Context: an optimization exercise on an open-source flow, tuned for small area. The choices shown serve that exercise and are no tape-out recipe.
Where RTL was checked, it was by simulation tests only, not by an equivalence proof against the original.
Not every run is shown, and edits may drop behaviour that the tests do not exercise.
Function not checked in runs 6 and 7: the RTL went through the layout flow alone.
Power is estimated from default activity; no workload was simulated.

Run 1, the routed nets:
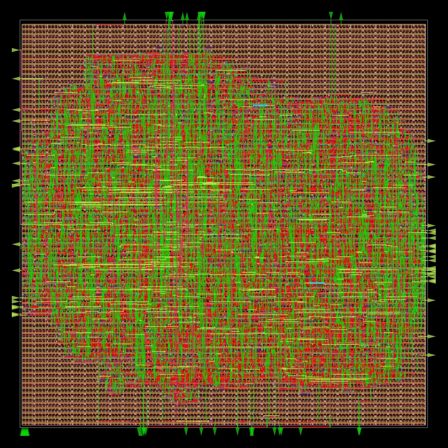
Run 1, signal wires on met4:
Scale: 1 px per µm.
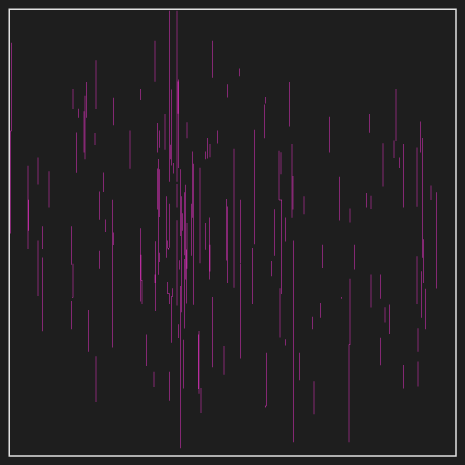
Run 1, clock distribution:
Scale: 1 px per µm.
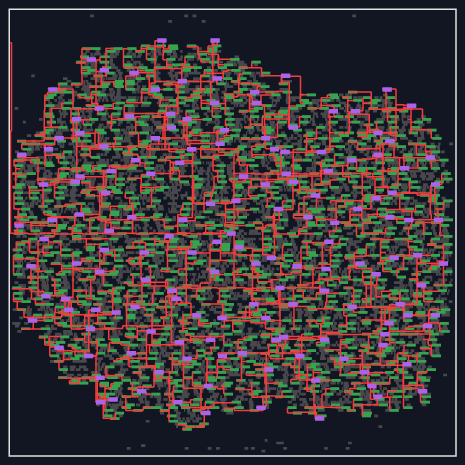
`flow/run.sh`:
```
#!/bin/bash
# synth_recipe.tcl (not shown) runs the flow's synth.tcl, then flattens the netlist and writes it again
# the make line also repeats each setting of config.mk as NAME=value (left out here)
make -C /OpenROAD-flow-scripts/flow DESIGN_CONFIG=/design/flow/config.mk WORK_HOME=/design/flow/orfs CLKGATE_MAP_FILE= SYNTH_SCRIPT=/design/flow/synth_recipe.tcl finish
```
`flow/config.mk`:
```
export PLATFORM = sky130hd
export DESIGN_NAME = LedMatrix
export DESIGN_NICKNAME = LedMatrix
export VERILOG_FILES = /design/flow/design.v
export SDC_FILE = /design/flow/constraint.sdc
export NUM_CORES = 4
export LEC_CHECK = 0
export CAP_MARGIN = 20
export CORE_MARGIN = 2
export CORE_UTILIZATION = 40
export SLEW_MARGIN = 20
```
`flow/constraint.sdc`:
```
create_clock -name core_clock -period 10.0 [get_ports {clk}]
set_input_delay 2.0000 -clock core_clock [delete_from_list [all_inputs] [get_ports {clk}]]
set_output_delay 2.0000 -clock core_clock [all_outputs]
set_load 0.01 [all_outputs]
```
`flow/design.v`:
```
module LedMatrix (
  output reg [34:0]   io_col,
  output     [5:0]    io_row,
  input               bus_write,
  input      [6:0]    bus_address,
  input      [31:0]   bus_writeData,
  input               clk,
  input               reset
);
  wire       [0:0]    _zz_112;
  wire       [7:0]    _zz_113;
  wire       [0:0]    _zz_114;
  wire       [2:0]    _zz_115;
  wire       [5:0]    _zz_116;
  wire                _zz_117;
  wire       [0:0]    _zz_118;
  wire       [64:0]   _zz_119;
  wire                _zz_120;
  wire       [0:0]    _zz_121;
  wire       [56:0]   _zz_122;
  wire                _zz_123;
  wire       [0:0]    _zz_124;
  wire       [48:0]   _zz_125;
  wire                _zz_126;
  wire       [0:0]    _zz_127;
  wire       [40:0]   _zz_128;
  wire                _zz_129;
  wire       [0:0]    _zz_130;
  wire       [32:0]   _zz_131;
  wire                _zz_132;
  wire       [0:0]    _zz_133;
  wire       [24:0]   _zz_134;
  wire                _zz_135;
  wire       [0:0]    _zz_136;
  wire       [16:0]   _zz_137;
  wire                _zz_138;
  wire       [0:0]    _zz_139;
  wire       [8:0]    _zz_140;
  wire                _zz_141;
  wire       [0:0]    _zz_142;
  wire       [0:0]    _zz_143;
  wire       [7:0]    regs_ice_0;
  wire       [7:0]    regs_ice_1;
  wire       [7:0]    regs_ice_2;
  wire       [7:0]    regs_ice_3;
  wire       [7:0]    regs_ice_4;
  wire       [7:0]    regs_ice_5;
  wire       [7:0]    regs_ice_6;
  wire       [7:0]    regs_ice_7;
  wire       [7:0]    regs_ice_8;
  wire       [7:0]    regs_ice_9;
  wire       [7:0]    regs_ice_10;
  wire       [7:0]    regs_ice_11;
  wire       [7:0]    regs_ice_12;
  wire       [7:0]    regs_ice_13;
  wire       [7:0]    regs_ice_14;
  wire       [7:0]    regs_ice_15;
  wire       [7:0]    regs_ice_16;
  wire       [7:0]    regs_ice_17;
  wire       [7:0]    regs_ice_18;
  wire       [7:0]    regs_ice_19;
  wire       [7:0]    regs_ice_20;
  wire       [7:0]    regs_ice_21;
  wire       [7:0]    regs_ice_22;
  wire       [7:0]    regs_ice_23;
  wire       [7:0]    regs_ice_24;
  wire       [7:0]    regs_ice_25;
  wire       [7:0]    regs_ice_26;
  wire       [7:0]    regs_ice_27;
  wire       [7:0]    regs_ice_28;
  wire       [7:0]    regs_ice_29;
  wire       [7:0]    regs_ice_30;
  wire       [7:0]    regs_ice_31;
  wire       [7:0]    regs_ice_32;
  wire       [7:0]    regs_ice_33;
  wire       [7:0]    regs_ice_34;
  wire       [7:0]    regs_ice_35;
  wire       [7:0]    regs_ice_36;
  wire       [7:0]    regs_ice_37;
  wire       [7:0]    regs_ice_38;
  wire       [7:0]    regs_ice_39;
  wire       [7:0]    regs_ice_40;
  wire       [7:0]    regs_ice_41;
  wire       [7:0]    regs_ice_42;
  wire       [7:0]    regs_ice_43;
  wire       [7:0]    regs_ice_44;
  wire       [7:0]    regs_ice_45;
  wire       [7:0]    regs_ice_46;
  wire       [7:0]    regs_ice_47;
  wire       [7:0]    regs_ice_48;
  wire       [7:0]    regs_ice_49;
  wire       [7:0]    regs_ice_50;
  wire       [7:0]    regs_ice_51;
  wire       [7:0]    regs_ice_52;
  wire       [7:0]    regs_ice_53;
  wire       [7:0]    regs_ice_54;
  wire       [7:0]    regs_ice_55;
  wire       [7:0]    regs_ice_56;
  wire       [7:0]    regs_ice_57;
  wire       [7:0]    regs_ice_58;
  wire       [7:0]    regs_ice_59;
  wire       [7:0]    regs_ice_60;
  wire       [7:0]    regs_ice_61;
  wire       [7:0]    regs_ice_62;
  wire       [7:0]    regs_ice_63;
  wire       [7:0]    regs_ice_64;
  wire       [7:0]    regs_ice_65;
  wire       [7:0]    regs_ice_66;
  wire       [7:0]    regs_ice_67;
  wire       [7:0]    regs_ice_68;
  wire       [7:0]    regs_ice_69;
  wire       [7:0]    regs_ice_70;
  wire       [7:0]    regs_ice_71;
  wire       [7:0]    regs_ice_72;
  wire       [15:0]   regs_fn;
  wire       [7:0]    regs_locks_0;
  wire       [7:0]    regs_locks_1;
  wire       [7:0]    regs_locks_2;
  wire       [23:0]   regs_rgb_0;
  wire       [23:0]   regs_rgb_1;
  wire       [23:0]   regs_rgb_2;
  wire       [23:0]   regs_rgb_3;
  wire       [23:0]   regs_rgb_4;
  wire       [23:0]   regs_rgb_5;
  wire       [23:0]   regs_rgb_6;
  wire       [23:0]   regs_rgb_7;
  wire       [23:0]   regs_rgb_8;
  wire       [23:0]   regs_rgb_9;
  wire       [23:0]   regs_rgb_10;
  wire       [23:0]   regs_rgb_11;
  wire       [23:0]   regs_rgb_12;
  wire       [23:0]   regs_rgb_13;
  wire       [23:0]   regs_rgb_14;
  wire       [23:0]   regs_rgb_15;
  wire       [23:0]   regs_rgb_16;
  wire       [23:0]   regs_rgb_17;
  wire       [23:0]   regs_rgb_18;
  wire       [23:0]   regs_rgb_19;
  wire       [23:0]   regs_rgb_20;
  wire       [23:0]   regs_rgb_21;
  wire       [23:0]   regs_rgb_22;
  wire       [23:0]   regs_rgb_23;
  wire       [23:0]   regs_rgb_24;
  wire       [23:0]   regs_rgb_25;
  wire       [23:0]   regs_rgb_26;
  wire       [23:0]   regs_rgb_27;
  wire       [23:0]   regs_rgb_28;
  wire       [23:0]   regs_rgb_29;
  reg        [7:0]    _zz_1;
  reg        [7:0]    _zz_2;
  reg        [7:0]    _zz_3;
  reg        [7:0]    _zz_4;
  reg        [7:0]    _zz_5;
  reg        [7:0]    _zz_6;
  reg        [7:0]    _zz_7;
  reg        [7:0]    _zz_8;
  reg        [7:0]    _zz_9;
  reg        [7:0]    _zz_10;
  reg        [7:0]    _zz_11;
  reg        [7:0]    _zz_12;
  reg        [7:0]    _zz_13;
  reg        [7:0]    _zz_14;
  reg        [7:0]    _zz_15;
  reg        [7:0]    _zz_16;
  reg        [7:0]    _zz_17;
  reg        [7:0]    _zz_18;
  reg        [7:0]    _zz_19;
  reg        [7:0]    _zz_20;
  reg        [7:0]    _zz_21;
  reg        [7:0]    _zz_22;
  reg        [7:0]    _zz_23;
  reg        [7:0]    _zz_24;
  reg        [7:0]    _zz_25;
  reg        [7:0]    _zz_26;
  reg        [7:0]    _zz_27;
  reg        [7:0]    _zz_28;
  reg        [7:0]    _zz_29;
  reg        [7:0]    _zz_30;
  reg        [7:0]    _zz_31;
  reg        [7:0]    _zz_32;
  reg        [7:0]    _zz_33;
  reg        [7:0]    _zz_34;
  reg        [7:0]    _zz_35;
  reg        [7:0]    _zz_36;
  reg        [7:0]    _zz_37;
  reg        [7:0]    _zz_38;
  reg        [7:0]    _zz_39;
  reg        [7:0]    _zz_40;
  reg        [7:0]    _zz_41;
  reg        [7:0]    _zz_42;
  reg        [7:0]    _zz_43;
  reg        [7:0]    _zz_44;
  reg        [7:0]    _zz_45;
  reg        [7:0]    _zz_46;
  reg        [7:0]    _zz_47;
  reg        [7:0]    _zz_48;
  reg        [7:0]    _zz_49;
  reg        [7:0]    _zz_50;
  reg        [7:0]    _zz_51;
  reg        [7:0]    _zz_52;
  reg        [7:0]    _zz_53;
  reg        [7:0]    _zz_54;
  reg        [7:0]    _zz_55;
  reg        [7:0]    _zz_56;
  reg        [7:0]    _zz_57;
  reg        [7:0]    _zz_58;
  reg        [7:0]    _zz_59;
  reg        [7:0]    _zz_60;
  reg        [7:0]    _zz_61;
  reg        [7:0]    _zz_62;
  reg        [7:0]    _zz_63;
  reg        [7:0]    _zz_64;
  reg        [7:0]    _zz_65;
  reg        [7:0]    _zz_66;
  reg        [7:0]    _zz_67;
  reg        [7:0]    _zz_68;
  reg        [7:0]    _zz_69;
  reg        [7:0]    _zz_70;
  reg        [7:0]    _zz_71;
  reg        [7:0]    _zz_72;
  reg        [7:0]    _zz_73;
  reg        [15:0]   _zz_74;
  reg        [23:0]   _zz_75;
  reg        [23:0]   _zz_76;
  reg        [23:0]   _zz_77;
  reg        [23:0]   _zz_78;
  reg        [23:0]   _zz_79;
  reg        [23:0]   _zz_80;
  reg        [23:0]   _zz_81;
  reg        [23:0]   _zz_82;
  reg        [23:0]   _zz_83;
  reg        [23:0]   _zz_84;
  reg        [23:0]   _zz_85;
  reg        [23:0]   _zz_86;
  reg        [23:0]   _zz_87;
  reg        [23:0]   _zz_88;
  reg        [23:0]   _zz_89;
  reg        [23:0]   _zz_90;
  reg        [23:0]   _zz_91;
  reg        [23:0]   _zz_92;
  reg        [23:0]   _zz_93;
  reg        [23:0]   _zz_94;
  reg        [23:0]   _zz_95;
  reg        [23:0]   _zz_96;
  reg        [23:0]   _zz_97;
  reg        [23:0]   _zz_98;
  reg        [23:0]   _zz_99;
  reg        [23:0]   _zz_100;
  reg        [23:0]   _zz_101;
  reg        [23:0]   _zz_102;
  reg        [23:0]   _zz_103;
  reg        [23:0]   _zz_104;
  reg        [7:0]    _zz_105;
  reg        [7:0]    _zz_106;
  reg        [7:0]    _zz_107;
  reg        [167:0]  ledSta;
  reg        [12:0]   _zz_108;
  wire                _zz_109;
  reg                 _zz_109_regNext;
  wire                pwm_pwmCnt_willIncrement;
  wire                pwm_pwmCnt_willClear;
  reg        [7:0]    pwm_pwmCnt_valueNext;
  reg        [7:0]    pwm_pwmCnt_value;
  wire                pwm_pwmCnt_willOverflowIfInc;
  wire                pwm_pwmCnt_willOverflow;
  reg        [9:0]    _zz_110;
  wire                _zz_111;
  reg                 _zz_111_regNext;
  wire                scanner_rowCnt_willIncrement;
  wire                scanner_rowCnt_willClear;
  reg        [2:0]    scanner_rowCnt_valueNext;
  reg        [2:0]    scanner_rowCnt_value;
  wire                scanner_rowCnt_willOverflowIfInc;
  wire                scanner_rowCnt_willOverflow;
  assign _zz_112 = pwm_pwmCnt_willIncrement;
  assign _zz_113 = {7'd0, _zz_112};
  assign _zz_114 = scanner_rowCnt_willIncrement;
  assign _zz_115 = {2'd0, _zz_114};
  assign _zz_116 = (6'h01 <<< scanner_rowCnt_value);
  assign _zz_117 = (regs_ice_66 < pwm_pwmCnt_value);
  assign _zz_118 = (regs_ice_65 < pwm_pwmCnt_value);
  assign _zz_119 = {(regs_ice_64 < pwm_pwmCnt_value),{(regs_ice_63 < pwm_pwmCnt_value),{(regs_ice_62 < pwm_pwmCnt_value),{(regs_ice_61 < pwm_pwmCnt_value),{(regs_ice_60 < pwm_pwmCnt_value),{(regs_ice_59 < pwm_pwmCnt_value),{_zz_120,{_zz_121,_zz_122}}}}}}}};
  assign _zz_120 = (regs_ice_58 < pwm_pwmCnt_value);
  assign _zz_121 = (regs_ice_57 < pwm_pwmCnt_value);
  assign _zz_122 = {(regs_ice_56 < pwm_pwmCnt_value),{(regs_ice_55 < pwm_pwmCnt_value),{(regs_ice_54 < pwm_pwmCnt_value),{(regs_ice_53 < pwm_pwmCnt_value),{(regs_ice_52 < pwm_pwmCnt_value),{(regs_ice_51 < pwm_pwmCnt_value),{_zz_123,{_zz_124,_zz_125}}}}}}}};
  assign _zz_123 = (regs_ice_50 < pwm_pwmCnt_value);
  assign _zz_124 = (regs_ice_49 < pwm_pwmCnt_value);
  assign _zz_125 = {(regs_ice_48 < pwm_pwmCnt_value),{(regs_ice_47 < pwm_pwmCnt_value),{(regs_ice_46 < pwm_pwmCnt_value),{(regs_ice_45 < pwm_pwmCnt_value),{(regs_ice_44 < pwm_pwmCnt_value),{(regs_ice_43 < pwm_pwmCnt_value),{_zz_126,{_zz_127,_zz_128}}}}}}}};
  assign _zz_126 = (regs_ice_42 < pwm_pwmCnt_value);
  assign _zz_127 = (regs_ice_41 < pwm_pwmCnt_value);
  assign _zz_128 = {(regs_ice_40 < pwm_pwmCnt_value),{(regs_ice_39 < pwm_pwmCnt_value),{(regs_ice_38 < pwm_pwmCnt_value),{(regs_ice_37 < pwm_pwmCnt_value),{(regs_ice_36 < pwm_pwmCnt_value),{(regs_ice_35 < pwm_pwmCnt_value),{_zz_129,{_zz_130,_zz_131}}}}}}}};
  assign _zz_129 = (regs_ice_34 < pwm_pwmCnt_value);
  assign _zz_130 = (regs_ice_33 < pwm_pwmCnt_value);
  assign _zz_131 = {(regs_ice_32 < pwm_pwmCnt_value),{(regs_ice_31 < pwm_pwmCnt_value),{(regs_ice_30 < pwm_pwmCnt_value),{(regs_ice_29 < pwm_pwmCnt_value),{(regs_ice_28 < pwm_pwmCnt_value),{(regs_ice_27 < pwm_pwmCnt_value),{_zz_132,{_zz_133,_zz_134}}}}}}}};
  assign _zz_132 = (regs_ice_26 < pwm_pwmCnt_value);
  assign _zz_133 = (regs_ice_25 < pwm_pwmCnt_value);
  assign _zz_134 = {(regs_ice_24 < pwm_pwmCnt_value),{(regs_ice_23 < pwm_pwmCnt_value),{(regs_ice_22 < pwm_pwmCnt_value),{(regs_ice_21 < pwm_pwmCnt_value),{(regs_ice_20 < pwm_pwmCnt_value),{(regs_ice_19 < pwm_pwmCnt_value),{_zz_135,{_zz_136,_zz_137}}}}}}}};
  assign _zz_135 = (regs_ice_18 < pwm_pwmCnt_value);
  assign _zz_136 = (regs_ice_17 < pwm_pwmCnt_value);
  assign _zz_137 = {(regs_ice_16 < pwm_pwmCnt_value),{(regs_ice_15 < pwm_pwmCnt_value),{(regs_ice_14 < pwm_pwmCnt_value),{(regs_ice_13 < pwm_pwmCnt_value),{(regs_ice_12 < pwm_pwmCnt_value),{(regs_ice_11 < pwm_pwmCnt_value),{_zz_138,{_zz_139,_zz_140}}}}}}}};
  assign _zz_138 = (regs_ice_10 < pwm_pwmCnt_value);
  assign _zz_139 = (regs_ice_9 < pwm_pwmCnt_value);
  assign _zz_140 = {(regs_ice_8 < pwm_pwmCnt_value),{(regs_ice_7 < pwm_pwmCnt_value),{(regs_ice_6 < pwm_pwmCnt_value),{(regs_ice_5 < pwm_pwmCnt_value),{(regs_ice_4 < pwm_pwmCnt_value),{(regs_ice_3 < pwm_pwmCnt_value),{_zz_141,{_zz_142,_zz_143}}}}}}}};
  assign _zz_141 = (regs_ice_2 < pwm_pwmCnt_value);
  assign _zz_142 = (regs_ice_1 < pwm_pwmCnt_value);
  assign _zz_143 = (regs_ice_0 < pwm_pwmCnt_value);
  assign regs_ice_0 = _zz_1;
  assign regs_ice_1 = _zz_2;
  assign regs_ice_2 = _zz_3;
  assign regs_ice_3 = _zz_4;
  assign regs_ice_4 = _zz_5;
  assign regs_ice_5 = _zz_6;
  assign regs_ice_6 = _zz_7;
  assign regs_ice_7 = _zz_8;
  assign regs_ice_8 = _zz_9;
  assign regs_ice_9 = _zz_10;
  assign regs_ice_10 = _zz_11;
  assign regs_ice_11 = _zz_12;
  assign regs_ice_12 = _zz_13;
  assign regs_ice_13 = _zz_14;
  assign regs_ice_14 = _zz_15;
  assign regs_ice_15 = _zz_16;
  assign regs_ice_16 = _zz_17;
  assign regs_ice_17 = _zz_18;
  assign regs_ice_18 = _zz_19;
  assign regs_ice_19 = _zz_20;
  assign regs_ice_20 = _zz_21;
  assign regs_ice_21 = _zz_22;
  assign regs_ice_22 = _zz_23;
  assign regs_ice_23 = _zz_24;
  assign regs_ice_24 = _zz_25;
  assign regs_ice_25 = _zz_26;
  assign regs_ice_26 = _zz_27;
  assign regs_ice_27 = _zz_28;
  assign regs_ice_28 = _zz_29;
  assign regs_ice_29 = _zz_30;
  assign regs_ice_30 = _zz_31;
  assign regs_ice_31 = _zz_32;
  assign regs_ice_32 = _zz_33;
  assign regs_ice_33 = _zz_34;
  assign regs_ice_34 = _zz_35;
  assign regs_ice_35 = _zz_36;
  assign regs_ice_36 = _zz_37;
  assign regs_ice_37 = _zz_38;
  assign regs_ice_38 = _zz_39;
  assign regs_ice_39 = _zz_40;
  assign regs_ice_40 = _zz_41;
  assign regs_ice_41 = _zz_42;
  assign regs_ice_42 = _zz_43;
  assign regs_ice_43 = _zz_44;
  assign regs_ice_44 = _zz_45;
  assign regs_ice_45 = _zz_46;
  assign regs_ice_46 = _zz_47;
  assign regs_ice_47 = _zz_48;
  assign regs_ice_48 = _zz_49;
  assign regs_ice_49 = _zz_50;
  assign regs_ice_50 = _zz_51;
  assign regs_ice_51 = _zz_52;
  assign regs_ice_52 = _zz_53;
  assign regs_ice_53 = _zz_54;
  assign regs_ice_54 = _zz_55;
  assign regs_ice_55 = _zz_56;
  assign regs_ice_56 = _zz_57;
  assign regs_ice_57 = _zz_58;
  assign regs_ice_58 = _zz_59;
  assign regs_ice_59 = _zz_60;
  assign regs_ice_60 = _zz_61;
  assign regs_ice_61 = _zz_62;
  assign regs_ice_62 = _zz_63;
  assign regs_ice_63 = _zz_64;
  assign regs_ice_64 = _zz_65;
  assign regs_ice_65 = _zz_66;
  assign regs_ice_66 = _zz_67;
  assign regs_ice_67 = _zz_68;
  assign regs_ice_68 = _zz_69;
  assign regs_ice_69 = _zz_70;
  assign regs_ice_70 = _zz_71;
  assign regs_ice_71 = _zz_72;
  assign regs_ice_72 = _zz_73;
  assign regs_fn = _zz_74;
  assign regs_rgb_0 = _zz_75;
  assign regs_rgb_1 = _zz_76;
  assign regs_rgb_2 = _zz_77;
  assign regs_rgb_3 = _zz_78;
  assign regs_rgb_4 = _zz_79;
  assign regs_rgb_5 = _zz_80;
  assign regs_rgb_6 = _zz_81;
  assign regs_rgb_7 = _zz_82;
  assign regs_rgb_8 = _zz_83;
  assign regs_rgb_9 = _zz_84;
  assign regs_rgb_10 = _zz_85;
  assign regs_rgb_11 = _zz_86;
  assign regs_rgb_12 = _zz_87;
  assign regs_rgb_13 = _zz_88;
  assign regs_rgb_14 = _zz_89;
  assign regs_rgb_15 = _zz_90;
  assign regs_rgb_16 = _zz_91;
  assign regs_rgb_17 = _zz_92;
  assign regs_rgb_18 = _zz_93;
  assign regs_rgb_19 = _zz_94;
  assign regs_rgb_20 = _zz_95;
  assign regs_rgb_21 = _zz_96;
  assign regs_rgb_22 = _zz_97;
  assign regs_rgb_23 = _zz_98;
  assign regs_rgb_24 = _zz_99;
  assign regs_rgb_25 = _zz_100;
  assign regs_rgb_26 = _zz_101;
  assign regs_rgb_27 = _zz_102;
  assign regs_rgb_28 = _zz_103;
  assign regs_rgb_29 = _zz_104;
  assign regs_locks_0 = _zz_105;
  assign regs_locks_1 = _zz_106;
  assign regs_locks_2 = _zz_107;
  assign _zz_109 = (_zz_108 == 13'h1387);
  assign pwm_pwmCnt_willClear = 1'b0;
  assign pwm_pwmCnt_willOverflowIfInc = (pwm_pwmCnt_value == 8'hff);
  assign pwm_pwmCnt_willOverflow = (pwm_pwmCnt_willOverflowIfInc && pwm_pwmCnt_willIncrement);
  always @ (*) begin
    pwm_pwmCnt_valueNext = (pwm_pwmCnt_value + _zz_113);
    if(pwm_pwmCnt_willClear)begin
      pwm_pwmCnt_valueNext = 8'h0;
    end
  end
  assign pwm_pwmCnt_willIncrement = 1'b1;
  always @ (*) begin
    ledSta[72 : 0] = {(regs_ice_72 < pwm_pwmCnt_value),{(regs_ice_71 < pwm_pwmCnt_value),{(regs_ice_70 < pwm_pwmCnt_value),{(regs_ice_69 < pwm_pwmCnt_value),{(regs_ice_68 < pwm_pwmCnt_value),{(regs_ice_67 < pwm_pwmCnt_value),{_zz_117,{_zz_118,_zz_119}}}}}}}};
    ledSta[74 : 73] = {(regs_fn[7 : 0] < pwm_pwmCnt_value),(regs_fn[15 : 8] < pwm_pwmCnt_value)};
    ledSta[77 : 75] = {(regs_rgb_0[7 : 0] < pwm_pwmCnt_value),{(regs_rgb_0[15 : 8] < pwm_pwmCnt_value),(regs_rgb_0[23 : 16] < pwm_pwmCnt_value)}};
    ledSta[80 : 78] = {(regs_rgb_1[7 : 0] < pwm_pwmCnt_value),{(regs_rgb_1[15 : 8] < pwm_pwmCnt_value),(regs_rgb_1[23 : 16] < pwm_pwmCnt_value)}};
    ledSta[83 : 81] = {(regs_rgb_2[7 : 0] < pwm_pwmCnt_value),{(regs_rgb_2[15 : 8] < pwm_pwmCnt_value),(regs_rgb_2[23 : 16] < pwm_pwmCnt_value)}};
    ledSta[86 : 84] = {(regs_rgb_3[7 : 0] < pwm_pwmCnt_value),{(regs_rgb_3[15 : 8] < pwm_pwmCnt_value),(regs_rgb_3[23 : 16] < pwm_pwmCnt_value)}};
    ledSta[89 : 87] = {(regs_rgb_4[7 : 0] < pwm_pwmCnt_value),{(regs_rgb_4[15 : 8] < pwm_pwmCnt_value),(regs_rgb_4[23 : 16] < pwm_pwmCnt_value)}};
    ledSta[92 : 90] = {(regs_rgb_5[7 : 0] < pwm_pwmCnt_value),{(regs_rgb_5[15 : 8] < pwm_pwmCnt_value),(regs_rgb_5[23 : 16] < pwm_pwmCnt_value)}};
    ledSta[95 : 93] = {(regs_rgb_6[7 : 0] < pwm_pwmCnt_value),{(regs_rgb_6[15 : 8] < pwm_pwmCnt_value),(regs_rgb_6[23 : 16] < pwm_pwmCnt_value)}};
    ledSta[98 : 96] = {(regs_rgb_7[7 : 0] < pwm_pwmCnt_value),{(regs_rgb_7[15 : 8] < pwm_pwmCnt_value),(regs_rgb_7[23 : 16] < pwm_pwmCnt_value)}};
    ledSta[101 : 99] = {(regs_rgb_8[7 : 0] < pwm_pwmCnt_value),{(regs_rgb_8[15 : 8] < pwm_pwmCnt_value),(regs_rgb_8[23 : 16] < pwm_pwmCnt_value)}};
    ledSta[104 : 102] = {(regs_rgb_9[7 : 0] < pwm_pwmCnt_value),{(regs_rgb_9[15 : 8] < pwm_pwmCnt_value),(regs_rgb_9[23 : 16] < pwm_pwmCnt_value)}};
    ledSta[107 : 105] = {(regs_rgb_10[7 : 0] < pwm_pwmCnt_value),{(regs_rgb_10[15 : 8] < pwm_pwmCnt_value),(regs_rgb_10[23 : 16] < pwm_pwmCnt_value)}};
    ledSta[110 : 108] = {(regs_rgb_11[7 : 0] < pwm_pwmCnt_value),{(regs_rgb_11[15 : 8] < pwm_pwmCnt_value),(regs_rgb_11[23 : 16] < pwm_pwmCnt_value)}};
    ledSta[113 : 111] = {(regs_rgb_12[7 : 0] < pwm_pwmCnt_value),{(regs_rgb_12[15 : 8] < pwm_pwmCnt_value),(regs_rgb_12[23 : 16] < pwm_pwmCnt_value)}};
    ledSta[116 : 114] = {(regs_rgb_13[7 : 0] < pwm_pwmCnt_value),{(regs_rgb_13[15 : 8] < pwm_pwmCnt_value),(regs_rgb_13[23 : 16] < pwm_pwmCnt_value)}};
    ledSta[119 : 117] = {(regs_rgb_14[7 : 0] < pwm_pwmCnt_value),{(regs_rgb_14[15 : 8] < pwm_pwmCnt_value),(regs_rgb_14[23 : 16] < pwm_pwmCnt_value)}};
    ledSta[122 : 120] = {(regs_rgb_15[7 : 0] < pwm_pwmCnt_value),{(regs_rgb_15[15 : 8] < pwm_pwmCnt_value),(regs_rgb_15[23 : 16] < pwm_pwmCnt_value)}};
    ledSta[125 : 123] = {(regs_rgb_16[7 : 0] < pwm_pwmCnt_value),{(regs_rgb_16[15 : 8] < pwm_pwmCnt_value),(regs_rgb_16[23 : 16] < pwm_pwmCnt_value)}};
    ledSta[128 : 126] = {(regs_rgb_17[7 : 0] < pwm_pwmCnt_value),{(regs_rgb_17[15 : 8] < pwm_pwmCnt_value),(regs_rgb_17[23 : 16] < pwm_pwmCnt_value)}};
    ledSta[131 : 129] = {(regs_rgb_18[7 : 0] < pwm_pwmCnt_value),{(regs_rgb_18[15 : 8] < pwm_pwmCnt_value),(regs_rgb_18[23 : 16] < pwm_pwmCnt_value)}};
    ledSta[134 : 132] = {(regs_rgb_19[7 : 0] < pwm_pwmCnt_value),{(regs_rgb_19[15 : 8] < pwm_pwmCnt_value),(regs_rgb_19[23 : 16] < pwm_pwmCnt_value)}};
    ledSta[137 : 135] = {(regs_rgb_20[7 : 0] < pwm_pwmCnt_value),{(regs_rgb_20[15 : 8] < pwm_pwmCnt_value),(regs_rgb_20[23 : 16] < pwm_pwmCnt_value)}};
    ledSta[140 : 138] = {(regs_rgb_21[7 : 0] < pwm_pwmCnt_value),{(regs_rgb_21[15 : 8] < pwm_pwmCnt_value),(regs_rgb_21[23 : 16] < pwm_pwmCnt_value)}};
    ledSta[143 : 141] = {(regs_rgb_22[7 : 0] < pwm_pwmCnt_value),{(regs_rgb_22[15 : 8] < pwm_pwmCnt_value),(regs_rgb_22[23 : 16] < pwm_pwmCnt_value)}};
    ledSta[146 : 144] = {(regs_rgb_23[7 : 0] < pwm_pwmCnt_value),{(regs_rgb_23[15 : 8] < pwm_pwmCnt_value),(regs_rgb_23[23 : 16] < pwm_pwmCnt_value)}};
    ledSta[149 : 147] = {(regs_rgb_24[7 : 0] < pwm_pwmCnt_value),{(regs_rgb_24[15 : 8] < pwm_pwmCnt_value),(regs_rgb_24[23 : 16] < pwm_pwmCnt_value)}};
    ledSta[152 : 150] = {(regs_rgb_25[7 : 0] < pwm_pwmCnt_value),{(regs_rgb_25[15 : 8] < pwm_pwmCnt_value),(regs_rgb_25[23 : 16] < pwm_pwmCnt_value)}};
    ledSta[155 : 153] = {(regs_rgb_26[7 : 0] < pwm_pwmCnt_value),{(regs_rgb_26[15 : 8] < pwm_pwmCnt_value),(regs_rgb_26[23 : 16] < pwm_pwmCnt_value)}};
    ledSta[158 : 156] = {(regs_rgb_27[7 : 0] < pwm_pwmCnt_value),{(regs_rgb_27[15 : 8] < pwm_pwmCnt_value),(regs_rgb_27[23 : 16] < pwm_pwmCnt_value)}};
    ledSta[161 : 159] = {(regs_rgb_28[7 : 0] < pwm_pwmCnt_value),{(regs_rgb_28[15 : 8] < pwm_pwmCnt_value),(regs_rgb_28[23 : 16] < pwm_pwmCnt_value)}};
    ledSta[164 : 162] = {(regs_rgb_29[7 : 0] < pwm_pwmCnt_value),{(regs_rgb_29[15 : 8] < pwm_pwmCnt_value),(regs_rgb_29[23 : 16] < pwm_pwmCnt_value)}};
    ledSta[167 : 165] = {(regs_locks_2 < pwm_pwmCnt_value),{(regs_locks_1 < pwm_pwmCnt_value),(regs_locks_0 < pwm_pwmCnt_value)}};
  end
  assign _zz_111 = (_zz_110 == 10'h340);
  assign scanner_rowCnt_willClear = 1'b0;
  assign scanner_rowCnt_willOverflowIfInc = (scanner_rowCnt_value == 3'b101);
  assign scanner_rowCnt_willOverflow = (scanner_rowCnt_willOverflowIfInc && scanner_rowCnt_willIncrement);
  always @ (*) begin
    if(scanner_rowCnt_willOverflow)begin
      scanner_rowCnt_valueNext = 3'b000;
    end else begin
      scanner_rowCnt_valueNext = (scanner_rowCnt_value + _zz_115);
    end
    if(scanner_rowCnt_willClear)begin
      scanner_rowCnt_valueNext = 3'b000;
    end
  end
  assign scanner_rowCnt_willIncrement = 1'b1;
  assign io_row = (~ _zz_116);
  always @ (*) begin
    io_col = (~ 35'h0);
    case(scanner_rowCnt_value)
      3'b000 : begin
        io_col[0] = ledSta[0];
        io_col[13 : 2] = ledSta[12 : 1];
        io_col[22 : 14] = ledSta[83 : 75];
        io_col[28] = ledSta[165];
        io_col[31] = ledSta[166];
        io_col[34] = ledSta[167];
      end
      3'b001 : begin
        io_col[13 : 0] = ledSta[26 : 13];
        io_col[34 : 14] = ledSta[104 : 84];
      end
      3'b010 : begin
        io_col[13 : 0] = ledSta[40 : 27];
        io_col[34 : 14] = ledSta[125 : 105];
      end
      3'b011 : begin
        io_col[11 : 0] = ledSta[52 : 41];
        io_col[13] = ledSta[53];
        io_col[31 : 23] = ledSta[134 : 126];
      end
      3'b100 : begin
        io_col[10 : 0] = ledSta[64 : 54];
        io_col[13] = ledSta[65];
        io_col[19 : 17] = ledSta[137 : 135];
        io_col[31 : 23] = ledSta[146 : 138];
      end
      3'b101 : begin
        io_col[2 : 0] = ledSta[68 : 66];
        io_col[5] = ledSta[69];
        io_col[10 : 9] = ledSta[71 : 70];
        io_col[12 : 11] = ledSta[74 : 73];
        io_col[25 : 13] = {ledSta[158 : 147],ledSta[72]};
        io_col[34 : 29] = ledSta[164 : 159];
      end
      default : begin
      end
    endcase
  end
  always @ (posedge clk or posedge reset) begin
    if (reset) begin
      _zz_1 <= 8'h0;
      _zz_2 <= 8'h0;
      _zz_3 <= 8'h0;
      _zz_4 <= 8'h0;
      _zz_5 <= 8'h0;
      _zz_6 <= 8'h0;
      _zz_7 <= 8'h0;
      _zz_8 <= 8'h0;
      _zz_9 <= 8'h0;
      _zz_10 <= 8'h0;
      _zz_11 <= 8'h0;
      _zz_12 <= 8'h0;
      _zz_13 <= 8'h0;
      _zz_14 <= 8'h0;
      _zz_15 <= 8'h0;
      _zz_16 <= 8'h0;
      _zz_17 <= 8'h0;
      _zz_18 <= 8'h0;
      _zz_19 <= 8'h0;
      _zz_20 <= 8'h0;
      _zz_21 <= 8'h0;
      _zz_22 <= 8'h0;
      _zz_23 <= 8'h0;
      _zz_24 <= 8'h0;
      _zz_25 <= 8'h0;
      _zz_26 <= 8'h0;
      _zz_27 <= 8'h0;
      _zz_28 <= 8'h0;
      _zz_29 <= 8'h0;
      _zz_30 <= 8'h0;
      _zz_31 <= 8'h0;
      _zz_32 <= 8'h0;
      _zz_33 <= 8'h0;
      _zz_34 <= 8'h0;
      _zz_35 <= 8'h0;
      _zz_36 <= 8'h0;
      _zz_37 <= 8'h0;
      _zz_38 <= 8'h0;
      _zz_39 <= 8'h0;
      _zz_40 <= 8'h0;
      _zz_41 <= 8'h0;
      _zz_42 <= 8'h0;
      _zz_43 <= 8'h0;
      _zz_44 <= 8'h0;
      _zz_45 <= 8'h0;
      _zz_46 <= 8'h0;
      _zz_47 <= 8'h0;
      _zz_48 <= 8'h0;
      _zz_49 <= 8'h0;
      _zz_50 <= 8'h0;
      _zz_51 <= 8'h0;
      _zz_52 <= 8'h0;
      _zz_53 <= 8'h0;
      _zz_54 <= 8'h0;
      _zz_55 <= 8'h0;
      _zz_56 <= 8'h0;
      _zz_57 <= 8'h0;
      _zz_58 <= 8'h0;
      _zz_59 <= 8'h0;
      _zz_60 <= 8'h0;
      _zz_61 <= 8'h0;
      _zz_62 <= 8'h0;
      _zz_63 <= 8'h0;
      _zz_64 <= 8'h0;
      _zz_65 <= 8'h0;
      _zz_66 <= 8'h0;
      _zz_67 <= 8'h0;
      _zz_68 <= 8'h0;
      _zz_69 <= 8'h0;
      _zz_70 <= 8'h0;
      _zz_71 <= 8'h0;
      _zz_72 <= 8'h0;
      _zz_73 <= 8'h0;
      _zz_74 <= 16'h0;
      _zz_75 <= 24'h0;
      _zz_76 <= 24'h0;
      _zz_77 <= 24'h0;
      _zz_78 <= 24'h0;
      _zz_79 <= 24'h0;
      _zz_80 <= 24'h0;
      _zz_81 <= 24'h0;
      _zz_82 <= 24'h0;
      _zz_83 <= 24'h0;
      _zz_84 <= 24'h0;
      _zz_85 <= 24'h0;
      _zz_86 <= 24'h0;
      _zz_87 <= 24'h0;
      _zz_88 <= 24'h0;
      _zz_89 <= 24'h0;
      _zz_90 <= 24'h0;
      _zz_91 <= 24'h0;
      _zz_92 <= 24'h0;
      _zz_93 <= 24'h0;
      _zz_94 <= 24'h0;
      _zz_95 <= 24'h0;
      _zz_96 <= 24'h0;
      _zz_97 <= 24'h0;
      _zz_98 <= 24'h0;
      _zz_99 <= 24'h0;
      _zz_100 <= 24'h0;
      _zz_101 <= 24'h0;
      _zz_102 <= 24'h0;
      _zz_103 <= 24'h0;
      _zz_104 <= 24'h0;
      _zz_105 <= 8'h0;
      _zz_106 <= 8'h0;
      _zz_107 <= 8'h0;
      _zz_108 <= 13'h0;
      _zz_109_regNext <= 1'b0;
      _zz_110 <= 10'h0;
      _zz_111_regNext <= 1'b0;
    end else begin
      if((bus_write && (bus_address == 7'h0)))begin
        _zz_1 <= bus_writeData[7:0];
      end
      if((bus_write && (bus_address == 7'h01)))begin
        _zz_2 <= bus_writeData[7:0];
      end
      if((bus_write && (bus_address == 7'h02)))begin
        _zz_3 <= bus_writeData[7:0];
      end
      if((bus_write && (bus_address == 7'h03)))begin
        _zz_4 <= bus_writeData[7:0];
      end
      if((bus_write && (bus_address == 7'h04)))begin
        _zz_5 <= bus_writeData[7:0];
      end
      if((bus_write && (bus_address == 7'h05)))begin
        _zz_6 <= bus_writeData[7:0];
      end
      if((bus_write && (bus_address == 7'h06)))begin
        _zz_7 <= bus_writeData[7:0];
      end
      if((bus_write && (bus_address == 7'h07)))begin
        _zz_8 <= bus_writeData[7:0];
      end
      if((bus_write && (bus_address == 7'h08)))begin
        _zz_9 <= bus_writeData[7:0];
      end
      if((bus_write && (bus_address == 7'h09)))begin
        _zz_10 <= bus_writeData[7:0];
      end
      if((bus_write && (bus_address == 7'h0a)))begin
        _zz_11 <= bus_writeData[7:0];
      end
      if((bus_write && (bus_address == 7'h0b)))begin
        _zz_12 <= bus_writeData[7:0];
      end
      if((bus_write && (bus_address == 7'h0c)))begin
        _zz_13 <= bus_writeData[7:0];
      end
      if((bus_write && (bus_address == 7'h0d)))begin
        _zz_14 <= bus_writeData[7:0];
      end
      if((bus_write && (bus_address == 7'h0e)))begin
        _zz_15 <= bus_writeData[7:0];
      end
      if((bus_write && (bus_address == 7'h0f)))begin
        _zz_16 <= bus_writeData[7:0];
      end
      if((bus_write && (bus_address == 7'h10)))begin
        _zz_17 <= bus_writeData[7:0];
      end
      if((bus_write && (bus_address == 7'h11)))begin
        _zz_18 <= bus_writeData[7:0];
      end
      if((bus_write && (bus_address == 7'h12)))begin
        _zz_19 <= bus_writeData[7:0];
      end
      if((bus_write && (bus_address == 7'h13)))begin
        _zz_20 <= bus_writeData[7:0];
      end
      if((bus_write && (bus_address == 7'h14)))begin
        _zz_21 <= bus_writeData[7:0];
      end
      if((bus_write && (bus_address == 7'h15)))begin
        _zz_22 <= bus_writeData[7:0];
      end
      if((bus_write && (bus_address == 7'h16)))begin
        _zz_23 <= bus_writeData[7:0];
      end
      if((bus_write && (bus_address == 7'h17)))begin
        _zz_24 <= bus_writeData[7:0];
      end
      if((bus_write && (bus_address == 7'h18)))begin
        _zz_25 <= bus_writeData[7:0];
      end
      if((bus_write && (bus_address == 7'h19)))begin
        _zz_26 <= bus_writeData[7:0];
      end
      if((bus_write && (bus_address == 7'h1a)))begin
        _zz_27 <= bus_writeData[7:0];
      end
      if((bus_write && (bus_address == 7'h1b)))begin
        _zz_28 <= bus_writeData[7:0];
      end
      if((bus_write && (bus_address == 7'h1c)))begin
        _zz_29 <= bus_writeData[7:0];
      end
      if((bus_write && (bus_address == 7'h1d)))begin
        _zz_30 <= bus_writeData[7:0];
      end
      if((bus_write && (bus_address == 7'h1e)))begin
        _zz_31 <= bus_writeData[7:0];
      end
      if((bus_write && (bus_address == 7'h1f)))begin
        _zz_32 <= bus_writeData[7:0];
      end
      if((bus_write && (bus_address == 7'h20)))begin
        _zz_33 <= bus_writeData[7:0];
      end
      if((bus_write && (bus_address == 7'h21)))begin
        _zz_34 <= bus_writeData[7:0];
      end
      if((bus_write && (bus_address == 7'h22)))begin
        _zz_35 <= bus_writeData[7:0];
      end
      if((bus_write && (bus_address == 7'h23)))begin
        _zz_36 <= bus_writeData[7:0];
      end
      if((bus_write && (bus_address == 7'h24)))begin
        _zz_37 <= bus_writeData[7:0];
      end
      if((bus_write && (bus_address == 7'h25)))begin
        _zz_38 <= bus_writeData[7:0];
      end
      if((bus_write && (bus_address == 7'h26)))begin
        _zz_39 <= bus_writeData[7:0];
      end
      if((bus_write && (bus_address == 7'h27)))begin
        _zz_40 <= bus_writeData[7:0];
      end
      if((bus_write && (bus_address == 7'h28)))begin
        _zz_41 <= bus_writeData[7:0];
      end
      if((bus_write && (bus_address == 7'h29)))begin
        _zz_42 <= bus_writeData[7:0];
      end
      if((bus_write && (bus_address == 7'h2a)))begin
        _zz_43 <= bus_writeData[7:0];
      end
      if((bus_write && (bus_address == 7'h2b)))begin
        _zz_44 <= bus_writeData[7:0];
      end
      if((bus_write && (bus_address == 7'h2c)))begin
        _zz_45 <= bus_writeData[7:0];
      end
      if((bus_write && (bus_address == 7'h2d)))begin
        _zz_46 <= bus_writeData[7:0];
      end
      if((bus_write && (bus_address == 7'h2e)))begin
        _zz_47 <= bus_writeData[7:0];
      end
      if((bus_write && (bus_address == 7'h2f)))begin
        _zz_48 <= bus_writeData[7:0];
      end
      if((bus_write && (bus_address == 7'h30)))begin
        _zz_49 <= bus_writeData[7:0];
      end
      if((bus_write && (bus_address == 7'h31)))begin
        _zz_50 <= bus_writeData[7:0];
      end
      if((bus_write && (bus_address == 7'h32)))begin
        _zz_51 <= bus_writeData[7:0];
      end
      if((bus_write && (bus_address == 7'h33)))begin
        _zz_52 <= bus_writeData[7:0];
      end
      if((bus_write && (bus_address == 7'h34)))begin
        _zz_53 <= bus_writeData[7:0];
      end
      if((bus_write && (bus_address == 7'h35)))begin
        _zz_54 <= bus_writeData[7:0];
      end
      if((bus_write && (bus_address == 7'h36)))begin
        _zz_55 <= bus_writeData[7:0];
      end
      if((bus_write && (bus_address == 7'h37)))begin
        _zz_56 <= bus_writeData[7:0];
      end
      if((bus_write && (bus_address == 7'h38)))begin
        _zz_57 <= bus_writeData[7:0];
      end
      if((bus_write && (bus_address == 7'h39)))begin
        _zz_58 <= bus_writeData[7:0];
      end
      if((bus_write && (bus_address == 7'h3a)))begin
        _zz_59 <= bus_writeData[7:0];
      end
      if((bus_write && (bus_address == 7'h3b)))begin
        _zz_60 <= bus_writeData[7:0];
      end
      if((bus_write && (bus_address == 7'h3c)))begin
        _zz_61 <= bus_writeData[7:0];
      end
      if((bus_write && (bus_address == 7'h3d)))begin
        _zz_62 <= bus_writeData[7:0];
      end
      if((bus_write && (bus_address == 7'h3e)))begin
        _zz_63 <= bus_writeData[7:0];
      end
      if((bus_write && (bus_address == 7'h3f)))begin
        _zz_64 <= bus_writeData[7:0];
      end
      if((bus_write && (bus_address == 7'h40)))begin
        _zz_65 <= bus_writeData[7:0];
      end
      if((bus_write && (bus_address == 7'h41)))begin
        _zz_66 <= bus_writeData[7:0];
      end
      if((bus_write && (bus_address == 7'h42)))begin
        _zz_67 <= bus_writeData[7:0];
      end
      if((bus_write && (bus_address == 7'h43)))begin
        _zz_68 <= bus_writeData[7:0];
      end
      if((bus_write && (bus_address == 7'h44)))begin
        _zz_69 <= bus_writeData[7:0];
      end
      if((bus_write && (bus_address == 7'h45)))begin
        _zz_70 <= bus_writeData[7:0];
      end
      if((bus_write && (bus_address == 7'h46)))begin
        _zz_71 <= bus_writeData[7:0];
      end
      if((bus_write && (bus_address == 7'h47)))begin
        _zz_72 <= bus_writeData[7:0];
      end
      if((bus_write && (bus_address == 7'h48)))begin
        _zz_73 <= bus_writeData[7:0];
      end
      if((bus_write && (bus_address == 7'h49)))begin
        _zz_74 <= bus_writeData[15:0];
      end
      if((bus_write && (bus_address == 7'h4a)))begin
        _zz_75 <= bus_writeData[23:0];
      end
      if((bus_write && (bus_address == 7'h4b)))begin
        _zz_76 <= bus_writeData[23:0];
      end
      if((bus_write && (bus_address == 7'h4c)))begin
        _zz_77 <= bus_writeData[23:0];
      end
      if((bus_write && (bus_address == 7'h4d)))begin
        _zz_78 <= bus_writeData[23:0];
      end
      if((bus_write && (bus_address == 7'h4e)))begin
        _zz_79 <= bus_writeData[23:0];
      end
      if((bus_write && (bus_address == 7'h4f)))begin
        _zz_80 <= bus_writeData[23:0];
      end
      if((bus_write && (bus_address == 7'h50)))begin
        _zz_81 <= bus_writeData[23:0];
      end
      if((bus_write && (bus_address == 7'h51)))begin
        _zz_82 <= bus_writeData[23:0];
      end
      if((bus_write && (bus_address == 7'h52)))begin
        _zz_83 <= bus_writeData[23:0];
      end
      if((bus_write && (bus_address == 7'h53)))begin
        _zz_84 <= bus_writeData[23:0];
      end
      if((bus_write && (bus_address == 7'h54)))begin
        _zz_85 <= bus_writeData[23:0];
      end
      if((bus_write && (bus_address == 7'h55)))begin
        _zz_86 <= bus_writeData[23:0];
      end
      if((bus_write && (bus_address == 7'h56)))begin
        _zz_87 <= bus_writeData[23:0];
      end
      if((bus_write && (bus_address == 7'h57)))begin
        _zz_88 <= bus_writeData[23:0];
      end
      if((bus_write && (bus_address == 7'h58)))begin
        _zz_89 <= bus_writeData[23:0];
      end
      if((bus_write && (bus_address == 7'h59)))begin
        _zz_90 <= bus_writeData[23:0];
      end
      if((bus_write && (bus_address == 7'h5a)))begin
        _zz_91 <= bus_writeData[23:0];
      end
      if((bus_write && (bus_address == 7'h5b)))begin
        _zz_92 <= bus_writeData[23:0];
      end
      if((bus_write && (bus_address == 7'h5c)))begin
        _zz_93 <= bus_writeData[23:0];
      end
      if((bus_write && (bus_address == 7'h5d)))begin
        _zz_94 <= bus_writeData[23:0];
      end
      if((bus_write && (bus_address == 7'h5e)))begin
        _zz_95 <= bus_writeData[23:0];
      end
      if((bus_write && (bus_address == 7'h5f)))begin
        _zz_96 <= bus_writeData[23:0];
      end
      if((bus_write && (bus_address == 7'h60)))begin
        _zz_97 <= bus_writeData[23:0];
      end
      if((bus_write && (bus_address == 7'h61)))begin
        _zz_98 <= bus_writeData[23:0];
      end
      if((bus_write && (bus_address == 7'h62)))begin
        _zz_99 <= bus_writeData[23:0];
      end
      if((bus_write && (bus_address == 7'h63)))begin
        _zz_100 <= bus_writeData[23:0];
      end
      if((bus_write && (bus_address == 7'h64)))begin
        _zz_101 <= bus_writeData[23:0];
      end
      if((bus_write && (bus_address == 7'h65)))begin
        _zz_102 <= bus_writeData[23:0];
      end
      if((bus_write && (bus_address == 7'h66)))begin
        _zz_103 <= bus_writeData[23:0];
      end
      if((bus_write && (bus_address == 7'h67)))begin
        _zz_104 <= bus_writeData[23:0];
      end
      if((bus_write && (bus_address == 7'h68)))begin
        _zz_105 <= bus_writeData[7:0];
      end
      if((bus_write && (bus_address == 7'h69)))begin
        _zz_106 <= bus_writeData[7:0];
      end
      if((bus_write && (bus_address == 7'h6a)))begin
        _zz_107 <= bus_writeData[7:0];
      end
      _zz_108 <= (_zz_108 + 13'h0001);
      if(_zz_109)begin
        _zz_108 <= 13'h0;
      end
      _zz_109_regNext <= _zz_109;
      _zz_110 <= (_zz_110 + 10'h001);
      if(_zz_111)begin
        _zz_110 <= 10'h0;
      end
      _zz_111_regNext <= _zz_111;
    end
  end
  always @ (posedge clk or posedge reset) begin
    if (reset) begin
      pwm_pwmCnt_value <= 8'h0;
    end else begin
      if(_zz_109_regNext) begin
        pwm_pwmCnt_value <= pwm_pwmCnt_valueNext;
      end
    end
  end
  always @ (posedge clk or posedge reset) begin
    if (reset) begin
      scanner_rowCnt_value <= 3'b000;
    end else begin
      if(_zz_111_regNext) begin
        scanner_rowCnt_value <= scanner_rowCnt_valueNext;
      end
    end
  end
endmodule
```
==> run notes, run 1 <==
Status:
- The flow ran to the end and the layout has no timing, DRC or antenna violations.

STA:
- The post-route worst setup slack is roughly 2900 ps.
- The time the final worst path needs with I/O delays and setup is between 7000 and 8000 ps.
- Across the routed clock network, the largest skew measured is a little over 30 ps.
- The number of pins exceeding their max-slew limit in the final report is 0.
- The final-layout setup total negative slack is 0 ps.

Min path:
- The path with the worst hold slack has its endpoint at _zz_108[0].
- The worst min-delay path category is flip-flop to flip-flop.

Placed design:
- Input and output buffers added on the ports amount to between 70 and 80.
- The global placer's final weighted congestion is between 0.7 and 0.8.

Global routing:
- Entering global routing, the biggest net connects around 150 pins.
- After global routing the overflow that remains totals 0.

Job:
- The number of maximum-capacitance constraint violations is 0.

Clocking:
- Clock-pin slew was measured on the worst setup and hold paths at roughly 60 ps.
- The count of hold-fix buffers inserted at cts is 0.
- The longest clock path from root to sink contains 3 buffers.
- The post-CTS repair timing setup buffer count is 0.
- The clock latency of the later-clocked register in the worst-skew pair is approximately 800 ps.
- CTS placed an instance of clkbuf_16 at the clock tree root.
- The number of sinks handled by clock tree synthesis is about 1400.
- The post-cts gate resize count is 0.
- The H-tree was split into 4 levels.

Worst setup path:
- The worst path arrival time is between 5000 and 6000 ps.
- The worst-case register-to-register setup slack is between 7000 and 8000 ps.
- The endpoint class of the critical path is an output pin.
- The type of element launching the critical path is a flip-flop.
- The worst reg2reg path endpoint is pwm_pwmCnt_value[6].
- The critical path contains buffers and inverters numbering 4 combined.
- The slowest cell on the critical path is clkdlybuf4s50_1.
- The required time at the endpoint of the critical path is around 8000 ps.
- In this run the worst setup path begins at pwm_pwmCnt_value[5].
- Along the worst path, the maximum fanout reaches between 60 and 70.
- Walking the worst path, the cells encountered are inv_8 > buf_4 > ha_1 > and3_1 > a2111o_1 > a31oi_1 > a2111oi_1 > buf_4 > o311ai_0 > clkdlybuf4s50_1.
- The kind of cell with the highest combined delay along the critical path is buffers and inverters.

Synth:
- The unique cell type count in the Yosys netlist is 83.
- After synthesis the netlist holds a flip-flop and latch count of approximately 1400.
- The main combinational cell family by area after synthesis is multiplexers.
- The post-synthesis instance area is around 80000 µm².
- Of the total synthesized cell area, the portion taken by AND, OR, NAND and NOR gates is under 10%.
- Among all flip-flop cells after synthesis, the most frequent one is dfrtp_1.
- The synthesized netlist devotes around a fifth of its cell area to adder and majority cells.
- The portion of the post-synthesis area used by sequential elements is 44.3%.
- The count of flip-flops with a built-in enable after synthesis is 0.

Die:
- The site row count is between 150 and 200.
- The die covers slightly below 200000 µm².
- The y dimension of the die is 445 µm.
- The standard cell core area is just under 200000 µm².

Final layout:
- Leaving out fill and tap cells, the most frequent cells in the layout are 1379 x dfrtp_1, 1315 x mux2_2, 1183 x ha_1.
- The final instance area is between 80000 and 90000 µm².
- The fraction of layout cells with a size suffix above 1 is approximately 28%.

Power:
- Sequential cells consume a total of about 6.3 mW.
- The leakage dissipation is 42.6 nW.
- Per report_power, the sequential group accounts for 44.6% of the total.
- The completed layout was analyzed and its total power is ~14 mW.
- The relative contribution of combinational cells to total power is between 10 and 15%.

Drt:
- After the first detailed-routing iteration, the DRC count stood at a little under 3000.
- The detail route stage leaves a number of antenna-violating nets equal to 0.
- The final routed DRC violation total is 0.
- Before antenna repair, the detailed router went through 5 iterations.
- The number of vias per cell is ~5.8.
- The routed length on met3 is about 9800 µm.
About 'the routed nets':
via total after detailed routing: 50900
average detailed-routed wire length per instance: 24.5 µm
highest metal layer with signal wires: met5
wire length on met1: 99900 µm

About 'signal wires on met4':
78 nets have wire on it. The layer carries 7050 µm of wire.

About 'clock distribution':
Key: green = flip-flops [count 1380]; red = clock wires [length 19700 µm]; purple = cells driving clock nets [count 155]
Position of the flops: widely spread. There are 156 routed clock nets.

[run 1: synth_stat cells, types with 19 or more instances]
cell type	count	area, µm²
inv_1	29	109
a211oi_1	121	908
nand2_1	193	724
nor3_1	27	135
nor2_1	98	368
nor2b_1	62	388
a21oi_1	256	1280
a2111oi_0	56	490
clkbuf_1	148	556
and4_1	35	307
o21a_1	27	203
o2111ai_1	28	245
dfrtp_1	1380	34500
and3_1	22	138
a21o_1	143	1070
nand2b_1	93	582
mux2_2	1315	14800
buf_4	19	143
nand3_1	59	295
o211ai_1	54	405
o21ai_0	273	1370
mux2_4	20	300
a211o_1	36	315
buf_2	70	350
ha_1	1183	14800
nand4_1	86	538
[run 1: area by class of cell]
cell class                      count  area (µm²)
Multi-Input combinational cell   4441       42000
Fill cell                       17500      107000
Timing Repair Buffer              159        1470
Tap cell                         2526        3160
Clock inverter                     42         514
Clock buffer                      235        4590
Sequential cell                  1380       34500
Inverter                           33         181
Antenna cell                        5        12.5
[run 1: per-layer routing]
layer	vias up	global-route usage (%)
li1	23300	-
met2	902	35.3
met5	-	0
met3	348	3.52
met4	4	7.09
met1	26300	29.9
Run 1, met2 routing:
Scale: 1 px per µm.
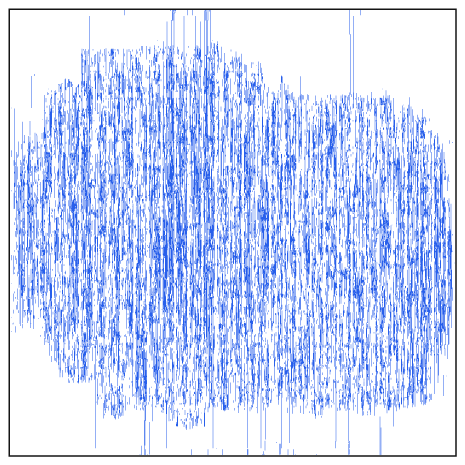

## Run 2: files that changed since run 1, shown whole
==> flow/design.v <==
module LedMatrix (
  output     [34:0]   io_col,
  output     [5:0]    io_row,
  input               bus_write,
  input      [6:0]    bus_address,
  input      [31:0]   bus_writeData,
  input               clk,
  input               reset
);
  reg [12:0] pwmPre;
  reg        pwmTick;
  reg [7:0]  pwm;
  reg [9:0]  rowPre;
  reg        rowTick;
  reg [2:0]  row;
  always @(posedge clk or posedge reset) begin
    if (reset) begin
      pwmPre <= 13'd0; pwmTick <= 1'b0; pwm <= 8'd0;
      rowPre <= 10'd0; rowTick <= 1'b0; row <= 3'd0;
    end else begin
      pwmPre  <= (pwmPre == 13'd4999) ? 13'd0 : pwmPre + 13'd1;
      pwmTick <= (pwmPre == 13'd4999);
      if (pwmTick) pwm <= pwm + 8'd1;
      rowPre  <= (rowPre == 10'd832) ? 10'd0 : rowPre + 10'd1;
      rowTick <= (rowPre == 10'd832);
      if (rowTick) row <= (row == 3'd5) ? 3'd0 : row + 3'd1;
    end
  end
  wire [5:0] rowHot = 6'b000001 << row;
  assign io_row = ~rowHot;
  reg [7:0] r0;
  reg       v0;
  reg [7:0] r1;
  reg       v1;
  reg [7:0] r2;
  reg       v2;
  reg [7:0] r3;
  reg       v3;
  reg [7:0] r4;
  reg       v4;
  reg [7:0] r5;
  reg       v5;
  reg [7:0] r6;
  reg       v6;
  reg [7:0] r7;
  reg       v7;
  reg [7:0] r8;
  reg       v8;
  reg [7:0] r9;
  reg       v9;
  reg [7:0] r10;
  reg       v10;
  reg [7:0] r11;
  reg       v11;
  reg [7:0] r12;
  reg       v12;
  reg [7:0] r13;
  reg       v13;
  reg [7:0] r14;
  reg       v14;
  reg [7:0] r15;
  reg       v15;
  reg [7:0] r16;
  reg       v16;
  reg [7:0] r17;
  reg       v17;
  reg [7:0] r18;
  reg       v18;
  reg [7:0] r19;
  reg       v19;
  reg [7:0] r20;
  reg       v20;
  reg [7:0] r21;
  reg       v21;
  reg [7:0] r22;
  reg       v22;
  reg [7:0] r23;
  reg       v23;
  reg [7:0] r24;
  reg       v24;
  reg [7:0] r25;
  reg       v25;
  reg [7:0] r26;
  reg       v26;
  reg [7:0] r27;
  reg       v27;
  reg [7:0] r28;
  reg       v28;
  reg [7:0] r29;
  reg       v29;
  reg [7:0] r30;
  reg       v30;
  reg [7:0] r31;
  reg       v31;
  reg [7:0] r32;
  reg       v32;
  reg [7:0] r33;
  reg       v33;
  reg [7:0] r34;
  reg       v34;
  reg [7:0] r35;
  reg       v35;
  reg [7:0] r36;
  reg       v36;
  reg [7:0] r37;
  reg       v37;
  reg [7:0] r38;
  reg       v38;
  reg [7:0] r39;
  reg       v39;
  reg [7:0] r40;
  reg       v40;
  reg [7:0] r41;
  reg       v41;
  reg [7:0] r42;
  reg       v42;
  reg [7:0] r43;
  reg       v43;
  reg [7:0] r44;
  reg       v44;
  reg [7:0] r45;
  reg       v45;
  reg [7:0] r46;
  reg       v46;
  reg [7:0] r47;
  reg       v47;
  reg [7:0] r48;
  reg       v48;
  reg [7:0] r49;
  reg       v49;
  reg [7:0] r50;
  reg       v50;
  reg [7:0] r51;
  reg       v51;
  reg [7:0] r52;
  reg       v52;
  reg [7:0] r53;
  reg       v53;
  reg [7:0] r54;
  reg       v54;
  reg [7:0] r55;
  reg       v55;
  reg [7:0] r56;
  reg       v56;
  reg [7:0] r57;
  reg       v57;
  reg [7:0] r58;
  reg       v58;
  reg [7:0] r59;
  reg       v59;
  reg [7:0] r60;
  reg       v60;
  reg [7:0] r61;
  reg       v61;
  reg [7:0] r62;
  reg       v62;
  reg [7:0] r63;
  reg       v63;
  reg [7:0] r64;
  reg       v64;
  reg [7:0] r65;
  reg       v65;
  reg [7:0] r66;
  reg       v66;
  reg [7:0] r67;
  reg       v67;
  reg [7:0] r68;
  reg       v68;
  reg [7:0] r69;
  reg       v69;
  reg [7:0] r70;
  reg       v70;
  reg [7:0] r71;
  reg       v71;
  reg [7:0] r72;
  reg       v72;
  reg [15:0] r73;
  reg       v73;
  reg [23:0] r74;
  reg       v74;
  reg [23:0] r75;
  reg       v75;
  reg [23:0] r76;
  reg       v76;
  reg [23:0] r77;
  reg       v77;
  reg [23:0] r78;
  reg       v78;
  reg [23:0] r79;
  reg       v79;
  reg [23:0] r80;
  reg       v80;
  reg [23:0] r81;
  reg       v81;
  reg [23:0] r82;
  reg       v82;
  reg [23:0] r83;
  reg       v83;
  reg [23:0] r84;
  reg       v84;
  reg [23:0] r85;
  reg       v85;
  reg [23:0] r86;
  reg       v86;
  reg [23:0] r87;
  reg       v87;
  reg [23:0] r88;
  reg       v88;
  reg [23:0] r89;
  reg       v89;
  reg [23:0] r90;
  reg       v90;
  reg [23:0] r91;
  reg       v91;
  reg [23:0] r92;
  reg       v92;
  reg [23:0] r93;
  reg       v93;
  reg [23:0] r94;
  reg       v94;
  reg [23:0] r95;
  reg       v95;
  reg [23:0] r96;
  reg       v96;
  reg [23:0] r97;
  reg       v97;
  reg [23:0] r98;
  reg       v98;
  reg [23:0] r99;
  reg       v99;
  reg [23:0] r100;
  reg       v100;
  reg [23:0] r101;
  reg       v101;
  reg [23:0] r102;
  reg       v102;
  reg [23:0] r103;
  reg       v103;
  reg [7:0] r104;
  reg       v104;
  reg [7:0] r105;
  reg       v105;
  reg [7:0] r106;
  reg       v106;
  always @(posedge clk) begin
    if (bus_write && bus_address == 7'd0) r0 <= bus_writeData[7:0];
    if (bus_write && bus_address == 7'd1) r1 <= bus_writeData[7:0];
    if (bus_write && bus_address == 7'd2) r2 <= bus_writeData[7:0];
    if (bus_write && bus_address == 7'd3) r3 <= bus_writeData[7:0];
    if (bus_write && bus_address == 7'd4) r4 <= bus_writeData[7:0];
    if (bus_write && bus_address == 7'd5) r5 <= bus_writeData[7:0];
    if (bus_write && bus_address == 7'd6) r6 <= bus_writeData[7:0];
    if (bus_write && bus_address == 7'd7) r7 <= bus_writeData[7:0];
    if (bus_write && bus_address == 7'd8) r8 <= bus_writeData[7:0];
    if (bus_write && bus_address == 7'd9) r9 <= bus_writeData[7:0];
    if (bus_write && bus_address == 7'd10) r10 <= bus_writeData[7:0];
    if (bus_write && bus_address == 7'd11) r11 <= bus_writeData[7:0];
    if (bus_write && bus_address == 7'd12) r12 <= bus_writeData[7:0];
    if (bus_write && bus_address == 7'd13) r13 <= bus_writeData[7:0];
    if (bus_write && bus_address == 7'd14) r14 <= bus_writeData[7:0];
    if (bus_write && bus_address == 7'd15) r15 <= bus_writeData[7:0];
    if (bus_write && bus_address == 7'd16) r16 <= bus_writeData[7:0];
    if (bus_write && bus_address == 7'd17) r17 <= bus_writeData[7:0];
    if (bus_write && bus_address == 7'd18) r18 <= bus_writeData[7:0];
    if (bus_write && bus_address == 7'd19) r19 <= bus_writeData[7:0];
    if (bus_write && bus_address == 7'd20) r20 <= bus_writeData[7:0];
    if (bus_write && bus_address == 7'd21) r21 <= bus_writeData[7:0];
    if (bus_write && bus_address == 7'd22) r22 <= bus_writeData[7:0];
    if (bus_write && bus_address == 7'd23) r23 <= bus_writeData[7:0];
    if (bus_write && bus_address == 7'd24) r24 <= bus_writeData[7:0];
    if (bus_write && bus_address == 7'd25) r25 <= bus_writeData[7:0];
    if (bus_write && bus_address == 7'd26) r26 <= bus_writeData[7:0];
    if (bus_write && bus_address == 7'd27) r27 <= bus_writeData[7:0];
    if (bus_write && bus_address == 7'd28) r28 <= bus_writeData[7:0];
    if (bus_write && bus_address == 7'd29) r29 <= bus_writeData[7:0];
    if (bus_write && bus_address == 7'd30) r30 <= bus_writeData[7:0];
    if (bus_write && bus_address == 7'd31) r31 <= bus_writeData[7:0];
    if (bus_write && bus_address == 7'd32) r32 <= bus_writeData[7:0];
    if (bus_write && bus_address == 7'd33) r33 <= bus_writeData[7:0];
    if (bus_write && bus_address == 7'd34) r34 <= bus_writeData[7:0];
    if (bus_write && bus_address == 7'd35) r35 <= bus_writeData[7:0];
    if (bus_write && bus_address == 7'd36) r36 <= bus_writeData[7:0];
    if (bus_write && bus_address == 7'd37) r37 <= bus_writeData[7:0];
    if (bus_write && bus_address == 7'd38) r38 <= bus_writeData[7:0];
    if (bus_write && bus_address == 7'd39) r39 <= bus_writeData[7:0];
    if (bus_write && bus_address == 7'd40) r40 <= bus_writeData[7:0];
    if (bus_write && bus_address == 7'd41) r41 <= bus_writeData[7:0];
    if (bus_write && bus_address == 7'd42) r42 <= bus_writeData[7:0];
    if (bus_write && bus_address == 7'd43) r43 <= bus_writeData[7:0];
    if (bus_write && bus_address == 7'd44) r44 <= bus_writeData[7:0];
    if (bus_write && bus_address == 7'd45) r45 <= bus_writeData[7:0];
    if (bus_write && bus_address == 7'd46) r46 <= bus_writeData[7:0];
    if (bus_write && bus_address == 7'd47) r47 <= bus_writeData[7:0];
    if (bus_write && bus_address == 7'd48) r48 <= bus_writeData[7:0];
    if (bus_write && bus_address == 7'd49) r49 <= bus_writeData[7:0];
    if (bus_write && bus_address == 7'd50) r50 <= bus_writeData[7:0];
    if (bus_write && bus_address == 7'd51) r51 <= bus_writeData[7:0];
    if (bus_write && bus_address == 7'd52) r52 <= bus_writeData[7:0];
    if (bus_write && bus_address == 7'd53) r53 <= bus_writeData[7:0];
    if (bus_write && bus_address == 7'd54) r54 <= bus_writeData[7:0];
    if (bus_write && bus_address == 7'd55) r55 <= bus_writeData[7:0];
    if (bus_write && bus_address == 7'd56) r56 <= bus_writeData[7:0];
    if (bus_write && bus_address == 7'd57) r57 <= bus_writeData[7:0];
    if (bus_write && bus_address == 7'd58) r58 <= bus_writeData[7:0];
    if (bus_write && bus_address == 7'd59) r59 <= bus_writeData[7:0];
    if (bus_write && bus_address == 7'd60) r60 <= bus_writeData[7:0];
    if (bus_write && bus_address == 7'd61) r61 <= bus_writeData[7:0];
    if (bus_write && bus_address == 7'd62) r62 <= bus_writeData[7:0];
    if (bus_write && bus_address == 7'd63) r63 <= bus_writeData[7:0];
    if (bus_write && bus_address == 7'd64) r64 <= bus_writeData[7:0];
    if (bus_write && bus_address == 7'd65) r65 <= bus_writeData[7:0];
    if (bus_write && bus_address == 7'd66) r66 <= bus_writeData[7:0];
    if (bus_write && bus_address == 7'd67) r67 <= bus_writeData[7:0];
    if (bus_write && bus_address == 7'd68) r68 <= bus_writeData[7:0];
    if (bus_write && bus_address == 7'd69) r69 <= bus_writeData[7:0];
    if (bus_write && bus_address == 7'd70) r70 <= bus_writeData[7:0];
    if (bus_write && bus_address == 7'd71) r71 <= bus_writeData[7:0];
    if (bus_write && bus_address == 7'd72) r72 <= bus_writeData[7:0];
    if (bus_write && bus_address == 7'd73) r73 <= bus_writeData[15:0];
    if (bus_write && bus_address == 7'd74) r74 <= bus_writeData[23:0];
    if (bus_write && bus_address == 7'd75) r75 <= bus_writeData[23:0];
    if (bus_write && bus_address == 7'd76) r76 <= bus_writeData[23:0];
    if (bus_write && bus_address == 7'd77) r77 <= bus_writeData[23:0];
    if (bus_write && bus_address == 7'd78) r78 <= bus_writeData[23:0];
    if (bus_write && bus_address == 7'd79) r79 <= bus_writeData[23:0];
    if (bus_write && bus_address == 7'd80) r80 <= bus_writeData[23:0];
    if (bus_write && bus_address == 7'd81) r81 <= bus_writeData[23:0];
    if (bus_write && bus_address == 7'd82) r82 <= bus_writeData[23:0];
    if (bus_write && bus_address == 7'd83) r83 <= bus_writeData[23:0];
    if (bus_write && bus_address == 7'd84) r84 <= bus_writeData[23:0];
    if (bus_write && bus_address == 7'd85) r85 <= bus_writeData[23:0];
    if (bus_write && bus_address == 7'd86) r86 <= bus_writeData[23:0];
    if (bus_write && bus_address == 7'd87) r87 <= bus_writeData[23:0];
    if (bus_write && bus_address == 7'd88) r88 <= bus_writeData[23:0];
    if (bus_write && bus_address == 7'd89) r89 <= bus_writeData[23:0];
    if (bus_write && bus_address == 7'd90) r90 <= bus_writeData[23:0];
    if (bus_write && bus_address == 7'd91) r91 <= bus_writeData[23:0];
    if (bus_write && bus_address == 7'd92) r92 <= bus_writeData[23:0];
    if (bus_write && bus_address == 7'd93) r93 <= bus_writeData[23:0];
    if (bus_write && bus_address == 7'd94) r94 <= bus_writeData[23:0];
    if (bus_write && bus_address == 7'd95) r95 <= bus_writeData[23:0];
    if (bus_write && bus_address == 7'd96) r96 <= bus_writeData[23:0];
    if (bus_write && bus_address == 7'd97) r97 <= bus_writeData[23:0];
    if (bus_write && bus_address == 7'd98) r98 <= bus_writeData[23:0];
    if (bus_write && bus_address == 7'd99) r99 <= bus_writeData[23:0];
    if (bus_write && bus_address == 7'd100) r100 <= bus_writeData[23:0];
    if (bus_write && bus_address == 7'd101) r101 <= bus_writeData[23:0];
    if (bus_write && bus_address == 7'd102) r102 <= bus_writeData[23:0];
    if (bus_write && bus_address == 7'd103) r103 <= bus_writeData[23:0];
    if (bus_write && bus_address == 7'd104) r104 <= bus_writeData[7:0];
    if (bus_write && bus_address == 7'd105) r105 <= bus_writeData[7:0];
    if (bus_write && bus_address == 7'd106) r106 <= bus_writeData[7:0];
  end
  always @(posedge clk or posedge reset) begin
    if (reset) begin
      v0 <= 1'b0;
      v1 <= 1'b0;
      v2 <= 1'b0;
      v3 <= 1'b0;
      v4 <= 1'b0;
      v5 <= 1'b0;
      v6 <= 1'b0;
      v7 <= 1'b0;
      v8 <= 1'b0;
      v9 <= 1'b0;
      v10 <= 1'b0;
      v11 <= 1'b0;
      v12 <= 1'b0;
      v13 <= 1'b0;
      v14 <= 1'b0;
      v15 <= 1'b0;
      v16 <= 1'b0;
      v17 <= 1'b0;
      v18 <= 1'b0;
      v19 <= 1'b0;
      v20 <= 1'b0;
      v21 <= 1'b0;
      v22 <= 1'b0;
      v23 <= 1'b0;
      v24 <= 1'b0;
      v25 <= 1'b0;
      v26 <= 1'b0;
      v27 <= 1'b0;
      v28 <= 1'b0;
      v29 <= 1'b0;
      v30 <= 1'b0;
      v31 <= 1'b0;
      v32 <= 1'b0;
      v33 <= 1'b0;
      v34 <= 1'b0;
      v35 <= 1'b0;
      v36 <= 1'b0;
      v37 <= 1'b0;
      v38 <= 1'b0;
      v39 <= 1'b0;
      v40 <= 1'b0;
      v41 <= 1'b0;
      v42 <= 1'b0;
      v43 <= 1'b0;
      v44 <= 1'b0;
      v45 <= 1'b0;
      v46 <= 1'b0;
      v47 <= 1'b0;
      v48 <= 1'b0;
      v49 <= 1'b0;
      v50 <= 1'b0;
      v51 <= 1'b0;
      v52 <= 1'b0;
      v53 <= 1'b0;
      v54 <= 1'b0;
      v55 <= 1'b0;
      v56 <= 1'b0;
      v57 <= 1'b0;
      v58 <= 1'b0;
      v59 <= 1'b0;
      v60 <= 1'b0;
      v61 <= 1'b0;
      v62 <= 1'b0;
      v63 <= 1'b0;
      v64 <= 1'b0;
      v65 <= 1'b0;
      v66 <= 1'b0;
      v67 <= 1'b0;
      v68 <= 1'b0;
      v69 <= 1'b0;
      v70 <= 1'b0;
      v71 <= 1'b0;
      v72 <= 1'b0;
      v73 <= 1'b0;
      v74 <= 1'b0;
      v75 <= 1'b0;
      v76 <= 1'b0;
      v77 <= 1'b0;
      v78 <= 1'b0;
      v79 <= 1'b0;
      v80 <= 1'b0;
      v81 <= 1'b0;
      v82 <= 1'b0;
      v83 <= 1'b0;
      v84 <= 1'b0;
      v85 <= 1'b0;
      v86 <= 1'b0;
      v87 <= 1'b0;
      v88 <= 1'b0;
      v89 <= 1'b0;
      v90 <= 1'b0;
      v91 <= 1'b0;
      v92 <= 1'b0;
      v93 <= 1'b0;
      v94 <= 1'b0;
      v95 <= 1'b0;
      v96 <= 1'b0;
      v97 <= 1'b0;
      v98 <= 1'b0;
      v99 <= 1'b0;
      v100 <= 1'b0;
      v101 <= 1'b0;
      v102 <= 1'b0;
      v103 <= 1'b0;
      v104 <= 1'b0;
      v105 <= 1'b0;
      v106 <= 1'b0;
    end else begin
      if (bus_write && bus_address == 7'd0) v0 <= 1'b1;
      if (bus_write && bus_address == 7'd1) v1 <= 1'b1;
      if (bus_write && bus_address == 7'd2) v2 <= 1'b1;
      if (bus_write && bus_address == 7'd3) v3 <= 1'b1;
      if (bus_write && bus_address == 7'd4) v4 <= 1'b1;
      if (bus_write && bus_address == 7'd5) v5 <= 1'b1;
      if (bus_write && bus_address == 7'd6) v6 <= 1'b1;
      if (bus_write && bus_address == 7'd7) v7 <= 1'b1;
      if (bus_write && bus_address == 7'd8) v8 <= 1'b1;
      if (bus_write && bus_address == 7'd9) v9 <= 1'b1;
      if (bus_write && bus_address == 7'd10) v10 <= 1'b1;
      if (bus_write && bus_address == 7'd11) v11 <= 1'b1;
      if (bus_write && bus_address == 7'd12) v12 <= 1'b1;
      if (bus_write && bus_address == 7'd13) v13 <= 1'b1;
      if (bus_write && bus_address == 7'd14) v14 <= 1'b1;
      if (bus_write && bus_address == 7'd15) v15 <= 1'b1;
      if (bus_write && bus_address == 7'd16) v16 <= 1'b1;
      if (bus_write && bus_address == 7'd17) v17 <= 1'b1;
      if (bus_write && bus_address == 7'd18) v18 <= 1'b1;
      if (bus_write && bus_address == 7'd19) v19 <= 1'b1;
      if (bus_write && bus_address == 7'd20) v20 <= 1'b1;
      if (bus_write && bus_address == 7'd21) v21 <= 1'b1;
      if (bus_write && bus_address == 7'd22) v22 <= 1'b1;
      if (bus_write && bus_address == 7'd23) v23 <= 1'b1;
      if (bus_write && bus_address == 7'd24) v24 <= 1'b1;
      if (bus_write && bus_address == 7'd25) v25 <= 1'b1;
      if (bus_write && bus_address == 7'd26) v26 <= 1'b1;
      if (bus_write && bus_address == 7'd27) v27 <= 1'b1;
      if (bus_write && bus_address == 7'd28) v28 <= 1'b1;
      if (bus_write && bus_address == 7'd29) v29 <= 1'b1;
      if (bus_write && bus_address == 7'd30) v30 <= 1'b1;
      if (bus_write && bus_address == 7'd31) v31 <= 1'b1;
      if (bus_write && bus_address == 7'd32) v32 <= 1'b1;
      if (bus_write && bus_address == 7'd33) v33 <= 1'b1;
      if (bus_write && bus_address == 7'd34) v34 <= 1'b1;
      if (bus_write && bus_address == 7'd35) v35 <= 1'b1;
      if (bus_write && bus_address == 7'd36) v36 <= 1'b1;
      if (bus_write && bus_address == 7'd37) v37 <= 1'b1;
      if (bus_write && bus_address == 7'd38) v38 <= 1'b1;
      if (bus_write && bus_address == 7'd39) v39 <= 1'b1;
      if (bus_write && bus_address == 7'd40) v40 <= 1'b1;
      if (bus_write && bus_address == 7'd41) v41 <= 1'b1;
      if (bus_write && bus_address == 7'd42) v42 <= 1'b1;
      if (bus_write && bus_address == 7'd43) v43 <= 1'b1;
      if (bus_write && bus_address == 7'd44) v44 <= 1'b1;
      if (bus_write && bus_address == 7'd45) v45 <= 1'b1;
      if (bus_write && bus_address == 7'd46) v46 <= 1'b1;
      if (bus_write && bus_address == 7'd47) v47 <= 1'b1;
      if (bus_write && bus_address == 7'd48) v48 <= 1'b1;
      if (bus_write && bus_address == 7'd49) v49 <= 1'b1;
      if (bus_write && bus_address == 7'd50) v50 <= 1'b1;
      if (bus_write && bus_address == 7'd51) v51 <= 1'b1;
      if (bus_write && bus_address == 7'd52) v52 <= 1'b1;
      if (bus_write && bus_address == 7'd53) v53 <= 1'b1;
      if (bus_write && bus_address == 7'd54) v54 <= 1'b1;
      if (bus_write && bus_address == 7'd55) v55 <= 1'b1;
      if (bus_write && bus_address == 7'd56) v56 <= 1'b1;
      if (bus_write && bus_address == 7'd57) v57 <= 1'b1;
      if (bus_write && bus_address == 7'd58) v58 <= 1'b1;
      if (bus_write && bus_address == 7'd59) v59 <= 1'b1;
      if (bus_write && bus_address == 7'd60) v60 <= 1'b1;
      if (bus_write && bus_address == 7'd61) v61 <= 1'b1;
      if (bus_write && bus_address == 7'd62) v62 <= 1'b1;
      if (bus_write && bus_address == 7'd63) v63 <= 1'b1;
      if (bus_write && bus_address == 7'd64) v64 <= 1'b1;
      if (bus_write && bus_address == 7'd65) v65 <= 1'b1;
      if (bus_write && bus_address == 7'd66) v66 <= 1'b1;
      if (bus_write && bus_address == 7'd67) v67 <= 1'b1;
      if (bus_write && bus_address == 7'd68) v68 <= 1'b1;
      if (bus_write && bus_address == 7'd69) v69 <= 1'b1;
      if (bus_write && bus_address == 7'd70) v70 <= 1'b1;
      if (bus_write && bus_address == 7'd71) v71 <= 1'b1;
      if (bus_write && bus_address == 7'd72) v72 <= 1'b1;
      if (bus_write && bus_address == 7'd73) v73 <= 1'b1;
      if (bus_write && bus_address == 7'd74) v74 <= 1'b1;
      if (bus_write && bus_address == 7'd75) v75 <= 1'b1;
      if (bus_write && bus_address == 7'd76) v76 <= 1'b1;
      if (bus_write && bus_address == 7'd77) v77 <= 1'b1;
      if (bus_write && bus_address == 7'd78) v78 <= 1'b1;
      if (bus_write && bus_address == 7'd79) v79 <= 1'b1;
      if (bus_write && bus_address == 7'd80) v80 <= 1'b1;
      if (bus_write && bus_address == 7'd81) v81 <= 1'b1;
      if (bus_write && bus_address == 7'd82) v82 <= 1'b1;
      if (bus_write && bus_address == 7'd83) v83 <= 1'b1;
      if (bus_write && bus_address == 7'd84) v84 <= 1'b1;
      if (bus_write && bus_address == 7'd85) v85 <= 1'b1;
      if (bus_write && bus_address == 7'd86) v86 <= 1'b1;
      if (bus_write && bus_address == 7'd87) v87 <= 1'b1;
      if (bus_write && bus_address == 7'd88) v88 <= 1'b1;
      if (bus_write && bus_address == 7'd89) v89 <= 1'b1;
      if (bus_write && bus_address == 7'd90) v90 <= 1'b1;
      if (bus_write && bus_address == 7'd91) v91 <= 1'b1;
      if (bus_write && bus_address == 7'd92) v92 <= 1'b1;
      if (bus_write && bus_address == 7'd93) v93 <= 1'b1;
      if (bus_write && bus_address == 7'd94) v94 <= 1'b1;
      if (bus_write && bus_address == 7'd95) v95 <= 1'b1;
      if (bus_write && bus_address == 7'd96) v96 <= 1'b1;
      if (bus_write && bus_address == 7'd97) v97 <= 1'b1;
      if (bus_write && bus_address == 7'd98) v98 <= 1'b1;
      if (bus_write && bus_address == 7'd99) v99 <= 1'b1;
      if (bus_write && bus_address == 7'd100) v100 <= 1'b1;
      if (bus_write && bus_address == 7'd101) v101 <= 1'b1;
      if (bus_write && bus_address == 7'd102) v102 <= 1'b1;
      if (bus_write && bus_address == 7'd103) v103 <= 1'b1;
      if (bus_write && bus_address == 7'd104) v104 <= 1'b1;
      if (bus_write && bus_address == 7'd105) v105 <= 1'b1;
      if (bus_write && bus_address == 7'd106) v106 <= 1'b1;
    end
  end
  wire s0_0 = rowHot[0] & v0;
  wire s0_1 = rowHot[0] & v1;
  wire s0_2 = rowHot[0] & v2;
  wire s0_3 = rowHot[0] & v3;
  wire s0_4 = rowHot[0] & v4;
  wire s0_5 = rowHot[0] & v5;
  wire s0_6 = rowHot[0] & v6;
  wire s0_7 = rowHot[0] & v7;
  wire s0_8 = rowHot[0] & v8;
  wire s0_9 = rowHot[0] & v9;
  wire s0_10 = rowHot[0] & v10;
  wire s0_11 = rowHot[0] & v11;
  wire s0_12 = rowHot[0] & v12;
  wire s0_74 = rowHot[0] & v74;
  wire s0_75 = rowHot[0] & v75;
  wire s0_76 = rowHot[0] & v76;
  wire s0_104 = rowHot[0] & v104;
  wire s0_105 = rowHot[0] & v105;
  wire s0_106 = rowHot[0] & v106;
  wire s1_13 = rowHot[1] & v13;
  wire s1_14 = rowHot[1] & v14;
  wire s1_15 = rowHot[1] & v15;
  wire s1_16 = rowHot[1] & v16;
  wire s1_17 = rowHot[1] & v17;
  wire s1_18 = rowHot[1] & v18;
  wire s1_19 = rowHot[1] & v19;
  wire s1_20 = rowHot[1] & v20;
  wire s1_21 = rowHot[1] & v21;
  wire s1_22 = rowHot[1] & v22;
  wire s1_23 = rowHot[1] & v23;
  wire s1_24 = rowHot[1] & v24;
  wire s1_25 = rowHot[1] & v25;
  wire s1_26 = rowHot[1] & v26;
  wire s1_77 = rowHot[1] & v77;
  wire s1_78 = rowHot[1] & v78;
  wire s1_79 = rowHot[1] & v79;
  wire s1_80 = rowHot[1] & v80;
  wire s1_81 = rowHot[1] & v81;
  wire s1_82 = rowHot[1] & v82;
  wire s1_83 = rowHot[1] & v83;
  wire s2_27 = rowHot[2] & v27;
  wire s2_28 = rowHot[2] & v28;
  wire s2_29 = rowHot[2] & v29;
  wire s2_30 = rowHot[2] & v30;
  wire s2_31 = rowHot[2] & v31;
  wire s2_32 = rowHot[2] & v32;
  wire s2_33 = rowHot[2] & v33;
  wire s2_34 = rowHot[2] & v34;
  wire s2_35 = rowHot[2] & v35;
  wire s2_36 = rowHot[2] & v36;
  wire s2_37 = rowHot[2] & v37;
  wire s2_38 = rowHot[2] & v38;
  wire s2_39 = rowHot[2] & v39;
  wire s2_40 = rowHot[2] & v40;
  wire s2_84 = rowHot[2] & v84;
  wire s2_85 = rowHot[2] & v85;
  wire s2_86 = rowHot[2] & v86;
  wire s2_87 = rowHot[2] & v87;
  wire s2_88 = rowHot[2] & v88;
  wire s2_89 = rowHot[2] & v89;
  wire s2_90 = rowHot[2] & v90;
  wire s3_41 = rowHot[3] & v41;
  wire s3_42 = rowHot[3] & v42;
  wire s3_43 = rowHot[3] & v43;
  wire s3_44 = rowHot[3] & v44;
  wire s3_45 = rowHot[3] & v45;
  wire s3_46 = rowHot[3] & v46;
  wire s3_47 = rowHot[3] & v47;
  wire s3_48 = rowHot[3] & v48;
  wire s3_49 = rowHot[3] & v49;
  wire s3_50 = rowHot[3] & v50;
  wire s3_51 = rowHot[3] & v51;
  wire s3_52 = rowHot[3] & v52;
  wire s3_53 = rowHot[3] & v53;
  wire s3_91 = rowHot[3] & v91;
  wire s3_92 = rowHot[3] & v92;
  wire s3_93 = rowHot[3] & v93;
  wire s4_54 = rowHot[4] & v54;
  wire s4_55 = rowHot[4] & v55;
  wire s4_56 = rowHot[4] & v56;
  wire s4_57 = rowHot[4] & v57;
  wire s4_58 = rowHot[4] & v58;
  wire s4_59 = rowHot[4] & v59;
  wire s4_60 = rowHot[4] & v60;
  wire s4_61 = rowHot[4] & v61;
  wire s4_62 = rowHot[4] & v62;
  wire s4_63 = rowHot[4] & v63;
  wire s4_64 = rowHot[4] & v64;
  wire s4_65 = rowHot[4] & v65;
  wire s4_94 = rowHot[4] & v94;
  wire s4_95 = rowHot[4] & v95;
  wire s4_96 = rowHot[4] & v96;
  wire s4_97 = rowHot[4] & v97;
  wire s5_66 = rowHot[5] & v66;
  wire s5_67 = rowHot[5] & v67;
  wire s5_68 = rowHot[5] & v68;
  wire s5_69 = rowHot[5] & v69;
  wire s5_70 = rowHot[5] & v70;
  wire s5_71 = rowHot[5] & v71;
  wire s5_72 = rowHot[5] & v72;
  wire s5_73 = rowHot[5] & v73;
  wire s5_98 = rowHot[5] & v98;
  wire s5_99 = rowHot[5] & v99;
  wire s5_100 = rowHot[5] & v100;
  wire s5_101 = rowHot[5] & v101;
  wire s5_102 = rowHot[5] & v102;
  wire s5_103 = rowHot[5] & v103;
  wire [34:0] lt;
  wire [7:0] val0 = ({8{s0_0}} & r0[7:0]) | ({8{s1_13}} & r13[7:0]) | ({8{s2_27}} & r27[7:0]) | ({8{s3_41}} & r41[7:0]) | ({8{s4_54}} & r54[7:0]) | ({8{s5_66}} & r66[7:0]);
  assign lt[0] = val0 < pwm;
  assign io_col[0] = lt[0] | ~(rowHot[0] | rowHot[1] | rowHot[2] | rowHot[3] | rowHot[4] | rowHot[5]);
  wire [7:0] val1 = ({8{s1_14}} & r14[7:0]) | ({8{s2_28}} & r28[7:0]) | ({8{s3_42}} & r42[7:0]) | ({8{s4_55}} & r55[7:0]) | ({8{s5_67}} & r67[7:0]);
  assign lt[1] = val1 < pwm;
  assign io_col[1] = lt[1] | ~(rowHot[1] | rowHot[2] | rowHot[3] | rowHot[4] | rowHot[5]);
  wire [7:0] val2 = ({8{s0_1}} & r1[7:0]) | ({8{s1_15}} & r15[7:0]) | ({8{s2_29}} & r29[7:0]) | ({8{s3_43}} & r43[7:0]) | ({8{s4_56}} & r56[7:0]) | ({8{s5_68}} & r68[7:0]);
  assign lt[2] = val2 < pwm;
  assign io_col[2] = lt[2] | ~(rowHot[0] | rowHot[1] | rowHot[2] | rowHot[3] | rowHot[4] | rowHot[5]);
  wire [7:0] val3 = ({8{s0_2}} & r2[7:0]) | ({8{s1_16}} & r16[7:0]) | ({8{s2_30}} & r30[7:0]) | ({8{s3_44}} & r44[7:0]) | ({8{s4_57}} & r57[7:0]);
  assign lt[3] = val3 < pwm;
  assign io_col[3] = lt[3] | ~(rowHot[0] | rowHot[1] | rowHot[2] | rowHot[3] | rowHot[4]);
  wire [7:0] val4 = ({8{s0_3}} & r3[7:0]) | ({8{s1_17}} & r17[7:0]) | ({8{s2_31}} & r31[7:0]) | ({8{s3_45}} & r45[7:0]) | ({8{s4_58}} & r58[7:0]);
  assign lt[4] = val4 < pwm;
  assign io_col[4] = lt[4] | ~(rowHot[0] | rowHot[1] | rowHot[2] | rowHot[3] | rowHot[4]);
  wire [7:0] val5 = ({8{s0_4}} & r4[7:0]) | ({8{s1_18}} & r18[7:0]) | ({8{s2_32}} & r32[7:0]) | ({8{s3_46}} & r46[7:0]) | ({8{s4_59}} & r59[7:0]) | ({8{s5_69}} & r69[7:0]);
  assign lt[5] = val5 < pwm;
  assign io_col[5] = lt[5] | ~(rowHot[0] | rowHot[1] | rowHot[2] | rowHot[3] | rowHot[4] | rowHot[5]);
  wire [7:0] val6 = ({8{s0_5}} & r5[7:0]) | ({8{s1_19}} & r19[7:0]) | ({8{s2_33}} & r33[7:0]) | ({8{s3_47}} & r47[7:0]) | ({8{s4_60}} & r60[7:0]);
  assign lt[6] = val6 < pwm;
  assign io_col[6] = lt[6] | ~(rowHot[0] | rowHot[1] | rowHot[2] | rowHot[3] | rowHot[4]);
  wire [7:0] val7 = ({8{s0_6}} & r6[7:0]) | ({8{s1_20}} & r20[7:0]) | ({8{s2_34}} & r34[7:0]) | ({8{s3_48}} & r48[7:0]) | ({8{s4_61}} & r61[7:0]);
  assign lt[7] = val7 < pwm;
  assign io_col[7] = lt[7] | ~(rowHot[0] | rowHot[1] | rowHot[2] | rowHot[3] | rowHot[4]);
  wire [7:0] val8 = ({8{s0_7}} & r7[7:0]) | ({8{s1_21}} & r21[7:0]) | ({8{s2_35}} & r35[7:0]) | ({8{s3_49}} & r49[7:0]) | ({8{s4_62}} & r62[7:0]);
  assign lt[8] = val8 < pwm;
  assign io_col[8] = lt[8] | ~(rowHot[0] | rowHot[1] | rowHot[2] | rowHot[3] | rowHot[4]);
  wire [7:0] val9 = ({8{s0_8}} & r8[7:0]) | ({8{s1_22}} & r22[7:0]) | ({8{s2_36}} & r36[7:0]) | ({8{s3_50}} & r50[7:0]) | ({8{s4_63}} & r63[7:0]) | ({8{s5_70}} & r70[7:0]);
  assign lt[9] = val9 < pwm;
  assign io_col[9] = lt[9] | ~(rowHot[0] | rowHot[1] | rowHot[2] | rowHot[3] | rowHot[4] | rowHot[5]);
  wire [7:0] val10 = ({8{s0_9}} & r9[7:0]) | ({8{s1_23}} & r23[7:0]) | ({8{s2_37}} & r37[7:0]) | ({8{s3_51}} & r51[7:0]) | ({8{s4_64}} & r64[7:0]) | ({8{s5_71}} & r71[7:0]);
  assign lt[10] = val10 < pwm;
  assign io_col[10] = lt[10] | ~(rowHot[0] | rowHot[1] | rowHot[2] | rowHot[3] | rowHot[4] | rowHot[5]);
  wire [7:0] val11 = ({8{s0_10}} & r10[7:0]) | ({8{s1_24}} & r24[7:0]) | ({8{s2_38}} & r38[7:0]) | ({8{s3_52}} & r52[7:0]) | ({8{s5_73}} & r73[15:8]);
  assign lt[11] = val11 < pwm;
  assign io_col[11] = lt[11] | ~(rowHot[0] | rowHot[1] | rowHot[2] | rowHot[3] | rowHot[5]);
  wire [7:0] val12 = ({8{s0_11}} & r11[7:0]) | ({8{s1_25}} & r25[7:0]) | ({8{s2_39}} & r39[7:0]) | ({8{s5_73}} & r73[7:0]);
  assign lt[12] = val12 < pwm;
  assign io_col[12] = lt[12] | ~(rowHot[0] | rowHot[1] | rowHot[2] | rowHot[5]);
  wire [7:0] val13 = ({8{s0_12}} & r12[7:0]) | ({8{s1_26}} & r26[7:0]) | ({8{s2_40}} & r40[7:0]) | ({8{s3_53}} & r53[7:0]) | ({8{s4_65}} & r65[7:0]) | ({8{s5_72}} & r72[7:0]);
  assign lt[13] = val13 < pwm;
  assign io_col[13] = lt[13] | ~(rowHot[0] | rowHot[1] | rowHot[2] | rowHot[3] | rowHot[4] | rowHot[5]);
  wire [7:0] val14 = ({8{s0_74}} & r74[23:16]) | ({8{s1_77}} & r77[23:16]) | ({8{s2_84}} & r84[23:16]) | ({8{s5_98}} & r98[23:16]);
  assign lt[14] = val14 < pwm;
  assign io_col[14] = lt[14] | ~(rowHot[0] | rowHot[1] | rowHot[2] | rowHot[5]);
  wire [7:0] val15 = ({8{s0_74}} & r74[15:8]) | ({8{s1_77}} & r77[15:8]) | ({8{s2_84}} & r84[15:8]) | ({8{s5_98}} & r98[15:8]);
  assign lt[15] = val15 < pwm;
  assign io_col[15] = lt[15] | ~(rowHot[0] | rowHot[1] | rowHot[2] | rowHot[5]);
  wire [7:0] val16 = ({8{s0_74}} & r74[7:0]) | ({8{s1_77}} & r77[7:0]) | ({8{s2_84}} & r84[7:0]) | ({8{s5_98}} & r98[7:0]);
  assign lt[16] = val16 < pwm;
  assign io_col[16] = lt[16] | ~(rowHot[0] | rowHot[1] | rowHot[2] | rowHot[5]);
  wire [7:0] val17 = ({8{s0_75}} & r75[23:16]) | ({8{s1_78}} & r78[23:16]) | ({8{s2_85}} & r85[23:16]) | ({8{s4_94}} & r94[23:16]) | ({8{s5_99}} & r99[23:16]);
  assign lt[17] = val17 < pwm;
  assign io_col[17] = lt[17] | ~(rowHot[0] | rowHot[1] | rowHot[2] | rowHot[4] | rowHot[5]);
  wire [7:0] val18 = ({8{s0_75}} & r75[15:8]) | ({8{s1_78}} & r78[15:8]) | ({8{s2_85}} & r85[15:8]) | ({8{s4_94}} & r94[15:8]) | ({8{s5_99}} & r99[15:8]);
  assign lt[18] = val18 < pwm;
  assign io_col[18] = lt[18] | ~(rowHot[0] | rowHot[1] | rowHot[2] | rowHot[4] | rowHot[5]);
  wire [7:0] val19 = ({8{s0_75}} & r75[7:0]) | ({8{s1_78}} & r78[7:0]) | ({8{s2_85}} & r85[7:0]) | ({8{s4_94}} & r94[7:0]) | ({8{s5_99}} & r99[7:0]);
  assign lt[19] = val19 < pwm;
  assign io_col[19] = lt[19] | ~(rowHot[0] | rowHot[1] | rowHot[2] | rowHot[4] | rowHot[5]);
  wire [7:0] val20 = ({8{s0_76}} & r76[23:16]) | ({8{s1_79}} & r79[23:16]) | ({8{s2_86}} & r86[23:16]) | ({8{s5_100}} & r100[23:16]);
  assign lt[20] = val20 < pwm;
  assign io_col[20] = lt[20] | ~(rowHot[0] | rowHot[1] | rowHot[2] | rowHot[5]);
  wire [7:0] val21 = ({8{s0_76}} & r76[15:8]) | ({8{s1_79}} & r79[15:8]) | ({8{s2_86}} & r86[15:8]) | ({8{s5_100}} & r100[15:8]);
  assign lt[21] = val21 < pwm;
  assign io_col[21] = lt[21] | ~(rowHot[0] | rowHot[1] | rowHot[2] | rowHot[5]);
  wire [7:0] val22 = ({8{s0_76}} & r76[7:0]) | ({8{s1_79}} & r79[7:0]) | ({8{s2_86}} & r86[7:0]) | ({8{s5_100}} & r100[7:0]);
  assign lt[22] = val22 < pwm;
  assign io_col[22] = lt[22] | ~(rowHot[0] | rowHot[1] | rowHot[2] | rowHot[5]);
  wire [7:0] val23 = ({8{s1_80}} & r80[23:16]) | ({8{s2_87}} & r87[23:16]) | ({8{s3_91}} & r91[23:16]) | ({8{s4_95}} & r95[23:16]) | ({8{s5_101}} & r101[23:16]);
  assign lt[23] = val23 < pwm;
  assign io_col[23] = lt[23] | ~(rowHot[1] | rowHot[2] | rowHot[3] | rowHot[4] | rowHot[5]);
  wire [7:0] val24 = ({8{s1_80}} & r80[15:8]) | ({8{s2_87}} & r87[15:8]) | ({8{s3_91}} & r91[15:8]) | ({8{s4_95}} & r95[15:8]) | ({8{s5_101}} & r101[15:8]);
  assign lt[24] = val24 < pwm;
  assign io_col[24] = lt[24] | ~(rowHot[1] | rowHot[2] | rowHot[3] | rowHot[4] | rowHot[5]);
  wire [7:0] val25 = ({8{s1_80}} & r80[7:0]) | ({8{s2_87}} & r87[7:0]) | ({8{s3_91}} & r91[7:0]) | ({8{s4_95}} & r95[7:0]) | ({8{s5_101}} & r101[7:0]);
  assign lt[25] = val25 < pwm;
  assign io_col[25] = lt[25] | ~(rowHot[1] | rowHot[2] | rowHot[3] | rowHot[4] | rowHot[5]);
  wire [7:0] val26 = ({8{s1_81}} & r81[23:16]) | ({8{s2_88}} & r88[23:16]) | ({8{s3_92}} & r92[23:16]) | ({8{s4_96}} & r96[23:16]);
  assign lt[26] = val26 < pwm;
  assign io_col[26] = lt[26] | ~(rowHot[1] | rowHot[2] | rowHot[3] | rowHot[4]);
  wire [7:0] val27 = ({8{s1_81}} & r81[15:8]) | ({8{s2_88}} & r88[15:8]) | ({8{s3_92}} & r92[15:8]) | ({8{s4_96}} & r96[15:8]);
  assign lt[27] = val27 < pwm;
  assign io_col[27] = lt[27] | ~(rowHot[1] | rowHot[2] | rowHot[3] | rowHot[4]);
  wire [7:0] val28 = ({8{s0_104}} & r104[7:0]) | ({8{s1_81}} & r81[7:0]) | ({8{s2_88}} & r88[7:0]) | ({8{s3_92}} & r92[7:0]) | ({8{s4_96}} & r96[7:0]);
  assign lt[28] = val28 < pwm;
  assign io_col[28] = lt[28] | ~(rowHot[0] | rowHot[1] | rowHot[2] | rowHot[3] | rowHot[4]);
  wire [7:0] val29 = ({8{s1_82}} & r82[23:16]) | ({8{s2_89}} & r89[23:16]) | ({8{s3_93}} & r93[23:16]) | ({8{s4_97}} & r97[23:16]) | ({8{s5_102}} & r102[23:16]);
  assign lt[29] = val29 < pwm;
  assign io_col[29] = lt[29] | ~(rowHot[1] | rowHot[2] | rowHot[3] | rowHot[4] | rowHot[5]);
  wire [7:0] val30 = ({8{s1_82}} & r82[15:8]) | ({8{s2_89}} & r89[15:8]) | ({8{s3_93}} & r93[15:8]) | ({8{s4_97}} & r97[15:8]) | ({8{s5_102}} & r102[15:8]);
  assign lt[30] = val30 < pwm;
  assign io_col[30] = lt[30] | ~(rowHot[1] | rowHot[2] | rowHot[3] | rowHot[4] | rowHot[5]);
  wire [7:0] val31 = ({8{s0_105}} & r105[7:0]) | ({8{s1_82}} & r82[7:0]) | ({8{s2_89}} & r89[7:0]) | ({8{s3_93}} & r93[7:0]) | ({8{s4_97}} & r97[7:0]) | ({8{s5_102}} & r102[7:0]);
  assign lt[31] = val31 < pwm;
  assign io_col[31] = lt[31] | ~(rowHot[0] | rowHot[1] | rowHot[2] | rowHot[3] | rowHot[4] | rowHot[5]);
  wire [7:0] val32 = ({8{s1_83}} & r83[23:16]) | ({8{s2_90}} & r90[23:16]) | ({8{s5_103}} & r103[23:16]);
  assign lt[32] = val32 < pwm;
  assign io_col[32] = lt[32] | ~(rowHot[1] | rowHot[2] | rowHot[5]);
  wire [7:0] val33 = ({8{s1_83}} & r83[15:8]) | ({8{s2_90}} & r90[15:8]) | ({8{s5_103}} & r103[15:8]);
  assign lt[33] = val33 < pwm;
  assign io_col[33] = lt[33] | ~(rowHot[1] | rowHot[2] | rowHot[5]);
  wire [7:0] val34 = ({8{s0_106}} & r106[7:0]) | ({8{s1_83}} & r83[7:0]) | ({8{s2_90}} & r90[7:0]) | ({8{s5_103}} & r103[7:0]);
  assign lt[34] = val34 < pwm;
  assign io_col[34] = lt[34] | ~(rowHot[0] | rowHot[1] | rowHot[2] | rowHot[5]);
endmodule
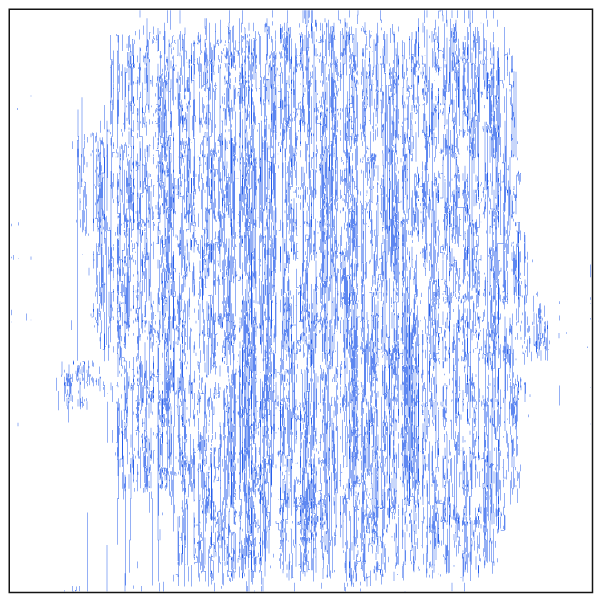
Run 2: met2 routing
Scale: 1.5 px per µm.
The wires run mostly vertical. The layer holds 48% of the routed length. The layer carries 74.7 mm of wire. 3316 nets have wire on it. The longest straight run is 147 µm.

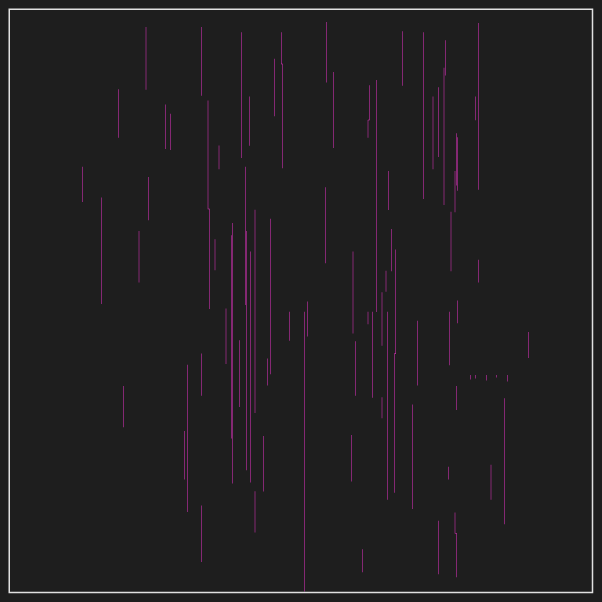
Run 2: signal wires on met4
Scale: 1.5 px per µm.
46 nets have wire on it. The wires run mostly vertical. The layer carries 4290 µm of wire. The longest straight run is 186 µm. The layer holds 2.8% of the routed length.

==> run notes, run 2 <==
Status:
- The run finished with no timing, DRC or antenna violations.

Synth:
- The count of flip-flops with a built-in enable after synthesis is 1344 (+1344).
- The post-synthesis cell type with the largest combined area is edfxtp_1.
- In the post-synthesis netlist, the biggest area contributors are edfxtp_1 68%, dfrtp_1 6.1%, ha_1 5.3%.
- The post-synthesis instance area was 59000 µm² (-24%).
- The commonest cells after synthesis are 1344 x edfxtp_1, 320 x nand2_1, 250 x ha_1.
- The area fraction in compound gates after synthesis is between 10% and 20%.
- The synthesized-area fraction occupied by xor and xnor cells is 0.416%.
- The flip-flop and latch count after synthesis is 1487 (+7.8%).
- Among all flip-flop cells after synthesis, the most frequent one is edfxtp_1.
- The share of flip-flops with an asynchronous set or reset after synthesis is 9.62%.
- The total nets after synthesis is a little under 4000.
- The share of the synthesized area in the top cell type is 68.5% (+24 points).
- In the synthesized netlist, the number of instances is 3646.
- The unique cell type count in the Yosys netlist is 68 (-18%).
- For this run, the number of Yosys warnings is 1.
- The basic-gate share of the synthesized area counting and, or, nand and nor cells is 7.08% (+1.4 points).
- The per-instance average area after synthesis is between 15 and 20 µm².
- The portion of the post-synthesis area used by sequential elements is 74.5% (+30 points).
- The main combinational cell family by area after synthesis is compound AO/OA/AOI/OAI gates.
- The arithmetic-cell share of the synthesized area counting full adders, half adders and majority gates came to 5.31% (-14 points).
- The most common cell in the synthesized netlist is edfxtp_1.
- The multiplexer area fraction after synthesis is 0.0191%.

Global routing:
- The pin count of the biggest net entering global routing was 90 (-41%).
- The number of global-route vias before repair is around 34000.
- The total routing resource utilization after global routing is 20.3%.
- The initial antenna violation count is 9.
- The residual overflow from global routing came to 0 (unchanged).
- The met1 layer usage reported by global route was 27.5% (-2.4 points).
- The global-route wire length before repair is about 230000 µm.
- The most used routing layer is met2.
- The met3 layer usage reported by global route is 3.05% (-0.47 points).
- The met2 usage in global routing is 33.6% (-1.7 points).

Power:
- The combinational power is 647 µW.
- In this run, power in the clock network comes to approximately 5.6 mW.
- The relative contribution of combinational cells to total power is 4.9% (-9.3 points).
- The peak ir drop on the vdd network is ~0.17 mV.
- The power attributed to sequential cells is 6.90 mW (+10%).
- The switching fraction of total power is between 20% and 30%.
- In this run the power spent charging and discharging nets is roughly 2.8 mW.
- The portion of total power attributed to sequential cells is 52.7% (+8.1 points).
- The leakage dissipation is 23.8 nW (-44%).
- The largest part of the power goes to registers.
- In this run, the clock network consumes between 40% and 50% of the power.
- The internal power component is 10.3 mW.
- The power density over the cells is ~200 nW/µm².

Worst setup path:
- The slowest cell on the critical path is nor3b_2.
- The worst setup path is launched from a flip-flop.
- The worst path arrival time came to 5830 ps (+710 ps).
- The depth of the most critical reg-to-reg path is 4.
- The critical setup path kind is flip-flop to output pin.
- The worst path buffer plus inverter count was 3 (-1).
- Grouping stages by cell kind, the critical path spends the most delay in buffers and inverters.
- The logic depth of the worst path, buffers included is 13.
- The biggest fanout along the worst timing path was 32 (-52%).
- Walking the worst path, the cells encountered are buf_4 > nor3b_2 > buf_4 > and2_1 > a222oi_1 > nand2_1 > ha_1 > a211oi_1 > nand2_1 > a221oi_1 > a31oi_1 > o21ai_0 > clkdlybuf4s50_1.
- STA classifies the critical path endpoint as an output pin.
- The required time at the endpoint of the critical path came to 8000 ps (about the same).
- The longest individual stage delay on the worst path is a little over 800 ps.

Drt:
- The number of DRC violations after detailed-routing iteration 0 is 4108 (+40%).
- The number of vias per cell is 5.81 (+0.71%).
- The highest signal layer in the routed design is met5.
- The count of vias placed by the detailed router came to 33800 (-34%).
- The first-pass iteration count of the detailed router is 9 (+4).
- The routed design has approximately 150000 µm of wire.
- The met1 routed wirelength after detailed routing came to 65800 µm (-34%).
- The detail-routed net length per standard cell was 26.6 µm (+8.5%).
- The final routed DRC violation total is 0 (unchanged).
- The routed wire length on met2 is 74700 µm.
- The remaining antenna violation count after routing was 0 (unchanged).
- The routed length on met3 is 9700 µm (-1.1%).

Placed design:
- The placed cell area is between 60000 and 70000 µm².
- The global placer's final weighted congestion was 0.814 (+3.3%).
- The number of buffer cells added on primary ports is 74 (unchanged).
- In this run, placement finished with an instance count of approximately 5500.
- The HPWL reported at the end of detailed placement is approximately 85000 µm.

Final layout:
- The area growth from synthesis to layout is 13.7%.
- In the final design database the tool counted 4071 nets.
- The final standard cell count with taps included and fillers excluded is around 5800.
- The library cell used most frequently in the layout, excluding fill and tap cells, is edfxtp_1.
- The final instance area is 67100 µm² (-22%).
- The fraction of layout cells with a size suffix above 1 is 12.8% (-15 points).
- The top cell types in the final layout, fill and taps aside, are 1344 x edfxtp_1, 320 x nand2_1, 249 x ha_1.

STA:
- The number of hold-slack violations in the final timing report is 0.
- The number of pins exceeding their max-slew limit in the final report came to 0 (unchanged).
- The time the final worst path needs with I/O delays and setup is 7830 ps (+702 ps).
- The number of endpoints failing setup at the final stage is 0.
- The post-route fraction of the period consumed by the critical path is ~80%.
- Setup repair after global routing left no endpoint under its margin.
- Measured against its own limit, the worst slew margin works out to between 15 and 20%.
- The slew at the pin with the worst max-slew slack is 1220 ps.
- The final clock skew is 11.8 ps (-19.2 ps).
- For this run, the top clock speed supported by timing is 128 MHz.
- The final-layout setup total negative slack came to 0 ps (unchanged).

Die:
- The number of top-level pins is between 80 and 90.
- The site row count is 140 (-13%).
- The y dimension of the die was 388 µm (-13%).
- For this configuration, the core starts out at a cell density of 40.4%.
- The full die area came to 150000 µm² (-24%).
- From left edge to right edge, the die measures 388 µm.
- The standard cell core area is 146000 µm² (-24%).

Min path:
- The worst min-delay path category is flip-flop to flip-flop.
- Along the worst hold path, the cell count comes to 1.

Clocking:
- The post-cts gate resize count is 0 (unchanged).
- The clock slew at the register clock pins of the worst setup and hold paths is 60 ps (about the same).
- The clock root buffer is clkbuf_16.
- The number of sinks handled by clock tree synthesis came to 1487 (+7.8%).
- The clock latency of the later-clocked register in the worst-skew pair was 770 ps (-30 ps).
- The count of hold-fix buffers inserted at cts is 0 (unchanged).
- TritonCTS built the clock tree.
- The post-CTS repair timing setup buffer count is 0 (unchanged).
- The CTS buffer count is between 150 and 200.
- The maximum buffer depth of the clock tree is 3 (unchanged).
- The H-tree level count is 4 (unchanged).

Job:
- The number of maximum-capacitance constraint violations is 0 (unchanged).
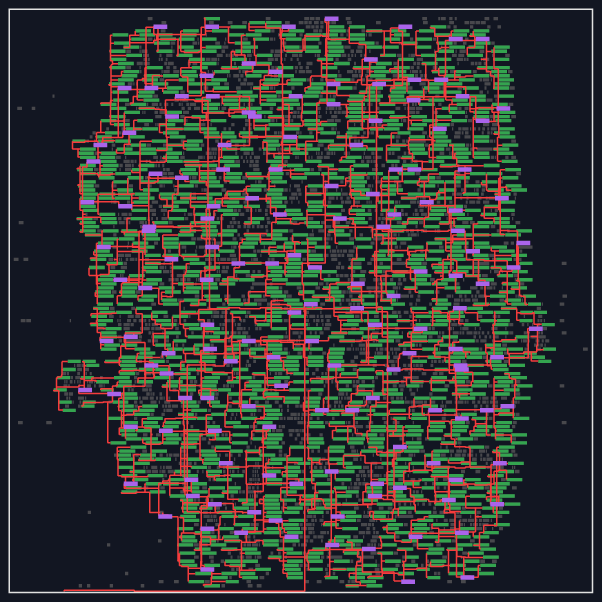
Run 2: clock distribution
Scale: 1.5 px per µm.
Key: purple = cells driving clock nets [count 151]; green = flip-flops [count 1487]; red = clock wires [length 17000 µm]
There are 152 routed clock nets.

## run 2: through the flow
step           setup slack [ps]  hold WS [ps]  power [mW]  util, %
6_report                   2170           458        13.1     46.0
5_1_grt                    1950           462        13.5     46.0
4_1_cts                    2040           457        13.2     46.0
3_5_place_dp               2900           442        7.67     42.6
3_3_place_gp               2920           438        7.66     42.6
2_1_floorplan              4160           424        7.35        -
## run 2: layout make-up
cell class              count  area, µm²
clock inverters            57        574
clock buffers             220       4260
repair buffers            183       1520
flip-flops and latches   1487      43900
well taps                1917       2400
diodes                      1       2.50
multi-input cells        1932      14200
inverters                  24        106
fillers                 12400      78900
## run 2: kinds of logic after synthesis
family,count (synthesis)
and+or+nand+nor,841
DFF,1487
xor gates and xnor gates,28
buffers and inverters,227
muxes,1
AOI/OAI and AO/OA,812
adders and majority gates,250
## run 2: path summary, 6_finish.rpt
check	from	endpoint	slack [ps]
worst min-delay path	v19	v19	460
max in group asynchronous	reset	row[2]	6670
worst max-delay path	row[2]	io_col[10]	2170
min in group asynchronous	reset	pwmPre[2]	1800
worst max register to register	pwm[0]	pwm[7]	7780
worst min register to register	v19	v19	460
Run 2, the routed nets:
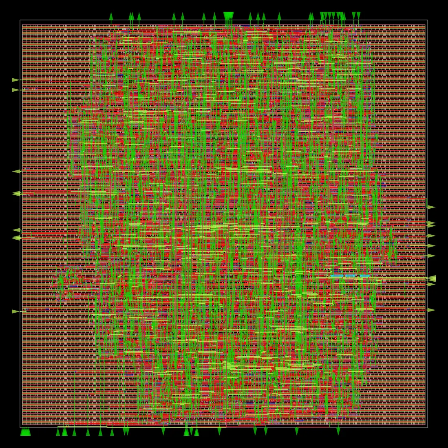

==> run 3: a larger rewrite; changed files in full <==
==> flow/design.v <==
module LedMatrix (
  output     [34:0]   io_col,
  output     [5:0]    io_row,
  input               bus_write,
  input      [6:0]    bus_address,
  input      [31:0]   bus_writeData,
  input               clk,
  input               reset
);
  reg [12:0] pwmPre;
  reg [7:0]  pwm;
  reg [9:0]  rowPre;
  reg [5:0]  rowHot;  
  wire pwmStep = (pwmPre == 13'd5000);
  wire rowStep = (rowPre == 10'd833);
  always @(posedge clk or posedge reset) begin
    if (reset) begin
      pwmPre <= 13'd0; pwm <= 8'd0;
      rowPre <= 10'd0; rowHot <= 6'b000001;
    end else begin
      pwmPre <= pwmStep ? 13'd1 : pwmPre + 13'd1;
      if (pwmStep) pwm <= pwm + 8'd1;
      rowPre <= rowStep ? 10'd1 : rowPre + 10'd1;
      if (rowStep) rowHot <= {rowHot[4:0], rowHot[5]};
    end
  end
  assign io_row = ~rowHot;
  reg [7:0] r0;
  reg [7:0] r1;
  reg [7:0] r2;
  reg [7:0] r3;
  reg [7:0] r4;
  reg [7:0] r5;
  reg [7:0] r6;
  reg [7:0] r7;
  reg [7:0] r8;
  reg [7:0] r9;
  reg [7:0] r10;
  reg [7:0] r11;
  reg [7:0] r12;
  reg [7:0] r13;
  reg [7:0] r14;
  reg [7:0] r15;
  reg [7:0] r16;
  reg [7:0] r17;
  reg [7:0] r18;
  reg [7:0] r19;
  reg [7:0] r20;
  reg [7:0] r21;
  reg [7:0] r22;
  reg [7:0] r23;
  reg [7:0] r24;
  reg [7:0] r25;
  reg [7:0] r26;
  reg [7:0] r27;
  reg [7:0] r28;
  reg [7:0] r29;
  reg [7:0] r30;
  reg [7:0] r31;
  reg [7:0] r32;
  reg [7:0] r33;
  reg [7:0] r34;
  reg [7:0] r35;
  reg [7:0] r36;
  reg [7:0] r37;
  reg [7:0] r38;
  reg [7:0] r39;
  reg [7:0] r40;
  reg [7:0] r41;
  reg [7:0] r42;
  reg [7:0] r43;
  reg [7:0] r44;
  reg [7:0] r45;
  reg [7:0] r46;
  reg [7:0] r47;
  reg [7:0] r48;
  reg [7:0] r49;
  reg [7:0] r50;
  reg [7:0] r51;
  reg [7:0] r52;
  reg [7:0] r53;
  reg [7:0] r54;
  reg [7:0] r55;
  reg [7:0] r56;
  reg [7:0] r57;
  reg [7:0] r58;
  reg [7:0] r59;
  reg [7:0] r60;
  reg [7:0] r61;
  reg [7:0] r62;
  reg [7:0] r63;
  reg [7:0] r64;
  reg [7:0] r65;
  reg [7:0] r66;
  reg [7:0] r67;
  reg [7:0] r68;
  reg [7:0] r69;
  reg [7:0] r70;
  reg [7:0] r71;
  reg [7:0] r72;
  reg [15:0] r73;
  reg [23:0] r74;
  reg [23:0] r75;
  reg [23:0] r76;
  reg [23:0] r77;
  reg [23:0] r78;
  reg [23:0] r79;
  reg [23:0] r80;
  reg [23:0] r81;
  reg [23:0] r82;
  reg [23:0] r83;
  reg [23:0] r84;
  reg [23:0] r85;
  reg [23:0] r86;
  reg [23:0] r87;
  reg [23:0] r88;
  reg [23:0] r89;
  reg [23:0] r90;
  reg [23:0] r91;
  reg [23:0] r92;
  reg [23:0] r93;
  reg [23:0] r94;
  reg [23:0] r95;
  reg [23:0] r96;
  reg [23:0] r97;
  reg [23:0] r98;
  reg [23:0] r99;
  reg [23:0] r100;
  reg [23:0] r101;
  reg [23:0] r102;
  reg [23:0] r103;
  reg [7:0] r104;
  reg [7:0] r105;
  reg [7:0] r106;
  reg resetSeen;    
  reg resetAtEdge;  
  always @(posedge clk or posedge reset) begin
    if (reset) resetSeen <= 1'b1;
    else resetSeen <= 1'b0;
  end
  always @(posedge clk) resetAtEdge <= reset;
  wire clr = reset | (resetSeen & ~resetAtEdge);
  wire addrValid = (bus_address < 7'd107);
  reg        held;
  reg [6:0]  addrQ;
  reg [23:0] dataQ;
  always @(posedge clk) begin
    addrQ <= bus_address;
    dataQ <= bus_writeData[23:0];
  end
  wire sameAddr = (bus_address == addrQ);
  wire useHeld = held & ~(bus_write & sameAddr);
  always @(posedge clk or posedge reset) begin
    if (reset) held <= 1'b0;
    else held <= bus_write & addrValid & (clr | useHeld);
  end
  wire [6:0]  wa  = useHeld ? addrQ : bus_address;
  wire        wen = useHeld | bus_write;
  wire [23:0] wd  = clr ? 24'd0 : (useHeld ? dataQ : bus_writeData[23:0]);
  always @(posedge clk) begin
    if (clr || (wen && wa == 7'd0)) r0 <= wd[7:0];
    if (clr || (wen && wa == 7'd1)) r1 <= wd[7:0];
    if (clr || (wen && wa == 7'd2)) r2 <= wd[7:0];
    if (clr || (wen && wa == 7'd3)) r3 <= wd[7:0];
    if (clr || (wen && wa == 7'd4)) r4 <= wd[7:0];
    if (clr || (wen && wa == 7'd5)) r5 <= wd[7:0];
    if (clr || (wen && wa == 7'd6)) r6 <= wd[7:0];
    if (clr || (wen && wa == 7'd7)) r7 <= wd[7:0];
    if (clr || (wen && wa == 7'd8)) r8 <= wd[7:0];
    if (clr || (wen && wa == 7'd9)) r9 <= wd[7:0];
    if (clr || (wen && wa == 7'd10)) r10 <= wd[7:0];
    if (clr || (wen && wa == 7'd11)) r11 <= wd[7:0];
    if (clr || (wen && wa == 7'd12)) r12 <= wd[7:0];
    if (clr || (wen && wa == 7'd13)) r13 <= wd[7:0];
    if (clr || (wen && wa == 7'd14)) r14 <= wd[7:0];
    if (clr || (wen && wa == 7'd15)) r15 <= wd[7:0];
    if (clr || (wen && wa == 7'd16)) r16 <= wd[7:0];
    if (clr || (wen && wa == 7'd17)) r17 <= wd[7:0];
    if (clr || (wen && wa == 7'd18)) r18 <= wd[7:0];
    if (clr || (wen && wa == 7'd19)) r19 <= wd[7:0];
    if (clr || (wen && wa == 7'd20)) r20 <= wd[7:0];
    if (clr || (wen && wa == 7'd21)) r21 <= wd[7:0];
    if (clr || (wen && wa == 7'd22)) r22 <= wd[7:0];
    if (clr || (wen && wa == 7'd23)) r23 <= wd[7:0];
    if (clr || (wen && wa == 7'd24)) r24 <= wd[7:0];
    if (clr || (wen && wa == 7'd25)) r25 <= wd[7:0];
    if (clr || (wen && wa == 7'd26)) r26 <= wd[7:0];
    if (clr || (wen && wa == 7'd27)) r27 <= wd[7:0];
    if (clr || (wen && wa == 7'd28)) r28 <= wd[7:0];
    if (clr || (wen && wa == 7'd29)) r29 <= wd[7:0];
    if (clr || (wen && wa == 7'd30)) r30 <= wd[7:0];
    if (clr || (wen && wa == 7'd31)) r31 <= wd[7:0];
    if (clr || (wen && wa == 7'd32)) r32 <= wd[7:0];
    if (clr || (wen && wa == 7'd33)) r33 <= wd[7:0];
    if (clr || (wen && wa == 7'd34)) r34 <= wd[7:0];
    if (clr || (wen && wa == 7'd35)) r35 <= wd[7:0];
    if (clr || (wen && wa == 7'd36)) r36 <= wd[7:0];
    if (clr || (wen && wa == 7'd37)) r37 <= wd[7:0];
    if (clr || (wen && wa == 7'd38)) r38 <= wd[7:0];
    if (clr || (wen && wa == 7'd39)) r39 <= wd[7:0];
    if (clr || (wen && wa == 7'd40)) r40 <= wd[7:0];
    if (clr || (wen && wa == 7'd41)) r41 <= wd[7:0];
    if (clr || (wen && wa == 7'd42)) r42 <= wd[7:0];
    if (clr || (wen && wa == 7'd43)) r43 <= wd[7:0];
    if (clr || (wen && wa == 7'd44)) r44 <= wd[7:0];
    if (clr || (wen && wa == 7'd45)) r45 <= wd[7:0];
    if (clr || (wen && wa == 7'd46)) r46 <= wd[7:0];
    if (clr || (wen && wa == 7'd47)) r47 <= wd[7:0];
    if (clr || (wen && wa == 7'd48)) r48 <= wd[7:0];
    if (clr || (wen && wa == 7'd49)) r49 <= wd[7:0];
    if (clr || (wen && wa == 7'd50)) r50 <= wd[7:0];
    if (clr || (wen && wa == 7'd51)) r51 <= wd[7:0];
    if (clr || (wen && wa == 7'd52)) r52 <= wd[7:0];
    if (clr || (wen && wa == 7'd53)) r53 <= wd[7:0];
    if (clr || (wen && wa == 7'd54)) r54 <= wd[7:0];
    if (clr || (wen && wa == 7'd55)) r55 <= wd[7:0];
    if (clr || (wen && wa == 7'd56)) r56 <= wd[7:0];
    if (clr || (wen && wa == 7'd57)) r57 <= wd[7:0];
    if (clr || (wen && wa == 7'd58)) r58 <= wd[7:0];
    if (clr || (wen && wa == 7'd59)) r59 <= wd[7:0];
    if (clr || (wen && wa == 7'd60)) r60 <= wd[7:0];
    if (clr || (wen && wa == 7'd61)) r61 <= wd[7:0];
    if (clr || (wen && wa == 7'd62)) r62 <= wd[7:0];
    if (clr || (wen && wa == 7'd63)) r63 <= wd[7:0];
    if (clr || (wen && wa == 7'd64)) r64 <= wd[7:0];
    if (clr || (wen && wa == 7'd65)) r65 <= wd[7:0];
    if (clr || (wen && wa == 7'd66)) r66 <= wd[7:0];
    if (clr || (wen && wa == 7'd67)) r67 <= wd[7:0];
    if (clr || (wen && wa == 7'd68)) r68 <= wd[7:0];
    if (clr || (wen && wa == 7'd69)) r69 <= wd[7:0];
    if (clr || (wen && wa == 7'd70)) r70 <= wd[7:0];
    if (clr || (wen && wa == 7'd71)) r71 <= wd[7:0];
    if (clr || (wen && wa == 7'd72)) r72 <= wd[7:0];
    if (clr || (wen && wa == 7'd73)) r73 <= wd[15:0];
    if (clr || (wen && wa == 7'd74)) r74 <= wd[23:0];
    if (clr || (wen && wa == 7'd75)) r75 <= wd[23:0];
    if (clr || (wen && wa == 7'd76)) r76 <= wd[23:0];
    if (clr || (wen && wa == 7'd77)) r77 <= wd[23:0];
    if (clr || (wen && wa == 7'd78)) r78 <= wd[23:0];
    if (clr || (wen && wa == 7'd79)) r79 <= wd[23:0];
    if (clr || (wen && wa == 7'd80)) r80 <= wd[23:0];
    if (clr || (wen && wa == 7'd81)) r81 <= wd[23:0];
    if (clr || (wen && wa == 7'd82)) r82 <= wd[23:0];
    if (clr || (wen && wa == 7'd83)) r83 <= wd[23:0];
    if (clr || (wen && wa == 7'd84)) r84 <= wd[23:0];
    if (clr || (wen && wa == 7'd85)) r85 <= wd[23:0];
    if (clr || (wen && wa == 7'd86)) r86 <= wd[23:0];
    if (clr || (wen && wa == 7'd87)) r87 <= wd[23:0];
    if (clr || (wen && wa == 7'd88)) r88 <= wd[23:0];
    if (clr || (wen && wa == 7'd89)) r89 <= wd[23:0];
    if (clr || (wen && wa == 7'd90)) r90 <= wd[23:0];
    if (clr || (wen && wa == 7'd91)) r91 <= wd[23:0];
    if (clr || (wen && wa == 7'd92)) r92 <= wd[23:0];
    if (clr || (wen && wa == 7'd93)) r93 <= wd[23:0];
    if (clr || (wen && wa == 7'd94)) r94 <= wd[23:0];
    if (clr || (wen && wa == 7'd95)) r95 <= wd[23:0];
    if (clr || (wen && wa == 7'd96)) r96 <= wd[23:0];
    if (clr || (wen && wa == 7'd97)) r97 <= wd[23:0];
    if (clr || (wen && wa == 7'd98)) r98 <= wd[23:0];
    if (clr || (wen && wa == 7'd99)) r99 <= wd[23:0];
    if (clr || (wen && wa == 7'd100)) r100 <= wd[23:0];
    if (clr || (wen && wa == 7'd101)) r101 <= wd[23:0];
    if (clr || (wen && wa == 7'd102)) r102 <= wd[23:0];
    if (clr || (wen && wa == 7'd103)) r103 <= wd[23:0];
    if (clr || (wen && wa == 7'd104)) r104 <= wd[7:0];
    if (clr || (wen && wa == 7'd105)) r105 <= wd[7:0];
    if (clr || (wen && wa == 7'd106)) r106 <= wd[7:0];
  end
  wire v0 = 1'b1;
  wire v1 = 1'b1;
  wire v2 = 1'b1;
  wire v3 = 1'b1;
  wire v4 = 1'b1;
  wire v5 = 1'b1;
  wire v6 = 1'b1;
  wire v7 = 1'b1;
  wire v8 = 1'b1;
  wire v9 = 1'b1;
  wire v10 = 1'b1;
  wire v11 = 1'b1;
  wire v12 = 1'b1;
  wire v13 = 1'b1;
  wire v14 = 1'b1;
  wire v15 = 1'b1;
  wire v16 = 1'b1;
  wire v17 = 1'b1;
  wire v18 = 1'b1;
  wire v19 = 1'b1;
  wire v20 = 1'b1;
  wire v21 = 1'b1;
  wire v22 = 1'b1;
  wire v23 = 1'b1;
  wire v24 = 1'b1;
  wire v25 = 1'b1;
  wire v26 = 1'b1;
  wire v27 = 1'b1;
  wire v28 = 1'b1;
  wire v29 = 1'b1;
  wire v30 = 1'b1;
  wire v31 = 1'b1;
  wire v32 = 1'b1;
  wire v33 = 1'b1;
  wire v34 = 1'b1;
  wire v35 = 1'b1;
  wire v36 = 1'b1;
  wire v37 = 1'b1;
  wire v38 = 1'b1;
  wire v39 = 1'b1;
  wire v40 = 1'b1;
  wire v41 = 1'b1;
  wire v42 = 1'b1;
  wire v43 = 1'b1;
  wire v44 = 1'b1;
  wire v45 = 1'b1;
  wire v46 = 1'b1;
  wire v47 = 1'b1;
  wire v48 = 1'b1;
  wire v49 = 1'b1;
  wire v50 = 1'b1;
  wire v51 = 1'b1;
  wire v52 = 1'b1;
  wire v53 = 1'b1;
  wire v54 = 1'b1;
  wire v55 = 1'b1;
  wire v56 = 1'b1;
  wire v57 = 1'b1;
  wire v58 = 1'b1;
  wire v59 = 1'b1;
  wire v60 = 1'b1;
  wire v61 = 1'b1;
  wire v62 = 1'b1;
  wire v63 = 1'b1;
  wire v64 = 1'b1;
  wire v65 = 1'b1;
  wire v66 = 1'b1;
  wire v67 = 1'b1;
  wire v68 = 1'b1;
  wire v69 = 1'b1;
  wire v70 = 1'b1;
  wire v71 = 1'b1;
  wire v72 = 1'b1;
  wire v73 = 1'b1;
  wire v74 = 1'b1;
  wire v75 = 1'b1;
  wire v76 = 1'b1;
  wire v77 = 1'b1;
  wire v78 = 1'b1;
  wire v79 = 1'b1;
  wire v80 = 1'b1;
  wire v81 = 1'b1;
  wire v82 = 1'b1;
  wire v83 = 1'b1;
  wire v84 = 1'b1;
  wire v85 = 1'b1;
  wire v86 = 1'b1;
  wire v87 = 1'b1;
  wire v88 = 1'b1;
  wire v89 = 1'b1;
  wire v90 = 1'b1;
  wire v91 = 1'b1;
  wire v92 = 1'b1;
  wire v93 = 1'b1;
  wire v94 = 1'b1;
  wire v95 = 1'b1;
  wire v96 = 1'b1;
  wire v97 = 1'b1;
  wire v98 = 1'b1;
  wire v99 = 1'b1;
  wire v100 = 1'b1;
  wire v101 = 1'b1;
  wire v102 = 1'b1;
  wire v103 = 1'b1;
  wire v104 = 1'b1;
  wire v105 = 1'b1;
  wire v106 = 1'b1;
  wire s0_0 = rowHot[0];
  wire s0_1 = rowHot[0];
  wire s0_2 = rowHot[0];
  wire s0_3 = rowHot[0];
  wire s0_4 = rowHot[0];
  wire s0_5 = rowHot[0];
  wire s0_6 = rowHot[0];
  wire s0_7 = rowHot[0];
  wire s0_8 = rowHot[0];
  wire s0_9 = rowHot[0];
  wire s0_10 = rowHot[0];
  wire s0_11 = rowHot[0];
  wire s0_12 = rowHot[0];
  wire s0_74 = rowHot[0];
  wire s0_75 = rowHot[0];
  wire s0_76 = rowHot[0];
  wire s0_104 = rowHot[0];
  wire s0_105 = rowHot[0];
  wire s0_106 = rowHot[0];
  wire s1_13 = rowHot[1];
  wire s1_14 = rowHot[1];
  wire s1_15 = rowHot[1];
  wire s1_16 = rowHot[1];
  wire s1_17 = rowHot[1];
  wire s1_18 = rowHot[1];
  wire s1_19 = rowHot[1];
  wire s1_20 = rowHot[1];
  wire s1_21 = rowHot[1];
  wire s1_22 = rowHot[1];
  wire s1_23 = rowHot[1];
  wire s1_24 = rowHot[1];
  wire s1_25 = rowHot[1];
  wire s1_26 = rowHot[1];
  wire s1_77 = rowHot[1];
  wire s1_78 = rowHot[1];
  wire s1_79 = rowHot[1];
  wire s1_80 = rowHot[1];
  wire s1_81 = rowHot[1];
  wire s1_82 = rowHot[1];
  wire s1_83 = rowHot[1];
  wire s2_27 = rowHot[2];
  wire s2_28 = rowHot[2];
  wire s2_29 = rowHot[2];
  wire s2_30 = rowHot[2];
  wire s2_31 = rowHot[2];
  wire s2_32 = rowHot[2];
  wire s2_33 = rowHot[2];
  wire s2_34 = rowHot[2];
  wire s2_35 = rowHot[2];
  wire s2_36 = rowHot[2];
  wire s2_37 = rowHot[2];
  wire s2_38 = rowHot[2];
  wire s2_39 = rowHot[2];
  wire s2_40 = rowHot[2];
  wire s2_84 = rowHot[2];
  wire s2_85 = rowHot[2];
  wire s2_86 = rowHot[2];
  wire s2_87 = rowHot[2];
  wire s2_88 = rowHot[2];
  wire s2_89 = rowHot[2];
  wire s2_90 = rowHot[2];
  wire s3_41 = rowHot[3];
  wire s3_42 = rowHot[3];
  wire s3_43 = rowHot[3];
  wire s3_44 = rowHot[3];
  wire s3_45 = rowHot[3];
  wire s3_46 = rowHot[3];
  wire s3_47 = rowHot[3];
  wire s3_48 = rowHot[3];
  wire s3_49 = rowHot[3];
  wire s3_50 = rowHot[3];
  wire s3_51 = rowHot[3];
  wire s3_52 = rowHot[3];
  wire s3_53 = rowHot[3];
  wire s3_91 = rowHot[3];
  wire s3_92 = rowHot[3];
  wire s3_93 = rowHot[3];
  wire s4_54 = rowHot[4];
  wire s4_55 = rowHot[4];
  wire s4_56 = rowHot[4];
  wire s4_57 = rowHot[4];
  wire s4_58 = rowHot[4];
  wire s4_59 = rowHot[4];
  wire s4_60 = rowHot[4];
  wire s4_61 = rowHot[4];
  wire s4_62 = rowHot[4];
  wire s4_63 = rowHot[4];
  wire s4_64 = rowHot[4];
  wire s4_65 = rowHot[4];
  wire s4_94 = rowHot[4];
  wire s4_95 = rowHot[4];
  wire s4_96 = rowHot[4];
  wire s4_97 = rowHot[4];
  wire s5_66 = rowHot[5];
  wire s5_67 = rowHot[5];
  wire s5_68 = rowHot[5];
  wire s5_69 = rowHot[5];
  wire s5_70 = rowHot[5];
  wire s5_71 = rowHot[5];
  wire s5_72 = rowHot[5];
  wire s5_73 = rowHot[5];
  wire s5_98 = rowHot[5];
  wire s5_99 = rowHot[5];
  wire s5_100 = rowHot[5];
  wire s5_101 = rowHot[5];
  wire s5_102 = rowHot[5];
  wire s5_103 = rowHot[5];
  wire [34:0] lt;
  wire [7:0] val0 = ({8{s0_0}} & r0[7:0]) | ({8{s1_13}} & r13[7:0]) | ({8{s2_27}} & r27[7:0]) | ({8{s3_41}} & r41[7:0]) | ({8{s4_54}} & r54[7:0]) | ({8{s5_66}} & r66[7:0]);
  wire [7:0] cc0;
  assign cc0[0] = pwm[0] & ~val0[0];
  assign cc0[1] = (pwm[1] & ~val0[1]) | (cc0[0] & (pwm[1] | ~val0[1]));
  assign cc0[2] = (pwm[2] & ~val0[2]) | (cc0[1] & (pwm[2] | ~val0[2]));
  assign cc0[3] = (pwm[3] & ~val0[3]) | (cc0[2] & (pwm[3] | ~val0[3]));
  assign cc0[4] = (pwm[4] & ~val0[4]) | (cc0[3] & (pwm[4] | ~val0[4]));
  assign cc0[5] = (pwm[5] & ~val0[5]) | (cc0[4] & (pwm[5] | ~val0[5]));
  assign cc0[6] = (pwm[6] & ~val0[6]) | (cc0[5] & (pwm[6] | ~val0[6]));
  assign cc0[7] = (pwm[7] & ~val0[7]) | (cc0[6] & (pwm[7] | ~val0[7]));
  assign lt[0] = cc0[7];
  assign io_col[0] = lt[0] | ~(rowHot[0] | rowHot[1] | rowHot[2] | rowHot[3] | rowHot[4] | rowHot[5]);
  wire [7:0] val1 = ({8{s1_14}} & r14[7:0]) | ({8{s2_28}} & r28[7:0]) | ({8{s3_42}} & r42[7:0]) | ({8{s4_55}} & r55[7:0]) | ({8{s5_67}} & r67[7:0]);
  wire [7:0] cc1;
  assign cc1[0] = pwm[0] & ~val1[0];
  assign cc1[1] = (pwm[1] & ~val1[1]) | (cc1[0] & (pwm[1] | ~val1[1]));
  assign cc1[2] = (pwm[2] & ~val1[2]) | (cc1[1] & (pwm[2] | ~val1[2]));
  assign cc1[3] = (pwm[3] & ~val1[3]) | (cc1[2] & (pwm[3] | ~val1[3]));
  assign cc1[4] = (pwm[4] & ~val1[4]) | (cc1[3] & (pwm[4] | ~val1[4]));
  assign cc1[5] = (pwm[5] & ~val1[5]) | (cc1[4] & (pwm[5] | ~val1[5]));
  assign cc1[6] = (pwm[6] & ~val1[6]) | (cc1[5] & (pwm[6] | ~val1[6]));
  assign cc1[7] = (pwm[7] & ~val1[7]) | (cc1[6] & (pwm[7] | ~val1[7]));
  assign lt[1] = cc1[7];
  assign io_col[1] = lt[1] | ~(rowHot[1] | rowHot[2] | rowHot[3] | rowHot[4] | rowHot[5]);
  wire [7:0] val2 = ({8{s0_1}} & r1[7:0]) | ({8{s1_15}} & r15[7:0]) | ({8{s2_29}} & r29[7:0]) | ({8{s3_43}} & r43[7:0]) | ({8{s4_56}} & r56[7:0]) | ({8{s5_68}} & r68[7:0]);
  wire [7:0] cc2;
  assign cc2[0] = pwm[0] & ~val2[0];
  assign cc2[1] = (pwm[1] & ~val2[1]) | (cc2[0] & (pwm[1] | ~val2[1]));
  assign cc2[2] = (pwm[2] & ~val2[2]) | (cc2[1] & (pwm[2] | ~val2[2]));
  assign cc2[3] = (pwm[3] & ~val2[3]) | (cc2[2] & (pwm[3] | ~val2[3]));
  assign cc2[4] = (pwm[4] & ~val2[4]) | (cc2[3] & (pwm[4] | ~val2[4]));
  assign cc2[5] = (pwm[5] & ~val2[5]) | (cc2[4] & (pwm[5] | ~val2[5]));
  assign cc2[6] = (pwm[6] & ~val2[6]) | (cc2[5] & (pwm[6] | ~val2[6]));
  assign cc2[7] = (pwm[7] & ~val2[7]) | (cc2[6] & (pwm[7] | ~val2[7]));
  assign lt[2] = cc2[7];
  assign io_col[2] = lt[2] | ~(rowHot[0] | rowHot[1] | rowHot[2] | rowHot[3] | rowHot[4] | rowHot[5]);
  wire [7:0] val3 = ({8{s0_2}} & r2[7:0]) | ({8{s1_16}} & r16[7:0]) | ({8{s2_30}} & r30[7:0]) | ({8{s3_44}} & r44[7:0]) | ({8{s4_57}} & r57[7:0]);
  wire [7:0] cc3;
  assign cc3[0] = pwm[0] & ~val3[0];
  assign cc3[1] = (pwm[1] & ~val3[1]) | (cc3[0] & (pwm[1] | ~val3[1]));
  assign cc3[2] = (pwm[2] & ~val3[2]) | (cc3[1] & (pwm[2] | ~val3[2]));
  assign cc3[3] = (pwm[3] & ~val3[3]) | (cc3[2] & (pwm[3] | ~val3[3]));
  assign cc3[4] = (pwm[4] & ~val3[4]) | (cc3[3] & (pwm[4] | ~val3[4]));
  assign cc3[5] = (pwm[5] & ~val3[5]) | (cc3[4] & (pwm[5] | ~val3[5]));
  assign cc3[6] = (pwm[6] & ~val3[6]) | (cc3[5] & (pwm[6] | ~val3[6]));
  assign cc3[7] = (pwm[7] & ~val3[7]) | (cc3[6] & (pwm[7] | ~val3[7]));
  assign lt[3] = cc3[7];
  assign io_col[3] = lt[3] | ~(rowHot[0] | rowHot[1] | rowHot[2] | rowHot[3] | rowHot[4]);
  wire [7:0] val4 = ({8{s0_3}} & r3[7:0]) | ({8{s1_17}} & r17[7:0]) | ({8{s2_31}} & r31[7:0]) | ({8{s3_45}} & r45[7:0]) | ({8{s4_58}} & r58[7:0]);
  wire [7:0] cc4;
  assign cc4[0] = pwm[0] & ~val4[0];
  assign cc4[1] = (pwm[1] & ~val4[1]) | (cc4[0] & (pwm[1] | ~val4[1]));
  assign cc4[2] = (pwm[2] & ~val4[2]) | (cc4[1] & (pwm[2] | ~val4[2]));
  assign cc4[3] = (pwm[3] & ~val4[3]) | (cc4[2] & (pwm[3] | ~val4[3]));
  assign cc4[4] = (pwm[4] & ~val4[4]) | (cc4[3] & (pwm[4] | ~val4[4]));
  assign cc4[5] = (pwm[5] & ~val4[5]) | (cc4[4] & (pwm[5] | ~val4[5]));
  assign cc4[6] = (pwm[6] & ~val4[6]) | (cc4[5] & (pwm[6] | ~val4[6]));
  assign cc4[7] = (pwm[7] & ~val4[7]) | (cc4[6] & (pwm[7] | ~val4[7]));
  assign lt[4] = cc4[7];
  assign io_col[4] = lt[4] | ~(rowHot[0] | rowHot[1] | rowHot[2] | rowHot[3] | rowHot[4]);
  wire [7:0] val5 = ({8{s0_4}} & r4[7:0]) | ({8{s1_18}} & r18[7:0]) | ({8{s2_32}} & r32[7:0]) | ({8{s3_46}} & r46[7:0]) | ({8{s4_59}} & r59[7:0]) | ({8{s5_69}} & r69[7:0]);
  wire [7:0] cc5;
  assign cc5[0] = pwm[0] & ~val5[0];
  assign cc5[1] = (pwm[1] & ~val5[1]) | (cc5[0] & (pwm[1] | ~val5[1]));
  assign cc5[2] = (pwm[2] & ~val5[2]) | (cc5[1] & (pwm[2] | ~val5[2]));
  assign cc5[3] = (pwm[3] & ~val5[3]) | (cc5[2] & (pwm[3] | ~val5[3]));
  assign cc5[4] = (pwm[4] & ~val5[4]) | (cc5[3] & (pwm[4] | ~val5[4]));
  assign cc5[5] = (pwm[5] & ~val5[5]) | (cc5[4] & (pwm[5] | ~val5[5]));
  assign cc5[6] = (pwm[6] & ~val5[6]) | (cc5[5] & (pwm[6] | ~val5[6]));
  assign cc5[7] = (pwm[7] & ~val5[7]) | (cc5[6] & (pwm[7] | ~val5[7]));
  assign lt[5] = cc5[7];
  assign io_col[5] = lt[5] | ~(rowHot[0] | rowHot[1] | rowHot[2] | rowHot[3] | rowHot[4] | rowHot[5]);
  wire [7:0] val6 = ({8{s0_5}} & r5[7:0]) | ({8{s1_19}} & r19[7:0]) | ({8{s2_33}} & r33[7:0]) | ({8{s3_47}} & r47[7:0]) | ({8{s4_60}} & r60[7:0]);
  wire [7:0] cc6;
  assign cc6[0] = pwm[0] & ~val6[0];
  assign cc6[1] = (pwm[1] & ~val6[1]) | (cc6[0] & (pwm[1] | ~val6[1]));
  assign cc6[2] = (pwm[2] & ~val6[2]) | (cc6[1] & (pwm[2] | ~val6[2]));
  assign cc6[3] = (pwm[3] & ~val6[3]) | (cc6[2] & (pwm[3] | ~val6[3]));
  assign cc6[4] = (pwm[4] & ~val6[4]) | (cc6[3] & (pwm[4] | ~val6[4]));
  assign cc6[5] = (pwm[5] & ~val6[5]) | (cc6[4] & (pwm[5] | ~val6[5]));
  assign cc6[6] = (pwm[6] & ~val6[6]) | (cc6[5] & (pwm[6] | ~val6[6]));
  assign cc6[7] = (pwm[7] & ~val6[7]) | (cc6[6] & (pwm[7] | ~val6[7]));
  assign lt[6] = cc6[7];
  assign io_col[6] = lt[6] | ~(rowHot[0] | rowHot[1] | rowHot[2] | rowHot[3] | rowHot[4]);
  wire [7:0] val7 = ({8{s0_6}} & r6[7:0]) | ({8{s1_20}} & r20[7:0]) | ({8{s2_34}} & r34[7:0]) | ({8{s3_48}} & r48[7:0]) | ({8{s4_61}} & r61[7:0]);
  wire [7:0] cc7;
  assign cc7[0] = pwm[0] & ~val7[0];
  assign cc7[1] = (pwm[1] & ~val7[1]) | (cc7[0] & (pwm[1] | ~val7[1]));
  assign cc7[2] = (pwm[2] & ~val7[2]) | (cc7[1] & (pwm[2] | ~val7[2]));
  assign cc7[3] = (pwm[3] & ~val7[3]) | (cc7[2] & (pwm[3] | ~val7[3]));
  assign cc7[4] = (pwm[4] & ~val7[4]) | (cc7[3] & (pwm[4] | ~val7[4]));
  assign cc7[5] = (pwm[5] & ~val7[5]) | (cc7[4] & (pwm[5] | ~val7[5]));
  assign cc7[6] = (pwm[6] & ~val7[6]) | (cc7[5] & (pwm[6] | ~val7[6]));
  assign cc7[7] = (pwm[7] & ~val7[7]) | (cc7[6] & (pwm[7] | ~val7[7]));
  assign lt[7] = cc7[7];
  assign io_col[7] = lt[7] | ~(rowHot[0] | rowHot[1] | rowHot[2] | rowHot[3] | rowHot[4]);
  wire [7:0] val8 = ({8{s0_7}} & r7[7:0]) | ({8{s1_21}} & r21[7:0]) | ({8{s2_35}} & r35[7:0]) | ({8{s3_49}} & r49[7:0]) | ({8{s4_62}} & r62[7:0]);
  wire [7:0] cc8;
  assign cc8[0] = pwm[0] & ~val8[0];
  assign cc8[1] = (pwm[1] & ~val8[1]) | (cc8[0] & (pwm[1] | ~val8[1]));
  assign cc8[2] = (pwm[2] & ~val8[2]) | (cc8[1] & (pwm[2] | ~val8[2]));
  assign cc8[3] = (pwm[3] & ~val8[3]) | (cc8[2] & (pwm[3] | ~val8[3]));
  assign cc8[4] = (pwm[4] & ~val8[4]) | (cc8[3] & (pwm[4] | ~val8[4]));
  assign cc8[5] = (pwm[5] & ~val8[5]) | (cc8[4] & (pwm[5] | ~val8[5]));
  assign cc8[6] = (pwm[6] & ~val8[6]) | (cc8[5] & (pwm[6] | ~val8[6]));
  assign cc8[7] = (pwm[7] & ~val8[7]) | (cc8[6] & (pwm[7] | ~val8[7]));
  assign lt[8] = cc8[7];
  assign io_col[8] = lt[8] | ~(rowHot[0] | rowHot[1] | rowHot[2] | rowHot[3] | rowHot[4]);
  wire [7:0] val9 = ({8{s0_8}} & r8[7:0]) | ({8{s1_22}} & r22[7:0]) | ({8{s2_36}} & r36[7:0]) | ({8{s3_50}} & r50[7:0]) | ({8{s4_63}} & r63[7:0]) | ({8{s5_70}} & r70[7:0]);
  wire [7:0] cc9;
  assign cc9[0] = pwm[0] & ~val9[0];
  assign cc9[1] = (pwm[1] & ~val9[1]) | (cc9[0] & (pwm[1] | ~val9[1]));
  assign cc9[2] = (pwm[2] & ~val9[2]) | (cc9[1] & (pwm[2] | ~val9[2]));
  assign cc9[3] = (pwm[3] & ~val9[3]) | (cc9[2] & (pwm[3] | ~val9[3]));
  assign cc9[4] = (pwm[4] & ~val9[4]) | (cc9[3] & (pwm[4] | ~val9[4]));
  assign cc9[5] = (pwm[5] & ~val9[5]) | (cc9[4] & (pwm[5] | ~val9[5]));
  assign cc9[6] = (pwm[6] & ~val9[6]) | (cc9[5] & (pwm[6] | ~val9[6]));
  assign cc9[7] = (pwm[7] & ~val9[7]) | (cc9[6] & (pwm[7] | ~val9[7]));
  assign lt[9] = cc9[7];
  assign io_col[9] = lt[9] | ~(rowHot[0] | rowHot[1] | rowHot[2] | rowHot[3] | rowHot[4] | rowHot[5]);
  wire [7:0] val10 = ({8{s0_9}} & r9[7:0]) | ({8{s1_23}} & r23[7:0]) | ({8{s2_37}} & r37[7:0]) | ({8{s3_51}} & r51[7:0]) | ({8{s4_64}} & r64[7:0]) | ({8{s5_71}} & r71[7:0]);
  wire [7:0] cc10;
  assign cc10[0] = pwm[0] & ~val10[0];
  assign cc10[1] = (pwm[1] & ~val10[1]) | (cc10[0] & (pwm[1] | ~val10[1]));
  assign cc10[2] = (pwm[2] & ~val10[2]) | (cc10[1] & (pwm[2] | ~val10[2]));
  assign cc10[3] = (pwm[3] & ~val10[3]) | (cc10[2] & (pwm[3] | ~val10[3]));
  assign cc10[4] = (pwm[4] & ~val10[4]) | (cc10[3] & (pwm[4] | ~val10[4]));
  assign cc10[5] = (pwm[5] & ~val10[5]) | (cc10[4] & (pwm[5] | ~val10[5]));
  assign cc10[6] = (pwm[6] & ~val10[6]) | (cc10[5] & (pwm[6] | ~val10[6]));
  assign cc10[7] = (pwm[7] & ~val10[7]) | (cc10[6] & (pwm[7] | ~val10[7]));
  assign lt[10] = cc10[7];
  assign io_col[10] = lt[10] | ~(rowHot[0] | rowHot[1] | rowHot[2] | rowHot[3] | rowHot[4] | rowHot[5]);
  wire [7:0] val11 = ({8{s0_10}} & r10[7:0]) | ({8{s1_24}} & r24[7:0]) | ({8{s2_38}} & r38[7:0]) | ({8{s3_52}} & r52[7:0]) | ({8{s5_73}} & r73[15:8]);
  wire [7:0] cc11;
  assign cc11[0] = pwm[0] & ~val11[0];
  assign cc11[1] = (pwm[1] & ~val11[1]) | (cc11[0] & (pwm[1] | ~val11[1]));
  assign cc11[2] = (pwm[2] & ~val11[2]) | (cc11[1] & (pwm[2] | ~val11[2]));
  assign cc11[3] = (pwm[3] & ~val11[3]) | (cc11[2] & (pwm[3] | ~val11[3]));
  assign cc11[4] = (pwm[4] & ~val11[4]) | (cc11[3] & (pwm[4] | ~val11[4]));
  assign cc11[5] = (pwm[5] & ~val11[5]) | (cc11[4] & (pwm[5] | ~val11[5]));
  assign cc11[6] = (pwm[6] & ~val11[6]) | (cc11[5] & (pwm[6] | ~val11[6]));
  assign cc11[7] = (pwm[7] & ~val11[7]) | (cc11[6] & (pwm[7] | ~val11[7]));
  assign lt[11] = cc11[7];
  assign io_col[11] = lt[11] | ~(rowHot[0] | rowHot[1] | rowHot[2] | rowHot[3] | rowHot[5]);
  wire [7:0] val12 = ({8{s0_11}} & r11[7:0]) | ({8{s1_25}} & r25[7:0]) | ({8{s2_39}} & r39[7:0]) | ({8{s5_73}} & r73[7:0]);
  wire [7:0] cc12;
  assign cc12[0] = pwm[0] & ~val12[0];
  assign cc12[1] = (pwm[1] & ~val12[1]) | (cc12[0] & (pwm[1] | ~val12[1]));
  assign cc12[2] = (pwm[2] & ~val12[2]) | (cc12[1] & (pwm[2] | ~val12[2]));
  assign cc12[3] = (pwm[3] & ~val12[3]) | (cc12[2] & (pwm[3] | ~val12[3]));
  assign cc12[4] = (pwm[4] & ~val12[4]) | (cc12[3] & (pwm[4] | ~val12[4]));
  assign cc12[5] = (pwm[5] & ~val12[5]) | (cc12[4] & (pwm[5] | ~val12[5]));
  assign cc12[6] = (pwm[6] & ~val12[6]) | (cc12[5] & (pwm[6] | ~val12[6]));
  assign cc12[7] = (pwm[7] & ~val12[7]) | (cc12[6] & (pwm[7] | ~val12[7]));
  assign lt[12] = cc12[7];
  assign io_col[12] = lt[12] | ~(rowHot[0] | rowHot[1] | rowHot[2] | rowHot[5]);
  wire [7:0] val13 = ({8{s0_12}} & r12[7:0]) | ({8{s1_26}} & r26[7:0]) | ({8{s2_40}} & r40[7:0]) | ({8{s3_53}} & r53[7:0]) | ({8{s4_65}} & r65[7:0]) | ({8{s5_72}} & r72[7:0]);
  wire [7:0] cc13;
  assign cc13[0] = pwm[0] & ~val13[0];
  assign cc13[1] = (pwm[1] & ~val13[1]) | (cc13[0] & (pwm[1] | ~val13[1]));
  assign cc13[2] = (pwm[2] & ~val13[2]) | (cc13[1] & (pwm[2] | ~val13[2]));
  assign cc13[3] = (pwm[3] & ~val13[3]) | (cc13[2] & (pwm[3] | ~val13[3]));
  assign cc13[4] = (pwm[4] & ~val13[4]) | (cc13[3] & (pwm[4] | ~val13[4]));
  assign cc13[5] = (pwm[5] & ~val13[5]) | (cc13[4] & (pwm[5] | ~val13[5]));
  assign cc13[6] = (pwm[6] & ~val13[6]) | (cc13[5] & (pwm[6] | ~val13[6]));
  assign cc13[7] = (pwm[7] & ~val13[7]) | (cc13[6] & (pwm[7] | ~val13[7]));
  assign lt[13] = cc13[7];
  assign io_col[13] = lt[13] | ~(rowHot[0] | rowHot[1] | rowHot[2] | rowHot[3] | rowHot[4] | rowHot[5]);
  wire [7:0] val14 = ({8{s0_74}} & r74[23:16]) | ({8{s1_77}} & r77[23:16]) | ({8{s2_84}} & r84[23:16]) | ({8{s5_98}} & r98[23:16]);
  wire [7:0] cc14;
  assign cc14[0] = pwm[0] & ~val14[0];
  assign cc14[1] = (pwm[1] & ~val14[1]) | (cc14[0] & (pwm[1] | ~val14[1]));
  assign cc14[2] = (pwm[2] & ~val14[2]) | (cc14[1] & (pwm[2] | ~val14[2]));
  assign cc14[3] = (pwm[3] & ~val14[3]) | (cc14[2] & (pwm[3] | ~val14[3]));
  assign cc14[4] = (pwm[4] & ~val14[4]) | (cc14[3] & (pwm[4] | ~val14[4]));
  assign cc14[5] = (pwm[5] & ~val14[5]) | (cc14[4] & (pwm[5] | ~val14[5]));
  assign cc14[6] = (pwm[6] & ~val14[6]) | (cc14[5] & (pwm[6] | ~val14[6]));
  assign cc14[7] = (pwm[7] & ~val14[7]) | (cc14[6] & (pwm[7] | ~val14[7]));
  assign lt[14] = cc14[7];
  assign io_col[14] = lt[14] | ~(rowHot[0] | rowHot[1] | rowHot[2] | rowHot[5]);
  wire [7:0] val15 = ({8{s0_74}} & r74[15:8]) | ({8{s1_77}} & r77[15:8]) | ({8{s2_84}} & r84[15:8]) | ({8{s5_98}} & r98[15:8]);
  wire [7:0] cc15;
  assign cc15[0] = pwm[0] & ~val15[0];
  assign cc15[1] = (pwm[1] & ~val15[1]) | (cc15[0] & (pwm[1] | ~val15[1]));
  assign cc15[2] = (pwm[2] & ~val15[2]) | (cc15[1] & (pwm[2] | ~val15[2]));
  assign cc15[3] = (pwm[3] & ~val15[3]) | (cc15[2] & (pwm[3] | ~val15[3]));
  assign cc15[4] = (pwm[4] & ~val15[4]) | (cc15[3] & (pwm[4] | ~val15[4]));
  assign cc15[5] = (pwm[5] & ~val15[5]) | (cc15[4] & (pwm[5] | ~val15[5]));
  assign cc15[6] = (pwm[6] & ~val15[6]) | (cc15[5] & (pwm[6] | ~val15[6]));
  assign cc15[7] = (pwm[7] & ~val15[7]) | (cc15[6] & (pwm[7] | ~val15[7]));
  assign lt[15] = cc15[7];
  assign io_col[15] = lt[15] | ~(rowHot[0] | rowHot[1] | rowHot[2] | rowHot[5]);
  wire [7:0] val16 = ({8{s0_74}} & r74[7:0]) | ({8{s1_77}} & r77[7:0]) | ({8{s2_84}} & r84[7:0]) | ({8{s5_98}} & r98[7:0]);
  wire [7:0] cc16;
  assign cc16[0] = pwm[0] & ~val16[0];
  assign cc16[1] = (pwm[1] & ~val16[1]) | (cc16[0] & (pwm[1] | ~val16[1]));
  assign cc16[2] = (pwm[2] & ~val16[2]) | (cc16[1] & (pwm[2] | ~val16[2]));
  assign cc16[3] = (pwm[3] & ~val16[3]) | (cc16[2] & (pwm[3] | ~val16[3]));
  assign cc16[4] = (pwm[4] & ~val16[4]) | (cc16[3] & (pwm[4] | ~val16[4]));
  assign cc16[5] = (pwm[5] & ~val16[5]) | (cc16[4] & (pwm[5] | ~val16[5]));
  assign cc16[6] = (pwm[6] & ~val16[6]) | (cc16[5] & (pwm[6] | ~val16[6]));
  assign cc16[7] = (pwm[7] & ~val16[7]) | (cc16[6] & (pwm[7] | ~val16[7]));
  assign lt[16] = cc16[7];
  assign io_col[16] = lt[16] | ~(rowHot[0] | rowHot[1] | rowHot[2] | rowHot[5]);
  wire [7:0] val17 = ({8{s0_75}} & r75[23:16]) | ({8{s1_78}} & r78[23:16]) | ({8{s2_85}} & r85[23:16]) | ({8{s4_94}} & r94[23:16]) | ({8{s5_99}} & r99[23:16]);
  wire [7:0] cc17;
  assign cc17[0] = pwm[0] & ~val17[0];
  assign cc17[1] = (pwm[1] & ~val17[1]) | (cc17[0] & (pwm[1] | ~val17[1]));
  assign cc17[2] = (pwm[2] & ~val17[2]) | (cc17[1] & (pwm[2] | ~val17[2]));
  assign cc17[3] = (pwm[3] & ~val17[3]) | (cc17[2] & (pwm[3] | ~val17[3]));
  assign cc17[4] = (pwm[4] & ~val17[4]) | (cc17[3] & (pwm[4] | ~val17[4]));
  assign cc17[5] = (pwm[5] & ~val17[5]) | (cc17[4] & (pwm[5] | ~val17[5]));
  assign cc17[6] = (pwm[6] & ~val17[6]) | (cc17[5] & (pwm[6] | ~val17[6]));
  assign cc17[7] = (pwm[7] & ~val17[7]) | (cc17[6] & (pwm[7] | ~val17[7]));
  assign lt[17] = cc17[7];
  assign io_col[17] = lt[17] | ~(rowHot[0] | rowHot[1] | rowHot[2] | rowHot[4] | rowHot[5]);
  wire [7:0] val18 = ({8{s0_75}} & r75[15:8]) | ({8{s1_78}} & r78[15:8]) | ({8{s2_85}} & r85[15:8]) | ({8{s4_94}} & r94[15:8]) | ({8{s5_99}} & r99[15:8]);
  wire [7:0] cc18;
  assign cc18[0] = pwm[0] & ~val18[0];
  assign cc18[1] = (pwm[1] & ~val18[1]) | (cc18[0] & (pwm[1] | ~val18[1]));
  assign cc18[2] = (pwm[2] & ~val18[2]) | (cc18[1] & (pwm[2] | ~val18[2]));
  assign cc18[3] = (pwm[3] & ~val18[3]) | (cc18[2] & (pwm[3] | ~val18[3]));
  assign cc18[4] = (pwm[4] & ~val18[4]) | (cc18[3] & (pwm[4] | ~val18[4]));
  assign cc18[5] = (pwm[5] & ~val18[5]) | (cc18[4] & (pwm[5] | ~val18[5]));
  assign cc18[6] = (pwm[6] & ~val18[6]) | (cc18[5] & (pwm[6] | ~val18[6]));
  assign cc18[7] = (pwm[7] & ~val18[7]) | (cc18[6] & (pwm[7] | ~val18[7]));
  assign lt[18] = cc18[7];
  assign io_col[18] = lt[18] | ~(rowHot[0] | rowHot[1] | rowHot[2] | rowHot[4] | rowHot[5]);
  wire [7:0] val19 = ({8{s0_75}} & r75[7:0]) | ({8{s1_78}} & r78[7:0]) | ({8{s2_85}} & r85[7:0]) | ({8{s4_94}} & r94[7:0]) | ({8{s5_99}} & r99[7:0]);
  wire [7:0] cc19;
  assign cc19[0] = pwm[0] & ~val19[0];
  assign cc19[1] = (pwm[1] & ~val19[1]) | (cc19[0] & (pwm[1] | ~val19[1]));
  assign cc19[2] = (pwm[2] & ~val19[2]) | (cc19[1] & (pwm[2] | ~val19[2]));
  assign cc19[3] = (pwm[3] & ~val19[3]) | (cc19[2] & (pwm[3] | ~val19[3]));
  assign cc19[4] = (pwm[4] & ~val19[4]) | (cc19[3] & (pwm[4] | ~val19[4]));
  assign cc19[5] = (pwm[5] & ~val19[5]) | (cc19[4] & (pwm[5] | ~val19[5]));
  assign cc19[6] = (pwm[6] & ~val19[6]) | (cc19[5] & (pwm[6] | ~val19[6]));
  assign cc19[7] = (pwm[7] & ~val19[7]) | (cc19[6] & (pwm[7] | ~val19[7]));
  assign lt[19] = cc19[7];
  assign io_col[19] = lt[19] | ~(rowHot[0] | rowHot[1] | rowHot[2] | rowHot[4] | rowHot[5]);
  wire [7:0] val20 = ({8{s0_76}} & r76[23:16]) | ({8{s1_79}} & r79[23:16]) | ({8{s2_86}} & r86[23:16]) | ({8{s5_100}} & r100[23:16]);
  wire [7:0] cc20;
  assign cc20[0] = pwm[0] & ~val20[0];
  assign cc20[1] = (pwm[1] & ~val20[1]) | (cc20[0] & (pwm[1] | ~val20[1]));
  assign cc20[2] = (pwm[2] & ~val20[2]) | (cc20[1] & (pwm[2] | ~val20[2]));
  assign cc20[3] = (pwm[3] & ~val20[3]) | (cc20[2] & (pwm[3] | ~val20[3]));
  assign cc20[4] = (pwm[4] & ~val20[4]) | (cc20[3] & (pwm[4] | ~val20[4]));
  assign cc20[5] = (pwm[5] & ~val20[5]) | (cc20[4] & (pwm[5] | ~val20[5]));
  assign cc20[6] = (pwm[6] & ~val20[6]) | (cc20[5] & (pwm[6] | ~val20[6]));
  assign cc20[7] = (pwm[7] & ~val20[7]) | (cc20[6] & (pwm[7] | ~val20[7]));
  assign lt[20] = cc20[7];
  assign io_col[20] = lt[20] | ~(rowHot[0] | rowHot[1] | rowHot[2] | rowHot[5]);
  wire [7:0] val21 = ({8{s0_76}} & r76[15:8]) | ({8{s1_79}} & r79[15:8]) | ({8{s2_86}} & r86[15:8]) | ({8{s5_100}} & r100[15:8]);
  wire [7:0] cc21;
  assign cc21[0] = pwm[0] & ~val21[0];
  assign cc21[1] = (pwm[1] & ~val21[1]) | (cc21[0] & (pwm[1] | ~val21[1]));
  assign cc21[2] = (pwm[2] & ~val21[2]) | (cc21[1] & (pwm[2] | ~val21[2]));
  assign cc21[3] = (pwm[3] & ~val21[3]) | (cc21[2] & (pwm[3] | ~val21[3]));
  assign cc21[4] = (pwm[4] & ~val21[4]) | (cc21[3] & (pwm[4] | ~val21[4]));
  assign cc21[5] = (pwm[5] & ~val21[5]) | (cc21[4] & (pwm[5] | ~val21[5]));
  assign cc21[6] = (pwm[6] & ~val21[6]) | (cc21[5] & (pwm[6] | ~val21[6]));
  assign cc21[7] = (pwm[7] & ~val21[7]) | (cc21[6] & (pwm[7] | ~val21[7]));
  assign lt[21] = cc21[7];
  assign io_col[21] = lt[21] | ~(rowHot[0] | rowHot[1] | rowHot[2] | rowHot[5]);
  wire [7:0] val22 = ({8{s0_76}} & r76[7:0]) | ({8{s1_79}} & r79[7:0]) | ({8{s2_86}} & r86[7:0]) | ({8{s5_100}} & r100[7:0]);
  wire [7:0] cc22;
  assign cc22[0] = pwm[0] & ~val22[0];
  assign cc22[1] = (pwm[1] & ~val22[1]) | (cc22[0] & (pwm[1] | ~val22[1]));
  assign cc22[2] = (pwm[2] & ~val22[2]) | (cc22[1] & (pwm[2] | ~val22[2]));
  assign cc22[3] = (pwm[3] & ~val22[3]) | (cc22[2] & (pwm[3] | ~val22[3]));
  assign cc22[4] = (pwm[4] & ~val22[4]) | (cc22[3] & (pwm[4] | ~val22[4]));
  assign cc22[5] = (pwm[5] & ~val22[5]) | (cc22[4] & (pwm[5] | ~val22[5]));
  assign cc22[6] = (pwm[6] & ~val22[6]) | (cc22[5] & (pwm[6] | ~val22[6]));
  assign cc22[7] = (pwm[7] & ~val22[7]) | (cc22[6] & (pwm[7] | ~val22[7]));
  assign lt[22] = cc22[7];
  assign io_col[22] = lt[22] | ~(rowHot[0] | rowHot[1] | rowHot[2] | rowHot[5]);
  wire [7:0] val23 = ({8{s1_80}} & r80[23:16]) | ({8{s2_87}} & r87[23:16]) | ({8{s3_91}} & r91[23:16]) | ({8{s4_95}} & r95[23:16]) | ({8{s5_101}} & r101[23:16]);
  wire [7:0] cc23;
  assign cc23[0] = pwm[0] & ~val23[0];
  assign cc23[1] = (pwm[1] & ~val23[1]) | (cc23[0] & (pwm[1] | ~val23[1]));
  assign cc23[2] = (pwm[2] & ~val23[2]) | (cc23[1] & (pwm[2] | ~val23[2]));
  assign cc23[3] = (pwm[3] & ~val23[3]) | (cc23[2] & (pwm[3] | ~val23[3]));
  assign cc23[4] = (pwm[4] & ~val23[4]) | (cc23[3] & (pwm[4] | ~val23[4]));
  assign cc23[5] = (pwm[5] & ~val23[5]) | (cc23[4] & (pwm[5] | ~val23[5]));
  assign cc23[6] = (pwm[6] & ~val23[6]) | (cc23[5] & (pwm[6] | ~val23[6]));
  assign cc23[7] = (pwm[7] & ~val23[7]) | (cc23[6] & (pwm[7] | ~val23[7]));
  assign lt[23] = cc23[7];
  assign io_col[23] = lt[23] | ~(rowHot[1] | rowHot[2] | rowHot[3] | rowHot[4] | rowHot[5]);
  wire [7:0] val24 = ({8{s1_80}} & r80[15:8]) | ({8{s2_87}} & r87[15:8]) | ({8{s3_91}} & r91[15:8]) | ({8{s4_95}} & r95[15:8]) | ({8{s5_101}} & r101[15:8]);
  wire [7:0] cc24;
  assign cc24[0] = pwm[0] & ~val24[0];
  assign cc24[1] = (pwm[1] & ~val24[1]) | (cc24[0] & (pwm[1] | ~val24[1]));
  assign cc24[2] = (pwm[2] & ~val24[2]) | (cc24[1] & (pwm[2] | ~val24[2]));
  assign cc24[3] = (pwm[3] & ~val24[3]) | (cc24[2] & (pwm[3] | ~val24[3]));
  assign cc24[4] = (pwm[4] & ~val24[4]) | (cc24[3] & (pwm[4] | ~val24[4]));
  assign cc24[5] = (pwm[5] & ~val24[5]) | (cc24[4] & (pwm[5] | ~val24[5]));
  assign cc24[6] = (pwm[6] & ~val24[6]) | (cc24[5] & (pwm[6] | ~val24[6]));
  assign cc24[7] = (pwm[7] & ~val24[7]) | (cc24[6] & (pwm[7] | ~val24[7]));
  assign lt[24] = cc24[7];
  assign io_col[24] = lt[24] | ~(rowHot[1] | rowHot[2] | rowHot[3] | rowHot[4] | rowHot[5]);
  wire [7:0] val25 = ({8{s1_80}} & r80[7:0]) | ({8{s2_87}} & r87[7:0]) | ({8{s3_91}} & r91[7:0]) | ({8{s4_95}} & r95[7:0]) | ({8{s5_101}} & r101[7:0]);
  wire [7:0] cc25;
  assign cc25[0] = pwm[0] & ~val25[0];
  assign cc25[1] = (pwm[1] & ~val25[1]) | (cc25[0] & (pwm[1] | ~val25[1]));
  assign cc25[2] = (pwm[2] & ~val25[2]) | (cc25[1] & (pwm[2] | ~val25[2]));
  assign cc25[3] = (pwm[3] & ~val25[3]) | (cc25[2] & (pwm[3] | ~val25[3]));
  assign cc25[4] = (pwm[4] & ~val25[4]) | (cc25[3] & (pwm[4] | ~val25[4]));
  assign cc25[5] = (pwm[5] & ~val25[5]) | (cc25[4] & (pwm[5] | ~val25[5]));
  assign cc25[6] = (pwm[6] & ~val25[6]) | (cc25[5] & (pwm[6] | ~val25[6]));
  assign cc25[7] = (pwm[7] & ~val25[7]) | (cc25[6] & (pwm[7] | ~val25[7]));
  assign lt[25] = cc25[7];
  assign io_col[25] = lt[25] | ~(rowHot[1] | rowHot[2] | rowHot[3] | rowHot[4] | rowHot[5]);
  wire [7:0] val26 = ({8{s1_81}} & r81[23:16]) | ({8{s2_88}} & r88[23:16]) | ({8{s3_92}} & r92[23:16]) | ({8{s4_96}} & r96[23:16]);
  wire [7:0] cc26;
  assign cc26[0] = pwm[0] & ~val26[0];
  assign cc26[1] = (pwm[1] & ~val26[1]) | (cc26[0] & (pwm[1] | ~val26[1]));
  assign cc26[2] = (pwm[2] & ~val26[2]) | (cc26[1] & (pwm[2] | ~val26[2]));
  assign cc26[3] = (pwm[3] & ~val26[3]) | (cc26[2] & (pwm[3] | ~val26[3]));
  assign cc26[4] = (pwm[4] & ~val26[4]) | (cc26[3] & (pwm[4] | ~val26[4]));
  assign cc26[5] = (pwm[5] & ~val26[5]) | (cc26[4] & (pwm[5] | ~val26[5]));
  assign cc26[6] = (pwm[6] & ~val26[6]) | (cc26[5] & (pwm[6] | ~val26[6]));
  assign cc26[7] = (pwm[7] & ~val26[7]) | (cc26[6] & (pwm[7] | ~val26[7]));
  assign lt[26] = cc26[7];
  assign io_col[26] = lt[26] | ~(rowHot[1] | rowHot[2] | rowHot[3] | rowHot[4]);
  wire [7:0] val27 = ({8{s1_81}} & r81[15:8]) | ({8{s2_88}} & r88[15:8]) | ({8{s3_92}} & r92[15:8]) | ({8{s4_96}} & r96[15:8]);
  wire [7:0] cc27;
  assign cc27[0] = pwm[0] & ~val27[0];
  assign cc27[1] = (pwm[1] & ~val27[1]) | (cc27[0] & (pwm[1] | ~val27[1]));
  assign cc27[2] = (pwm[2] & ~val27[2]) | (cc27[1] & (pwm[2] | ~val27[2]));
  assign cc27[3] = (pwm[3] & ~val27[3]) | (cc27[2] & (pwm[3] | ~val27[3]));
  assign cc27[4] = (pwm[4] & ~val27[4]) | (cc27[3] & (pwm[4] | ~val27[4]));
  assign cc27[5] = (pwm[5] & ~val27[5]) | (cc27[4] & (pwm[5] | ~val27[5]));
  assign cc27[6] = (pwm[6] & ~val27[6]) | (cc27[5] & (pwm[6] | ~val27[6]));
  assign cc27[7] = (pwm[7] & ~val27[7]) | (cc27[6] & (pwm[7] | ~val27[7]));
  assign lt[27] = cc27[7];
  assign io_col[27] = lt[27] | ~(rowHot[1] | rowHot[2] | rowHot[3] | rowHot[4]);
  wire [7:0] val28 = ({8{s0_104}} & r104[7:0]) | ({8{s1_81}} & r81[7:0]) | ({8{s2_88}} & r88[7:0]) | ({8{s3_92}} & r92[7:0]) | ({8{s4_96}} & r96[7:0]);
  wire [7:0] cc28;
  assign cc28[0] = pwm[0] & ~val28[0];
  assign cc28[1] = (pwm[1] & ~val28[1]) | (cc28[0] & (pwm[1] | ~val28[1]));
  assign cc28[2] = (pwm[2] & ~val28[2]) | (cc28[1] & (pwm[2] | ~val28[2]));
  assign cc28[3] = (pwm[3] & ~val28[3]) | (cc28[2] & (pwm[3] | ~val28[3]));
  assign cc28[4] = (pwm[4] & ~val28[4]) | (cc28[3] & (pwm[4] | ~val28[4]));
  assign cc28[5] = (pwm[5] & ~val28[5]) | (cc28[4] & (pwm[5] | ~val28[5]));
  assign cc28[6] = (pwm[6] & ~val28[6]) | (cc28[5] & (pwm[6] | ~val28[6]));
  assign cc28[7] = (pwm[7] & ~val28[7]) | (cc28[6] & (pwm[7] | ~val28[7]));
  assign lt[28] = cc28[7];
  assign io_col[28] = lt[28] | ~(rowHot[0] | rowHot[1] | rowHot[2] | rowHot[3] | rowHot[4]);
  wire [7:0] val29 = ({8{s1_82}} & r82[23:16]) | ({8{s2_89}} & r89[23:16]) | ({8{s3_93}} & r93[23:16]) | ({8{s4_97}} & r97[23:16]) | ({8{s5_102}} & r102[23:16]);
  wire [7:0] cc29;
  assign cc29[0] = pwm[0] & ~val29[0];
  assign cc29[1] = (pwm[1] & ~val29[1]) | (cc29[0] & (pwm[1] | ~val29[1]));
  assign cc29[2] = (pwm[2] & ~val29[2]) | (cc29[1] & (pwm[2] | ~val29[2]));
  assign cc29[3] = (pwm[3] & ~val29[3]) | (cc29[2] & (pwm[3] | ~val29[3]));
  assign cc29[4] = (pwm[4] & ~val29[4]) | (cc29[3] & (pwm[4] | ~val29[4]));
  assign cc29[5] = (pwm[5] & ~val29[5]) | (cc29[4] & (pwm[5] | ~val29[5]));
  assign cc29[6] = (pwm[6] & ~val29[6]) | (cc29[5] & (pwm[6] | ~val29[6]));
  assign cc29[7] = (pwm[7] & ~val29[7]) | (cc29[6] & (pwm[7] | ~val29[7]));
  assign lt[29] = cc29[7];
  assign io_col[29] = lt[29] | ~(rowHot[1] | rowHot[2] | rowHot[3] | rowHot[4] | rowHot[5]);
  wire [7:0] val30 = ({8{s1_82}} & r82[15:8]) | ({8{s2_89}} & r89[15:8]) | ({8{s3_93}} & r93[15:8]) | ({8{s4_97}} & r97[15:8]) | ({8{s5_102}} & r102[15:8]);
  wire [7:0] cc30;
  assign cc30[0] = pwm[0] & ~val30[0];
  assign cc30[1] = (pwm[1] & ~val30[1]) | (cc30[0] & (pwm[1] | ~val30[1]));
  assign cc30[2] = (pwm[2] & ~val30[2]) | (cc30[1] & (pwm[2] | ~val30[2]));
  assign cc30[3] = (pwm[3] & ~val30[3]) | (cc30[2] & (pwm[3] | ~val30[3]));
  assign cc30[4] = (pwm[4] & ~val30[4]) | (cc30[3] & (pwm[4] | ~val30[4]));
  assign cc30[5] = (pwm[5] & ~val30[5]) | (cc30[4] & (pwm[5] | ~val30[5]));
  assign cc30[6] = (pwm[6] & ~val30[6]) | (cc30[5] & (pwm[6] | ~val30[6]));
  assign cc30[7] = (pwm[7] & ~val30[7]) | (cc30[6] & (pwm[7] | ~val30[7]));
  assign lt[30] = cc30[7];
  assign io_col[30] = lt[30] | ~(rowHot[1] | rowHot[2] | rowHot[3] | rowHot[4] | rowHot[5]);
  wire [7:0] val31 = ({8{s0_105}} & r105[7:0]) | ({8{s1_82}} & r82[7:0]) | ({8{s2_89}} & r89[7:0]) | ({8{s3_93}} & r93[7:0]) | ({8{s4_97}} & r97[7:0]) | ({8{s5_102}} & r102[7:0]);
  wire [7:0] cc31;
  assign cc31[0] = pwm[0] & ~val31[0];
  assign cc31[1] = (pwm[1] & ~val31[1]) | (cc31[0] & (pwm[1] | ~val31[1]));
  assign cc31[2] = (pwm[2] & ~val31[2]) | (cc31[1] & (pwm[2] | ~val31[2]));
  assign cc31[3] = (pwm[3] & ~val31[3]) | (cc31[2] & (pwm[3] | ~val31[3]));
  assign cc31[4] = (pwm[4] & ~val31[4]) | (cc31[3] & (pwm[4] | ~val31[4]));
  assign cc31[5] = (pwm[5] & ~val31[5]) | (cc31[4] & (pwm[5] | ~val31[5]));
  assign cc31[6] = (pwm[6] & ~val31[6]) | (cc31[5] & (pwm[6] | ~val31[6]));
  assign cc31[7] = (pwm[7] & ~val31[7]) | (cc31[6] & (pwm[7] | ~val31[7]));
  assign lt[31] = cc31[7];
  assign io_col[31] = lt[31] | ~(rowHot[0] | rowHot[1] | rowHot[2] | rowHot[3] | rowHot[4] | rowHot[5]);
  wire [7:0] val32 = ({8{s1_83}} & r83[23:16]) | ({8{s2_90}} & r90[23:16]) | ({8{s5_103}} & r103[23:16]);
  wire [7:0] cc32;
  assign cc32[0] = pwm[0] & ~val32[0];
  assign cc32[1] = (pwm[1] & ~val32[1]) | (cc32[0] & (pwm[1] | ~val32[1]));
  assign cc32[2] = (pwm[2] & ~val32[2]) | (cc32[1] & (pwm[2] | ~val32[2]));
  assign cc32[3] = (pwm[3] & ~val32[3]) | (cc32[2] & (pwm[3] | ~val32[3]));
  assign cc32[4] = (pwm[4] & ~val32[4]) | (cc32[3] & (pwm[4] | ~val32[4]));
  assign cc32[5] = (pwm[5] & ~val32[5]) | (cc32[4] & (pwm[5] | ~val32[5]));
  assign cc32[6] = (pwm[6] & ~val32[6]) | (cc32[5] & (pwm[6] | ~val32[6]));
  assign cc32[7] = (pwm[7] & ~val32[7]) | (cc32[6] & (pwm[7] | ~val32[7]));
  assign lt[32] = cc32[7];
  assign io_col[32] = lt[32] | ~(rowHot[1] | rowHot[2] | rowHot[5]);
  wire [7:0] val33 = ({8{s1_83}} & r83[15:8]) | ({8{s2_90}} & r90[15:8]) | ({8{s5_103}} & r103[15:8]);
  wire [7:0] cc33;
  assign cc33[0] = pwm[0] & ~val33[0];
  assign cc33[1] = (pwm[1] & ~val33[1]) | (cc33[0] & (pwm[1] | ~val33[1]));
  assign cc33[2] = (pwm[2] & ~val33[2]) | (cc33[1] & (pwm[2] | ~val33[2]));
  assign cc33[3] = (pwm[3] & ~val33[3]) | (cc33[2] & (pwm[3] | ~val33[3]));
  assign cc33[4] = (pwm[4] & ~val33[4]) | (cc33[3] & (pwm[4] | ~val33[4]));
  assign cc33[5] = (pwm[5] & ~val33[5]) | (cc33[4] & (pwm[5] | ~val33[5]));
  assign cc33[6] = (pwm[6] & ~val33[6]) | (cc33[5] & (pwm[6] | ~val33[6]));
  assign cc33[7] = (pwm[7] & ~val33[7]) | (cc33[6] & (pwm[7] | ~val33[7]));
  assign lt[33] = cc33[7];
  assign io_col[33] = lt[33] | ~(rowHot[1] | rowHot[2] | rowHot[5]);
  wire [7:0] val34 = ({8{s0_106}} & r106[7:0]) | ({8{s1_83}} & r83[7:0]) | ({8{s2_90}} & r90[7:0]) | ({8{s5_103}} & r103[7:0]);
  wire [7:0] cc34;
  assign cc34[0] = pwm[0] & ~val34[0];
  assign cc34[1] = (pwm[1] & ~val34[1]) | (cc34[0] & (pwm[1] | ~val34[1]));
  assign cc34[2] = (pwm[2] & ~val34[2]) | (cc34[1] & (pwm[2] | ~val34[2]));
  assign cc34[3] = (pwm[3] & ~val34[3]) | (cc34[2] & (pwm[3] | ~val34[3]));
  assign cc34[4] = (pwm[4] & ~val34[4]) | (cc34[3] & (pwm[4] | ~val34[4]));
  assign cc34[5] = (pwm[5] & ~val34[5]) | (cc34[4] & (pwm[5] | ~val34[5]));
  assign cc34[6] = (pwm[6] & ~val34[6]) | (cc34[5] & (pwm[6] | ~val34[6]));
  assign cc34[7] = (pwm[7] & ~val34[7]) | (cc34[6] & (pwm[7] | ~val34[7]));
  assign lt[34] = cc34[7];
  assign io_col[34] = lt[34] | ~(rowHot[0] | rowHot[1] | rowHot[2] | rowHot[5]);
endmodule
==> flow/config.mk <==
export PLATFORM = sky130hd
export DESIGN_NAME = LedMatrix
export DESIGN_NICKNAME = LedMatrix
export VERILOG_FILES = /design/flow/design.v
export SDC_FILE = /design/flow/constraint.sdc
export NUM_CORES = 4
export LEC_CHECK = 0
export CAP_MARGIN = 20
export CORE_MARGIN = 2
export CORE_UTILIZATION = 40
export CTS_BUF_LIST = sky130_fd_sc_hd__clkbuf_16
export CTS_CLUSTER_DIAMETER = 100
export CTS_CLUSTER_SIZE = 20
export SLEW_MARGIN = 20
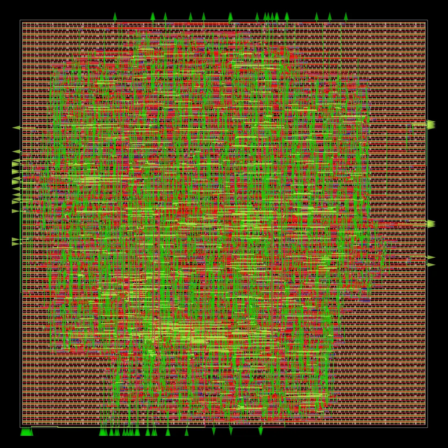
Run 3: the routed nets
average detailed-routed wire length per instance: 26.4 µm
total length of routed met2 wires: 69900 µm

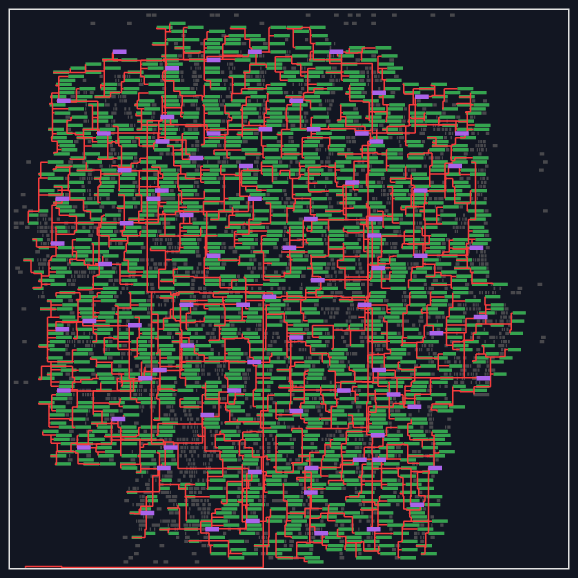
Run 3: clock distribution
Scale: 1.5 px per µm.
Key: purple = cells driving clock nets [count 81]; red = clock wires [length 14600 µm]; green = flip-flops [count 1415]
There are 82 routed clock nets.

==> run notes, run 3 <==
Placed design:
- The count of placed standard cells including taps was 5182 (-6.5%).
- The placed cell area is 57800 µm² (-7.1%).
- The pre-CTS setup slack came to 2860 ps (-36.0 ps).
- The number of buffer cells added on primary ports is 74 (unchanged).
- The global placer's final weighted congestion came to 0.776 (-4.7%).
- The HPWL reported at the end of detailed placement is 75900 µm (-11%).

Die:
- The number of top-level pins is 83 (unchanged).
- The starting density of the core came to 40.1% (-0.27 points).
- The full die area is 138000 µm² (-8.0%).
- The site row count is 135 (-3.6%).
- The horizontal die dimension is 372 µm (-4.1%).
- The standard cell core area is 135000 µm² (-7.5%).
- The y dimension of the die is 372 µm (-4.1%).

Drt:
- The met1 routed wirelength after detailed routing came to 57900 µm (-12%).
- The final routed DRC violation total is 0 (unchanged).
- The number of DRC violations after detailed-routing iteration 0 came to 3770 (-8.2%).
- The routed length on met3 is 9320 µm (-3.9%).
- The remaining antenna violation count after routing came to 0 (unchanged).
- The count of vias placed by the detailed router is 31500 (-7.0%).
- The total length of routed wires is 140000 µm (-9.2%).
- The number of vias per cell came to 5.93 (+2.0%).
- The detailed router used layers up to and including met4.
- The first-pass iteration count of the detailed router is 6 (-3).

Status:
- The run finished with no timing, DRC or antenna violations.

Synth:
- In the post-synthesis netlist, the cell with the most instances is edfxtp_1.
- The gate count of the mapped netlist is 3390 (-7.0%).
- The post-synthesis instance area is 54200 µm² (-8.1%).
- By count the netlist is led by 1344 x edfxtp_1, 420 x nand2_1, 344 x a22oi_1.
- The total nets after synthesis is 3437 (-13%).
- The unique cell type count in the Yosys netlist came to 67 (-1.5%).
- The most used flip-flop cell after synthesis is edfxtp_1.
- The number of warnings issued by yosys is 1 (unchanged).
- Summed over all instances, the cell type with the most area after synthesis is edfxtp_1.
- Ranked by total cell area, the synthesized netlist is headed by edfxtp_1 75%, a22oi_1 4.8%, nand2_1 2.9%.
- The portion of the post-synthesis area used by sequential elements is 77.5% (+3.0 points).
- The flip-flop and latch count after synthesis is 1415 (-4.8%).
- The share of flip-flops with an asynchronous set or reset after synthesis was 2.76% (-6.9 points).
- The count of flip-flops with a built-in enable after synthesis is 1344 (unchanged).
- The share of the synthesized area in the top cell type came to 74.5% (+6.1 points).
- The per-instance average area after synthesis is 16.0 µm² (-1.2%).

Power:
- The total net switching power was 2.35 mW (-15%).
- The internal power component came to 8.71 mW (-16%).
- The portion of total power attributed to sequential cells is 65.1% (+12 points).
- The relative contribution of combinational cells to total power is 4.3% (-0.6 points).
- The overall power of the completed layout is 11.1 mW (-16%).
- The leakage dissipation is 20.7 nW (-13%).
- The combinational power is 477 µW (-26%).
- The power density over the cells came to 184 nW/µm² (-5.9%).
- The switching fraction of total power came to 21.3% (+0.20 points).
- The total clock network power was 3.38 mW (-39%).
- The peak ir drop on the vdd network was 0.118 mV (-31%).
- The power attributed to sequential cells is 7.20 mW (+4.3%).
- The dominant power group in this design is registers.
- The clock network fraction of design power came to 30.5% (-12 points).

Final layout:
- Leaving out fill and tap cells, the most frequent cell in the layout is edfxtp_1.
- The fraction of layout cells with a size suffix above 1 is 10.4% (-2.4 points).
- The number of nets in the finished design came to 3535 (-13%).
- The final standard cell count with taps included and fillers excluded was 5308 (-8.8%).
- The synthesis-to-finish area growth is 11.1%.
- The total of fill cells in the finished design is 11600 (-6.5%).
- The final instance area is 60200 µm² (-10%).
- The library cells used most frequently in the layout, excluding fill and tap cells, are 1344 x edfxtp_1, 420 x nand2_1, 344 x a22oi_1.
- The final cell utilization of the core is 44.6% (-1.4 points).

Global routing:
- The global-route wire length before repair is 206000 µm (-8.7%).
- The total routing resource utilization after global routing came to 20.1% (-0.22 points).
- The residual overflow from global routing is 0 (unchanged).
- The number of global-route vias before repair is 31200 (-7.3%).
- The pin count of the biggest net entering global routing was 113 (+26%).
- In this run the most used layer during global routing was met2.
- The initial antenna violation count is 1 (-8).
- The met3 layer usage reported by global route came to 2.63% (-0.42 points).
- The met2 usage in global routing is 34.7% (+1.0 points).
- The met1 layer usage reported by global route is 26.7% (-0.78 points).

Min path:
- The worst min-delay path category is flip-flop to flip-flop.
- The number of cells traversed by the worst hold path is 1 (unchanged).
- The startpoint of the tightest hold check path is pwmPre[10].
- For hold timing, the worst endpoint is pwmPre[10].

STA:
- The number of pins exceeding their max-slew limit in the final report came to 0 (unchanged).
- The worst hold margin came to 497 ps (+39.7 ps).
- Setup repair after global routing left no endpoint under its margin.
- The worst-case headroom to the max-slew limit is 27.7% (+9.3 points).
- The final-layout setup total negative slack was 0 ps (unchanged).
- The highest clock frequency the design can meet is 139 MHz (+9.2%).
- The slew at the pin with the worst max-slew slack is 1080 ps (-140 ps).
- The final clock skew was 34.2 ps (+22.4 ps).
- The post-route worst setup slack is 2830 ps (+657 ps).
- The number of hold-slack violations in the final timing report is 0 (unchanged).
- The number of endpoints failing setup at the final stage is 0 (unchanged).
- The time the final worst path needs with I/O delays and setup is 7170 ps (-657 ps).
- The post-route fraction of the period consumed by the critical path is 71.7% (-6.6 points).

Worst setup path:
- STA classifies the critical path endpoint as an output pin.
- The start point of the critical path is rowHot[1].
- The biggest fanout along the worst timing path is 62 (+94%).
- The depth of the most critical reg-to-reg path is 9 (+5).
- The startpoint identified for the worst register-to-register timing path is addrQ[1].
- In this run the critical register-to-register path is captured at r98[18].
- The critical setup path kind is flip-flop to output pin.
- STA classifies the critical path startpoint as a flip-flop.
- The worst path arrival time is 5170 ps (-660 ps).
- The capture point of the worst path is io_col[33].
- The required time at the endpoint of the critical path is 8000 ps (about the same).
- The worst-case register-to-register setup slack was 5070 ps (-2710 ps).

Clocking:
- The H-tree level count was 3 (-1).
- The post-CTS repair timing setup buffer count came to 0 (unchanged).
- The count of hold-fix buffers inserted at cts is 0 (unchanged).
- The post-cts gate resize count was 0 (unchanged).
- The maximum buffer depth of the clock tree is 3 (unchanged).
- The clock latency of the later-clocked register in the worst-skew pair is 680 ps (-90 ps).
- TritonCTS built the clock tree.
- The CTS buffer count is 81 (-46%).
- The clock root buffer is clkbuf_16.
- The clock slew at the register clock pins of the worst setup and hold paths was 80 ps (+20 ps).
- The number of sinks handled by clock tree synthesis was 1415 (-4.8%).

Job:
- The number of maximum-capacitance constraint violations is 0 (unchanged).
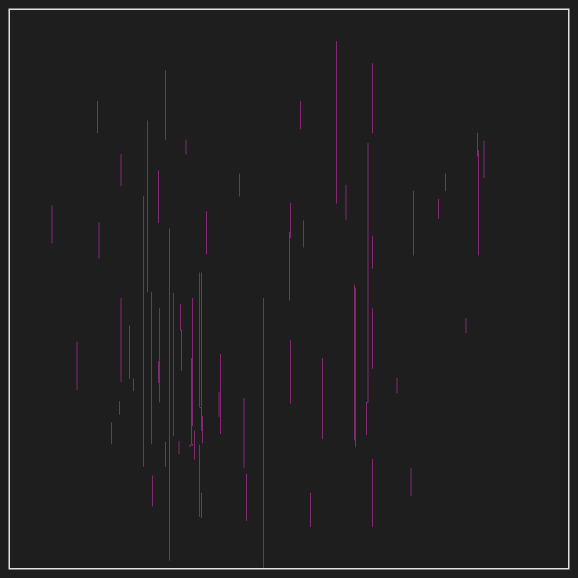
Run 3: signal wires on met4
Scale: 1.5 px per µm.
The wires run mostly vertical. The layer holds 2.3% of the routed length. The layer carries 3160 µm of wire. The longest straight run is 221 µm. 37 nets have wire on it.

run 3: kinds of logic (layout without fill, tap and decap cells):
logic type | after synthesis | count (layout) | synth area share [%]
xor gates and xnor gates | 33 | 33 | 0.534
muxes | 2 | 2 | 0.0393
adders and majority gates | 99 | 99 | 1.93
AOI/OAI and AO/OA | 891 | 891 | 12.4
DFF | 1415 | 1415 | 77.5
buffers and inverters | 273 | 409 | 2.19
and+or+nand+nor | 676 | 676 | 5.36
other | 1 | 2 | 0.00692
run 3: layout make-up:
| type | instances | area, µm² | share of cell area (%) |
|---|---|---|---|
| diodes | 1 | 2.50 | 0.00416 |
| clock inverters | 37 | 200 | 0.333 |
| repair buffers | 240 | 2110 | 3.51 |
| multi-input cells | 1702 | 11400 | 18.9 |
| inverters | 48 | 181 | 0.301 |
| clock buffers | 84 | 2100 | 3.49 |
| well taps | 1781 | 2230 | 3.70 |
| flip-flops and latches | 1415 | 42000 | 69.8 |
run 3: worst max-delay path: stages (launching register included):
cell and delay (ps):
dfrtp_4 850, buf_4 780, buf_4 590, a222oi_1 250
a41oi_1 270, a2bb2oi_1 190, o21ai_0 140, maj3_1 370
a21oi_1 120, a211o_1 110, nand4_1 110, clkdlybuf4s50_1 540
Run 3, met2 routing:
Scale: 1.5 px per µm.
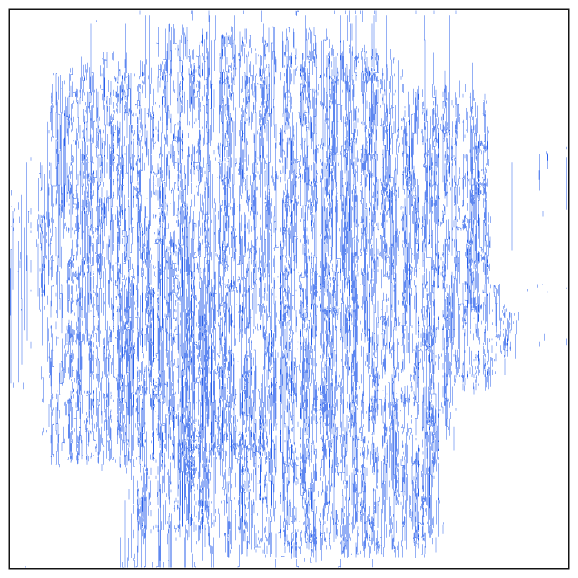

==> run 3 -> run 4 <==
--- a/flow/config.mk
+++ b/flow/config.mk
@@ -10,5 +10,5 @@
 export CORE_UTILIZATION = 40
 export CTS_BUF_LIST = sky130_fd_sc_hd__clkbuf_16
 export CTS_CLUSTER_DIAMETER = 100
-export CTS_CLUSTER_SIZE = 20
+export CTS_CLUSTER_SIZE = 28
 export SLEW_MARGIN = 20
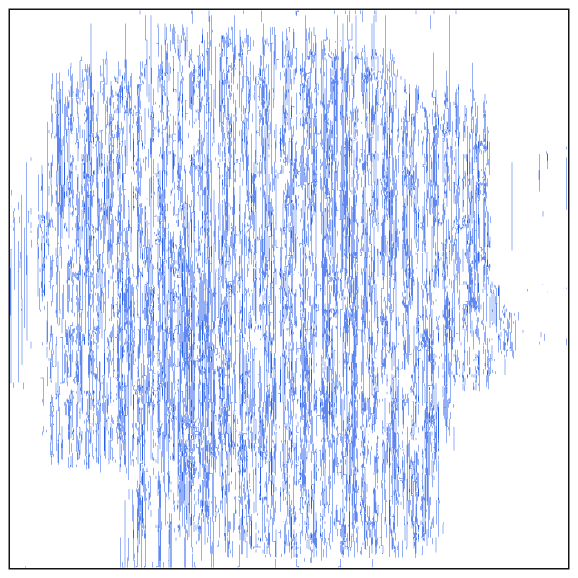
Run 4: met2 routing
Scale: 1.5 px per µm.
2860 nets have wire on it. The wires run mostly vertical. The layer holds 50% of the routed length.

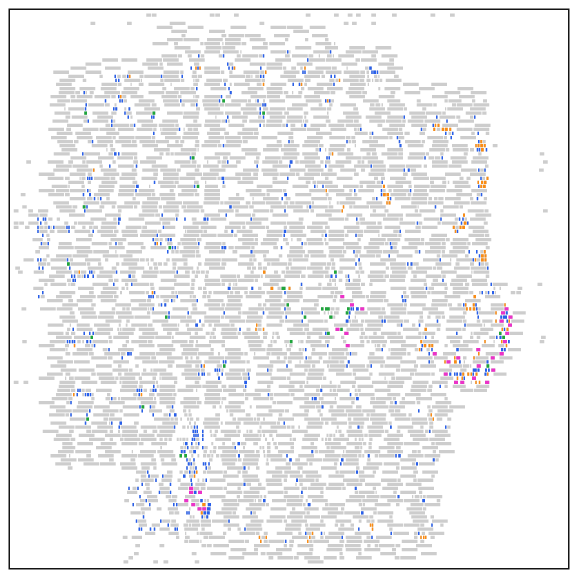
Run 4: gate-type map
Scale: 1.5 px per µm.
Key: green = AND and OR gates [cells 31, most used and3_1]; magenta = XOR/XNOR gates [cells 33, most used xnor2_1]; blue = NAND gates [cells 527, most used nand2_1, where widely spread]; orange = NOR gates [cells 118, most used nor2_1]

==> run notes, run 4 <==
Final layout:
- The number of nets in the finished design is 3511 (-0.68%).
- The final standard cell count with taps included and fillers excluded is 5296 (-0.23%).
- Leaving out fill and tap cells, the most frequent cell in the layout is edfxtp_1.
- The fraction of layout cells with a size suffix above 1 is 9.74% (-0.67 points).
- The synthesis-to-finish area growth is 10.0%.
- The total of fill cells in the finished design was 11700 (+0.40%).
- In the layout the commonest cells are 1344 x edfxtp_1, 420 x nand2_1, 344 x a22oi_1.

Worst setup path:
- The worst setup path is of the flip-flop to output pin kind.
- The worst path buffer plus inverter count is 3 (unchanged).
- The required time at the endpoint of the critical path was 8000 ps (about the same).
- The worst setup path is captured at an output pin.
- The type of element launching the critical path is a flip-flop.
- Traced cell by cell, the critical path runs through buf_4 > buf_4 > a222oi_1 > a41oi_1 > a2bb2oi_1 > o21ai_0 > maj3_1 > a21oi_1 > a211o_1 > nand4_1 > clkdlybuf4s50_1.
- The start point of the critical path is rowHot[1].
- The most critical setup path has its endpoint at io_col[33].
- The worst-case register-to-register setup slack is 5040 ps (-30 ps).
- The logic depth of the worst path, buffers included is 11 (unchanged).
- Among all stages on the critical path, the largest delay is contributed by dfrtp_4.
- The worst reg2reg path endpoint is r98[20].
- The depth of the most critical reg-to-reg path is 9 (unchanged).
- The longest individual stage delay on the worst path is 860 ps (about the same).
- Among cell families on the critical path, the largest total delay comes from buffers and inverters.
- The startpoint identified for the worst register-to-register timing path is addrQ[0].
- The worst path arrival time was 5210 ps (+40 ps).
- The most frequent cell on the critical path is buf_4.
- The biggest fanout along the worst timing path is 62 (unchanged).

Drt:
- The number of vias per cell came to 5.88 (-0.73%).
- The routed wire length on met2 came to 69000 µm (-1.4%).
- The first-pass iteration count of the detailed router is 6 (unchanged).
- The detail-routed net length per standard cell is 26.3 µm (-0.54%).
- The number of DRC violations after detailed-routing iteration 0 is 3760 (-0.27%).
- The final routed DRC violation total is 0 (unchanged).
- The routed length on met3 was 8800 µm (-5.6%).
- Signal routing reaches up to met4.
- The total length of routed wires was 139000 µm (-0.77%).
- The met1 routed wirelength after detailed routing is 58200 µm (+0.46%).
- The count of vias placed by the detailed router is 31200 (-0.95%).
- The remaining antenna violation count after routing is 0 (unchanged).

Global routing:
- The residual overflow from global routing is 0 (unchanged).
- The met2 usage in global routing is 34.4% (-0.30 points).
- The met1 layer usage reported by global route came to 26.6% (-0.14 points).
- The total routing resource utilization after global routing is 19.9% (-0.15 points).
- The met3 layer usage reported by global route is 2.75% (+0.12 points).
- The global-route wire length before repair was 205000 µm (-0.60%).
- The pin count of the biggest net entering global routing came to 113 (unchanged).
- The number of global-route vias before repair came to 30900 (-0.88%).
- The most used routing layer is met2.
- The initial antenna violation count came to 1 (unchanged).

Synth:
- Sorting the synthesized cells by area gives the leading types as edfxtp_1 75%, a22oi_1 4.8%, nand2_1 2.9%.
- The most used flip-flop cell after synthesis is edfxtp_1.
- The post-synthesis instance area came to 54200 µm² (unchanged).
- The flip-flop and latch count after synthesis is 1415 (unchanged).
- The portion of the post-synthesis area used by sequential elements came to 77.5% (unchanged).
- The multiplexer area fraction after synthesis is 0.0393% (unchanged).
- The per-instance average area after synthesis is 16.0 µm² (unchanged).
- The number of warnings issued by yosys is 1 (unchanged).
- The synthesized-area fraction occupied by xor and xnor cells is 0.534% (unchanged).
- The basic-gate share of the synthesized area counting and, or, nand and nor cells is 5.36% (unchanged).
- After synthesis, the most frequently instantiated cells are 1344 x edfxtp_1, 420 x nand2_1, 344 x a22oi_1.
- The total nets after synthesis is 3437 (unchanged).
- The area fraction in compound gates after synthesis came to 12.4% (unchanged).
- The share of the synthesized area in the top cell type is 74.5% (unchanged).
- The unique cell type count in the Yosys netlist came to 67 (unchanged).
- The gate count of the mapped netlist came to 3390 (unchanged).
- After synthesis, the largest family of logic cells by area is compound AO/OA/AOI/OAI gates.
- The most common cell in the synthesized netlist is edfxtp_1.
- The share of flip-flops with an asynchronous set or reset after synthesis was 2.76% (unchanged).
- The count of flip-flops with a built-in enable after synthesis came to 1344 (unchanged).
- The post-synthesis cell type with the largest combined area is edfxtp_1.
- The arithmetic-cell share of the synthesized area counting full adders, half adders and majority gates is 1.93% (unchanged).

Die:
- The horizontal die dimension was 372 µm (unchanged).
- The y dimension of the die is 372 µm (unchanged).
- The standard cell core area was 135000 µm² (unchanged).
- The starting density of the core was 40.1% (unchanged).
- The number of top-level pins is 83 (unchanged).
- The site row count is 135 (unchanged).
- The full die area came to 138000 µm² (unchanged).

Clocking:
- The maximum buffer depth of the clock tree is 3 (unchanged).
- The clock slew at the register clock pins of the worst setup and hold paths is 100 ps (+20 ps).
- The post-cts gate resize count is 0 (unchanged).
- The TritonCTS clock tree is done.
- The count of hold-fix buffers inserted at cts is 0 (unchanged).
- The post-CTS repair timing setup buffer count was 0 (unchanged).
- The H-tree level count is 2 (-1).
- The clock root buffer is clkbuf_16.
- The CTS buffer count came to 57 (-30%).
- The number of sinks handled by clock tree synthesis is 1415 (unchanged).
- The clock latency of the later-clocked register in the worst-skew pair is 710 ps (+30 ps).

STA:
- The number of hold-slack violations in the final timing report is 0 (unchanged).
- The time the final worst path needs with I/O delays and setup came to 7210 ps (+35.8 ps).
- The number of endpoints failing setup at the final stage is 0 (unchanged).
- The final clock skew is 19.4 ps (-14.8 ps).
- The highest clock frequency the design can meet is 139 MHz (-0.50%).
- The worst-case headroom to the max-slew limit was 27.4% (-0.37 points).
- The slew at the pin with the worst max-slew slack came to 1090 ps (+5.60 ps).
- The post-route fraction of the period consumed by the critical path is 72.1% (+0.36 points).
- The final-layout setup total negative slack is 0 ps (unchanged).
- The number of pins exceeding their max-slew limit in the final report is 0 (unchanged).
- Setup repair after global routing left no endpoint under its margin.
- The worst hold margin is 503 ps (+5.90 ps).

Min path:
- The startpoint of the tightest hold check path is pwmPre[6].
- The sink of the worst hold path is pwmPre[6].
- The worst min-delay path category is flip-flop to flip-flop.
- The number of cells traversed by the worst hold path was 1 (unchanged).

Power:
- The overall power of the completed layout is 10.5 mW (-4.9%).
- The power density over the cells is 177 nW/µm² (-3.9%).
- The leakage dissipation is 20.5 nW (-1.2%).
- The peak ir drop on the vdd network was 0.182 mV (+53%).

Placed design:
- The count of placed standard cells including taps was 5182 (unchanged).
- The HPWL reported at the end of detailed placement is 75900 µm (unchanged).
- The number of buffer cells added on primary ports is 74 (unchanged).
- The global placer's final weighted congestion is 0.776 (unchanged).

Job:
- The number of maximum-capacitance constraint violations is 0 (unchanged).

Status:
- The run finished with no timing, DRC or antenna violations.
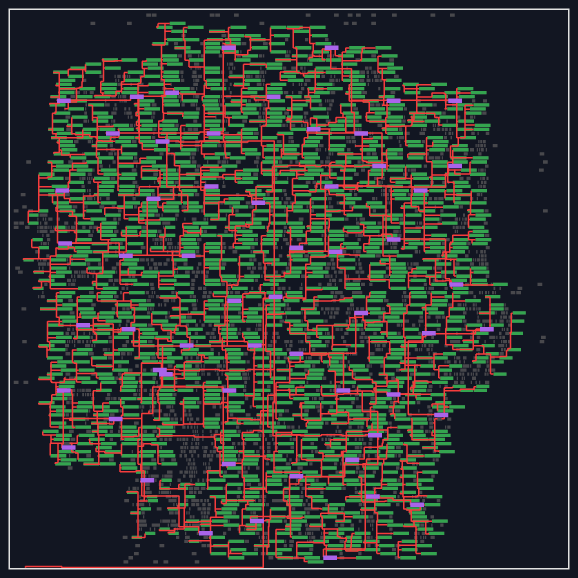
Run 4: clock distribution
Scale: 1.5 px per µm.
Key: red = clock wires [length 13900 µm]; purple = cells driving clock nets [count 57]; green = flip-flops [count 1415]
There are 58 routed clock nets.

run 4: cell families (layout without fill, tap and decap cells):
family | Yosys count | in the layout
compound gates | 891 | 891
buf+inv | 273 | 396
flops | 1415 | 1415
mux | 2 | 2
simple gates | 676 | 676
fa+ha+maj | 99 | 99
other cells | 1 | 3
xor+xnor | 33 | 33
run 4: final cells by class:
type | instances | area [µm²] | share of cell area (%)
Tap cell | 1781 | 2230 | 3.74
Timing Repair Buffer | 240 | 2110 | 3.55
Clock inverter | 49 | 223 | 0.374
Clock buffer | 59 | 1480 | 2.48
Inverter | 48 | 181 | 0.304
Antenna cell | 2 | 5.00 | 0.00840
Multi-Input combinational cell | 1702 | 11400 | 19.1
Sequential cell | 1415 | 42000 | 70.5
run 4: power by group:
part	switching, mW	leakage [nW]	internal [mW]
Sequential	0.128	15.0	7.07
Combinational	0.389	4.48	0.0870
Clock	1.75	0.992	1.09
run 4: stage by stage:
stage          area, µm²  util, %  setup slack (ps)
2_1_floorplan      54200        -              2830
3_3_place_gp       57800     42.8              2790
3_5_place_dp       57800     42.8              2860
4_1_cts            59500     44.1              2650
5_1_grt            59600     44.2              2480
6_report           59600     44.2              2790
Run 4, the routed nets:
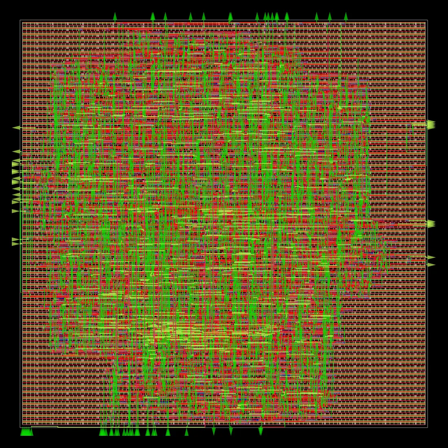

==> run 4 -> run 5 <==
--- a/flow/config.mk
+++ b/flow/config.mk
@@ -8,7 +8,4 @@
 export CAP_MARGIN = 20
 export CORE_MARGIN = 2
 export CORE_UTILIZATION = 40
-export CTS_BUF_LIST = sky130_fd_sc_hd__clkbuf_16
-export CTS_CLUSTER_DIAMETER = 100
-export CTS_CLUSTER_SIZE = 28
 export SLEW_MARGIN = 20
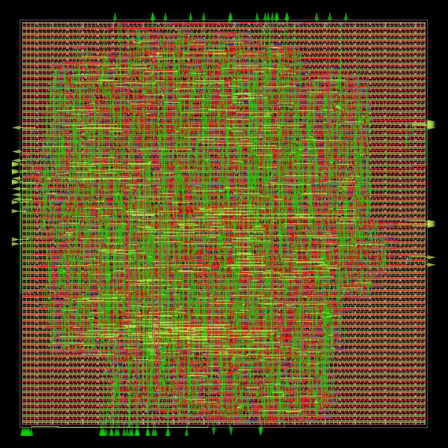
Run 5: the routed nets
average detailed-routed wire length per instance: 26.0 µm
total length of routed met2 wires: 69500 µm
Tot GR Track Use: 20.5%
total length of routed wires: 141000 µm
highest metal layer with signal wires: met4

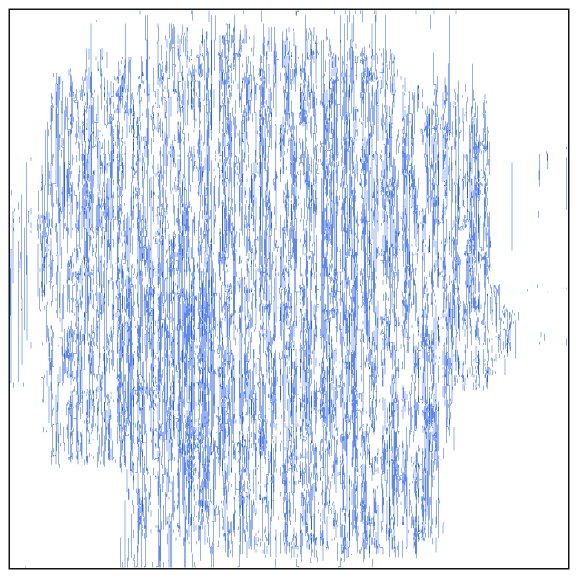
Run 5: met2 routing
Scale: 1.5 px per µm.
The layer carries 69.5 mm of wire. The wires run mostly vertical.

==> run notes, run 5 <==
Power:
- The clock network fraction of design power is 40.7% (+14 points).
- The leakage dissipation is 21.7 nW (+6.2%).
- The switching fraction of total power is 20.9% (-0.63 points).
- The power attributed to sequential cells is 7.22 mW (about the same).
- The internal power component is 10.3 mW (+24%).
- The largest part of the power goes to registers.
- The total clock network power is 5.27 mW (+86%).
- The relative contribution of combinational cells to total power is 3.7% (-0.8 points).

Synth:
- The unique cell type count in the Yosys netlist came to 67 (unchanged).
- The count of flip-flops with a built-in enable after synthesis was 1344 (unchanged).
- The area fraction in compound gates after synthesis is 12.4% (unchanged).
- The gate count of the mapped netlist is 3390 (unchanged).
- The total nets after synthesis was 3437 (unchanged).
- The synthesized-area fraction occupied by xor and xnor cells was 0.534% (unchanged).
- Yosys attributes the largest share of cell area to edfxtp_1 75%, a22oi_1 4.8%, nand2_1 2.9%.
- The most used flip-flop cell after synthesis is edfxtp_1.
- The multiplexer area fraction after synthesis is 0.0393% (unchanged).
- edfxtp_1 takes more of the synthesized area than any other cell.
- The number of warnings issued by yosys is 1 (unchanged).
- The per-instance average area after synthesis was 16.0 µm² (unchanged).
- By area, the combinational part of the netlist is dominated by compound AO/OA/AOI/OAI gates.
- The share of flip-flops with an asynchronous set or reset after synthesis is 2.76% (unchanged).
- The most common cell in the synthesized netlist is edfxtp_1.
- The portion of the post-synthesis area used by sequential elements came to 77.5% (unchanged).
- The post-synthesis instance area is 54200 µm² (unchanged).
- The basic-gate share of the synthesized area counting and, or, nand and nor cells is 5.36% (unchanged).
- The flip-flop and latch count after synthesis is 1415 (unchanged).

Die:
- The y dimension of the die was 372 µm (unchanged).
- The number of top-level pins came to 83 (unchanged).
- The starting density of the core is 40.1% (unchanged).
- The site row count came to 135 (unchanged).
- The horizontal die dimension came to 372 µm (unchanged).
- The full die area is 138000 µm² (unchanged).
- The standard cell core area is 135000 µm² (unchanged).

STA:
- The highest clock frequency the design can meet came to 138 MHz (-0.76%).
- The slew at the pin with the worst max-slew slack is 1070 ps (-20.8 ps).
- The worst hold margin was 494 ps (-9.45 ps).
- The number of endpoints failing setup at the final stage was 0 (unchanged).
- The post-route fraction of the period consumed by the critical path is 72.6% (+0.55 points).
- Setup repair after global routing left no endpoint under its margin.
- The number of pins exceeding their max-slew limit in the final report came to 0 (unchanged).
- The final clock skew is 19.2 ps (-0.150 ps).
- The time the final worst path needs with I/O delays and setup came to 7260 ps (+55.4 ps).
- The number of hold-slack violations in the final timing report is 0 (unchanged).
- The final-layout setup total negative slack is 0 ps (unchanged).

Worst setup path:
- The worst path arrival time is 5260 ps (+50 ps).
- STA classifies the critical path endpoint as an output pin.
- The start point of the critical path is rowHot[1].
- The family of cells with the greatest summed delay on the critical path is buffers and inverters.
- The worst register-to-register path begins at addrQ[1].
- The worst-case register-to-register setup slack is 5090 ps (+50 ps).
- Traced cell by cell, the critical path runs through buf_4 > buf_4 > a222oi_1 > a41oi_1 > a2bb2oi_1 > o21ai_0 > maj3_1 > a21oi_1 > a211o_1 > nand4_1 > clkdlybuf4s50_1.
- The worst path buffer plus inverter count came to 3 (unchanged).
- STA classifies the critical path startpoint as a flip-flop.
- The longest individual stage delay on the worst path was 840 ps (-20 ps).
- The biggest fanout along the worst timing path was 62 (unchanged).
- The required time at the endpoint of the critical path is 8000 ps (about the same).

Final layout:
- The most frequent standard cell in the layout excluding fill and tap cells is edfxtp_1.
- The number of nets in the finished design came to 3600 (+2.5%).
- Leaving out fill and tap cells, the most frequent cells in the layout are 1344 x edfxtp_1, 420 x nand2_1, 344 x a22oi_1.
- The total of fill cells in the finished design is 11400 (-2.2%).
- The fraction of layout cells with a size suffix above 1 is 13.1% (+3.3 points).
- The final instance area is 62500 µm² (+4.9%).
- The area growth from synthesis to layout is 15.4%.
- The area of combinational cells with multiple inputs is 11400 µm² (unchanged).

Global routing:
- The global-route wire length before repair is 209000 µm (+2.0%).
- The met2 usage in global routing is 34.5% (+0.089 points).
- The met1 layer usage reported by global route came to 26.7% (+0.065 points).
- The number of global-route vias before repair is 31900 (+3.3%).

Clocking:
- The post-CTS repair timing setup buffer count is 0 (unchanged).
- The maximum buffer depth of the clock tree is 3 (unchanged).
- The clock root buffer is clkbuf_16.
- The count of hold-fix buffers inserted at cts is 0 (unchanged).
- The post-cts gate resize count was 0 (unchanged).
- The TritonCTS clock tree is done.

Drt:
- The remaining antenna violation count after routing was 0 (unchanged).
- The number of DRC violations after detailed-routing iteration 0 came to 3595 (-4.4%).
- The count of vias placed by the detailed router is 31900 (+2.5%).
- The met1 routed wirelength after detailed routing was 58600 µm (+0.79%).
- The number of vias per cell is 5.87 (-0.26%).

Job:
- The number of maximum-capacitance constraint violations is 0 (unchanged).

Status:
- The flow ran to the end and the layout has no timing, DRC or antenna violations.

Min path:
- The worst min-delay path category is flip-flop to flip-flop.
- The sink of the worst hold path is pwmPre[10].
- The number of cells traversed by the worst hold path is 1 (unchanged).

Placed design:
- The placed cell area is 57800 µm² (unchanged).
- The global placer's final weighted congestion is 0.776 (unchanged).
- The HPWL reported at the end of detailed placement was 75900 µm (unchanged).
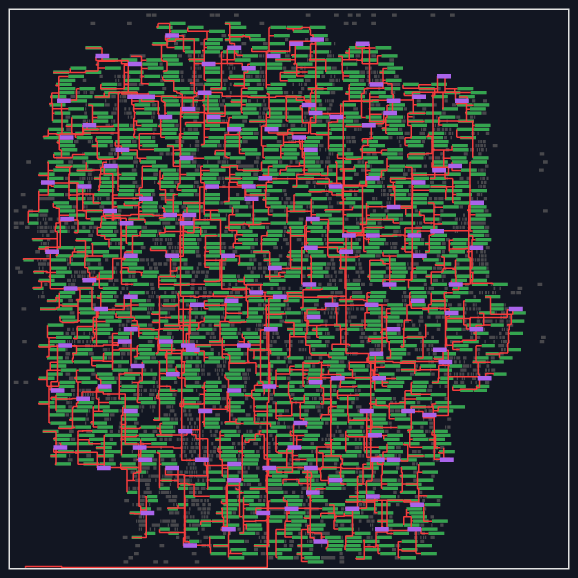
Run 5: clock distribution
Scale: 1.5 px per µm.
Key: green = flip-flops [count 1415]; purple = cells driving clock nets [count 146]; red = clock wires [length 15800 µm]
There are 147 routed clock nets.

-- run 5: cell counts after synthesis --
No cell type changed its count.
-- run 5: worst max path at each step --
stage | to | slack (ps) | cells past startpoint
after global routing | io_col[33] | 2470 | 11
after CTS | io_col[12] | 2640 | 10
after global placement | r64[5] | 2790 | 10
after floorplan | r0[4] | 2830 | 8
final | io_col[33] | 2740 | 11
after detailed placement | r34[7] | 2860 | 10
-- run 5: cell type report --
class	instances	area share (%)
Inverter	48	0.290
Tap cell	1781	3.57
Sequential cell	1415	67.2
Multi-Input combinational cell	1702	18.2
Clock inverter	71	1.03
Antenna cell	2	0.00801
Timing Repair Buffer	240	3.38
Clock buffer	185	6.35
-- run 5: per-stage QoR --
| stage | worst slack, ps | total power, mW | utilization (%) | cells |
|---|---|---|---|---|
| floorplan | 2830 | 7.53 | - | 3390 |
| global placement | 2790 | 7.78 | 42.8 | 5180 |
| detailed placement | 2860 | 7.81 | 42.8 | 5182 |
| CTS | 2640 | 13.0 | 46.2 | 5438 |
| global route | 2470 | 13.4 | 46.3 | 5442 |
| finish | 2740 | 13.0 | 46.3 | 5444 |
Run 5, gate-type map:
Scale: 1.5 px per µm.
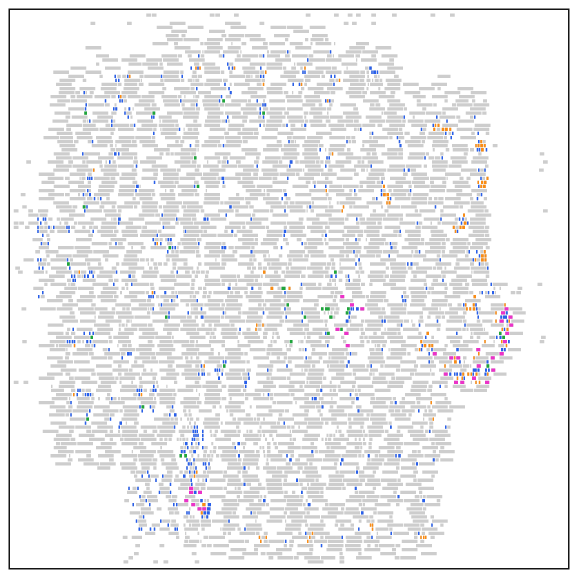

==> run 5 -> run 6 <==
--- a/flow/design.v
+++ b/flow/design.v
@@ -133,13 +133,11 @@
   reg [7:0] r105;
   reg [7:0] r106;
   reg resetSeen;    
-  reg resetAtEdge;  
   always @(posedge clk or posedge reset) begin
     if (reset) resetSeen <= 1'b1;
     else resetSeen <= 1'b0;
   end
-  always @(posedge clk) resetAtEdge <= reset;
-  wire clr = reset | (resetSeen & ~resetAtEdge);
+  wire clr = reset | resetSeen;
   wire addrValid = (bus_address < 7'd107);
   reg        held;
   reg [6:0]  addrQ;
==> flow/flow/run.sh (new file) <==
#!/bin/bash
# The standard layout (standard.sh), with one change to synthesis: Yosys's abc call maps the
# combinational logic with flow/area.abc, an area-oriented script, in place of ORFS's speed
# script. Everything else in synth_recipe.tcl (and so every register) is as the standard
# synthesis makes it.
# Port buffers are buf_1 cells.
set -euo pipefail
W=$(pwd)
cat > "$W/own_synth.tcl" <<TCL
# synth_recipe.tcl, with the -script of every abc call pointing at flow/area.abc
proc abc {args} {
  set i [lsearch -exact \$args -script]
  if {\$i >= 0} { lset args [expr {\$i + 1}] $W/flow/area.abc }
  yosys abc {*}\$args
}
source $W/synth_recipe.tcl
TCL
sed "s|SYNTH_SCRIPT=[^ ]*|SYNTH_SCRIPT=$W/own_synth.tcl|" standard.sh > own_standard.sh
grep -q "SYNTH_SCRIPT=$W/own_synth.tcl" own_standard.sh
# port buffers: the smallest buffer (ORFS otherwise picks clkdlybuf4s50_1)
bash own_standard.sh "BUFFER_PORTS_ARGS=-buffer_cell sky130_fd_sc_hd__buf_1" finish > "$W/flow_make.log" 2>&1
==> flow/flow/area.abc (new file) <==
strash
&get -n
&dch
&nf -R 1000
&put
strash
&get -n
&dch
&nf -R 1000
&put
==> flow/standard.sh (new file) <==
#!/bin/bash
# synth_recipe.tcl (not shown) runs the flow's synth.tcl, then flattens the netlist and writes it again
# the make line also repeats each setting of config.mk as NAME=value (left out here)
make -C /OpenROAD-flow-scripts/flow DESIGN_CONFIG=/design/flow/config.mk WORK_HOME=/design/flow/orfs CLKGATE_MAP_FILE= SYNTH_SCRIPT=/design/flow/synth_recipe.tcl "${@:-finish}"
--- a/flow/config.mk
+++ b/flow/config.mk
@@ -8,4 +8,7 @@
 export CAP_MARGIN = 20
 export CORE_MARGIN = 2
 export CORE_UTILIZATION = 40
+export CTS_BUF_LIST = sky130_fd_sc_hd__clkbuf_16
+export CTS_CLUSTER_DIAMETER = 100
+export CTS_CLUSTER_SIZE = 28
 export SLEW_MARGIN = 20
removed: flow/run.sh
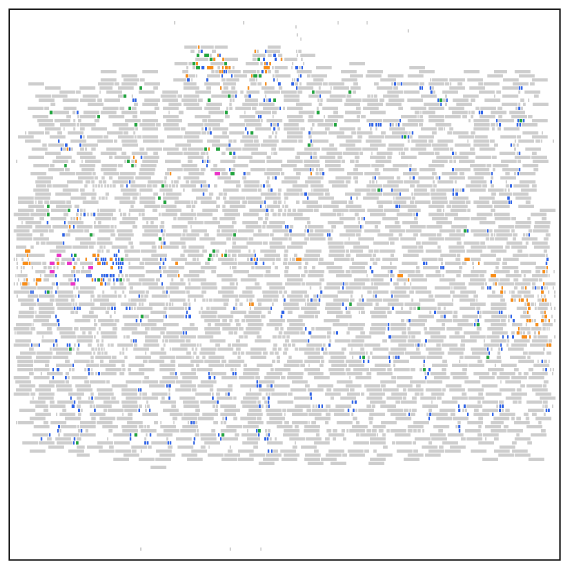
Run 6: gate-type map
Scale: 1.5 px per µm.
Key: magenta = multiplexers [cells 7, most used mux2i_1, where left middle]; orange = NOR gates [cells 95, most used nor2_1]; green = AND and OR gates [cells 67, most used and2_0]; blue = NAND gates [cells 399, most used nand2_1]

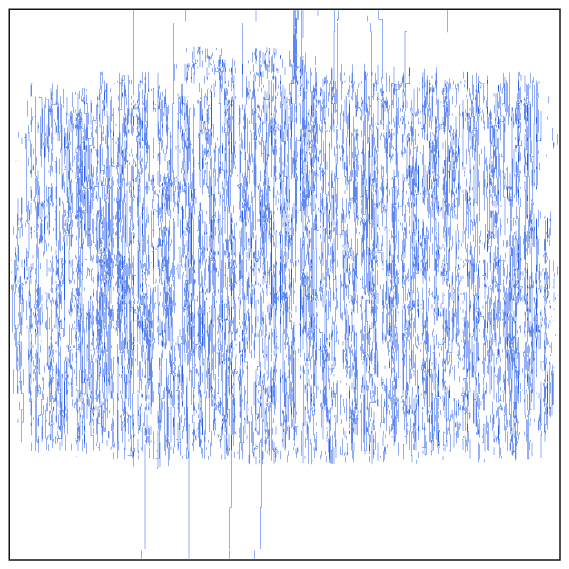
Run 6: met2 routing
Scale: 1.5 px per µm.
The wires run mostly vertical. The layer holds 47% of the routed length. The layer carries 65.4 mm of wire. 2782 nets have wire on it. The longest straight run is 89.8 µm.

==> run notes, run 6 <==
STA:
- The slew at the pin with the worst max-slew slack is 1110 ps (+47.2 ps).
- The post-route worst setup slack is 2870 ps (+135 ps).
- The time the final worst path needs with I/O delays and setup is 7130 ps (-135 ps).
- The final-layout setup total negative slack is 0 ps (unchanged).
- The final clock skew is 24.2 ps (+4.94 ps).
- The post-route fraction of the period consumed by the critical path is 71.3% (-1.4 points).
- The number of pins exceeding their max-slew limit in the final report is 0 (unchanged).
- The worst hold margin is 521 ps (+27.6 ps).
- The number of endpoints failing setup at the final stage is 0 (unchanged).
- The highest clock frequency the design can meet was 140 MHz (+1.9%).
- The number of hold-slack violations in the final timing report is 0 (unchanged).
- Setup repair after global routing left no endpoint under its margin.

Die:
- The full die area is 134000 µm² (-3.1%).
- The standard cell core area is 130000 µm² (-3.8%).
- The starting density of the core is 40.4% (+0.28 points).
- The y dimension of the die is 366 µm (-1.6%).
- The site row count is 132 (-2.2%).
- The horizontal die dimension was 366 µm (-1.6%).
- The tap cell count was 1742 (-2.2%).
- The number of top-level pins is 83 (unchanged).

Worst setup path:
- The required time at the endpoint of the critical path is 8000 ps (about the same).
- The signal on the critical path passes through buf_12 > a222oi_1 > a21oi_1 > o21ai_0 > maj3_1 > maj3_1 > maj3_1 > maj3_1 > maj3_1 > o21ai_0 > nand3_1 > buf_1.
- The origin of the critical flop-to-flop path is addrQ[3].
- The worst path arrival time is 5130 ps (-130 ps).
- The worst setup path is captured at an output pin.
- STA classifies the critical path startpoint as a flip-flop.
- The longest individual stage delay on the worst path was 1070 ps (+230 ps).
- The biggest fanout along the worst timing path is 72 (+16%).
- The slowest cell on the critical path is dfstp_4.
- Counting cells, the worst reg-to-reg path comes to 9.
- The worst-case register-to-register setup slack is 5760 ps (+670 ps).
- The critical setup path kind is flip-flop to output pin.

Final layout:
- The final instance area was 58200 µm² (-6.9%).
- The total of fill cells in the finished design is 11400 (-0.32%).
- The final cell utilization of the core was 44.8% (-1.5 points).
- The number of logic inverters in the finished layout is 46 (-4.2%).
- The number of nets in the finished design is 3389 (-5.9%).
- The fraction of area in clock buffers and inverters is 2.78% (-4.6 points).
- The biggest slice of the area belongs to sequential cells.
- The most frequent standard cell in the layout excluding fill and tap cells is edfxtp_1.
- The fraction of layout cells with a size suffix above 1 is 8.91% (-4.2 points).
- The top cell types in the final layout, fill and taps aside, are 1344 x edfxtp_1, 329 x a222oi_1, 264 x nand2_1.
- From synthesis to final layout, the design area changed by 10.9%.
- The fraction of standard cell area in multi-input logic is 18.2% (about the same).
- The number of clock buffers in the layout is 57 (-69%).
- The final antenna diode count is 2 (unchanged).
- The flip-flop and latch count is 1414 (-0.071%).
- The area share of buffers outside the clock network is 2.79% (-0.59 points).
- The buffer count excluding the clock tree in the final layout is 244 (+1.7%).
- The area of combinational cells with multiple inputs is 10600 µm² (-6.9%).
- The sequential fraction of total cell area is 72.2% (+5.0 points).
- The final standard cell count with taps included and fillers excluded was 5132 (-5.7%).
- The multi-input combinational cell count is 1580 (-7.2%).

Drt:
- The number of vias per cell is 6.12 (+4.3%).
- The met1 routed wirelength after detailed routing is 59600 µm (+1.7%).
- The highest signal layer in the routed design is met5.
- The routed wire length on met2 is 65400 µm (-5.9%).
- The remaining antenna violation count after routing was 0 (unchanged).
- The detail-routed net length per standard cell came to 27.4 µm (+5.5%).
- The count of vias placed by the detailed router is 31400 (-1.6%).
- The number of DRC violations after detailed-routing iteration 0 was 5046 (+40%).
- Before antenna repair, the detailed router went through 10 iterations.

Synth:
- The number of warnings issued by yosys came to 1 (unchanged).
- The area fraction in compound gates after synthesis is 13.1% (+0.65 points).
- The most common cell in the synthesized netlist is edfxtp_1.
- The flip-flop and latch count after synthesis is 1414 (-0.071%).
- The gate count of the mapped netlist is 3040 (-10%).
- The multiplexer area fraction after synthesis is 0.136% (+0.097 points).
- The post-synthesis cell type with the largest combined area is edfxtp_1.
- The total nets after synthesis is 3087 (-10%).
- The main combinational cell family by area after synthesis is compound AO/OA/AOI/OAI gates.
- The per-instance average area after synthesis was 17.3 µm² (+8.0%).
- After synthesis, the most frequently instantiated cells are 1344 x edfxtp_1, 329 x a222oi_1, 265 x nand2_1.
- The arithmetic-cell share of the synthesized area counting full adders, half adders and majority gates is about 1.3%.
- The share of the synthesized area in the top cell type is approximately three quarters.
- The most used flip-flop cell after synthesis is edfxtp_1.
- The portion of the post-synthesis area used by sequential elements is 80.0% (+2.5 points).
- The basic-gate share of the synthesized area counting and, or, nand and nor cells was 4.82% (-0.54 points).
- The post-synthesis instance area is 52500 µm² (-3.1%).
- Yosys attributes the largest share of cell area to edfxtp_1 77%, a222oi_1 6.3%, o21ai_0 2.0%.
- The synthesized-area fraction occupied by xor and xnor cells came to 0.367% (-0.17 points).
- The unique cell type count in the Yosys netlist is 47 (-30%).
- The count of flip-flops with a built-in enable after synthesis was 1344 (unchanged).
- The share of flip-flops with an asynchronous set or reset after synthesis is 2.76% (about the same).

Power:
- Summed over all nets, the switching power comes to ~2.2 mW.
- The overall power of the completed layout is 10.3 mW (-21%).
- The clock network fraction of design power is 27.1% (-14 points).
- The leakage dissipation is 19.8 nW (-8.8%).
- The relative contribution of combinational cells to total power was 3.7% (about the same).
- The switching fraction of total power came to 21.3% (+0.35 points).
- The internal power component is 8.11 mW (-21%).

Clocking:
- The number of sinks handled by clock tree synthesis is between 1000 and 1500.
- The clock tree synthesis step divided the H-tree into 2 levels.
- The maximum buffer depth of the clock tree is 3 (unchanged).
- Buffers inserted during clock tree synthesis total 56.
- The count of hold-fix buffers inserted at cts is 0 (unchanged).
- The clock root buffer is clkbuf_16.
- TritonCTS built the clock tree.
- The post-CTS repair timing setup buffer count is 0 (unchanged).
- The clock slew at the register clock pins of the worst setup and hold paths is about 100 ps.
- The post-cts gate resize count is 0 (unchanged).

Placed design:
- The count of placed standard cells including taps is 5024 (-3.0%).
- The global placer's final weighted congestion came to 0.767 (-1.1%).
- The pre-CTS setup slack came to 3570 ps (+705 ps).
- The placed cell area is 56500 µm² (-2.2%).
- The HPWL reported at the end of detailed placement came to 73700 µm (-2.9%).

Global routing:
- The initial antenna violation count came to 6.
- The global-route wire length before repair came to 205000 µm (-1.8%).
- The met2 usage in global routing is 33.0% (-1.5 points).
- The number of global-route vias before repair is 30800 (-3.5%).
- The met1 layer usage reported by global route is 28.8% (+2.2 points).

Job:
- The number of maximum-capacitance constraint violations is 0 (unchanged).

Min path:
- The worst hold path belongs to the class flip-flop to flip-flop.
- For hold timing, the worst endpoint is pwmPre[2].
- The number of cells traversed by the worst hold path came to 1 (unchanged).

Status:
- The run finished with no timing, DRC or antenna violations.
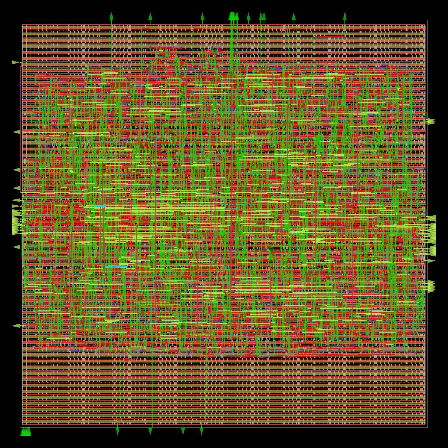
Run 6: the routed nets
total length of routed wires: 141000 µm
Tot GR Track Use: 20.3%

-- run 6: cell types whose count changed after synthesis, moves of 86 or more --
| cell | previous run | this run |
|---|---|---|
| nand2_1 | 420 | 265 |
| a22oi_1 | 344 | 57 |
| buf_2 | 88 | 0 |
| clkbuf_1 | 86 | 0 |
| a21oi_1 | 42 | 144 |
| a222oi_1 | 144 | 329 |
-- run 6: power by group through the flow --
stage	logic (mW)	registers [mW]	clock network [mW]
6_report	0.384	7.12	2.80
5_1_grt	0.410	7.16	3.03
4_1_cts	0.383	7.12	2.84
3_5_place_dp	0.383	7.26	0
3_3_place_gp	0.374	7.23	0
2_1_floorplan	0.162	7.24	0
-- run 6: worst max path at each step --
stage	start	to	slack, ps	cells past startpoint
2_1_floorplan	rowHot[1]	io_col[12]	540	10
3_5_place_dp	rowHot[0]	io_col[34]	3570	13
5_1_grt	rowHot[0]	io_col[34]	2660	13
6_report	rowHot[0]	io_col[22]	2870	12
4_1_cts	rowHot[0]	io_col[34]	2810	13
3_3_place_gp	rowHot[0]	io_col[34]	3570	13
-- run 6: critical path, delay by kind of cell (launching register included) --
kind	cells	cell delay, ps
flops	1	1070
simple gates	1	160
compound gates	4	640
buf+inv	2	600
fa+ha+maj	5	1920
Run 6, signal wires on met4:
Scale: 1.5 px per µm.
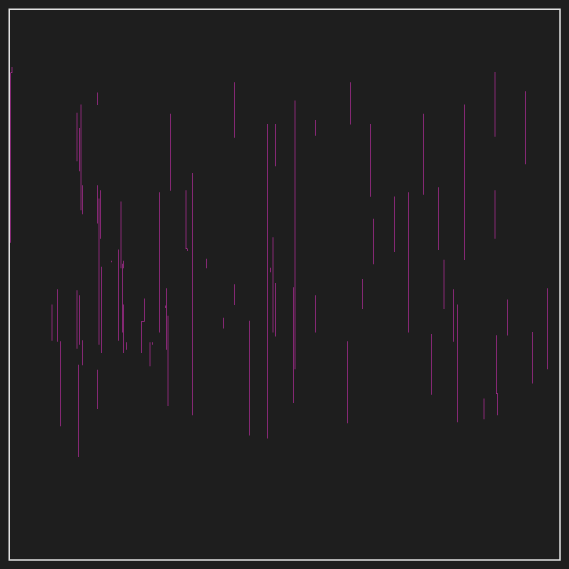

==> run 6 -> run 7 <==
--- a/flow/config.mk
+++ b/flow/config.mk
@@ -7,8 +7,9 @@
 export LEC_CHECK = 0
 export CAP_MARGIN = 20
 export CORE_MARGIN = 2
-export CORE_UTILIZATION = 40
+export CORE_UTILIZATION = 55
 export CTS_BUF_LIST = sky130_fd_sc_hd__clkbuf_16
-export CTS_CLUSTER_DIAMETER = 100
-export CTS_CLUSTER_SIZE = 28
+export CTS_CLUSTER_DIAMETER = 60
+export CTS_CLUSTER_SIZE = 30
+export PLACE_DENSITY = 0.7
 export SLEW_MARGIN = 20
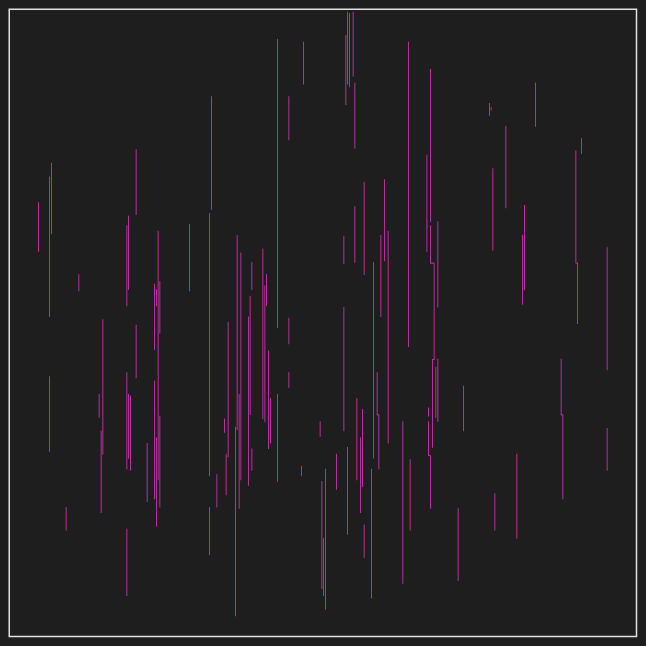
Run 7: signal wires on met4
Scale: 2 px per µm.
The wires run mostly vertical. The longest straight run is 152 µm. The layer holds 3.5% of the routed length. 66 nets have wire on it.

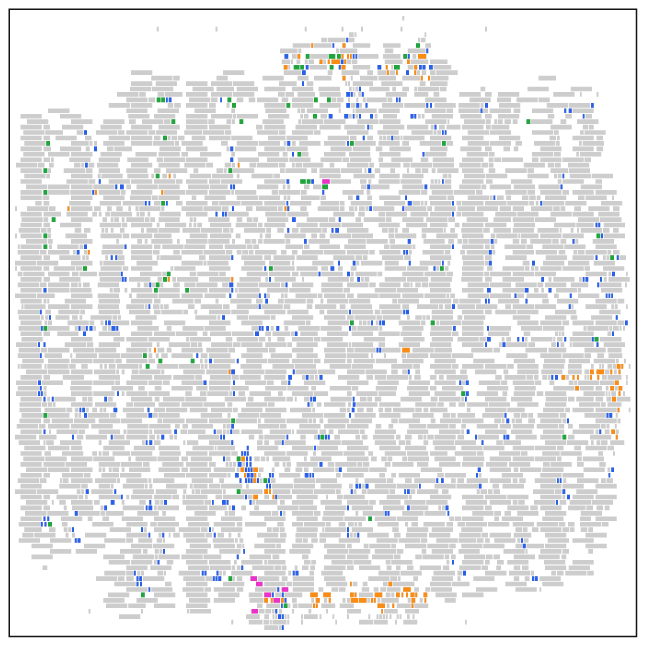
Run 7: gate-type map
Scale: 2 px per µm.
Key: orange = NOR gates [cells 95, most used nor2_1]; blue = NAND gates [cells 399, most used nand2_1, where widely spread]; magenta = multiplexers [cells 7, most used mux2i_1]; green = AND and OR gates [cells 67, most used and2_0, where widely spread]

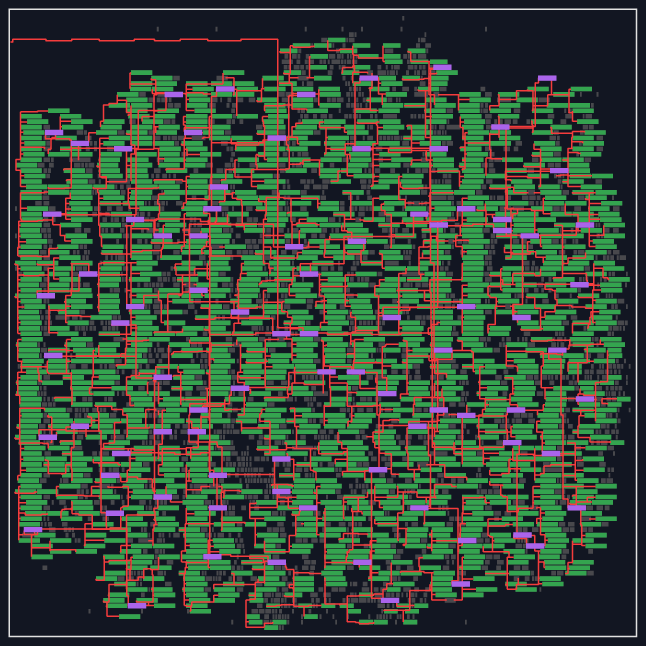
Run 7: clock distribution
Scale: 2 px per µm.
Key: red = clock wires [length 13200 µm]; green = flip-flops [count 1414]; purple = cells driving clock nets [count 85]
Position of the flops: widely spread.

==> run notes, run 7 <==
Synth:
- The share of the synthesized area in the top cell type is 76.9% (unchanged).
- The most used flip-flop cell after synthesis is edfxtp_1.
- The area fraction in compound gates after synthesis was 13.1% (unchanged).
- The total nets after synthesis is 3087 (unchanged).
- The post-synthesis cell type with the largest combined area is edfxtp_1.
- The unique cell type count in the Yosys netlist is 47 (unchanged).
- The per-instance average area after synthesis was 17.3 µm² (unchanged).
- By area, the combinational part of the netlist is dominated by compound AO/OA/AOI/OAI gates.
- The gate count of the mapped netlist is 3040 (unchanged).
- The synthesized-area fraction occupied by xor and xnor cells is 0.367% (unchanged).
- Among all cell types in the netlist, the one instantiated most often is edfxtp_1.
- The count of flip-flops with a built-in enable after synthesis was 1344 (unchanged).
- Yosys attributes the largest share of cell area to edfxtp_1 77%, a222oi_1 6.3%, o21ai_0 2.0%.
- The multiplexer area fraction after synthesis came to 0.136% (unchanged).
- The basic-gate share of the synthesized area counting and, or, nand and nor cells is 4.82% (unchanged).
- In the synthesized netlist, the cells that appear most often are 1344 x edfxtp_1, 329 x a222oi_1, 265 x nand2_1.

STA:
- The post-route fraction of the period consumed by the critical path is 73.6% (+2.3 points).
- The final clock skew is 37.4 ps (+13.3 ps).
- The time the final worst path needs with I/O delays and setup is 7360 ps (+230 ps).
- The post-route worst setup slack came to 2640 ps (-230 ps).
- The highest clock frequency the design can meet is 136 MHz (-3.1%).
- The number of endpoints failing setup at the final stage is 0 (unchanged).
- Setup repair after global routing left no endpoint under its margin.
- The number of hold-slack violations in the final timing report is 0 (unchanged).
- The number of pins exceeding their max-slew limit in the final report was 0 (unchanged).
- The final-layout setup total negative slack came to 0 ps (unchanged).
- The worst hold margin is 503 ps (-18.0 ps).
- The slew at the pin with the worst max-slew slack is 1150 ps (+36.6 ps).

Die:
- The starting density of the core was 55.4% (+15 points).
- The site row count was 113 (-14%).
- The full die area came to 97900 µm² (-27%).
- The number of top-level pins was 83 (unchanged).
- The horizontal die dimension came to 313 µm (-15%).

Worst setup path:
- The logic depth of the worst path, buffers included was 12 (unchanged).
- STA classifies the critical path startpoint as a flip-flop.
- The worst path buffer plus inverter count is 2 (unchanged).
- The kind of cell with the highest combined delay along the critical path is adder cells.
- The slowest cell on the critical path is dfrtp_4.
- The depth of the most critical reg-to-reg path is 9 (unchanged).
- The biggest fanout along the worst timing path is 67 (-6.9%).
- The required time at the endpoint of the critical path came to 8000 ps (about the same).
- The start point of the critical path is rowHot[2].
- The longest individual stage delay on the worst path was 980 ps (-90 ps).
- The capture point of the worst path is io_col[14].
- STA classifies the critical path endpoint as an output pin.

Drt:
- The total length of routed wires was 134000 µm (-5.0%).
- The count of vias placed by the detailed router is 31800 (+1.3%).
- The remaining antenna violation count after routing was 0 (unchanged).
- The first-pass iteration count of the detailed router came to 11 (+1).
- The number of vias per cell came to 6.82 (+11%).
- The number of DRC violations after detailed-routing iteration 0 is 5079 (+0.65%).

Clocking:
- The CTS buffer count is 85 (+52%).
- The post-CTS repair timing setup buffer count was 0 (unchanged).
- The clock root buffer is clkbuf_16.
- The TritonCTS clock tree is done.
- The clock slew at the register clock pins of the worst setup and hold paths is 90 ps (about the same).
- The H-tree level count is 3 (+1).
- The number of sinks handled by clock tree synthesis came to 1414 (unchanged).
- The post-cts gate resize count is 0 (unchanged).
- The count of hold-fix buffers inserted at cts was 0 (unchanged).

Global routing:
- The met2 usage in global routing was 46.6% (+14 points).
- The number of global-route vias before repair is 31500 (+2.3%).
- The global-route wire length before repair was 196000 µm (-4.1%).
- The total routing resource utilization after global routing is 26.9% (+6.6 points).
- The met1 layer usage reported by global route was 35.5% (+6.7 points).

Status:
- The flow ran to the end and the layout has no timing, DRC or antenna violations.

Final layout:
- The synthesis-to-finish area growth is 12.2%.
- Leaving out fill and tap cells, the most frequent cells in the layout are 1344 x edfxtp_1, 329 x a222oi_1, 265 x nand2_1.
- The final cell utilization of the core is 62.1% (+17 points).
- The final instance area is 58900 µm² (+1.2%).
- The final standard cell count with taps included and fillers excluded is 4665 (-9.1%).
- The most frequent standard cell in the layout excluding fill and tap cells is edfxtp_1.
- The fraction of layout cells with a size suffix above 1 is 10.5% (+1.6 points).
- The final antenna diode count came to 0 (-2).

Power:
- The overall power of the completed layout came to 11.6 mW (+13%).
- The leakage dissipation is 20.2 nW (+2.0%).

Min path:
- The tightest min-delay check is of the flip-flop to flip-flop type.
- The number of cells traversed by the worst hold path is 1 (unchanged).

Placed design:
- The global placer's final weighted congestion was 0.797 (+3.9%).
- The placed cell area is 55600 µm² (-1.6%).
- The count of placed standard cells including taps is 4502 (-10%).
- The HPWL reported at the end of detailed placement was 69700 µm (-5.5%).
run 7: metal layers:
| layer | wire length [µm] | up-vias | part of all wire [%] |
|---|---|---|---|
| li1 | - | 13600 | - |
| met1 | 49400 | 16100 | 37 |
| met2 | 67100 | 1902 | 50 |
| met3 | 12500 | 244 | 9.4 |
| met4 | 4630 | 0 | 3.5 |
| met5 | 0 | - | 0 |
run 7: worst register-to-register path: stages, from the launching register on:
cell and delay (ps):
dfxtp_1 330, xor2_1 160, nor4_1 340, nand3_1 140, nand2_1 320, mux2i_1 470
nor2b_1 360, nand2_1 740, o21ai_0 1080, buf_4 280
run 7: power breakdown:
group,switching [mW],leakage (nW),internal (mW)
clock network,2.19,1.56,1.92
registers,0.134,15.5,7.00
logic,0.313,3.20,0.0505
run 7: layout make-up:
type,count,area [µm²]
sequential,1414,42000
fill,6571,35900
multi-input combinational,1580,10600
clock buffer,89,2230
tap,1265,1580
timing repair buffer,200,1290
clock inverter,71,1010
inverter,46,173
Run 7, the routed nets:
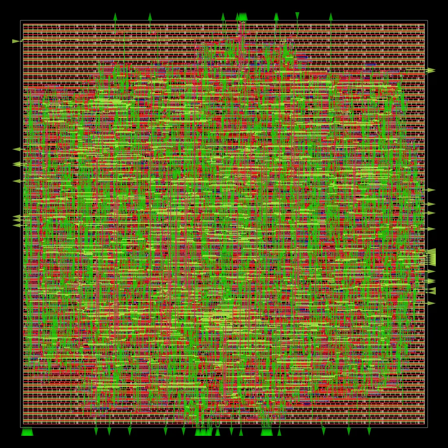

==> run 8: too many edits to list; what changed since run 7 <==
flow/design.v: 902 -> 902 lines; modules unchanged: 0
  LedMatrix: edited, 902 -> 902 lines
==> flow/config.mk (replaced) <==
export PLATFORM = sky130hd
export DESIGN_NAME = LedMatrix
export DESIGN_NICKNAME = LedMatrix
export VERILOG_FILES = /design/flow/design.v
export SDC_FILE = /design/flow/constraint.sdc
export NUM_CORES = 4
export LEC_CHECK = 0
export CAP_MARGIN = 0
export CORE_MARGIN = 2
export CORE_UTILIZATION = 70
export CTS_BUF_LIST = sky130_fd_sc_hd__clkbuf_16
export CTS_CLUSTER_DIAMETER = 100
export CTS_CLUSTER_SIZE = 30
export PLACE_DENSITY = 0.8
export SLEW_MARGIN = 0
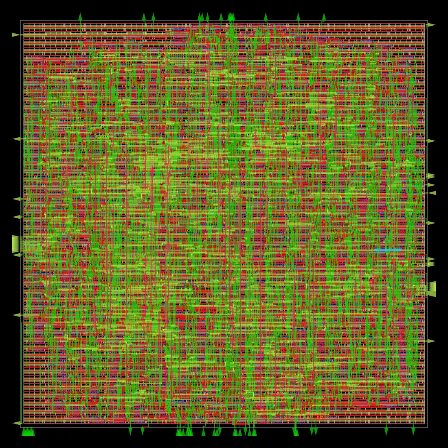
Run 8: the routed nets
total length of routed wires: 125000 µm
Tot GR Track Use: 32.5%
Routed met3 length: 15500 µm
highest metal layer with signal wires: met5
via total after detailed routing: 31300

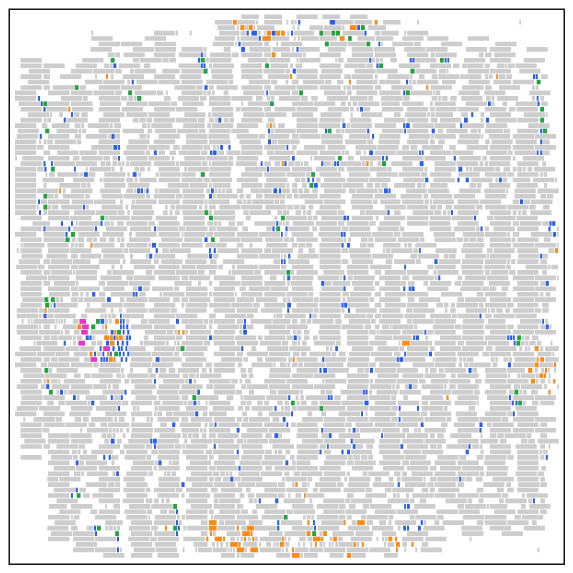
Run 8: gate-type map
Scale: 2 px per µm.
Key: green = AND and OR gates [cells 68, most used and3_1, where widely spread]; blue = NAND gates [cells 333, most used nand2_1, where widely spread]; magenta = multiplexers [cells 6, most used mux2i_1, where left middle]; orange = NOR gates [cells 95, most used nor2_1, where widely spread]

==> run notes, run 8 <==
Status:
- The flow ran to the end, but the layout failed its checks.
- The layout checks failed on max-capacitance violations, max-slew violations.

Synth:
- Among all flip-flop cells after synthesis, the most frequent one is edfxtp_1.
- The gate count of the mapped netlist is 2953 (-2.9%).
- The total nets after synthesis is 2996 (-2.9%).
- The main combinational cell family by area after synthesis is compound AO/OA/AOI/OAI gates.
- The basic-gate share of the synthesized area counting and, or, nand and nor cells is 4.35% (-0.47 points).
- The synthesized-area fraction occupied by xor and xnor cells was 0.269% (-0.098 points).
- The multiplexer area fraction after synthesis came to 0.115% (-0.021 points).
- The largest total area in the synthesized netlist belongs to edfxtp_1.
- Counting instances in the post-synthesis netlist gives the leading cell types as 1344 x edfxtp_1, 329 x a222oi_1, 223 x nand2_1.
- Yosys attributes the largest share of cell area to edfxtp_1 78%, a222oi_1 6.3%, o21ai_0 1.8%.
- The area fraction in compound gates after synthesis was 13.3% (+0.20 points).
- The share of the synthesized area in the top cell type was 77.5% (+0.58 points).
- The most common cell in the synthesized netlist is edfxtp_1.
- The per-instance average area after synthesis is 17.6 µm² (+2.2%).
- The count of flip-flops with a built-in enable after synthesis is 1344 (unchanged).
- The unique cell type count in the Yosys netlist is 45 (-4.3%).

STA:
- The number of endpoints failing setup at the final stage is 0 (unchanged).
- The worst hold margin is 386 ps (-117 ps).
- The time the final worst path needs with I/O delays and setup came to 7090 ps (-265 ps).
- Setup repair after global routing left no endpoint under its margin.
- The number of hold-slack violations in the final timing report came to 0 (unchanged).
- The post-route worst setup slack was 2910 ps (+265 ps).
- The post-route fraction of the period consumed by the critical path is 70.9% (-2.7 points).
- The final-layout setup total negative slack is 0 ps (unchanged).
- The slew at the pin with the worst max-slew slack came to 1500 ps (+345 ps).
- The highest clock frequency the design can meet came to 141 MHz (+3.7%).
- The number of pins exceeding their max-slew limit in the final report is 1 (+1).

Final layout:
- The final instance area was 56300 µm² (-4.4%).
- The final standard cell count with taps included and fillers excluded is 4195 (-10%).
- The total of fill cells in the finished design is 4070 (-38%).
- The area of all sequential standard cells is 42000 µm² (about the same).
- Leaving out fill and tap cells, the most frequent cells in the layout are 1344 x edfxtp_1, 329 x a222oi_1, 223 x nand2_1.
- The fraction of layout cells with a size suffix above 1 is 7.29% (-3.2 points).
- The final cell utilization of the core came to 75.9% (+14 points).
- The area of combinational cells with multiple inputs was 10200 µm² (-3.1%).
- The synthesis-to-finish area growth is 8.03%.

Drt:
- The first-pass iteration count of the detailed router is 10 (-1).
- The number of DRC violations after detailed-routing iteration 0 came to 5424 (+6.8%).
- In the final routed layout, each cell accounts on average for between 20 and 30 µm.
- The met1 routed wirelength after detailed routing came to 44000 µm (-11%).
- The number of vias per cell is 7.45 (+9.3%).
- The routed wire length on met2 is 61300 µm (-8.6%).

Worst setup path:
- The biggest fanout along the worst timing path is 114 (+70%).
- STA classifies the critical path endpoint as an output pin.
- The required time at the endpoint of the critical path came to 8000 ps (about the same).
- The worst path buffer plus inverter count is 2 (unchanged).
- The longest individual stage delay on the worst path is 1070 ps (+90 ps).
- The most frequent cell on the critical path is maj3_1.
- For this design, the slowest cell found on the critical path is dfstp_4.
- The type of element launching the critical path is a flip-flop.

Placed design:
- The count of placed standard cells including taps is 4092 (-9.1%).
- The global placer's final weighted congestion is 0.844 (+5.8%).
- The placed cell area is 54700 µm² (-1.6%).
- The HPWL reported at the end of detailed placement was 64500 µm (-7.5%).

Job:
- The number of maximum-capacitance constraint violations is 1.

Global routing:
- Entering global routing, the biggest net connects between 100 and 150 pins.
- The met2 usage in global routing is 54.3% (+7.7 points).
- The global-route wire length before repair came to 186000 µm (-5.3%).
- The met1 layer usage reported by global route is 44.1% (+8.6 points).
- The number of global-route vias before repair is 31200 (-0.99%).

Clocking:
- The number of sinks handled by clock tree synthesis is 1414 (unchanged).
- TritonCTS built the clock tree.
- The post-CTS repair timing setup buffer count is 0 (unchanged).
- The post-cts gate resize count was 0 (unchanged).
- The CTS buffer count is 53 (-38%).
- The clock root buffer is clkbuf_16.
- The count of hold-fix buffers inserted at cts was 0 (unchanged).
- The clock slew at the register clock pins of the worst setup and hold paths is 100 ps (about the same).
- The H-tree level count is 2 (-1).

Power:
- The leakage dissipation was 19.2 nW (-5.1%).
- The peak ir drop on the vdd network is between 0.15 and 0.2 mV.

Die:
- The number of top-level pins was 83 (unchanged).
- The horizontal die dimension is 277 µm (-12%).
- The site row count came to 100 (-12%).
- The full die area is 76600 µm² (-22%).
- The starting density of the core is 70.3% (+15 points).
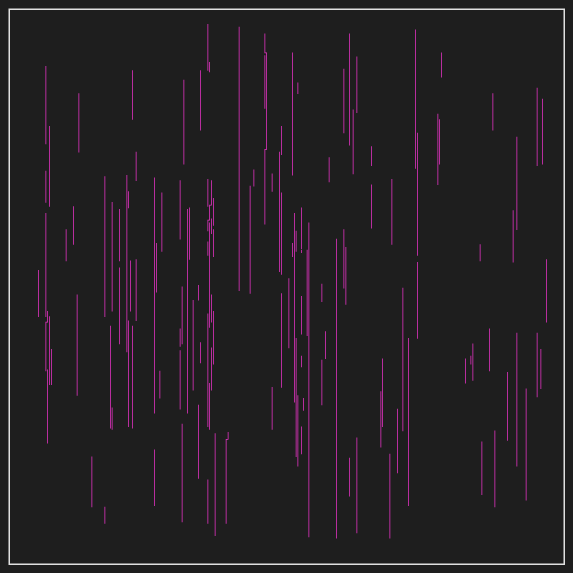
Run 8: signal wires on met4
Scale: 2 px per µm.
The wires run mostly vertical. The longest straight run is 157 µm. The layer holds 3.8% of the routed length.

[run 8: cell types whose count changed in the layout (fill, tap and decap cells not counted), moves of 24 or more]
cell	previous run	this run
nand3_1	105	81
clkinv_1	48	21
inv_1	0	42
o21ai_1	42	12
nand2_1	265	223
clkbuf_16	89	55
[run 8: final timing paths]
path	from	endpoint	slack [ps]	cells past startpoint
max	rowHot[0]	io_col[21]	2910	11
min	rowPre[3]	rowPre[4]	390	0
max reg2reg	addrQ[0]	r12[5]	5600	9
min reg2reg	rowPre[3]	rowPre[4]	390	0
max in group asynchronous	reset	rowHot[4]	7430	2
min in group asynchronous	reset	held	1750	2
[run 8: power breakdown]
part / total (mW) / switching, mW / internal, mW
clock network: 2.66 / 1.64 / 1.02
logic: 0.346 / 0.301 / 0.0448
registers: 7.15 / 0.140 / 7.01
[run 8: layout make-up]
class,count,area share [%]
clock buffers,55,2.45
clock inverters,45,0.345
repair buffers,179,2.02
diodes,2,0.00890
flip-flops and latches,1414,74.7
multi-input cells,1509,18.2
well taps,969,2.16
inverters,22,0.147
Run 8, clock distribution:
Scale: 2 px per µm.
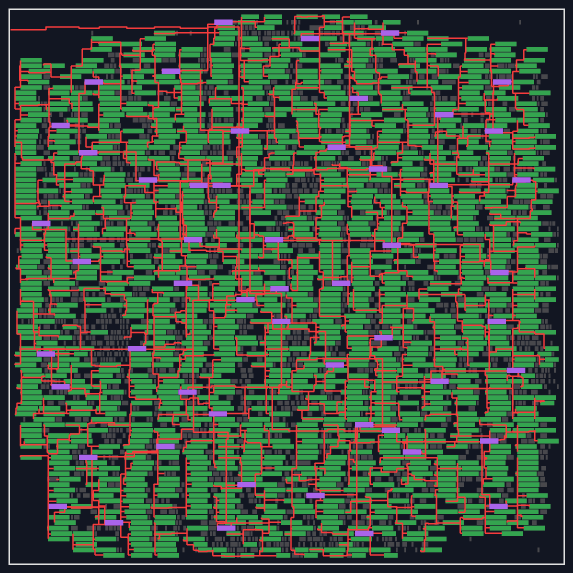

==> run 8 -> run 9 <==
==> flow/config.mk (replaced) <==
export PLATFORM = sky130hd
export DESIGN_NAME = LedMatrix
export DESIGN_NICKNAME = LedMatrix
export VERILOG_FILES = /design/flow/design.v
export SDC_FILE = /design/flow/constraint.sdc
export NUM_CORES = 4
export LEC_CHECK = 0
export CAP_MARGIN = 20
export CORE_MARGIN = 2
export CORE_UTILIZATION = 40
export CTS_BUF_LIST = sky130_fd_sc_hd__clkbuf_16
export CTS_CLUSTER_DIAMETER = 100
export CTS_CLUSTER_SIZE = 28
export SLEW_MARGIN = 20
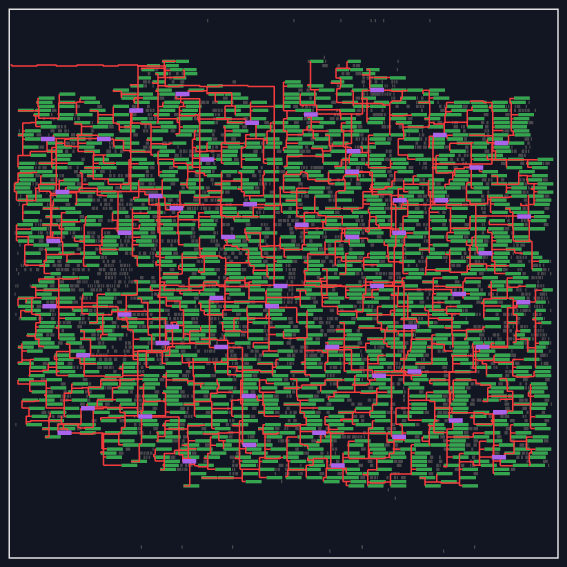
Run 9: clock distribution
Scale: 1.5 px per µm.
Key: red = clock wires [length 13800 µm]; green = flip-flops [count 1414]; purple = cells driving clock nets [count 56]
There are 57 routed clock nets.

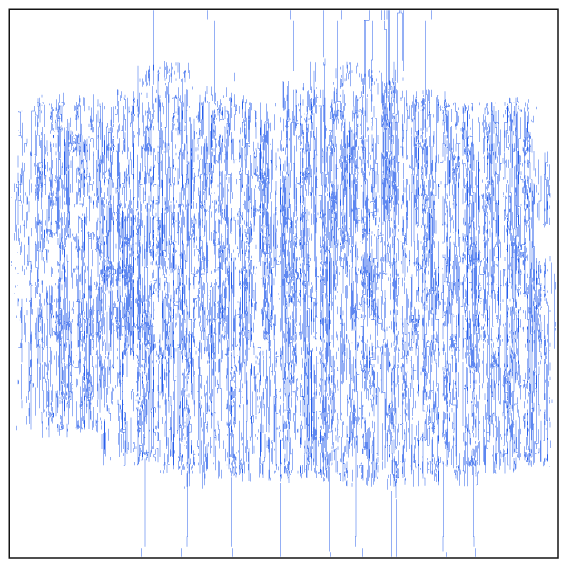
Run 9: met2 routing
Scale: 1.5 px per µm.
2655 nets have wire on it. The wires run mostly vertical. The layer holds 47% of the routed length.

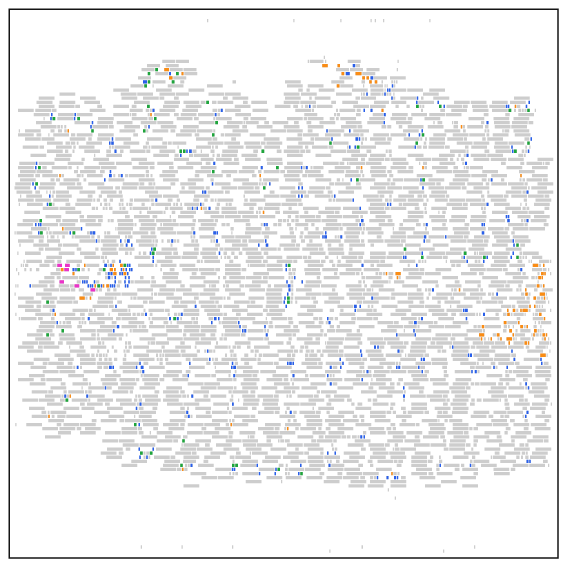
Run 9: gate-type map
Scale: 1.5 px per µm.
Key: magenta = multiplexers [cells 6, most used mux2i_1, where left middle]; green = AND and OR gates [cells 68, most used and3_1, where widely spread]; blue = NAND gates [cells 333, most used nand2_1]; orange = NOR gates [cells 95, most used nor2_1]

==> run notes, run 9 <==
Worst setup path:
- The worst-case register-to-register setup slack is 5960 ps (+360 ps).
- The most frequent cell on the critical path is maj3_1.
- The type of element launching the critical path is a flip-flop.
- In this run the worst setup path terminates at io_col[12].
- The endpoint class of the critical path is an output pin.
- On the critical path, the stage with the largest delay is an instance of dfstp_4.
- The longest individual stage delay on the worst path was 1070 ps (about the same).
- The depth of the most critical reg-to-reg path came to 9 (unchanged).
- The startpoint identified for the worst register-to-register timing path is addrQ[0].
- In this run the worst setup path begins at rowHot[0].

Final layout:
- The fraction of layout cells with a size suffix above 1 is 8.86% (+1.6 points).
- The synthesis-to-finish area growth is 10.8%.
- By area, the class that comes first in the final layout consists of sequential cells.
- The fraction of area in clock buffers and inverters is 2.80% (+0.0092 points).
- The library cells used most frequently in the layout, excluding fill and tap cells, are 1344 x edfxtp_1, 329 x a222oi_1, 223 x nand2_1.
- The fraction of standard cell area in multi-input logic came to 17.8% (-0.45 points).
- The final antenna diode count is 0 (-2).
- The area share of buffers outside the clock network is 2.69% (+0.66 points).
- The area of all sequential standard cells came to 42000 µm² (about the same).
- The number of clock buffers in the layout is 57 (+3.6%).
- The final cell utilization of the core is 44.6% (-31 points).
- The final instance area came to 57700 µm² (+2.5%).
- The total of fill cells in the finished design is 11300 (+180%).
- The flip-flop and latch count is 1414 (unchanged).

Drt:
- The routed length on met3 is 11500 µm (-25%).
- The routed wire length on met2 is 63700 µm (+4.0%).
- The highest signal layer in the routed design is met4.
- The count of vias placed by the detailed router is 30500 (-2.3%).
- The first-pass iteration count of the detailed router is 7 (-3).
- The detail-routed net length per standard cell is 26.7 µm (-11%).
- The met1 routed wirelength after detailed routing was 57200 µm (+30%).
- The total length of routed wires is 134000 µm (+7.0%).
- The number of vias per cell is 6.08 (-19%).

Power:
- The total net switching power is 2.16 mW (+4.1%).
- The leakage dissipation is 19.5 nW (+1.5%).
- The largest part of the power goes to registers.
- The clock network fraction of design power is 27.0% (+0.8 points).
- The relative contribution of combinational cells to total power was 3.7% (+0.3 points).
- The portion of total power attributed to sequential cells is 69.3% (-1.1 points).
- The total clock network power came to 2.78 mW (+5%).
- The power attributed to sequential cells is 7.12 mW (about the same).

Status:
- The run finished with no timing, DRC or antenna violations.

Placed design:
- The placed cell area was 56100 µm² (+2.5%).
- The count of placed standard cells including taps is 4923 (+20%).
- The HPWL reported at the end of detailed placement is 69700 µm (+8.0%).
- The global placer's final weighted congestion came to 0.748 (-11%).

Global routing:
- The number of global-route vias before repair is 29300 (-6.0%).
- The total routing resource utilization after global routing is 19.7% (-13 points).
- The global-route wire length before repair was 195000 µm (+5.1%).
- The pin count of the biggest net entering global routing is 124 (-8.8%).

Die:
- The site row count was 132 (+32%).
- The number of top-level pins is 83 (unchanged).
- The horizontal die dimension is 365 µm (+32%).

Synth:
- The per-instance average area after synthesis is 17.6 µm² (unchanged).
- By area the synthesized netlist is led by edfxtp_1 78%, a222oi_1 6.3%, o21ai_0 1.8%.
- The count of flip-flops with a built-in enable after synthesis is 1344 (unchanged).
- The gate count of the mapped netlist is 2953 (unchanged).
- The unique cell type count in the Yosys netlist was 45 (unchanged).
- For this run, the leading register cell type out of synthesis is edfxtp_1.
- After synthesis, the most frequently instantiated cells are 1344 x edfxtp_1, 329 x a222oi_1, 223 x nand2_1.
- The most common cell in the synthesized netlist is edfxtp_1.
- The post-synthesis cell type with the largest combined area is edfxtp_1.
- The total nets after synthesis is 2996 (unchanged).

STA:
- The post-route worst setup slack is 2920 ps (+9.52 ps).
- The worst hold margin came to 376 ps (-9.96 ps).
- Setup repair after global routing left no endpoint under its margin.
- The number of endpoints failing setup at the final stage is 0 (unchanged).
- The highest clock frequency the design can meet came to 141 MHz (+0.13%).
- The number of hold-slack violations in the final timing report is 0 (unchanged).
- The time the final worst path needs with I/O delays and setup was 7080 ps (-9.52 ps).
- The final-layout setup total negative slack is 0 ps (unchanged).

Clocking:
- The post-CTS repair timing setup buffer count is 0 (unchanged).
- TritonCTS built the clock tree.
- The count of hold-fix buffers inserted at cts is 0 (unchanged).
- The clock slew at the register clock pins of the worst setup and hold paths is 110 ps (about the same).
- The CTS buffer count is 56 (+5.7%).
- The number of sinks handled by clock tree synthesis came to 1414 (unchanged).

Min path:
- The number of cells traversed by the worst hold path is 0 (unchanged).
run 9: worst min path at each step:
stage / to / from
CTS: pwmPre[5] / pwmPre[4]
detailed placement: pwmPre[5] / pwmPre[4]
floorplan: pwmPre[5] / pwmPre[4]
finish: pwmPre[5] / pwmPre[4]
global route: rowPre[4] / rowPre[3]
global placement: rowPre[4] / rowPre[3]
run 9: critical path, delay by kind of cell (launching register included):
kind / cells / cell delay [ps]
flops: 1 / 1070
compound gates: 3 / 370
buf+inv: 2 / 780
fa+ha+maj: 5 / 1630
simple gates: 2 / 410
run 9: logic make-up (layout without fill, tap and decap cells):
logic type / count (synthesis) / in the layout / share of synthesized area, %
buffers and inverters: 30 / 362 / 0.216
AOI/OAI and AO/OA: 929 / 929 / 13.3
and+or+nand+nor: 496 / 496 / 4.35
DFF: 1414 / 1414 / 80.6
muxes: 6 / 6 / 0.115
other: 1 / 1 / 0.00720
xor gates and xnor gates: 16 / 16 / 0.269
adders and majority gates: 61 / 61 / 1.18
run 9: routing by layer:
layer  GRT usage, %  vias to the layer above
li1               -                    13300
met1           28.2                    15800
met2           32.7                     1360
met3           2.55                      121
met4           3.27                        0
met5              0                        -
Run 9, the routed nets:
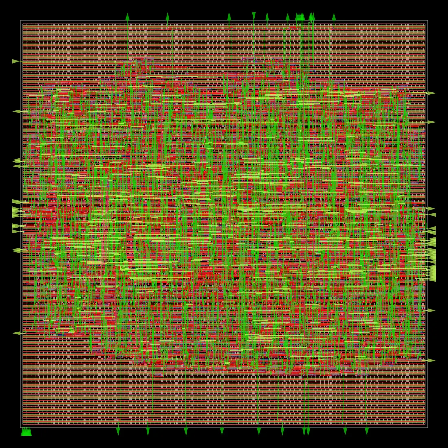

==> run 9 -> run 10 <==
==> flow/config.mk (replaced) <==
export PLATFORM = sky130hd
export DESIGN_NAME = LedMatrix
export DESIGN_NICKNAME = LedMatrix
export VERILOG_FILES = /design/flow/design.v
export SDC_FILE = /design/flow/constraint.sdc
export NUM_CORES = 4
export LEC_CHECK = 0
export CAP_MARGIN = 5
export CORE_MARGIN = 2
export CORE_UTILIZATION = 55
export CTS_BUF_LIST = sky130_fd_sc_hd__clkbuf_16
export CTS_CLUSTER_DIAMETER = 100
export CTS_CLUSTER_SIZE = 28
export PLACE_DENSITY = 0.7
export SLEW_MARGIN = 5
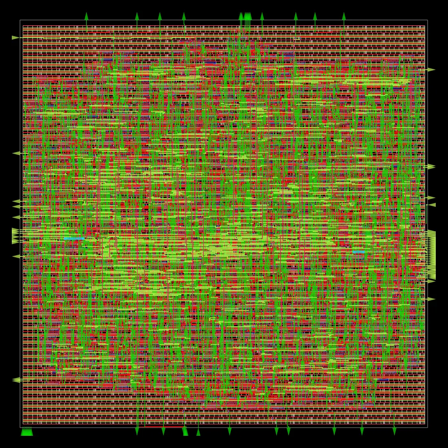
Run 10: the routed nets
Routed met3 length: 14300 µm
average detailed-routed wire length per instance: 29.0 µm
wire length on met1: 49100 µm

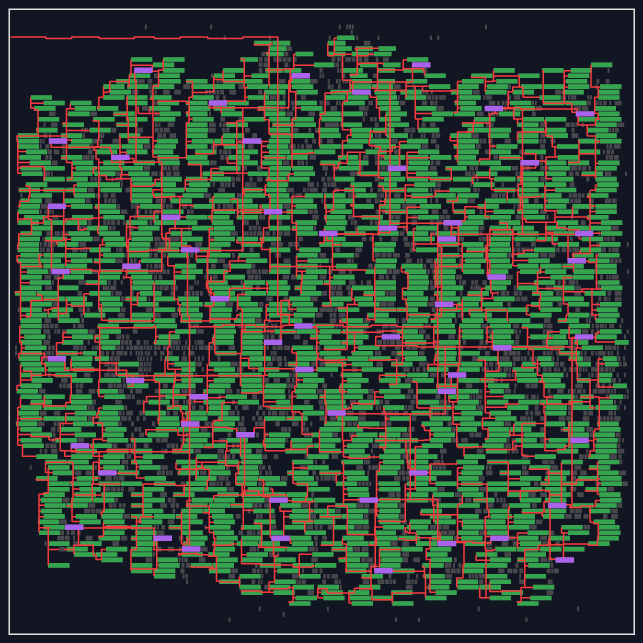
Run 10: clock distribution
Scale: 2 px per µm.
Key: red = clock wires [length 12400 µm]; purple = cells driving clock nets [count 56]; green = flip-flops [count 1414]
There are 57 routed clock nets.

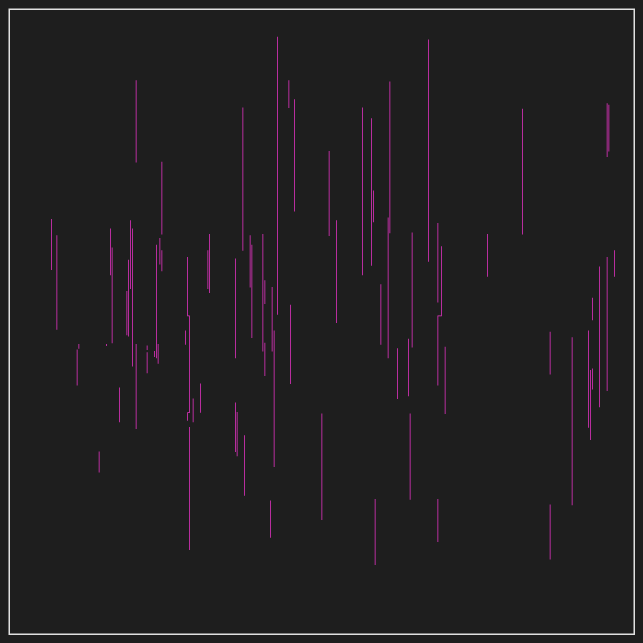
Run 10: signal wires on met4
Scale: 2 px per µm.
48 nets have wire on it. The layer holds 2.3% of the routed length.

==> run notes, run 10 <==
Status:
- The flow ran to the end and the layout has no timing, DRC or antenna violations.

Global routing:
- The total routing resource utilization after global routing is 26.2% (+6.5 points).
- The global-route wire length before repair is 191000 µm (-2.4%).
- The number of global-route vias before repair is 30200 (+3.0%).
- The met1 layer usage reported by global route is 35.5% (+7.3 points).
- The pin count of the biggest net entering global routing came to 121 (-2.4%).
- The met2 usage in global routing was 44.5% (+12 points).
- The initial antenna violation count is 7.
- The met3 layer usage reported by global route is 4.73% (+2.2 points).
- For this run the aggregate overflow at the end of global routing stands at 0.
- The global routing stage identified its most utilized layer as met2.

Synth:
- The flip-flop and latch count after synthesis is about 1400.
- The per-instance average area after synthesis is 17.6 µm² (unchanged).
- The most common cell in the synthesized netlist is edfxtp_1.
- Of all flip-flops after synthesis, the portion carrying an async set or reset was around 2.8%.
- The number of warnings issued by yosys is 1.
- Sorting the synthesized cells by area gives the leading types as edfxtp_1 78%, a222oi_1 6.3%, o21ai_0 1.8%.
- The gate count of the mapped netlist is 2953 (unchanged).
- The commonest cells after synthesis are 1344 x edfxtp_1, 329 x a222oi_1, 223 x nand2_1.
- Summing every instance area after synthesis gives about 52000 µm².
- The post-synthesis cell type with the largest combined area is edfxtp_1.
- The share of the Yosys chip area taken by registers is approximately four fifths.
- The total nets after synthesis is 2996 (unchanged).
- The share of the synthesized area in the top cell type is a little under 80%.
- The count of flip-flops with a built-in enable after synthesis is 1344 (unchanged).
- The unique cell type count in the Yosys netlist is 45 (unchanged).
- For this run, the leading register cell type out of synthesis is edfxtp_1.

Clocking:
- The maximum buffer depth of the clock tree is 3.
- The clock tree synthesis step divided the H-tree into 2 levels.
- TritonCTS built the clock tree.
- The count of hold-fix buffers inserted at cts is 0 (unchanged).
- The post-CTS repair timing setup buffer count came to 0 (unchanged).
- The clock root buffer is clkbuf_16.
- The post-cts gate resize count is 0.
- The clock slew at the register clock pins of the worst setup and hold paths is 100 ps (about the same).
- For the worst-skew pair, the clock arrives at the later sink with an insertion delay of around 670 ps.
- The CTS buffer count is 56 (unchanged).
- The number of sinks handled by clock tree synthesis is 1414 (unchanged).

Min path:
- The startpoint of the tightest hold check path is rowPre[3].
- The number of cells traversed by the worst hold path is 0 (unchanged).
- The worst hold path belongs to the class flip-flop to flip-flop.
- For hold timing, the worst endpoint is rowPre[4].

Worst setup path:
- The worst path arrival time is between 5000 and 6000 ps.
- The depth of the most critical reg-to-reg path is 9 (unchanged).
- The critical setup path kind is flip-flop to output pin.
- The worst-case register-to-register setup slack was 5320 ps (-640 ps).
- The logic depth of the worst path, buffers included came to 12 (unchanged).
- Among cell families on the critical path, the largest total delay comes from adder cells.
- In this run the worst setup path begins at rowHot[1].
- The worst path buffer plus inverter count is 2 (unchanged).
- The worst reg2reg path endpoint is r18[7].
- STA classifies the critical path endpoint as an output pin.
- The critical path ends at io_col[12].
- Walking the worst path, the cells encountered are buf_4 > a222oi_1 > nand3_1 > maj3_1 > a21oi_1 > maj3_1 > maj3_1 > maj3_1 > maj3_1 > o21ai_0 > nand3_1 > buf_1.
- For the worst setup path, the data required time is 8000 ps.
- STA classifies the critical path startpoint as a flip-flop.
- The longest individual stage delay on the worst path is 970 ps (-100 ps).
- In this run the worst path has a maximum fanout of 65.
- The origin of the critical flop-to-flop path is addrQ[0].
- The most frequent cell on the critical path is maj3_1.
- The slowest cell on the critical path is dfrtp_4.

STA:
- The final-layout setup total negative slack is 0 ps (unchanged).
- The number of endpoints failing setup at the final stage is 0 (unchanged).
- Clock skew on the completed layout was measured at 29.3 ps.
- The worst hold margin is 381 ps (+5.51 ps).
- The post-route worst setup slack is 2960 ps (+41.4 ps).
- The highest clock frequency the design can meet is 142 MHz (+0.59%).
- The worst-case headroom to the max-slew limit is between 10% and 20%.
- The slew at the pin with the worst max-slew slack is 1330 ps.
- The number of hold-slack violations in the final timing report was 0 (unchanged).
- The time the final worst path needs with I/O delays and setup is 7040 ps (-41.4 ps).
- Setup repair after global routing left no endpoint under its margin.

Die:
- The y dimension of the die is around 310 µm.
- The horizontal die dimension is 312 µm (-15%).
- The die covers roughly 100000 µm².
- For this configuration, the core starts out at a cell density of between 50% and 60%.
- The number of top-level pins came to 83 (unchanged).
- The standard cell core area is 93600 µm².
- The site row count is 112 (-15%).

Final layout:
- For this run, the number of standard cells in the final layout without fillers is between 4000 and 5000.
- At the end of the flow, the number of nets in the layout was 3245.
- The fraction of layout cells with a size suffix above 1 is 7.88% (-0.98 points).
- The final instance area is 56800 µm² (-1.6%).
- The most frequent standard cell in the layout excluding fill and tap cells is edfxtp_1.
- From synthesis to final layout, the design area changed by 9.03%.
- The total of fill cells in the finished design is 6760 (-40%).
- In the layout the commonest cells are 1344 x edfxtp_1, 329 x a222oi_1, 223 x nand2_1.

Drt:
- The first-pass iteration count of the detailed router was 12 (+5).
- The routed wire length on met2 is 64000 µm (+0.45%).
- The count of vias placed by the detailed router is 30900 (+1.2%).
- The remaining antenna violation count after routing is 0.
- The final routed DRC violation total is 0.
- The highest signal layer in the routed design is met5.
- The number of vias per cell is 6.87 (+13%).
- The total length of routed wires came to 130000 µm (-2.9%).

Placed design:
- Input and output buffers added on the ports amount to 74.
- The HPWL reported at the end of detailed placement is 68100 µm (-2.2%).
- The global placer's final weighted congestion came to 0.845 (+13%).
- At the placement stage, the worst setup path has a slack of between 3000 and 4000 ps.
- The count of placed standard cells including taps is 4393 (-11%).
- The placed cell area is 55100 µm² (-1.7%).

Job:
- The tool flagged a number of max-cap violations equal to 0.

Power:
- The leakage dissipation is 19.3 nW (-0.88%).
- The power density over the cells is between 150 and 200 nW/µm².
[run 10: where the power goes]
group / total (mW) / switching, mW / internal (mW)
combinational: 0.365 / 0.316 / 0.0489
clock: 2.72 / 1.67 / 1.05
sequential: 7.14 / 0.132 / 7.00
total: 10.2 / 2.12 / 8.10
[run 10: cells by family (layout without fill, tap and decap cells)]
family / Yosys count / after routing / synth area share (%)
compound gates: 929 / 929 / 13.3
xor+xnor: 16 / 16 / 0.269
fa+ha+maj: 61 / 61 / 1.18
buf+inv: 30 / 325 / 0.216
flops: 1414 / 1414 / 80.6
mux: 6 / 6 / 0.115
other cells: 1 / 2 / 0.00720
simple gates: 496 / 496 / 4.35
[run 10: final cells by class]
cell class	instances	area [µm²]	share of cell area, %
Inverter	22	82.6	0.145
Multi-Input combinational cell	1509	10200	18.0
Sequential cell	1414	42000	74.0
Clock inverter	47	184	0.324
Antenna cell	1	2.50	0.00441
Timing Repair Buffer	199	1260	2.22
Clock buffer	57	1430	2.51
Tap cell	1254	1570	2.76
[run 10: metrics by stage]
stage                     power, mW  utilization, %
final                          10.2            60.6
after global placement         7.57            58.9
after floorplan                7.40               -
after global routing           10.5            60.6
after CTS                      10.2            60.6
after detailed placement       7.63            58.9
Run 10, gate-type map:
Scale: 2 px per µm.
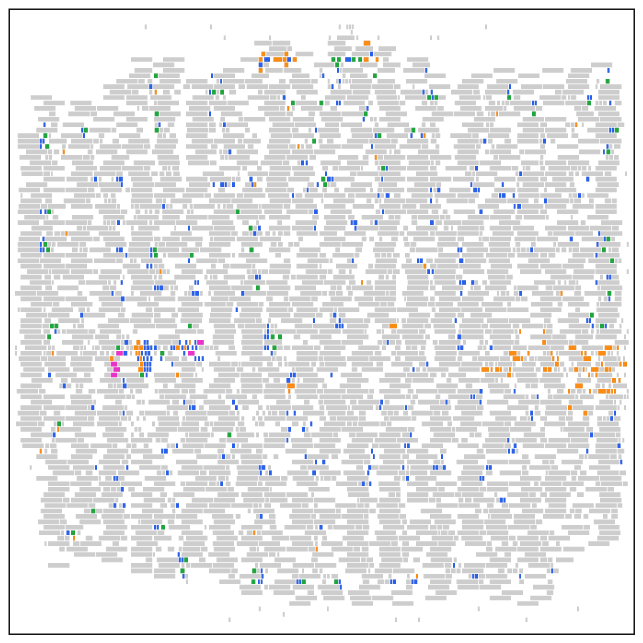

==> run 10 -> run 11 <==
--- a/flow/config.mk
+++ b/flow/config.mk
@@ -8,8 +8,8 @@
 export CAP_MARGIN = 5
 export CORE_MARGIN = 2
 export CORE_UTILIZATION = 55
-export CTS_BUF_LIST = sky130_fd_sc_hd__clkbuf_16
+export CTS_BUF_LIST = sky130_fd_sc_hd__clkbuf_8
 export CTS_CLUSTER_DIAMETER = 100
-export CTS_CLUSTER_SIZE = 28
+export CTS_CLUSTER_SIZE = 18
 export PLACE_DENSITY = 0.7
 export SLEW_MARGIN = 5
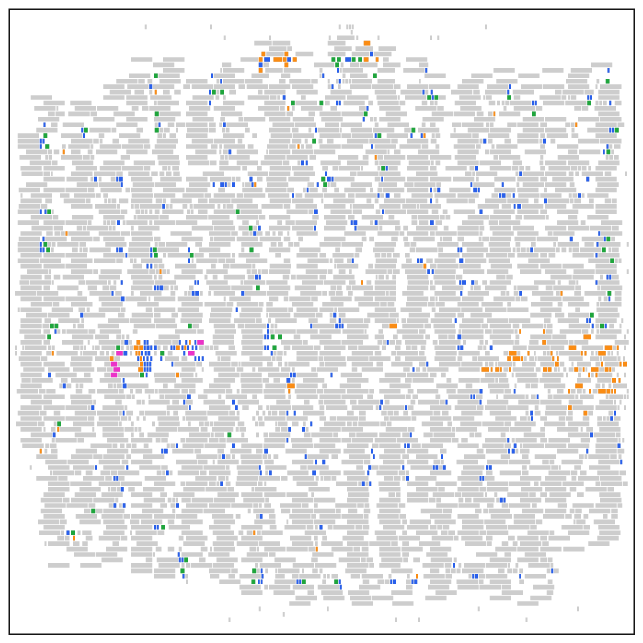
Run 11: gate-type map
Scale: 2 px per µm.
Key: orange = NOR gates [cells 95, most used nor2_1]; blue = NAND gates [cells 333, most used nand2_1]; green = AND and OR gates [cells 68, most used and3_1, where widely spread]; magenta = multiplexers [cells 6, most used mux2i_1, where left middle]

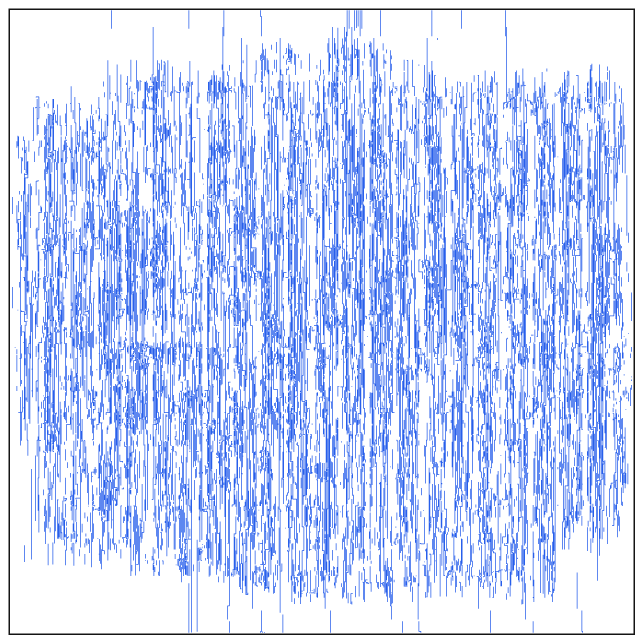
Run 11: met2 routing
Scale: 2 px per µm.
The longest straight run is 121 µm. 2773 nets have wire on it. The layer holds 49% of the routed length.

==> run notes, run 11 <==
Worst setup path:
- The critical path goes through buf_4 > a222oi_1 > nand3_1 > maj3_1 > a21oi_1 > maj3_1 > maj3_1 > maj3_1 > maj3_1 > o21ai_0 > nand3_1 > buf_1.
- The endpoint class of the critical path is an output pin.
- The longest individual stage delay on the worst path is 980 ps (about the same).
- Among cell families on the critical path, the largest total delay comes from adder cells.
- The depth of the most critical reg-to-reg path is 9 (unchanged).
- The biggest fanout along the worst timing path came to 65 (unchanged).
- The worst path arrival time was 5110 ps (+70 ps).
- Tracing the worst setup path back leads to its startpoint at rowHot[1].
- The worst register-to-register path begins at addrQ[0].
- The worst path buffer plus inverter count is 2 (unchanged).
- In this run the critical register-to-register path is captured at r18[2].

STA:
- The number of endpoints failing setup at the final stage is 0 (unchanged).
- Setup repair after global routing left no endpoint under its margin.
- The worst-case headroom to the max-slew limit is 10.6% (-0.12 points).
- The time the final worst path needs with I/O delays and setup is 7110 ps (+75.4 ps).

Die:
- The horizontal die dimension is 312 µm (unchanged).
- The number of top-level pins came to 83 (unchanged).
- The tap cell count came to 1254 (unchanged).
- The site row count is 112 (unchanged).

Min path:
- The worst min-delay path category is flip-flop to flip-flop.
- The sink of the worst hold path is pwmPre[11].

Power:
- The power density over the cells is 177 nW/µm² (-1.5%).

Global routing:
- The pin count of the biggest net entering global routing was 121 (unchanged).
- The met1 layer usage reported by global route is 35.8% (+0.23 points).
- The global-route wire length before repair is 192000 µm (+0.70%).
- The met3 layer usage reported by global route was 5.10% (+0.37 points).

Drt:
- The detail-routed net length per standard cell is 28.9 µm (-0.31%).
- The highest metal layer carrying signal wires in the routed design is met5.
- The final routed DRC violation total came to 0 (unchanged).

Final layout:
- The number of nets in the finished design is 3278 (+1.0%).
- The final cell utilization of the core is 60.5% (-0.19 points).
- The flip-flop and latch count was 1414 (unchanged).
- The fraction of layout cells with a size suffix above 1 was 8.93% (+1.0 points).
- The library cells used most frequently in the layout, excluding fill and tap cells, are 1344 x edfxtp_1, 329 x a222oi_1, 223 x nand2_1.
- From synthesis to final layout, the design area changed by 8.69%.
- The buffer count excluding the clock tree in the final layout is 200 (+0.50%).
- The total of fill cells in the finished design was 6759 (-0.015%).
- The area of all sequential standard cells is 42000 µm² (unchanged).
- The final antenna diode count was 1 (unchanged).
- The number of clock buffers in the layout is 91 (+60%).

Synth:
- The gate count of the mapped netlist was 2953 (unchanged).
- After synthesis, the cell types taking the most area are edfxtp_1 78%, a222oi_1 6.3%, o21ai_0 1.8%.
- In the synthesized netlist, the cells that appear most often are 1344 x edfxtp_1, 329 x a222oi_1, 223 x nand2_1.
- The most common cell in the synthesized netlist is edfxtp_1.
- The unique cell type count in the Yosys netlist is 45 (unchanged).
- The post-synthesis instance area was 52100 µm² (unchanged).
- The count of flip-flops with a built-in enable after synthesis is 1344 (unchanged).
- The flip-flop and latch count after synthesis is 1414 (unchanged).

Clocking:
- The H-tree level count was 3 (+1).
- The CTS buffer count was 88 (+57%).
- The post-cts gate resize count is 0 (unchanged).

Placed design:
- The global placer's final weighted congestion is 0.845 (unchanged).
- The HPWL reported at the end of detailed placement is 68100 µm (unchanged).

Status:
- The flow ran to the end and the layout has no timing, DRC or antenna violations.
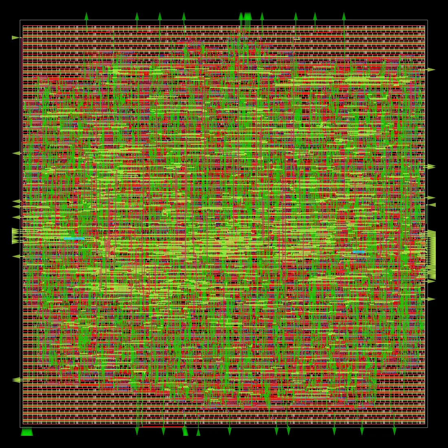
Run 11: the routed nets
total length of routed met2 wires: 63700 µm
Routed met3 length: 14700 µm
Tot GR Track Use: 26.5%
via total after detailed routing: 31100
wire length on met1: 49000 µm

## run 11: worst max path at each step
stage                      end  cells after the start
floorplan           io_col[21]                      9
global placement    io_col[12]                     12
detailed placement  io_col[21]                     12
CTS                 io_col[12]                     12
global route        io_col[12]                     12
finish              io_col[12]                     12
## run 11: power by group
group	switching [mW]	internal, mW
Combinational	0.315	0.0487
Clock	1.69	0.845
Sequential	0.131	7.00
Total	2.13	7.90
## run 11: through the flow
step / std cells / power [mW] / hold slack [ps] / worst slack, ps / area, µm²
final: 4537 / 10.0 / 390 / 2890 / 56600
after global routing: 4537 / 10.3 / 400 / 2700 / 56600
after CTS: 4530 / 10.1 / 390 / 2870 / 56500
after detailed placement: 4393 / 7.63 / 359 / 3730 / 55100
after global placement: 4393 / 7.57 / 352 / 3710 / 55100
after floorplan: 2953 / 7.40 / 421 / 820 / 52100
## run 11: cells by family after synthesis
kind of cell | after synthesis | share of synthesized area, %
DFF | 1414 | 80.6
and+or+nand+nor | 496 | 4.35
adders and majority gates | 61 | 1.18
xor gates and xnor gates | 16 | 0.269
other | 1 | 0.00720
buffers and inverters | 30 | 0.216
muxes | 6 | 0.115
AOI/OAI and AO/OA | 929 | 13.3

port drivers added, routing unchanged:
Ports are ideal in the flow. The routed layouts listed here were re-timed in OpenROAD. Step 1, drivers: a clkbuf_16 drives clk and a buf_2 each remaining input, both assumed. Step 2 times the ports against the registers' clock, not the clock port: input delays grow and output delays shrink by t, the midpoint of the rising clock arrivals with the driver on. Three values: no drivers, after step 1, after step 2; two values: the first two.
run | shift t [ns] | setup slack, ns
run 1 | 0.873 | 2.876 / 2.793 / 3.667
run 2 | 0.845 | 2.174 / 2.095 / 2.939
run 3 | 0.735 | 2.830 / 2.760 / 2.881
run 4 | 0.773 | 2.795 / 2.724 / 2.850
run 5 | 0.823 | 2.739 / 2.668 / 2.894
run 6 | 0.742 | 2.874 / 2.810 / 3.552
run 7 | 0.742 | 2.645 / 2.577 / 3.319
run 8 | 0.731 | 2.910 / 2.843 / 3.574
run 9 | 0.748 | 2.919 / 2.850 / 3.597
run 10 | 0.724 | 2.961 / 2.895 / 3.482
run 11 | 0.810 | 2.885 / 2.823 / 3.565
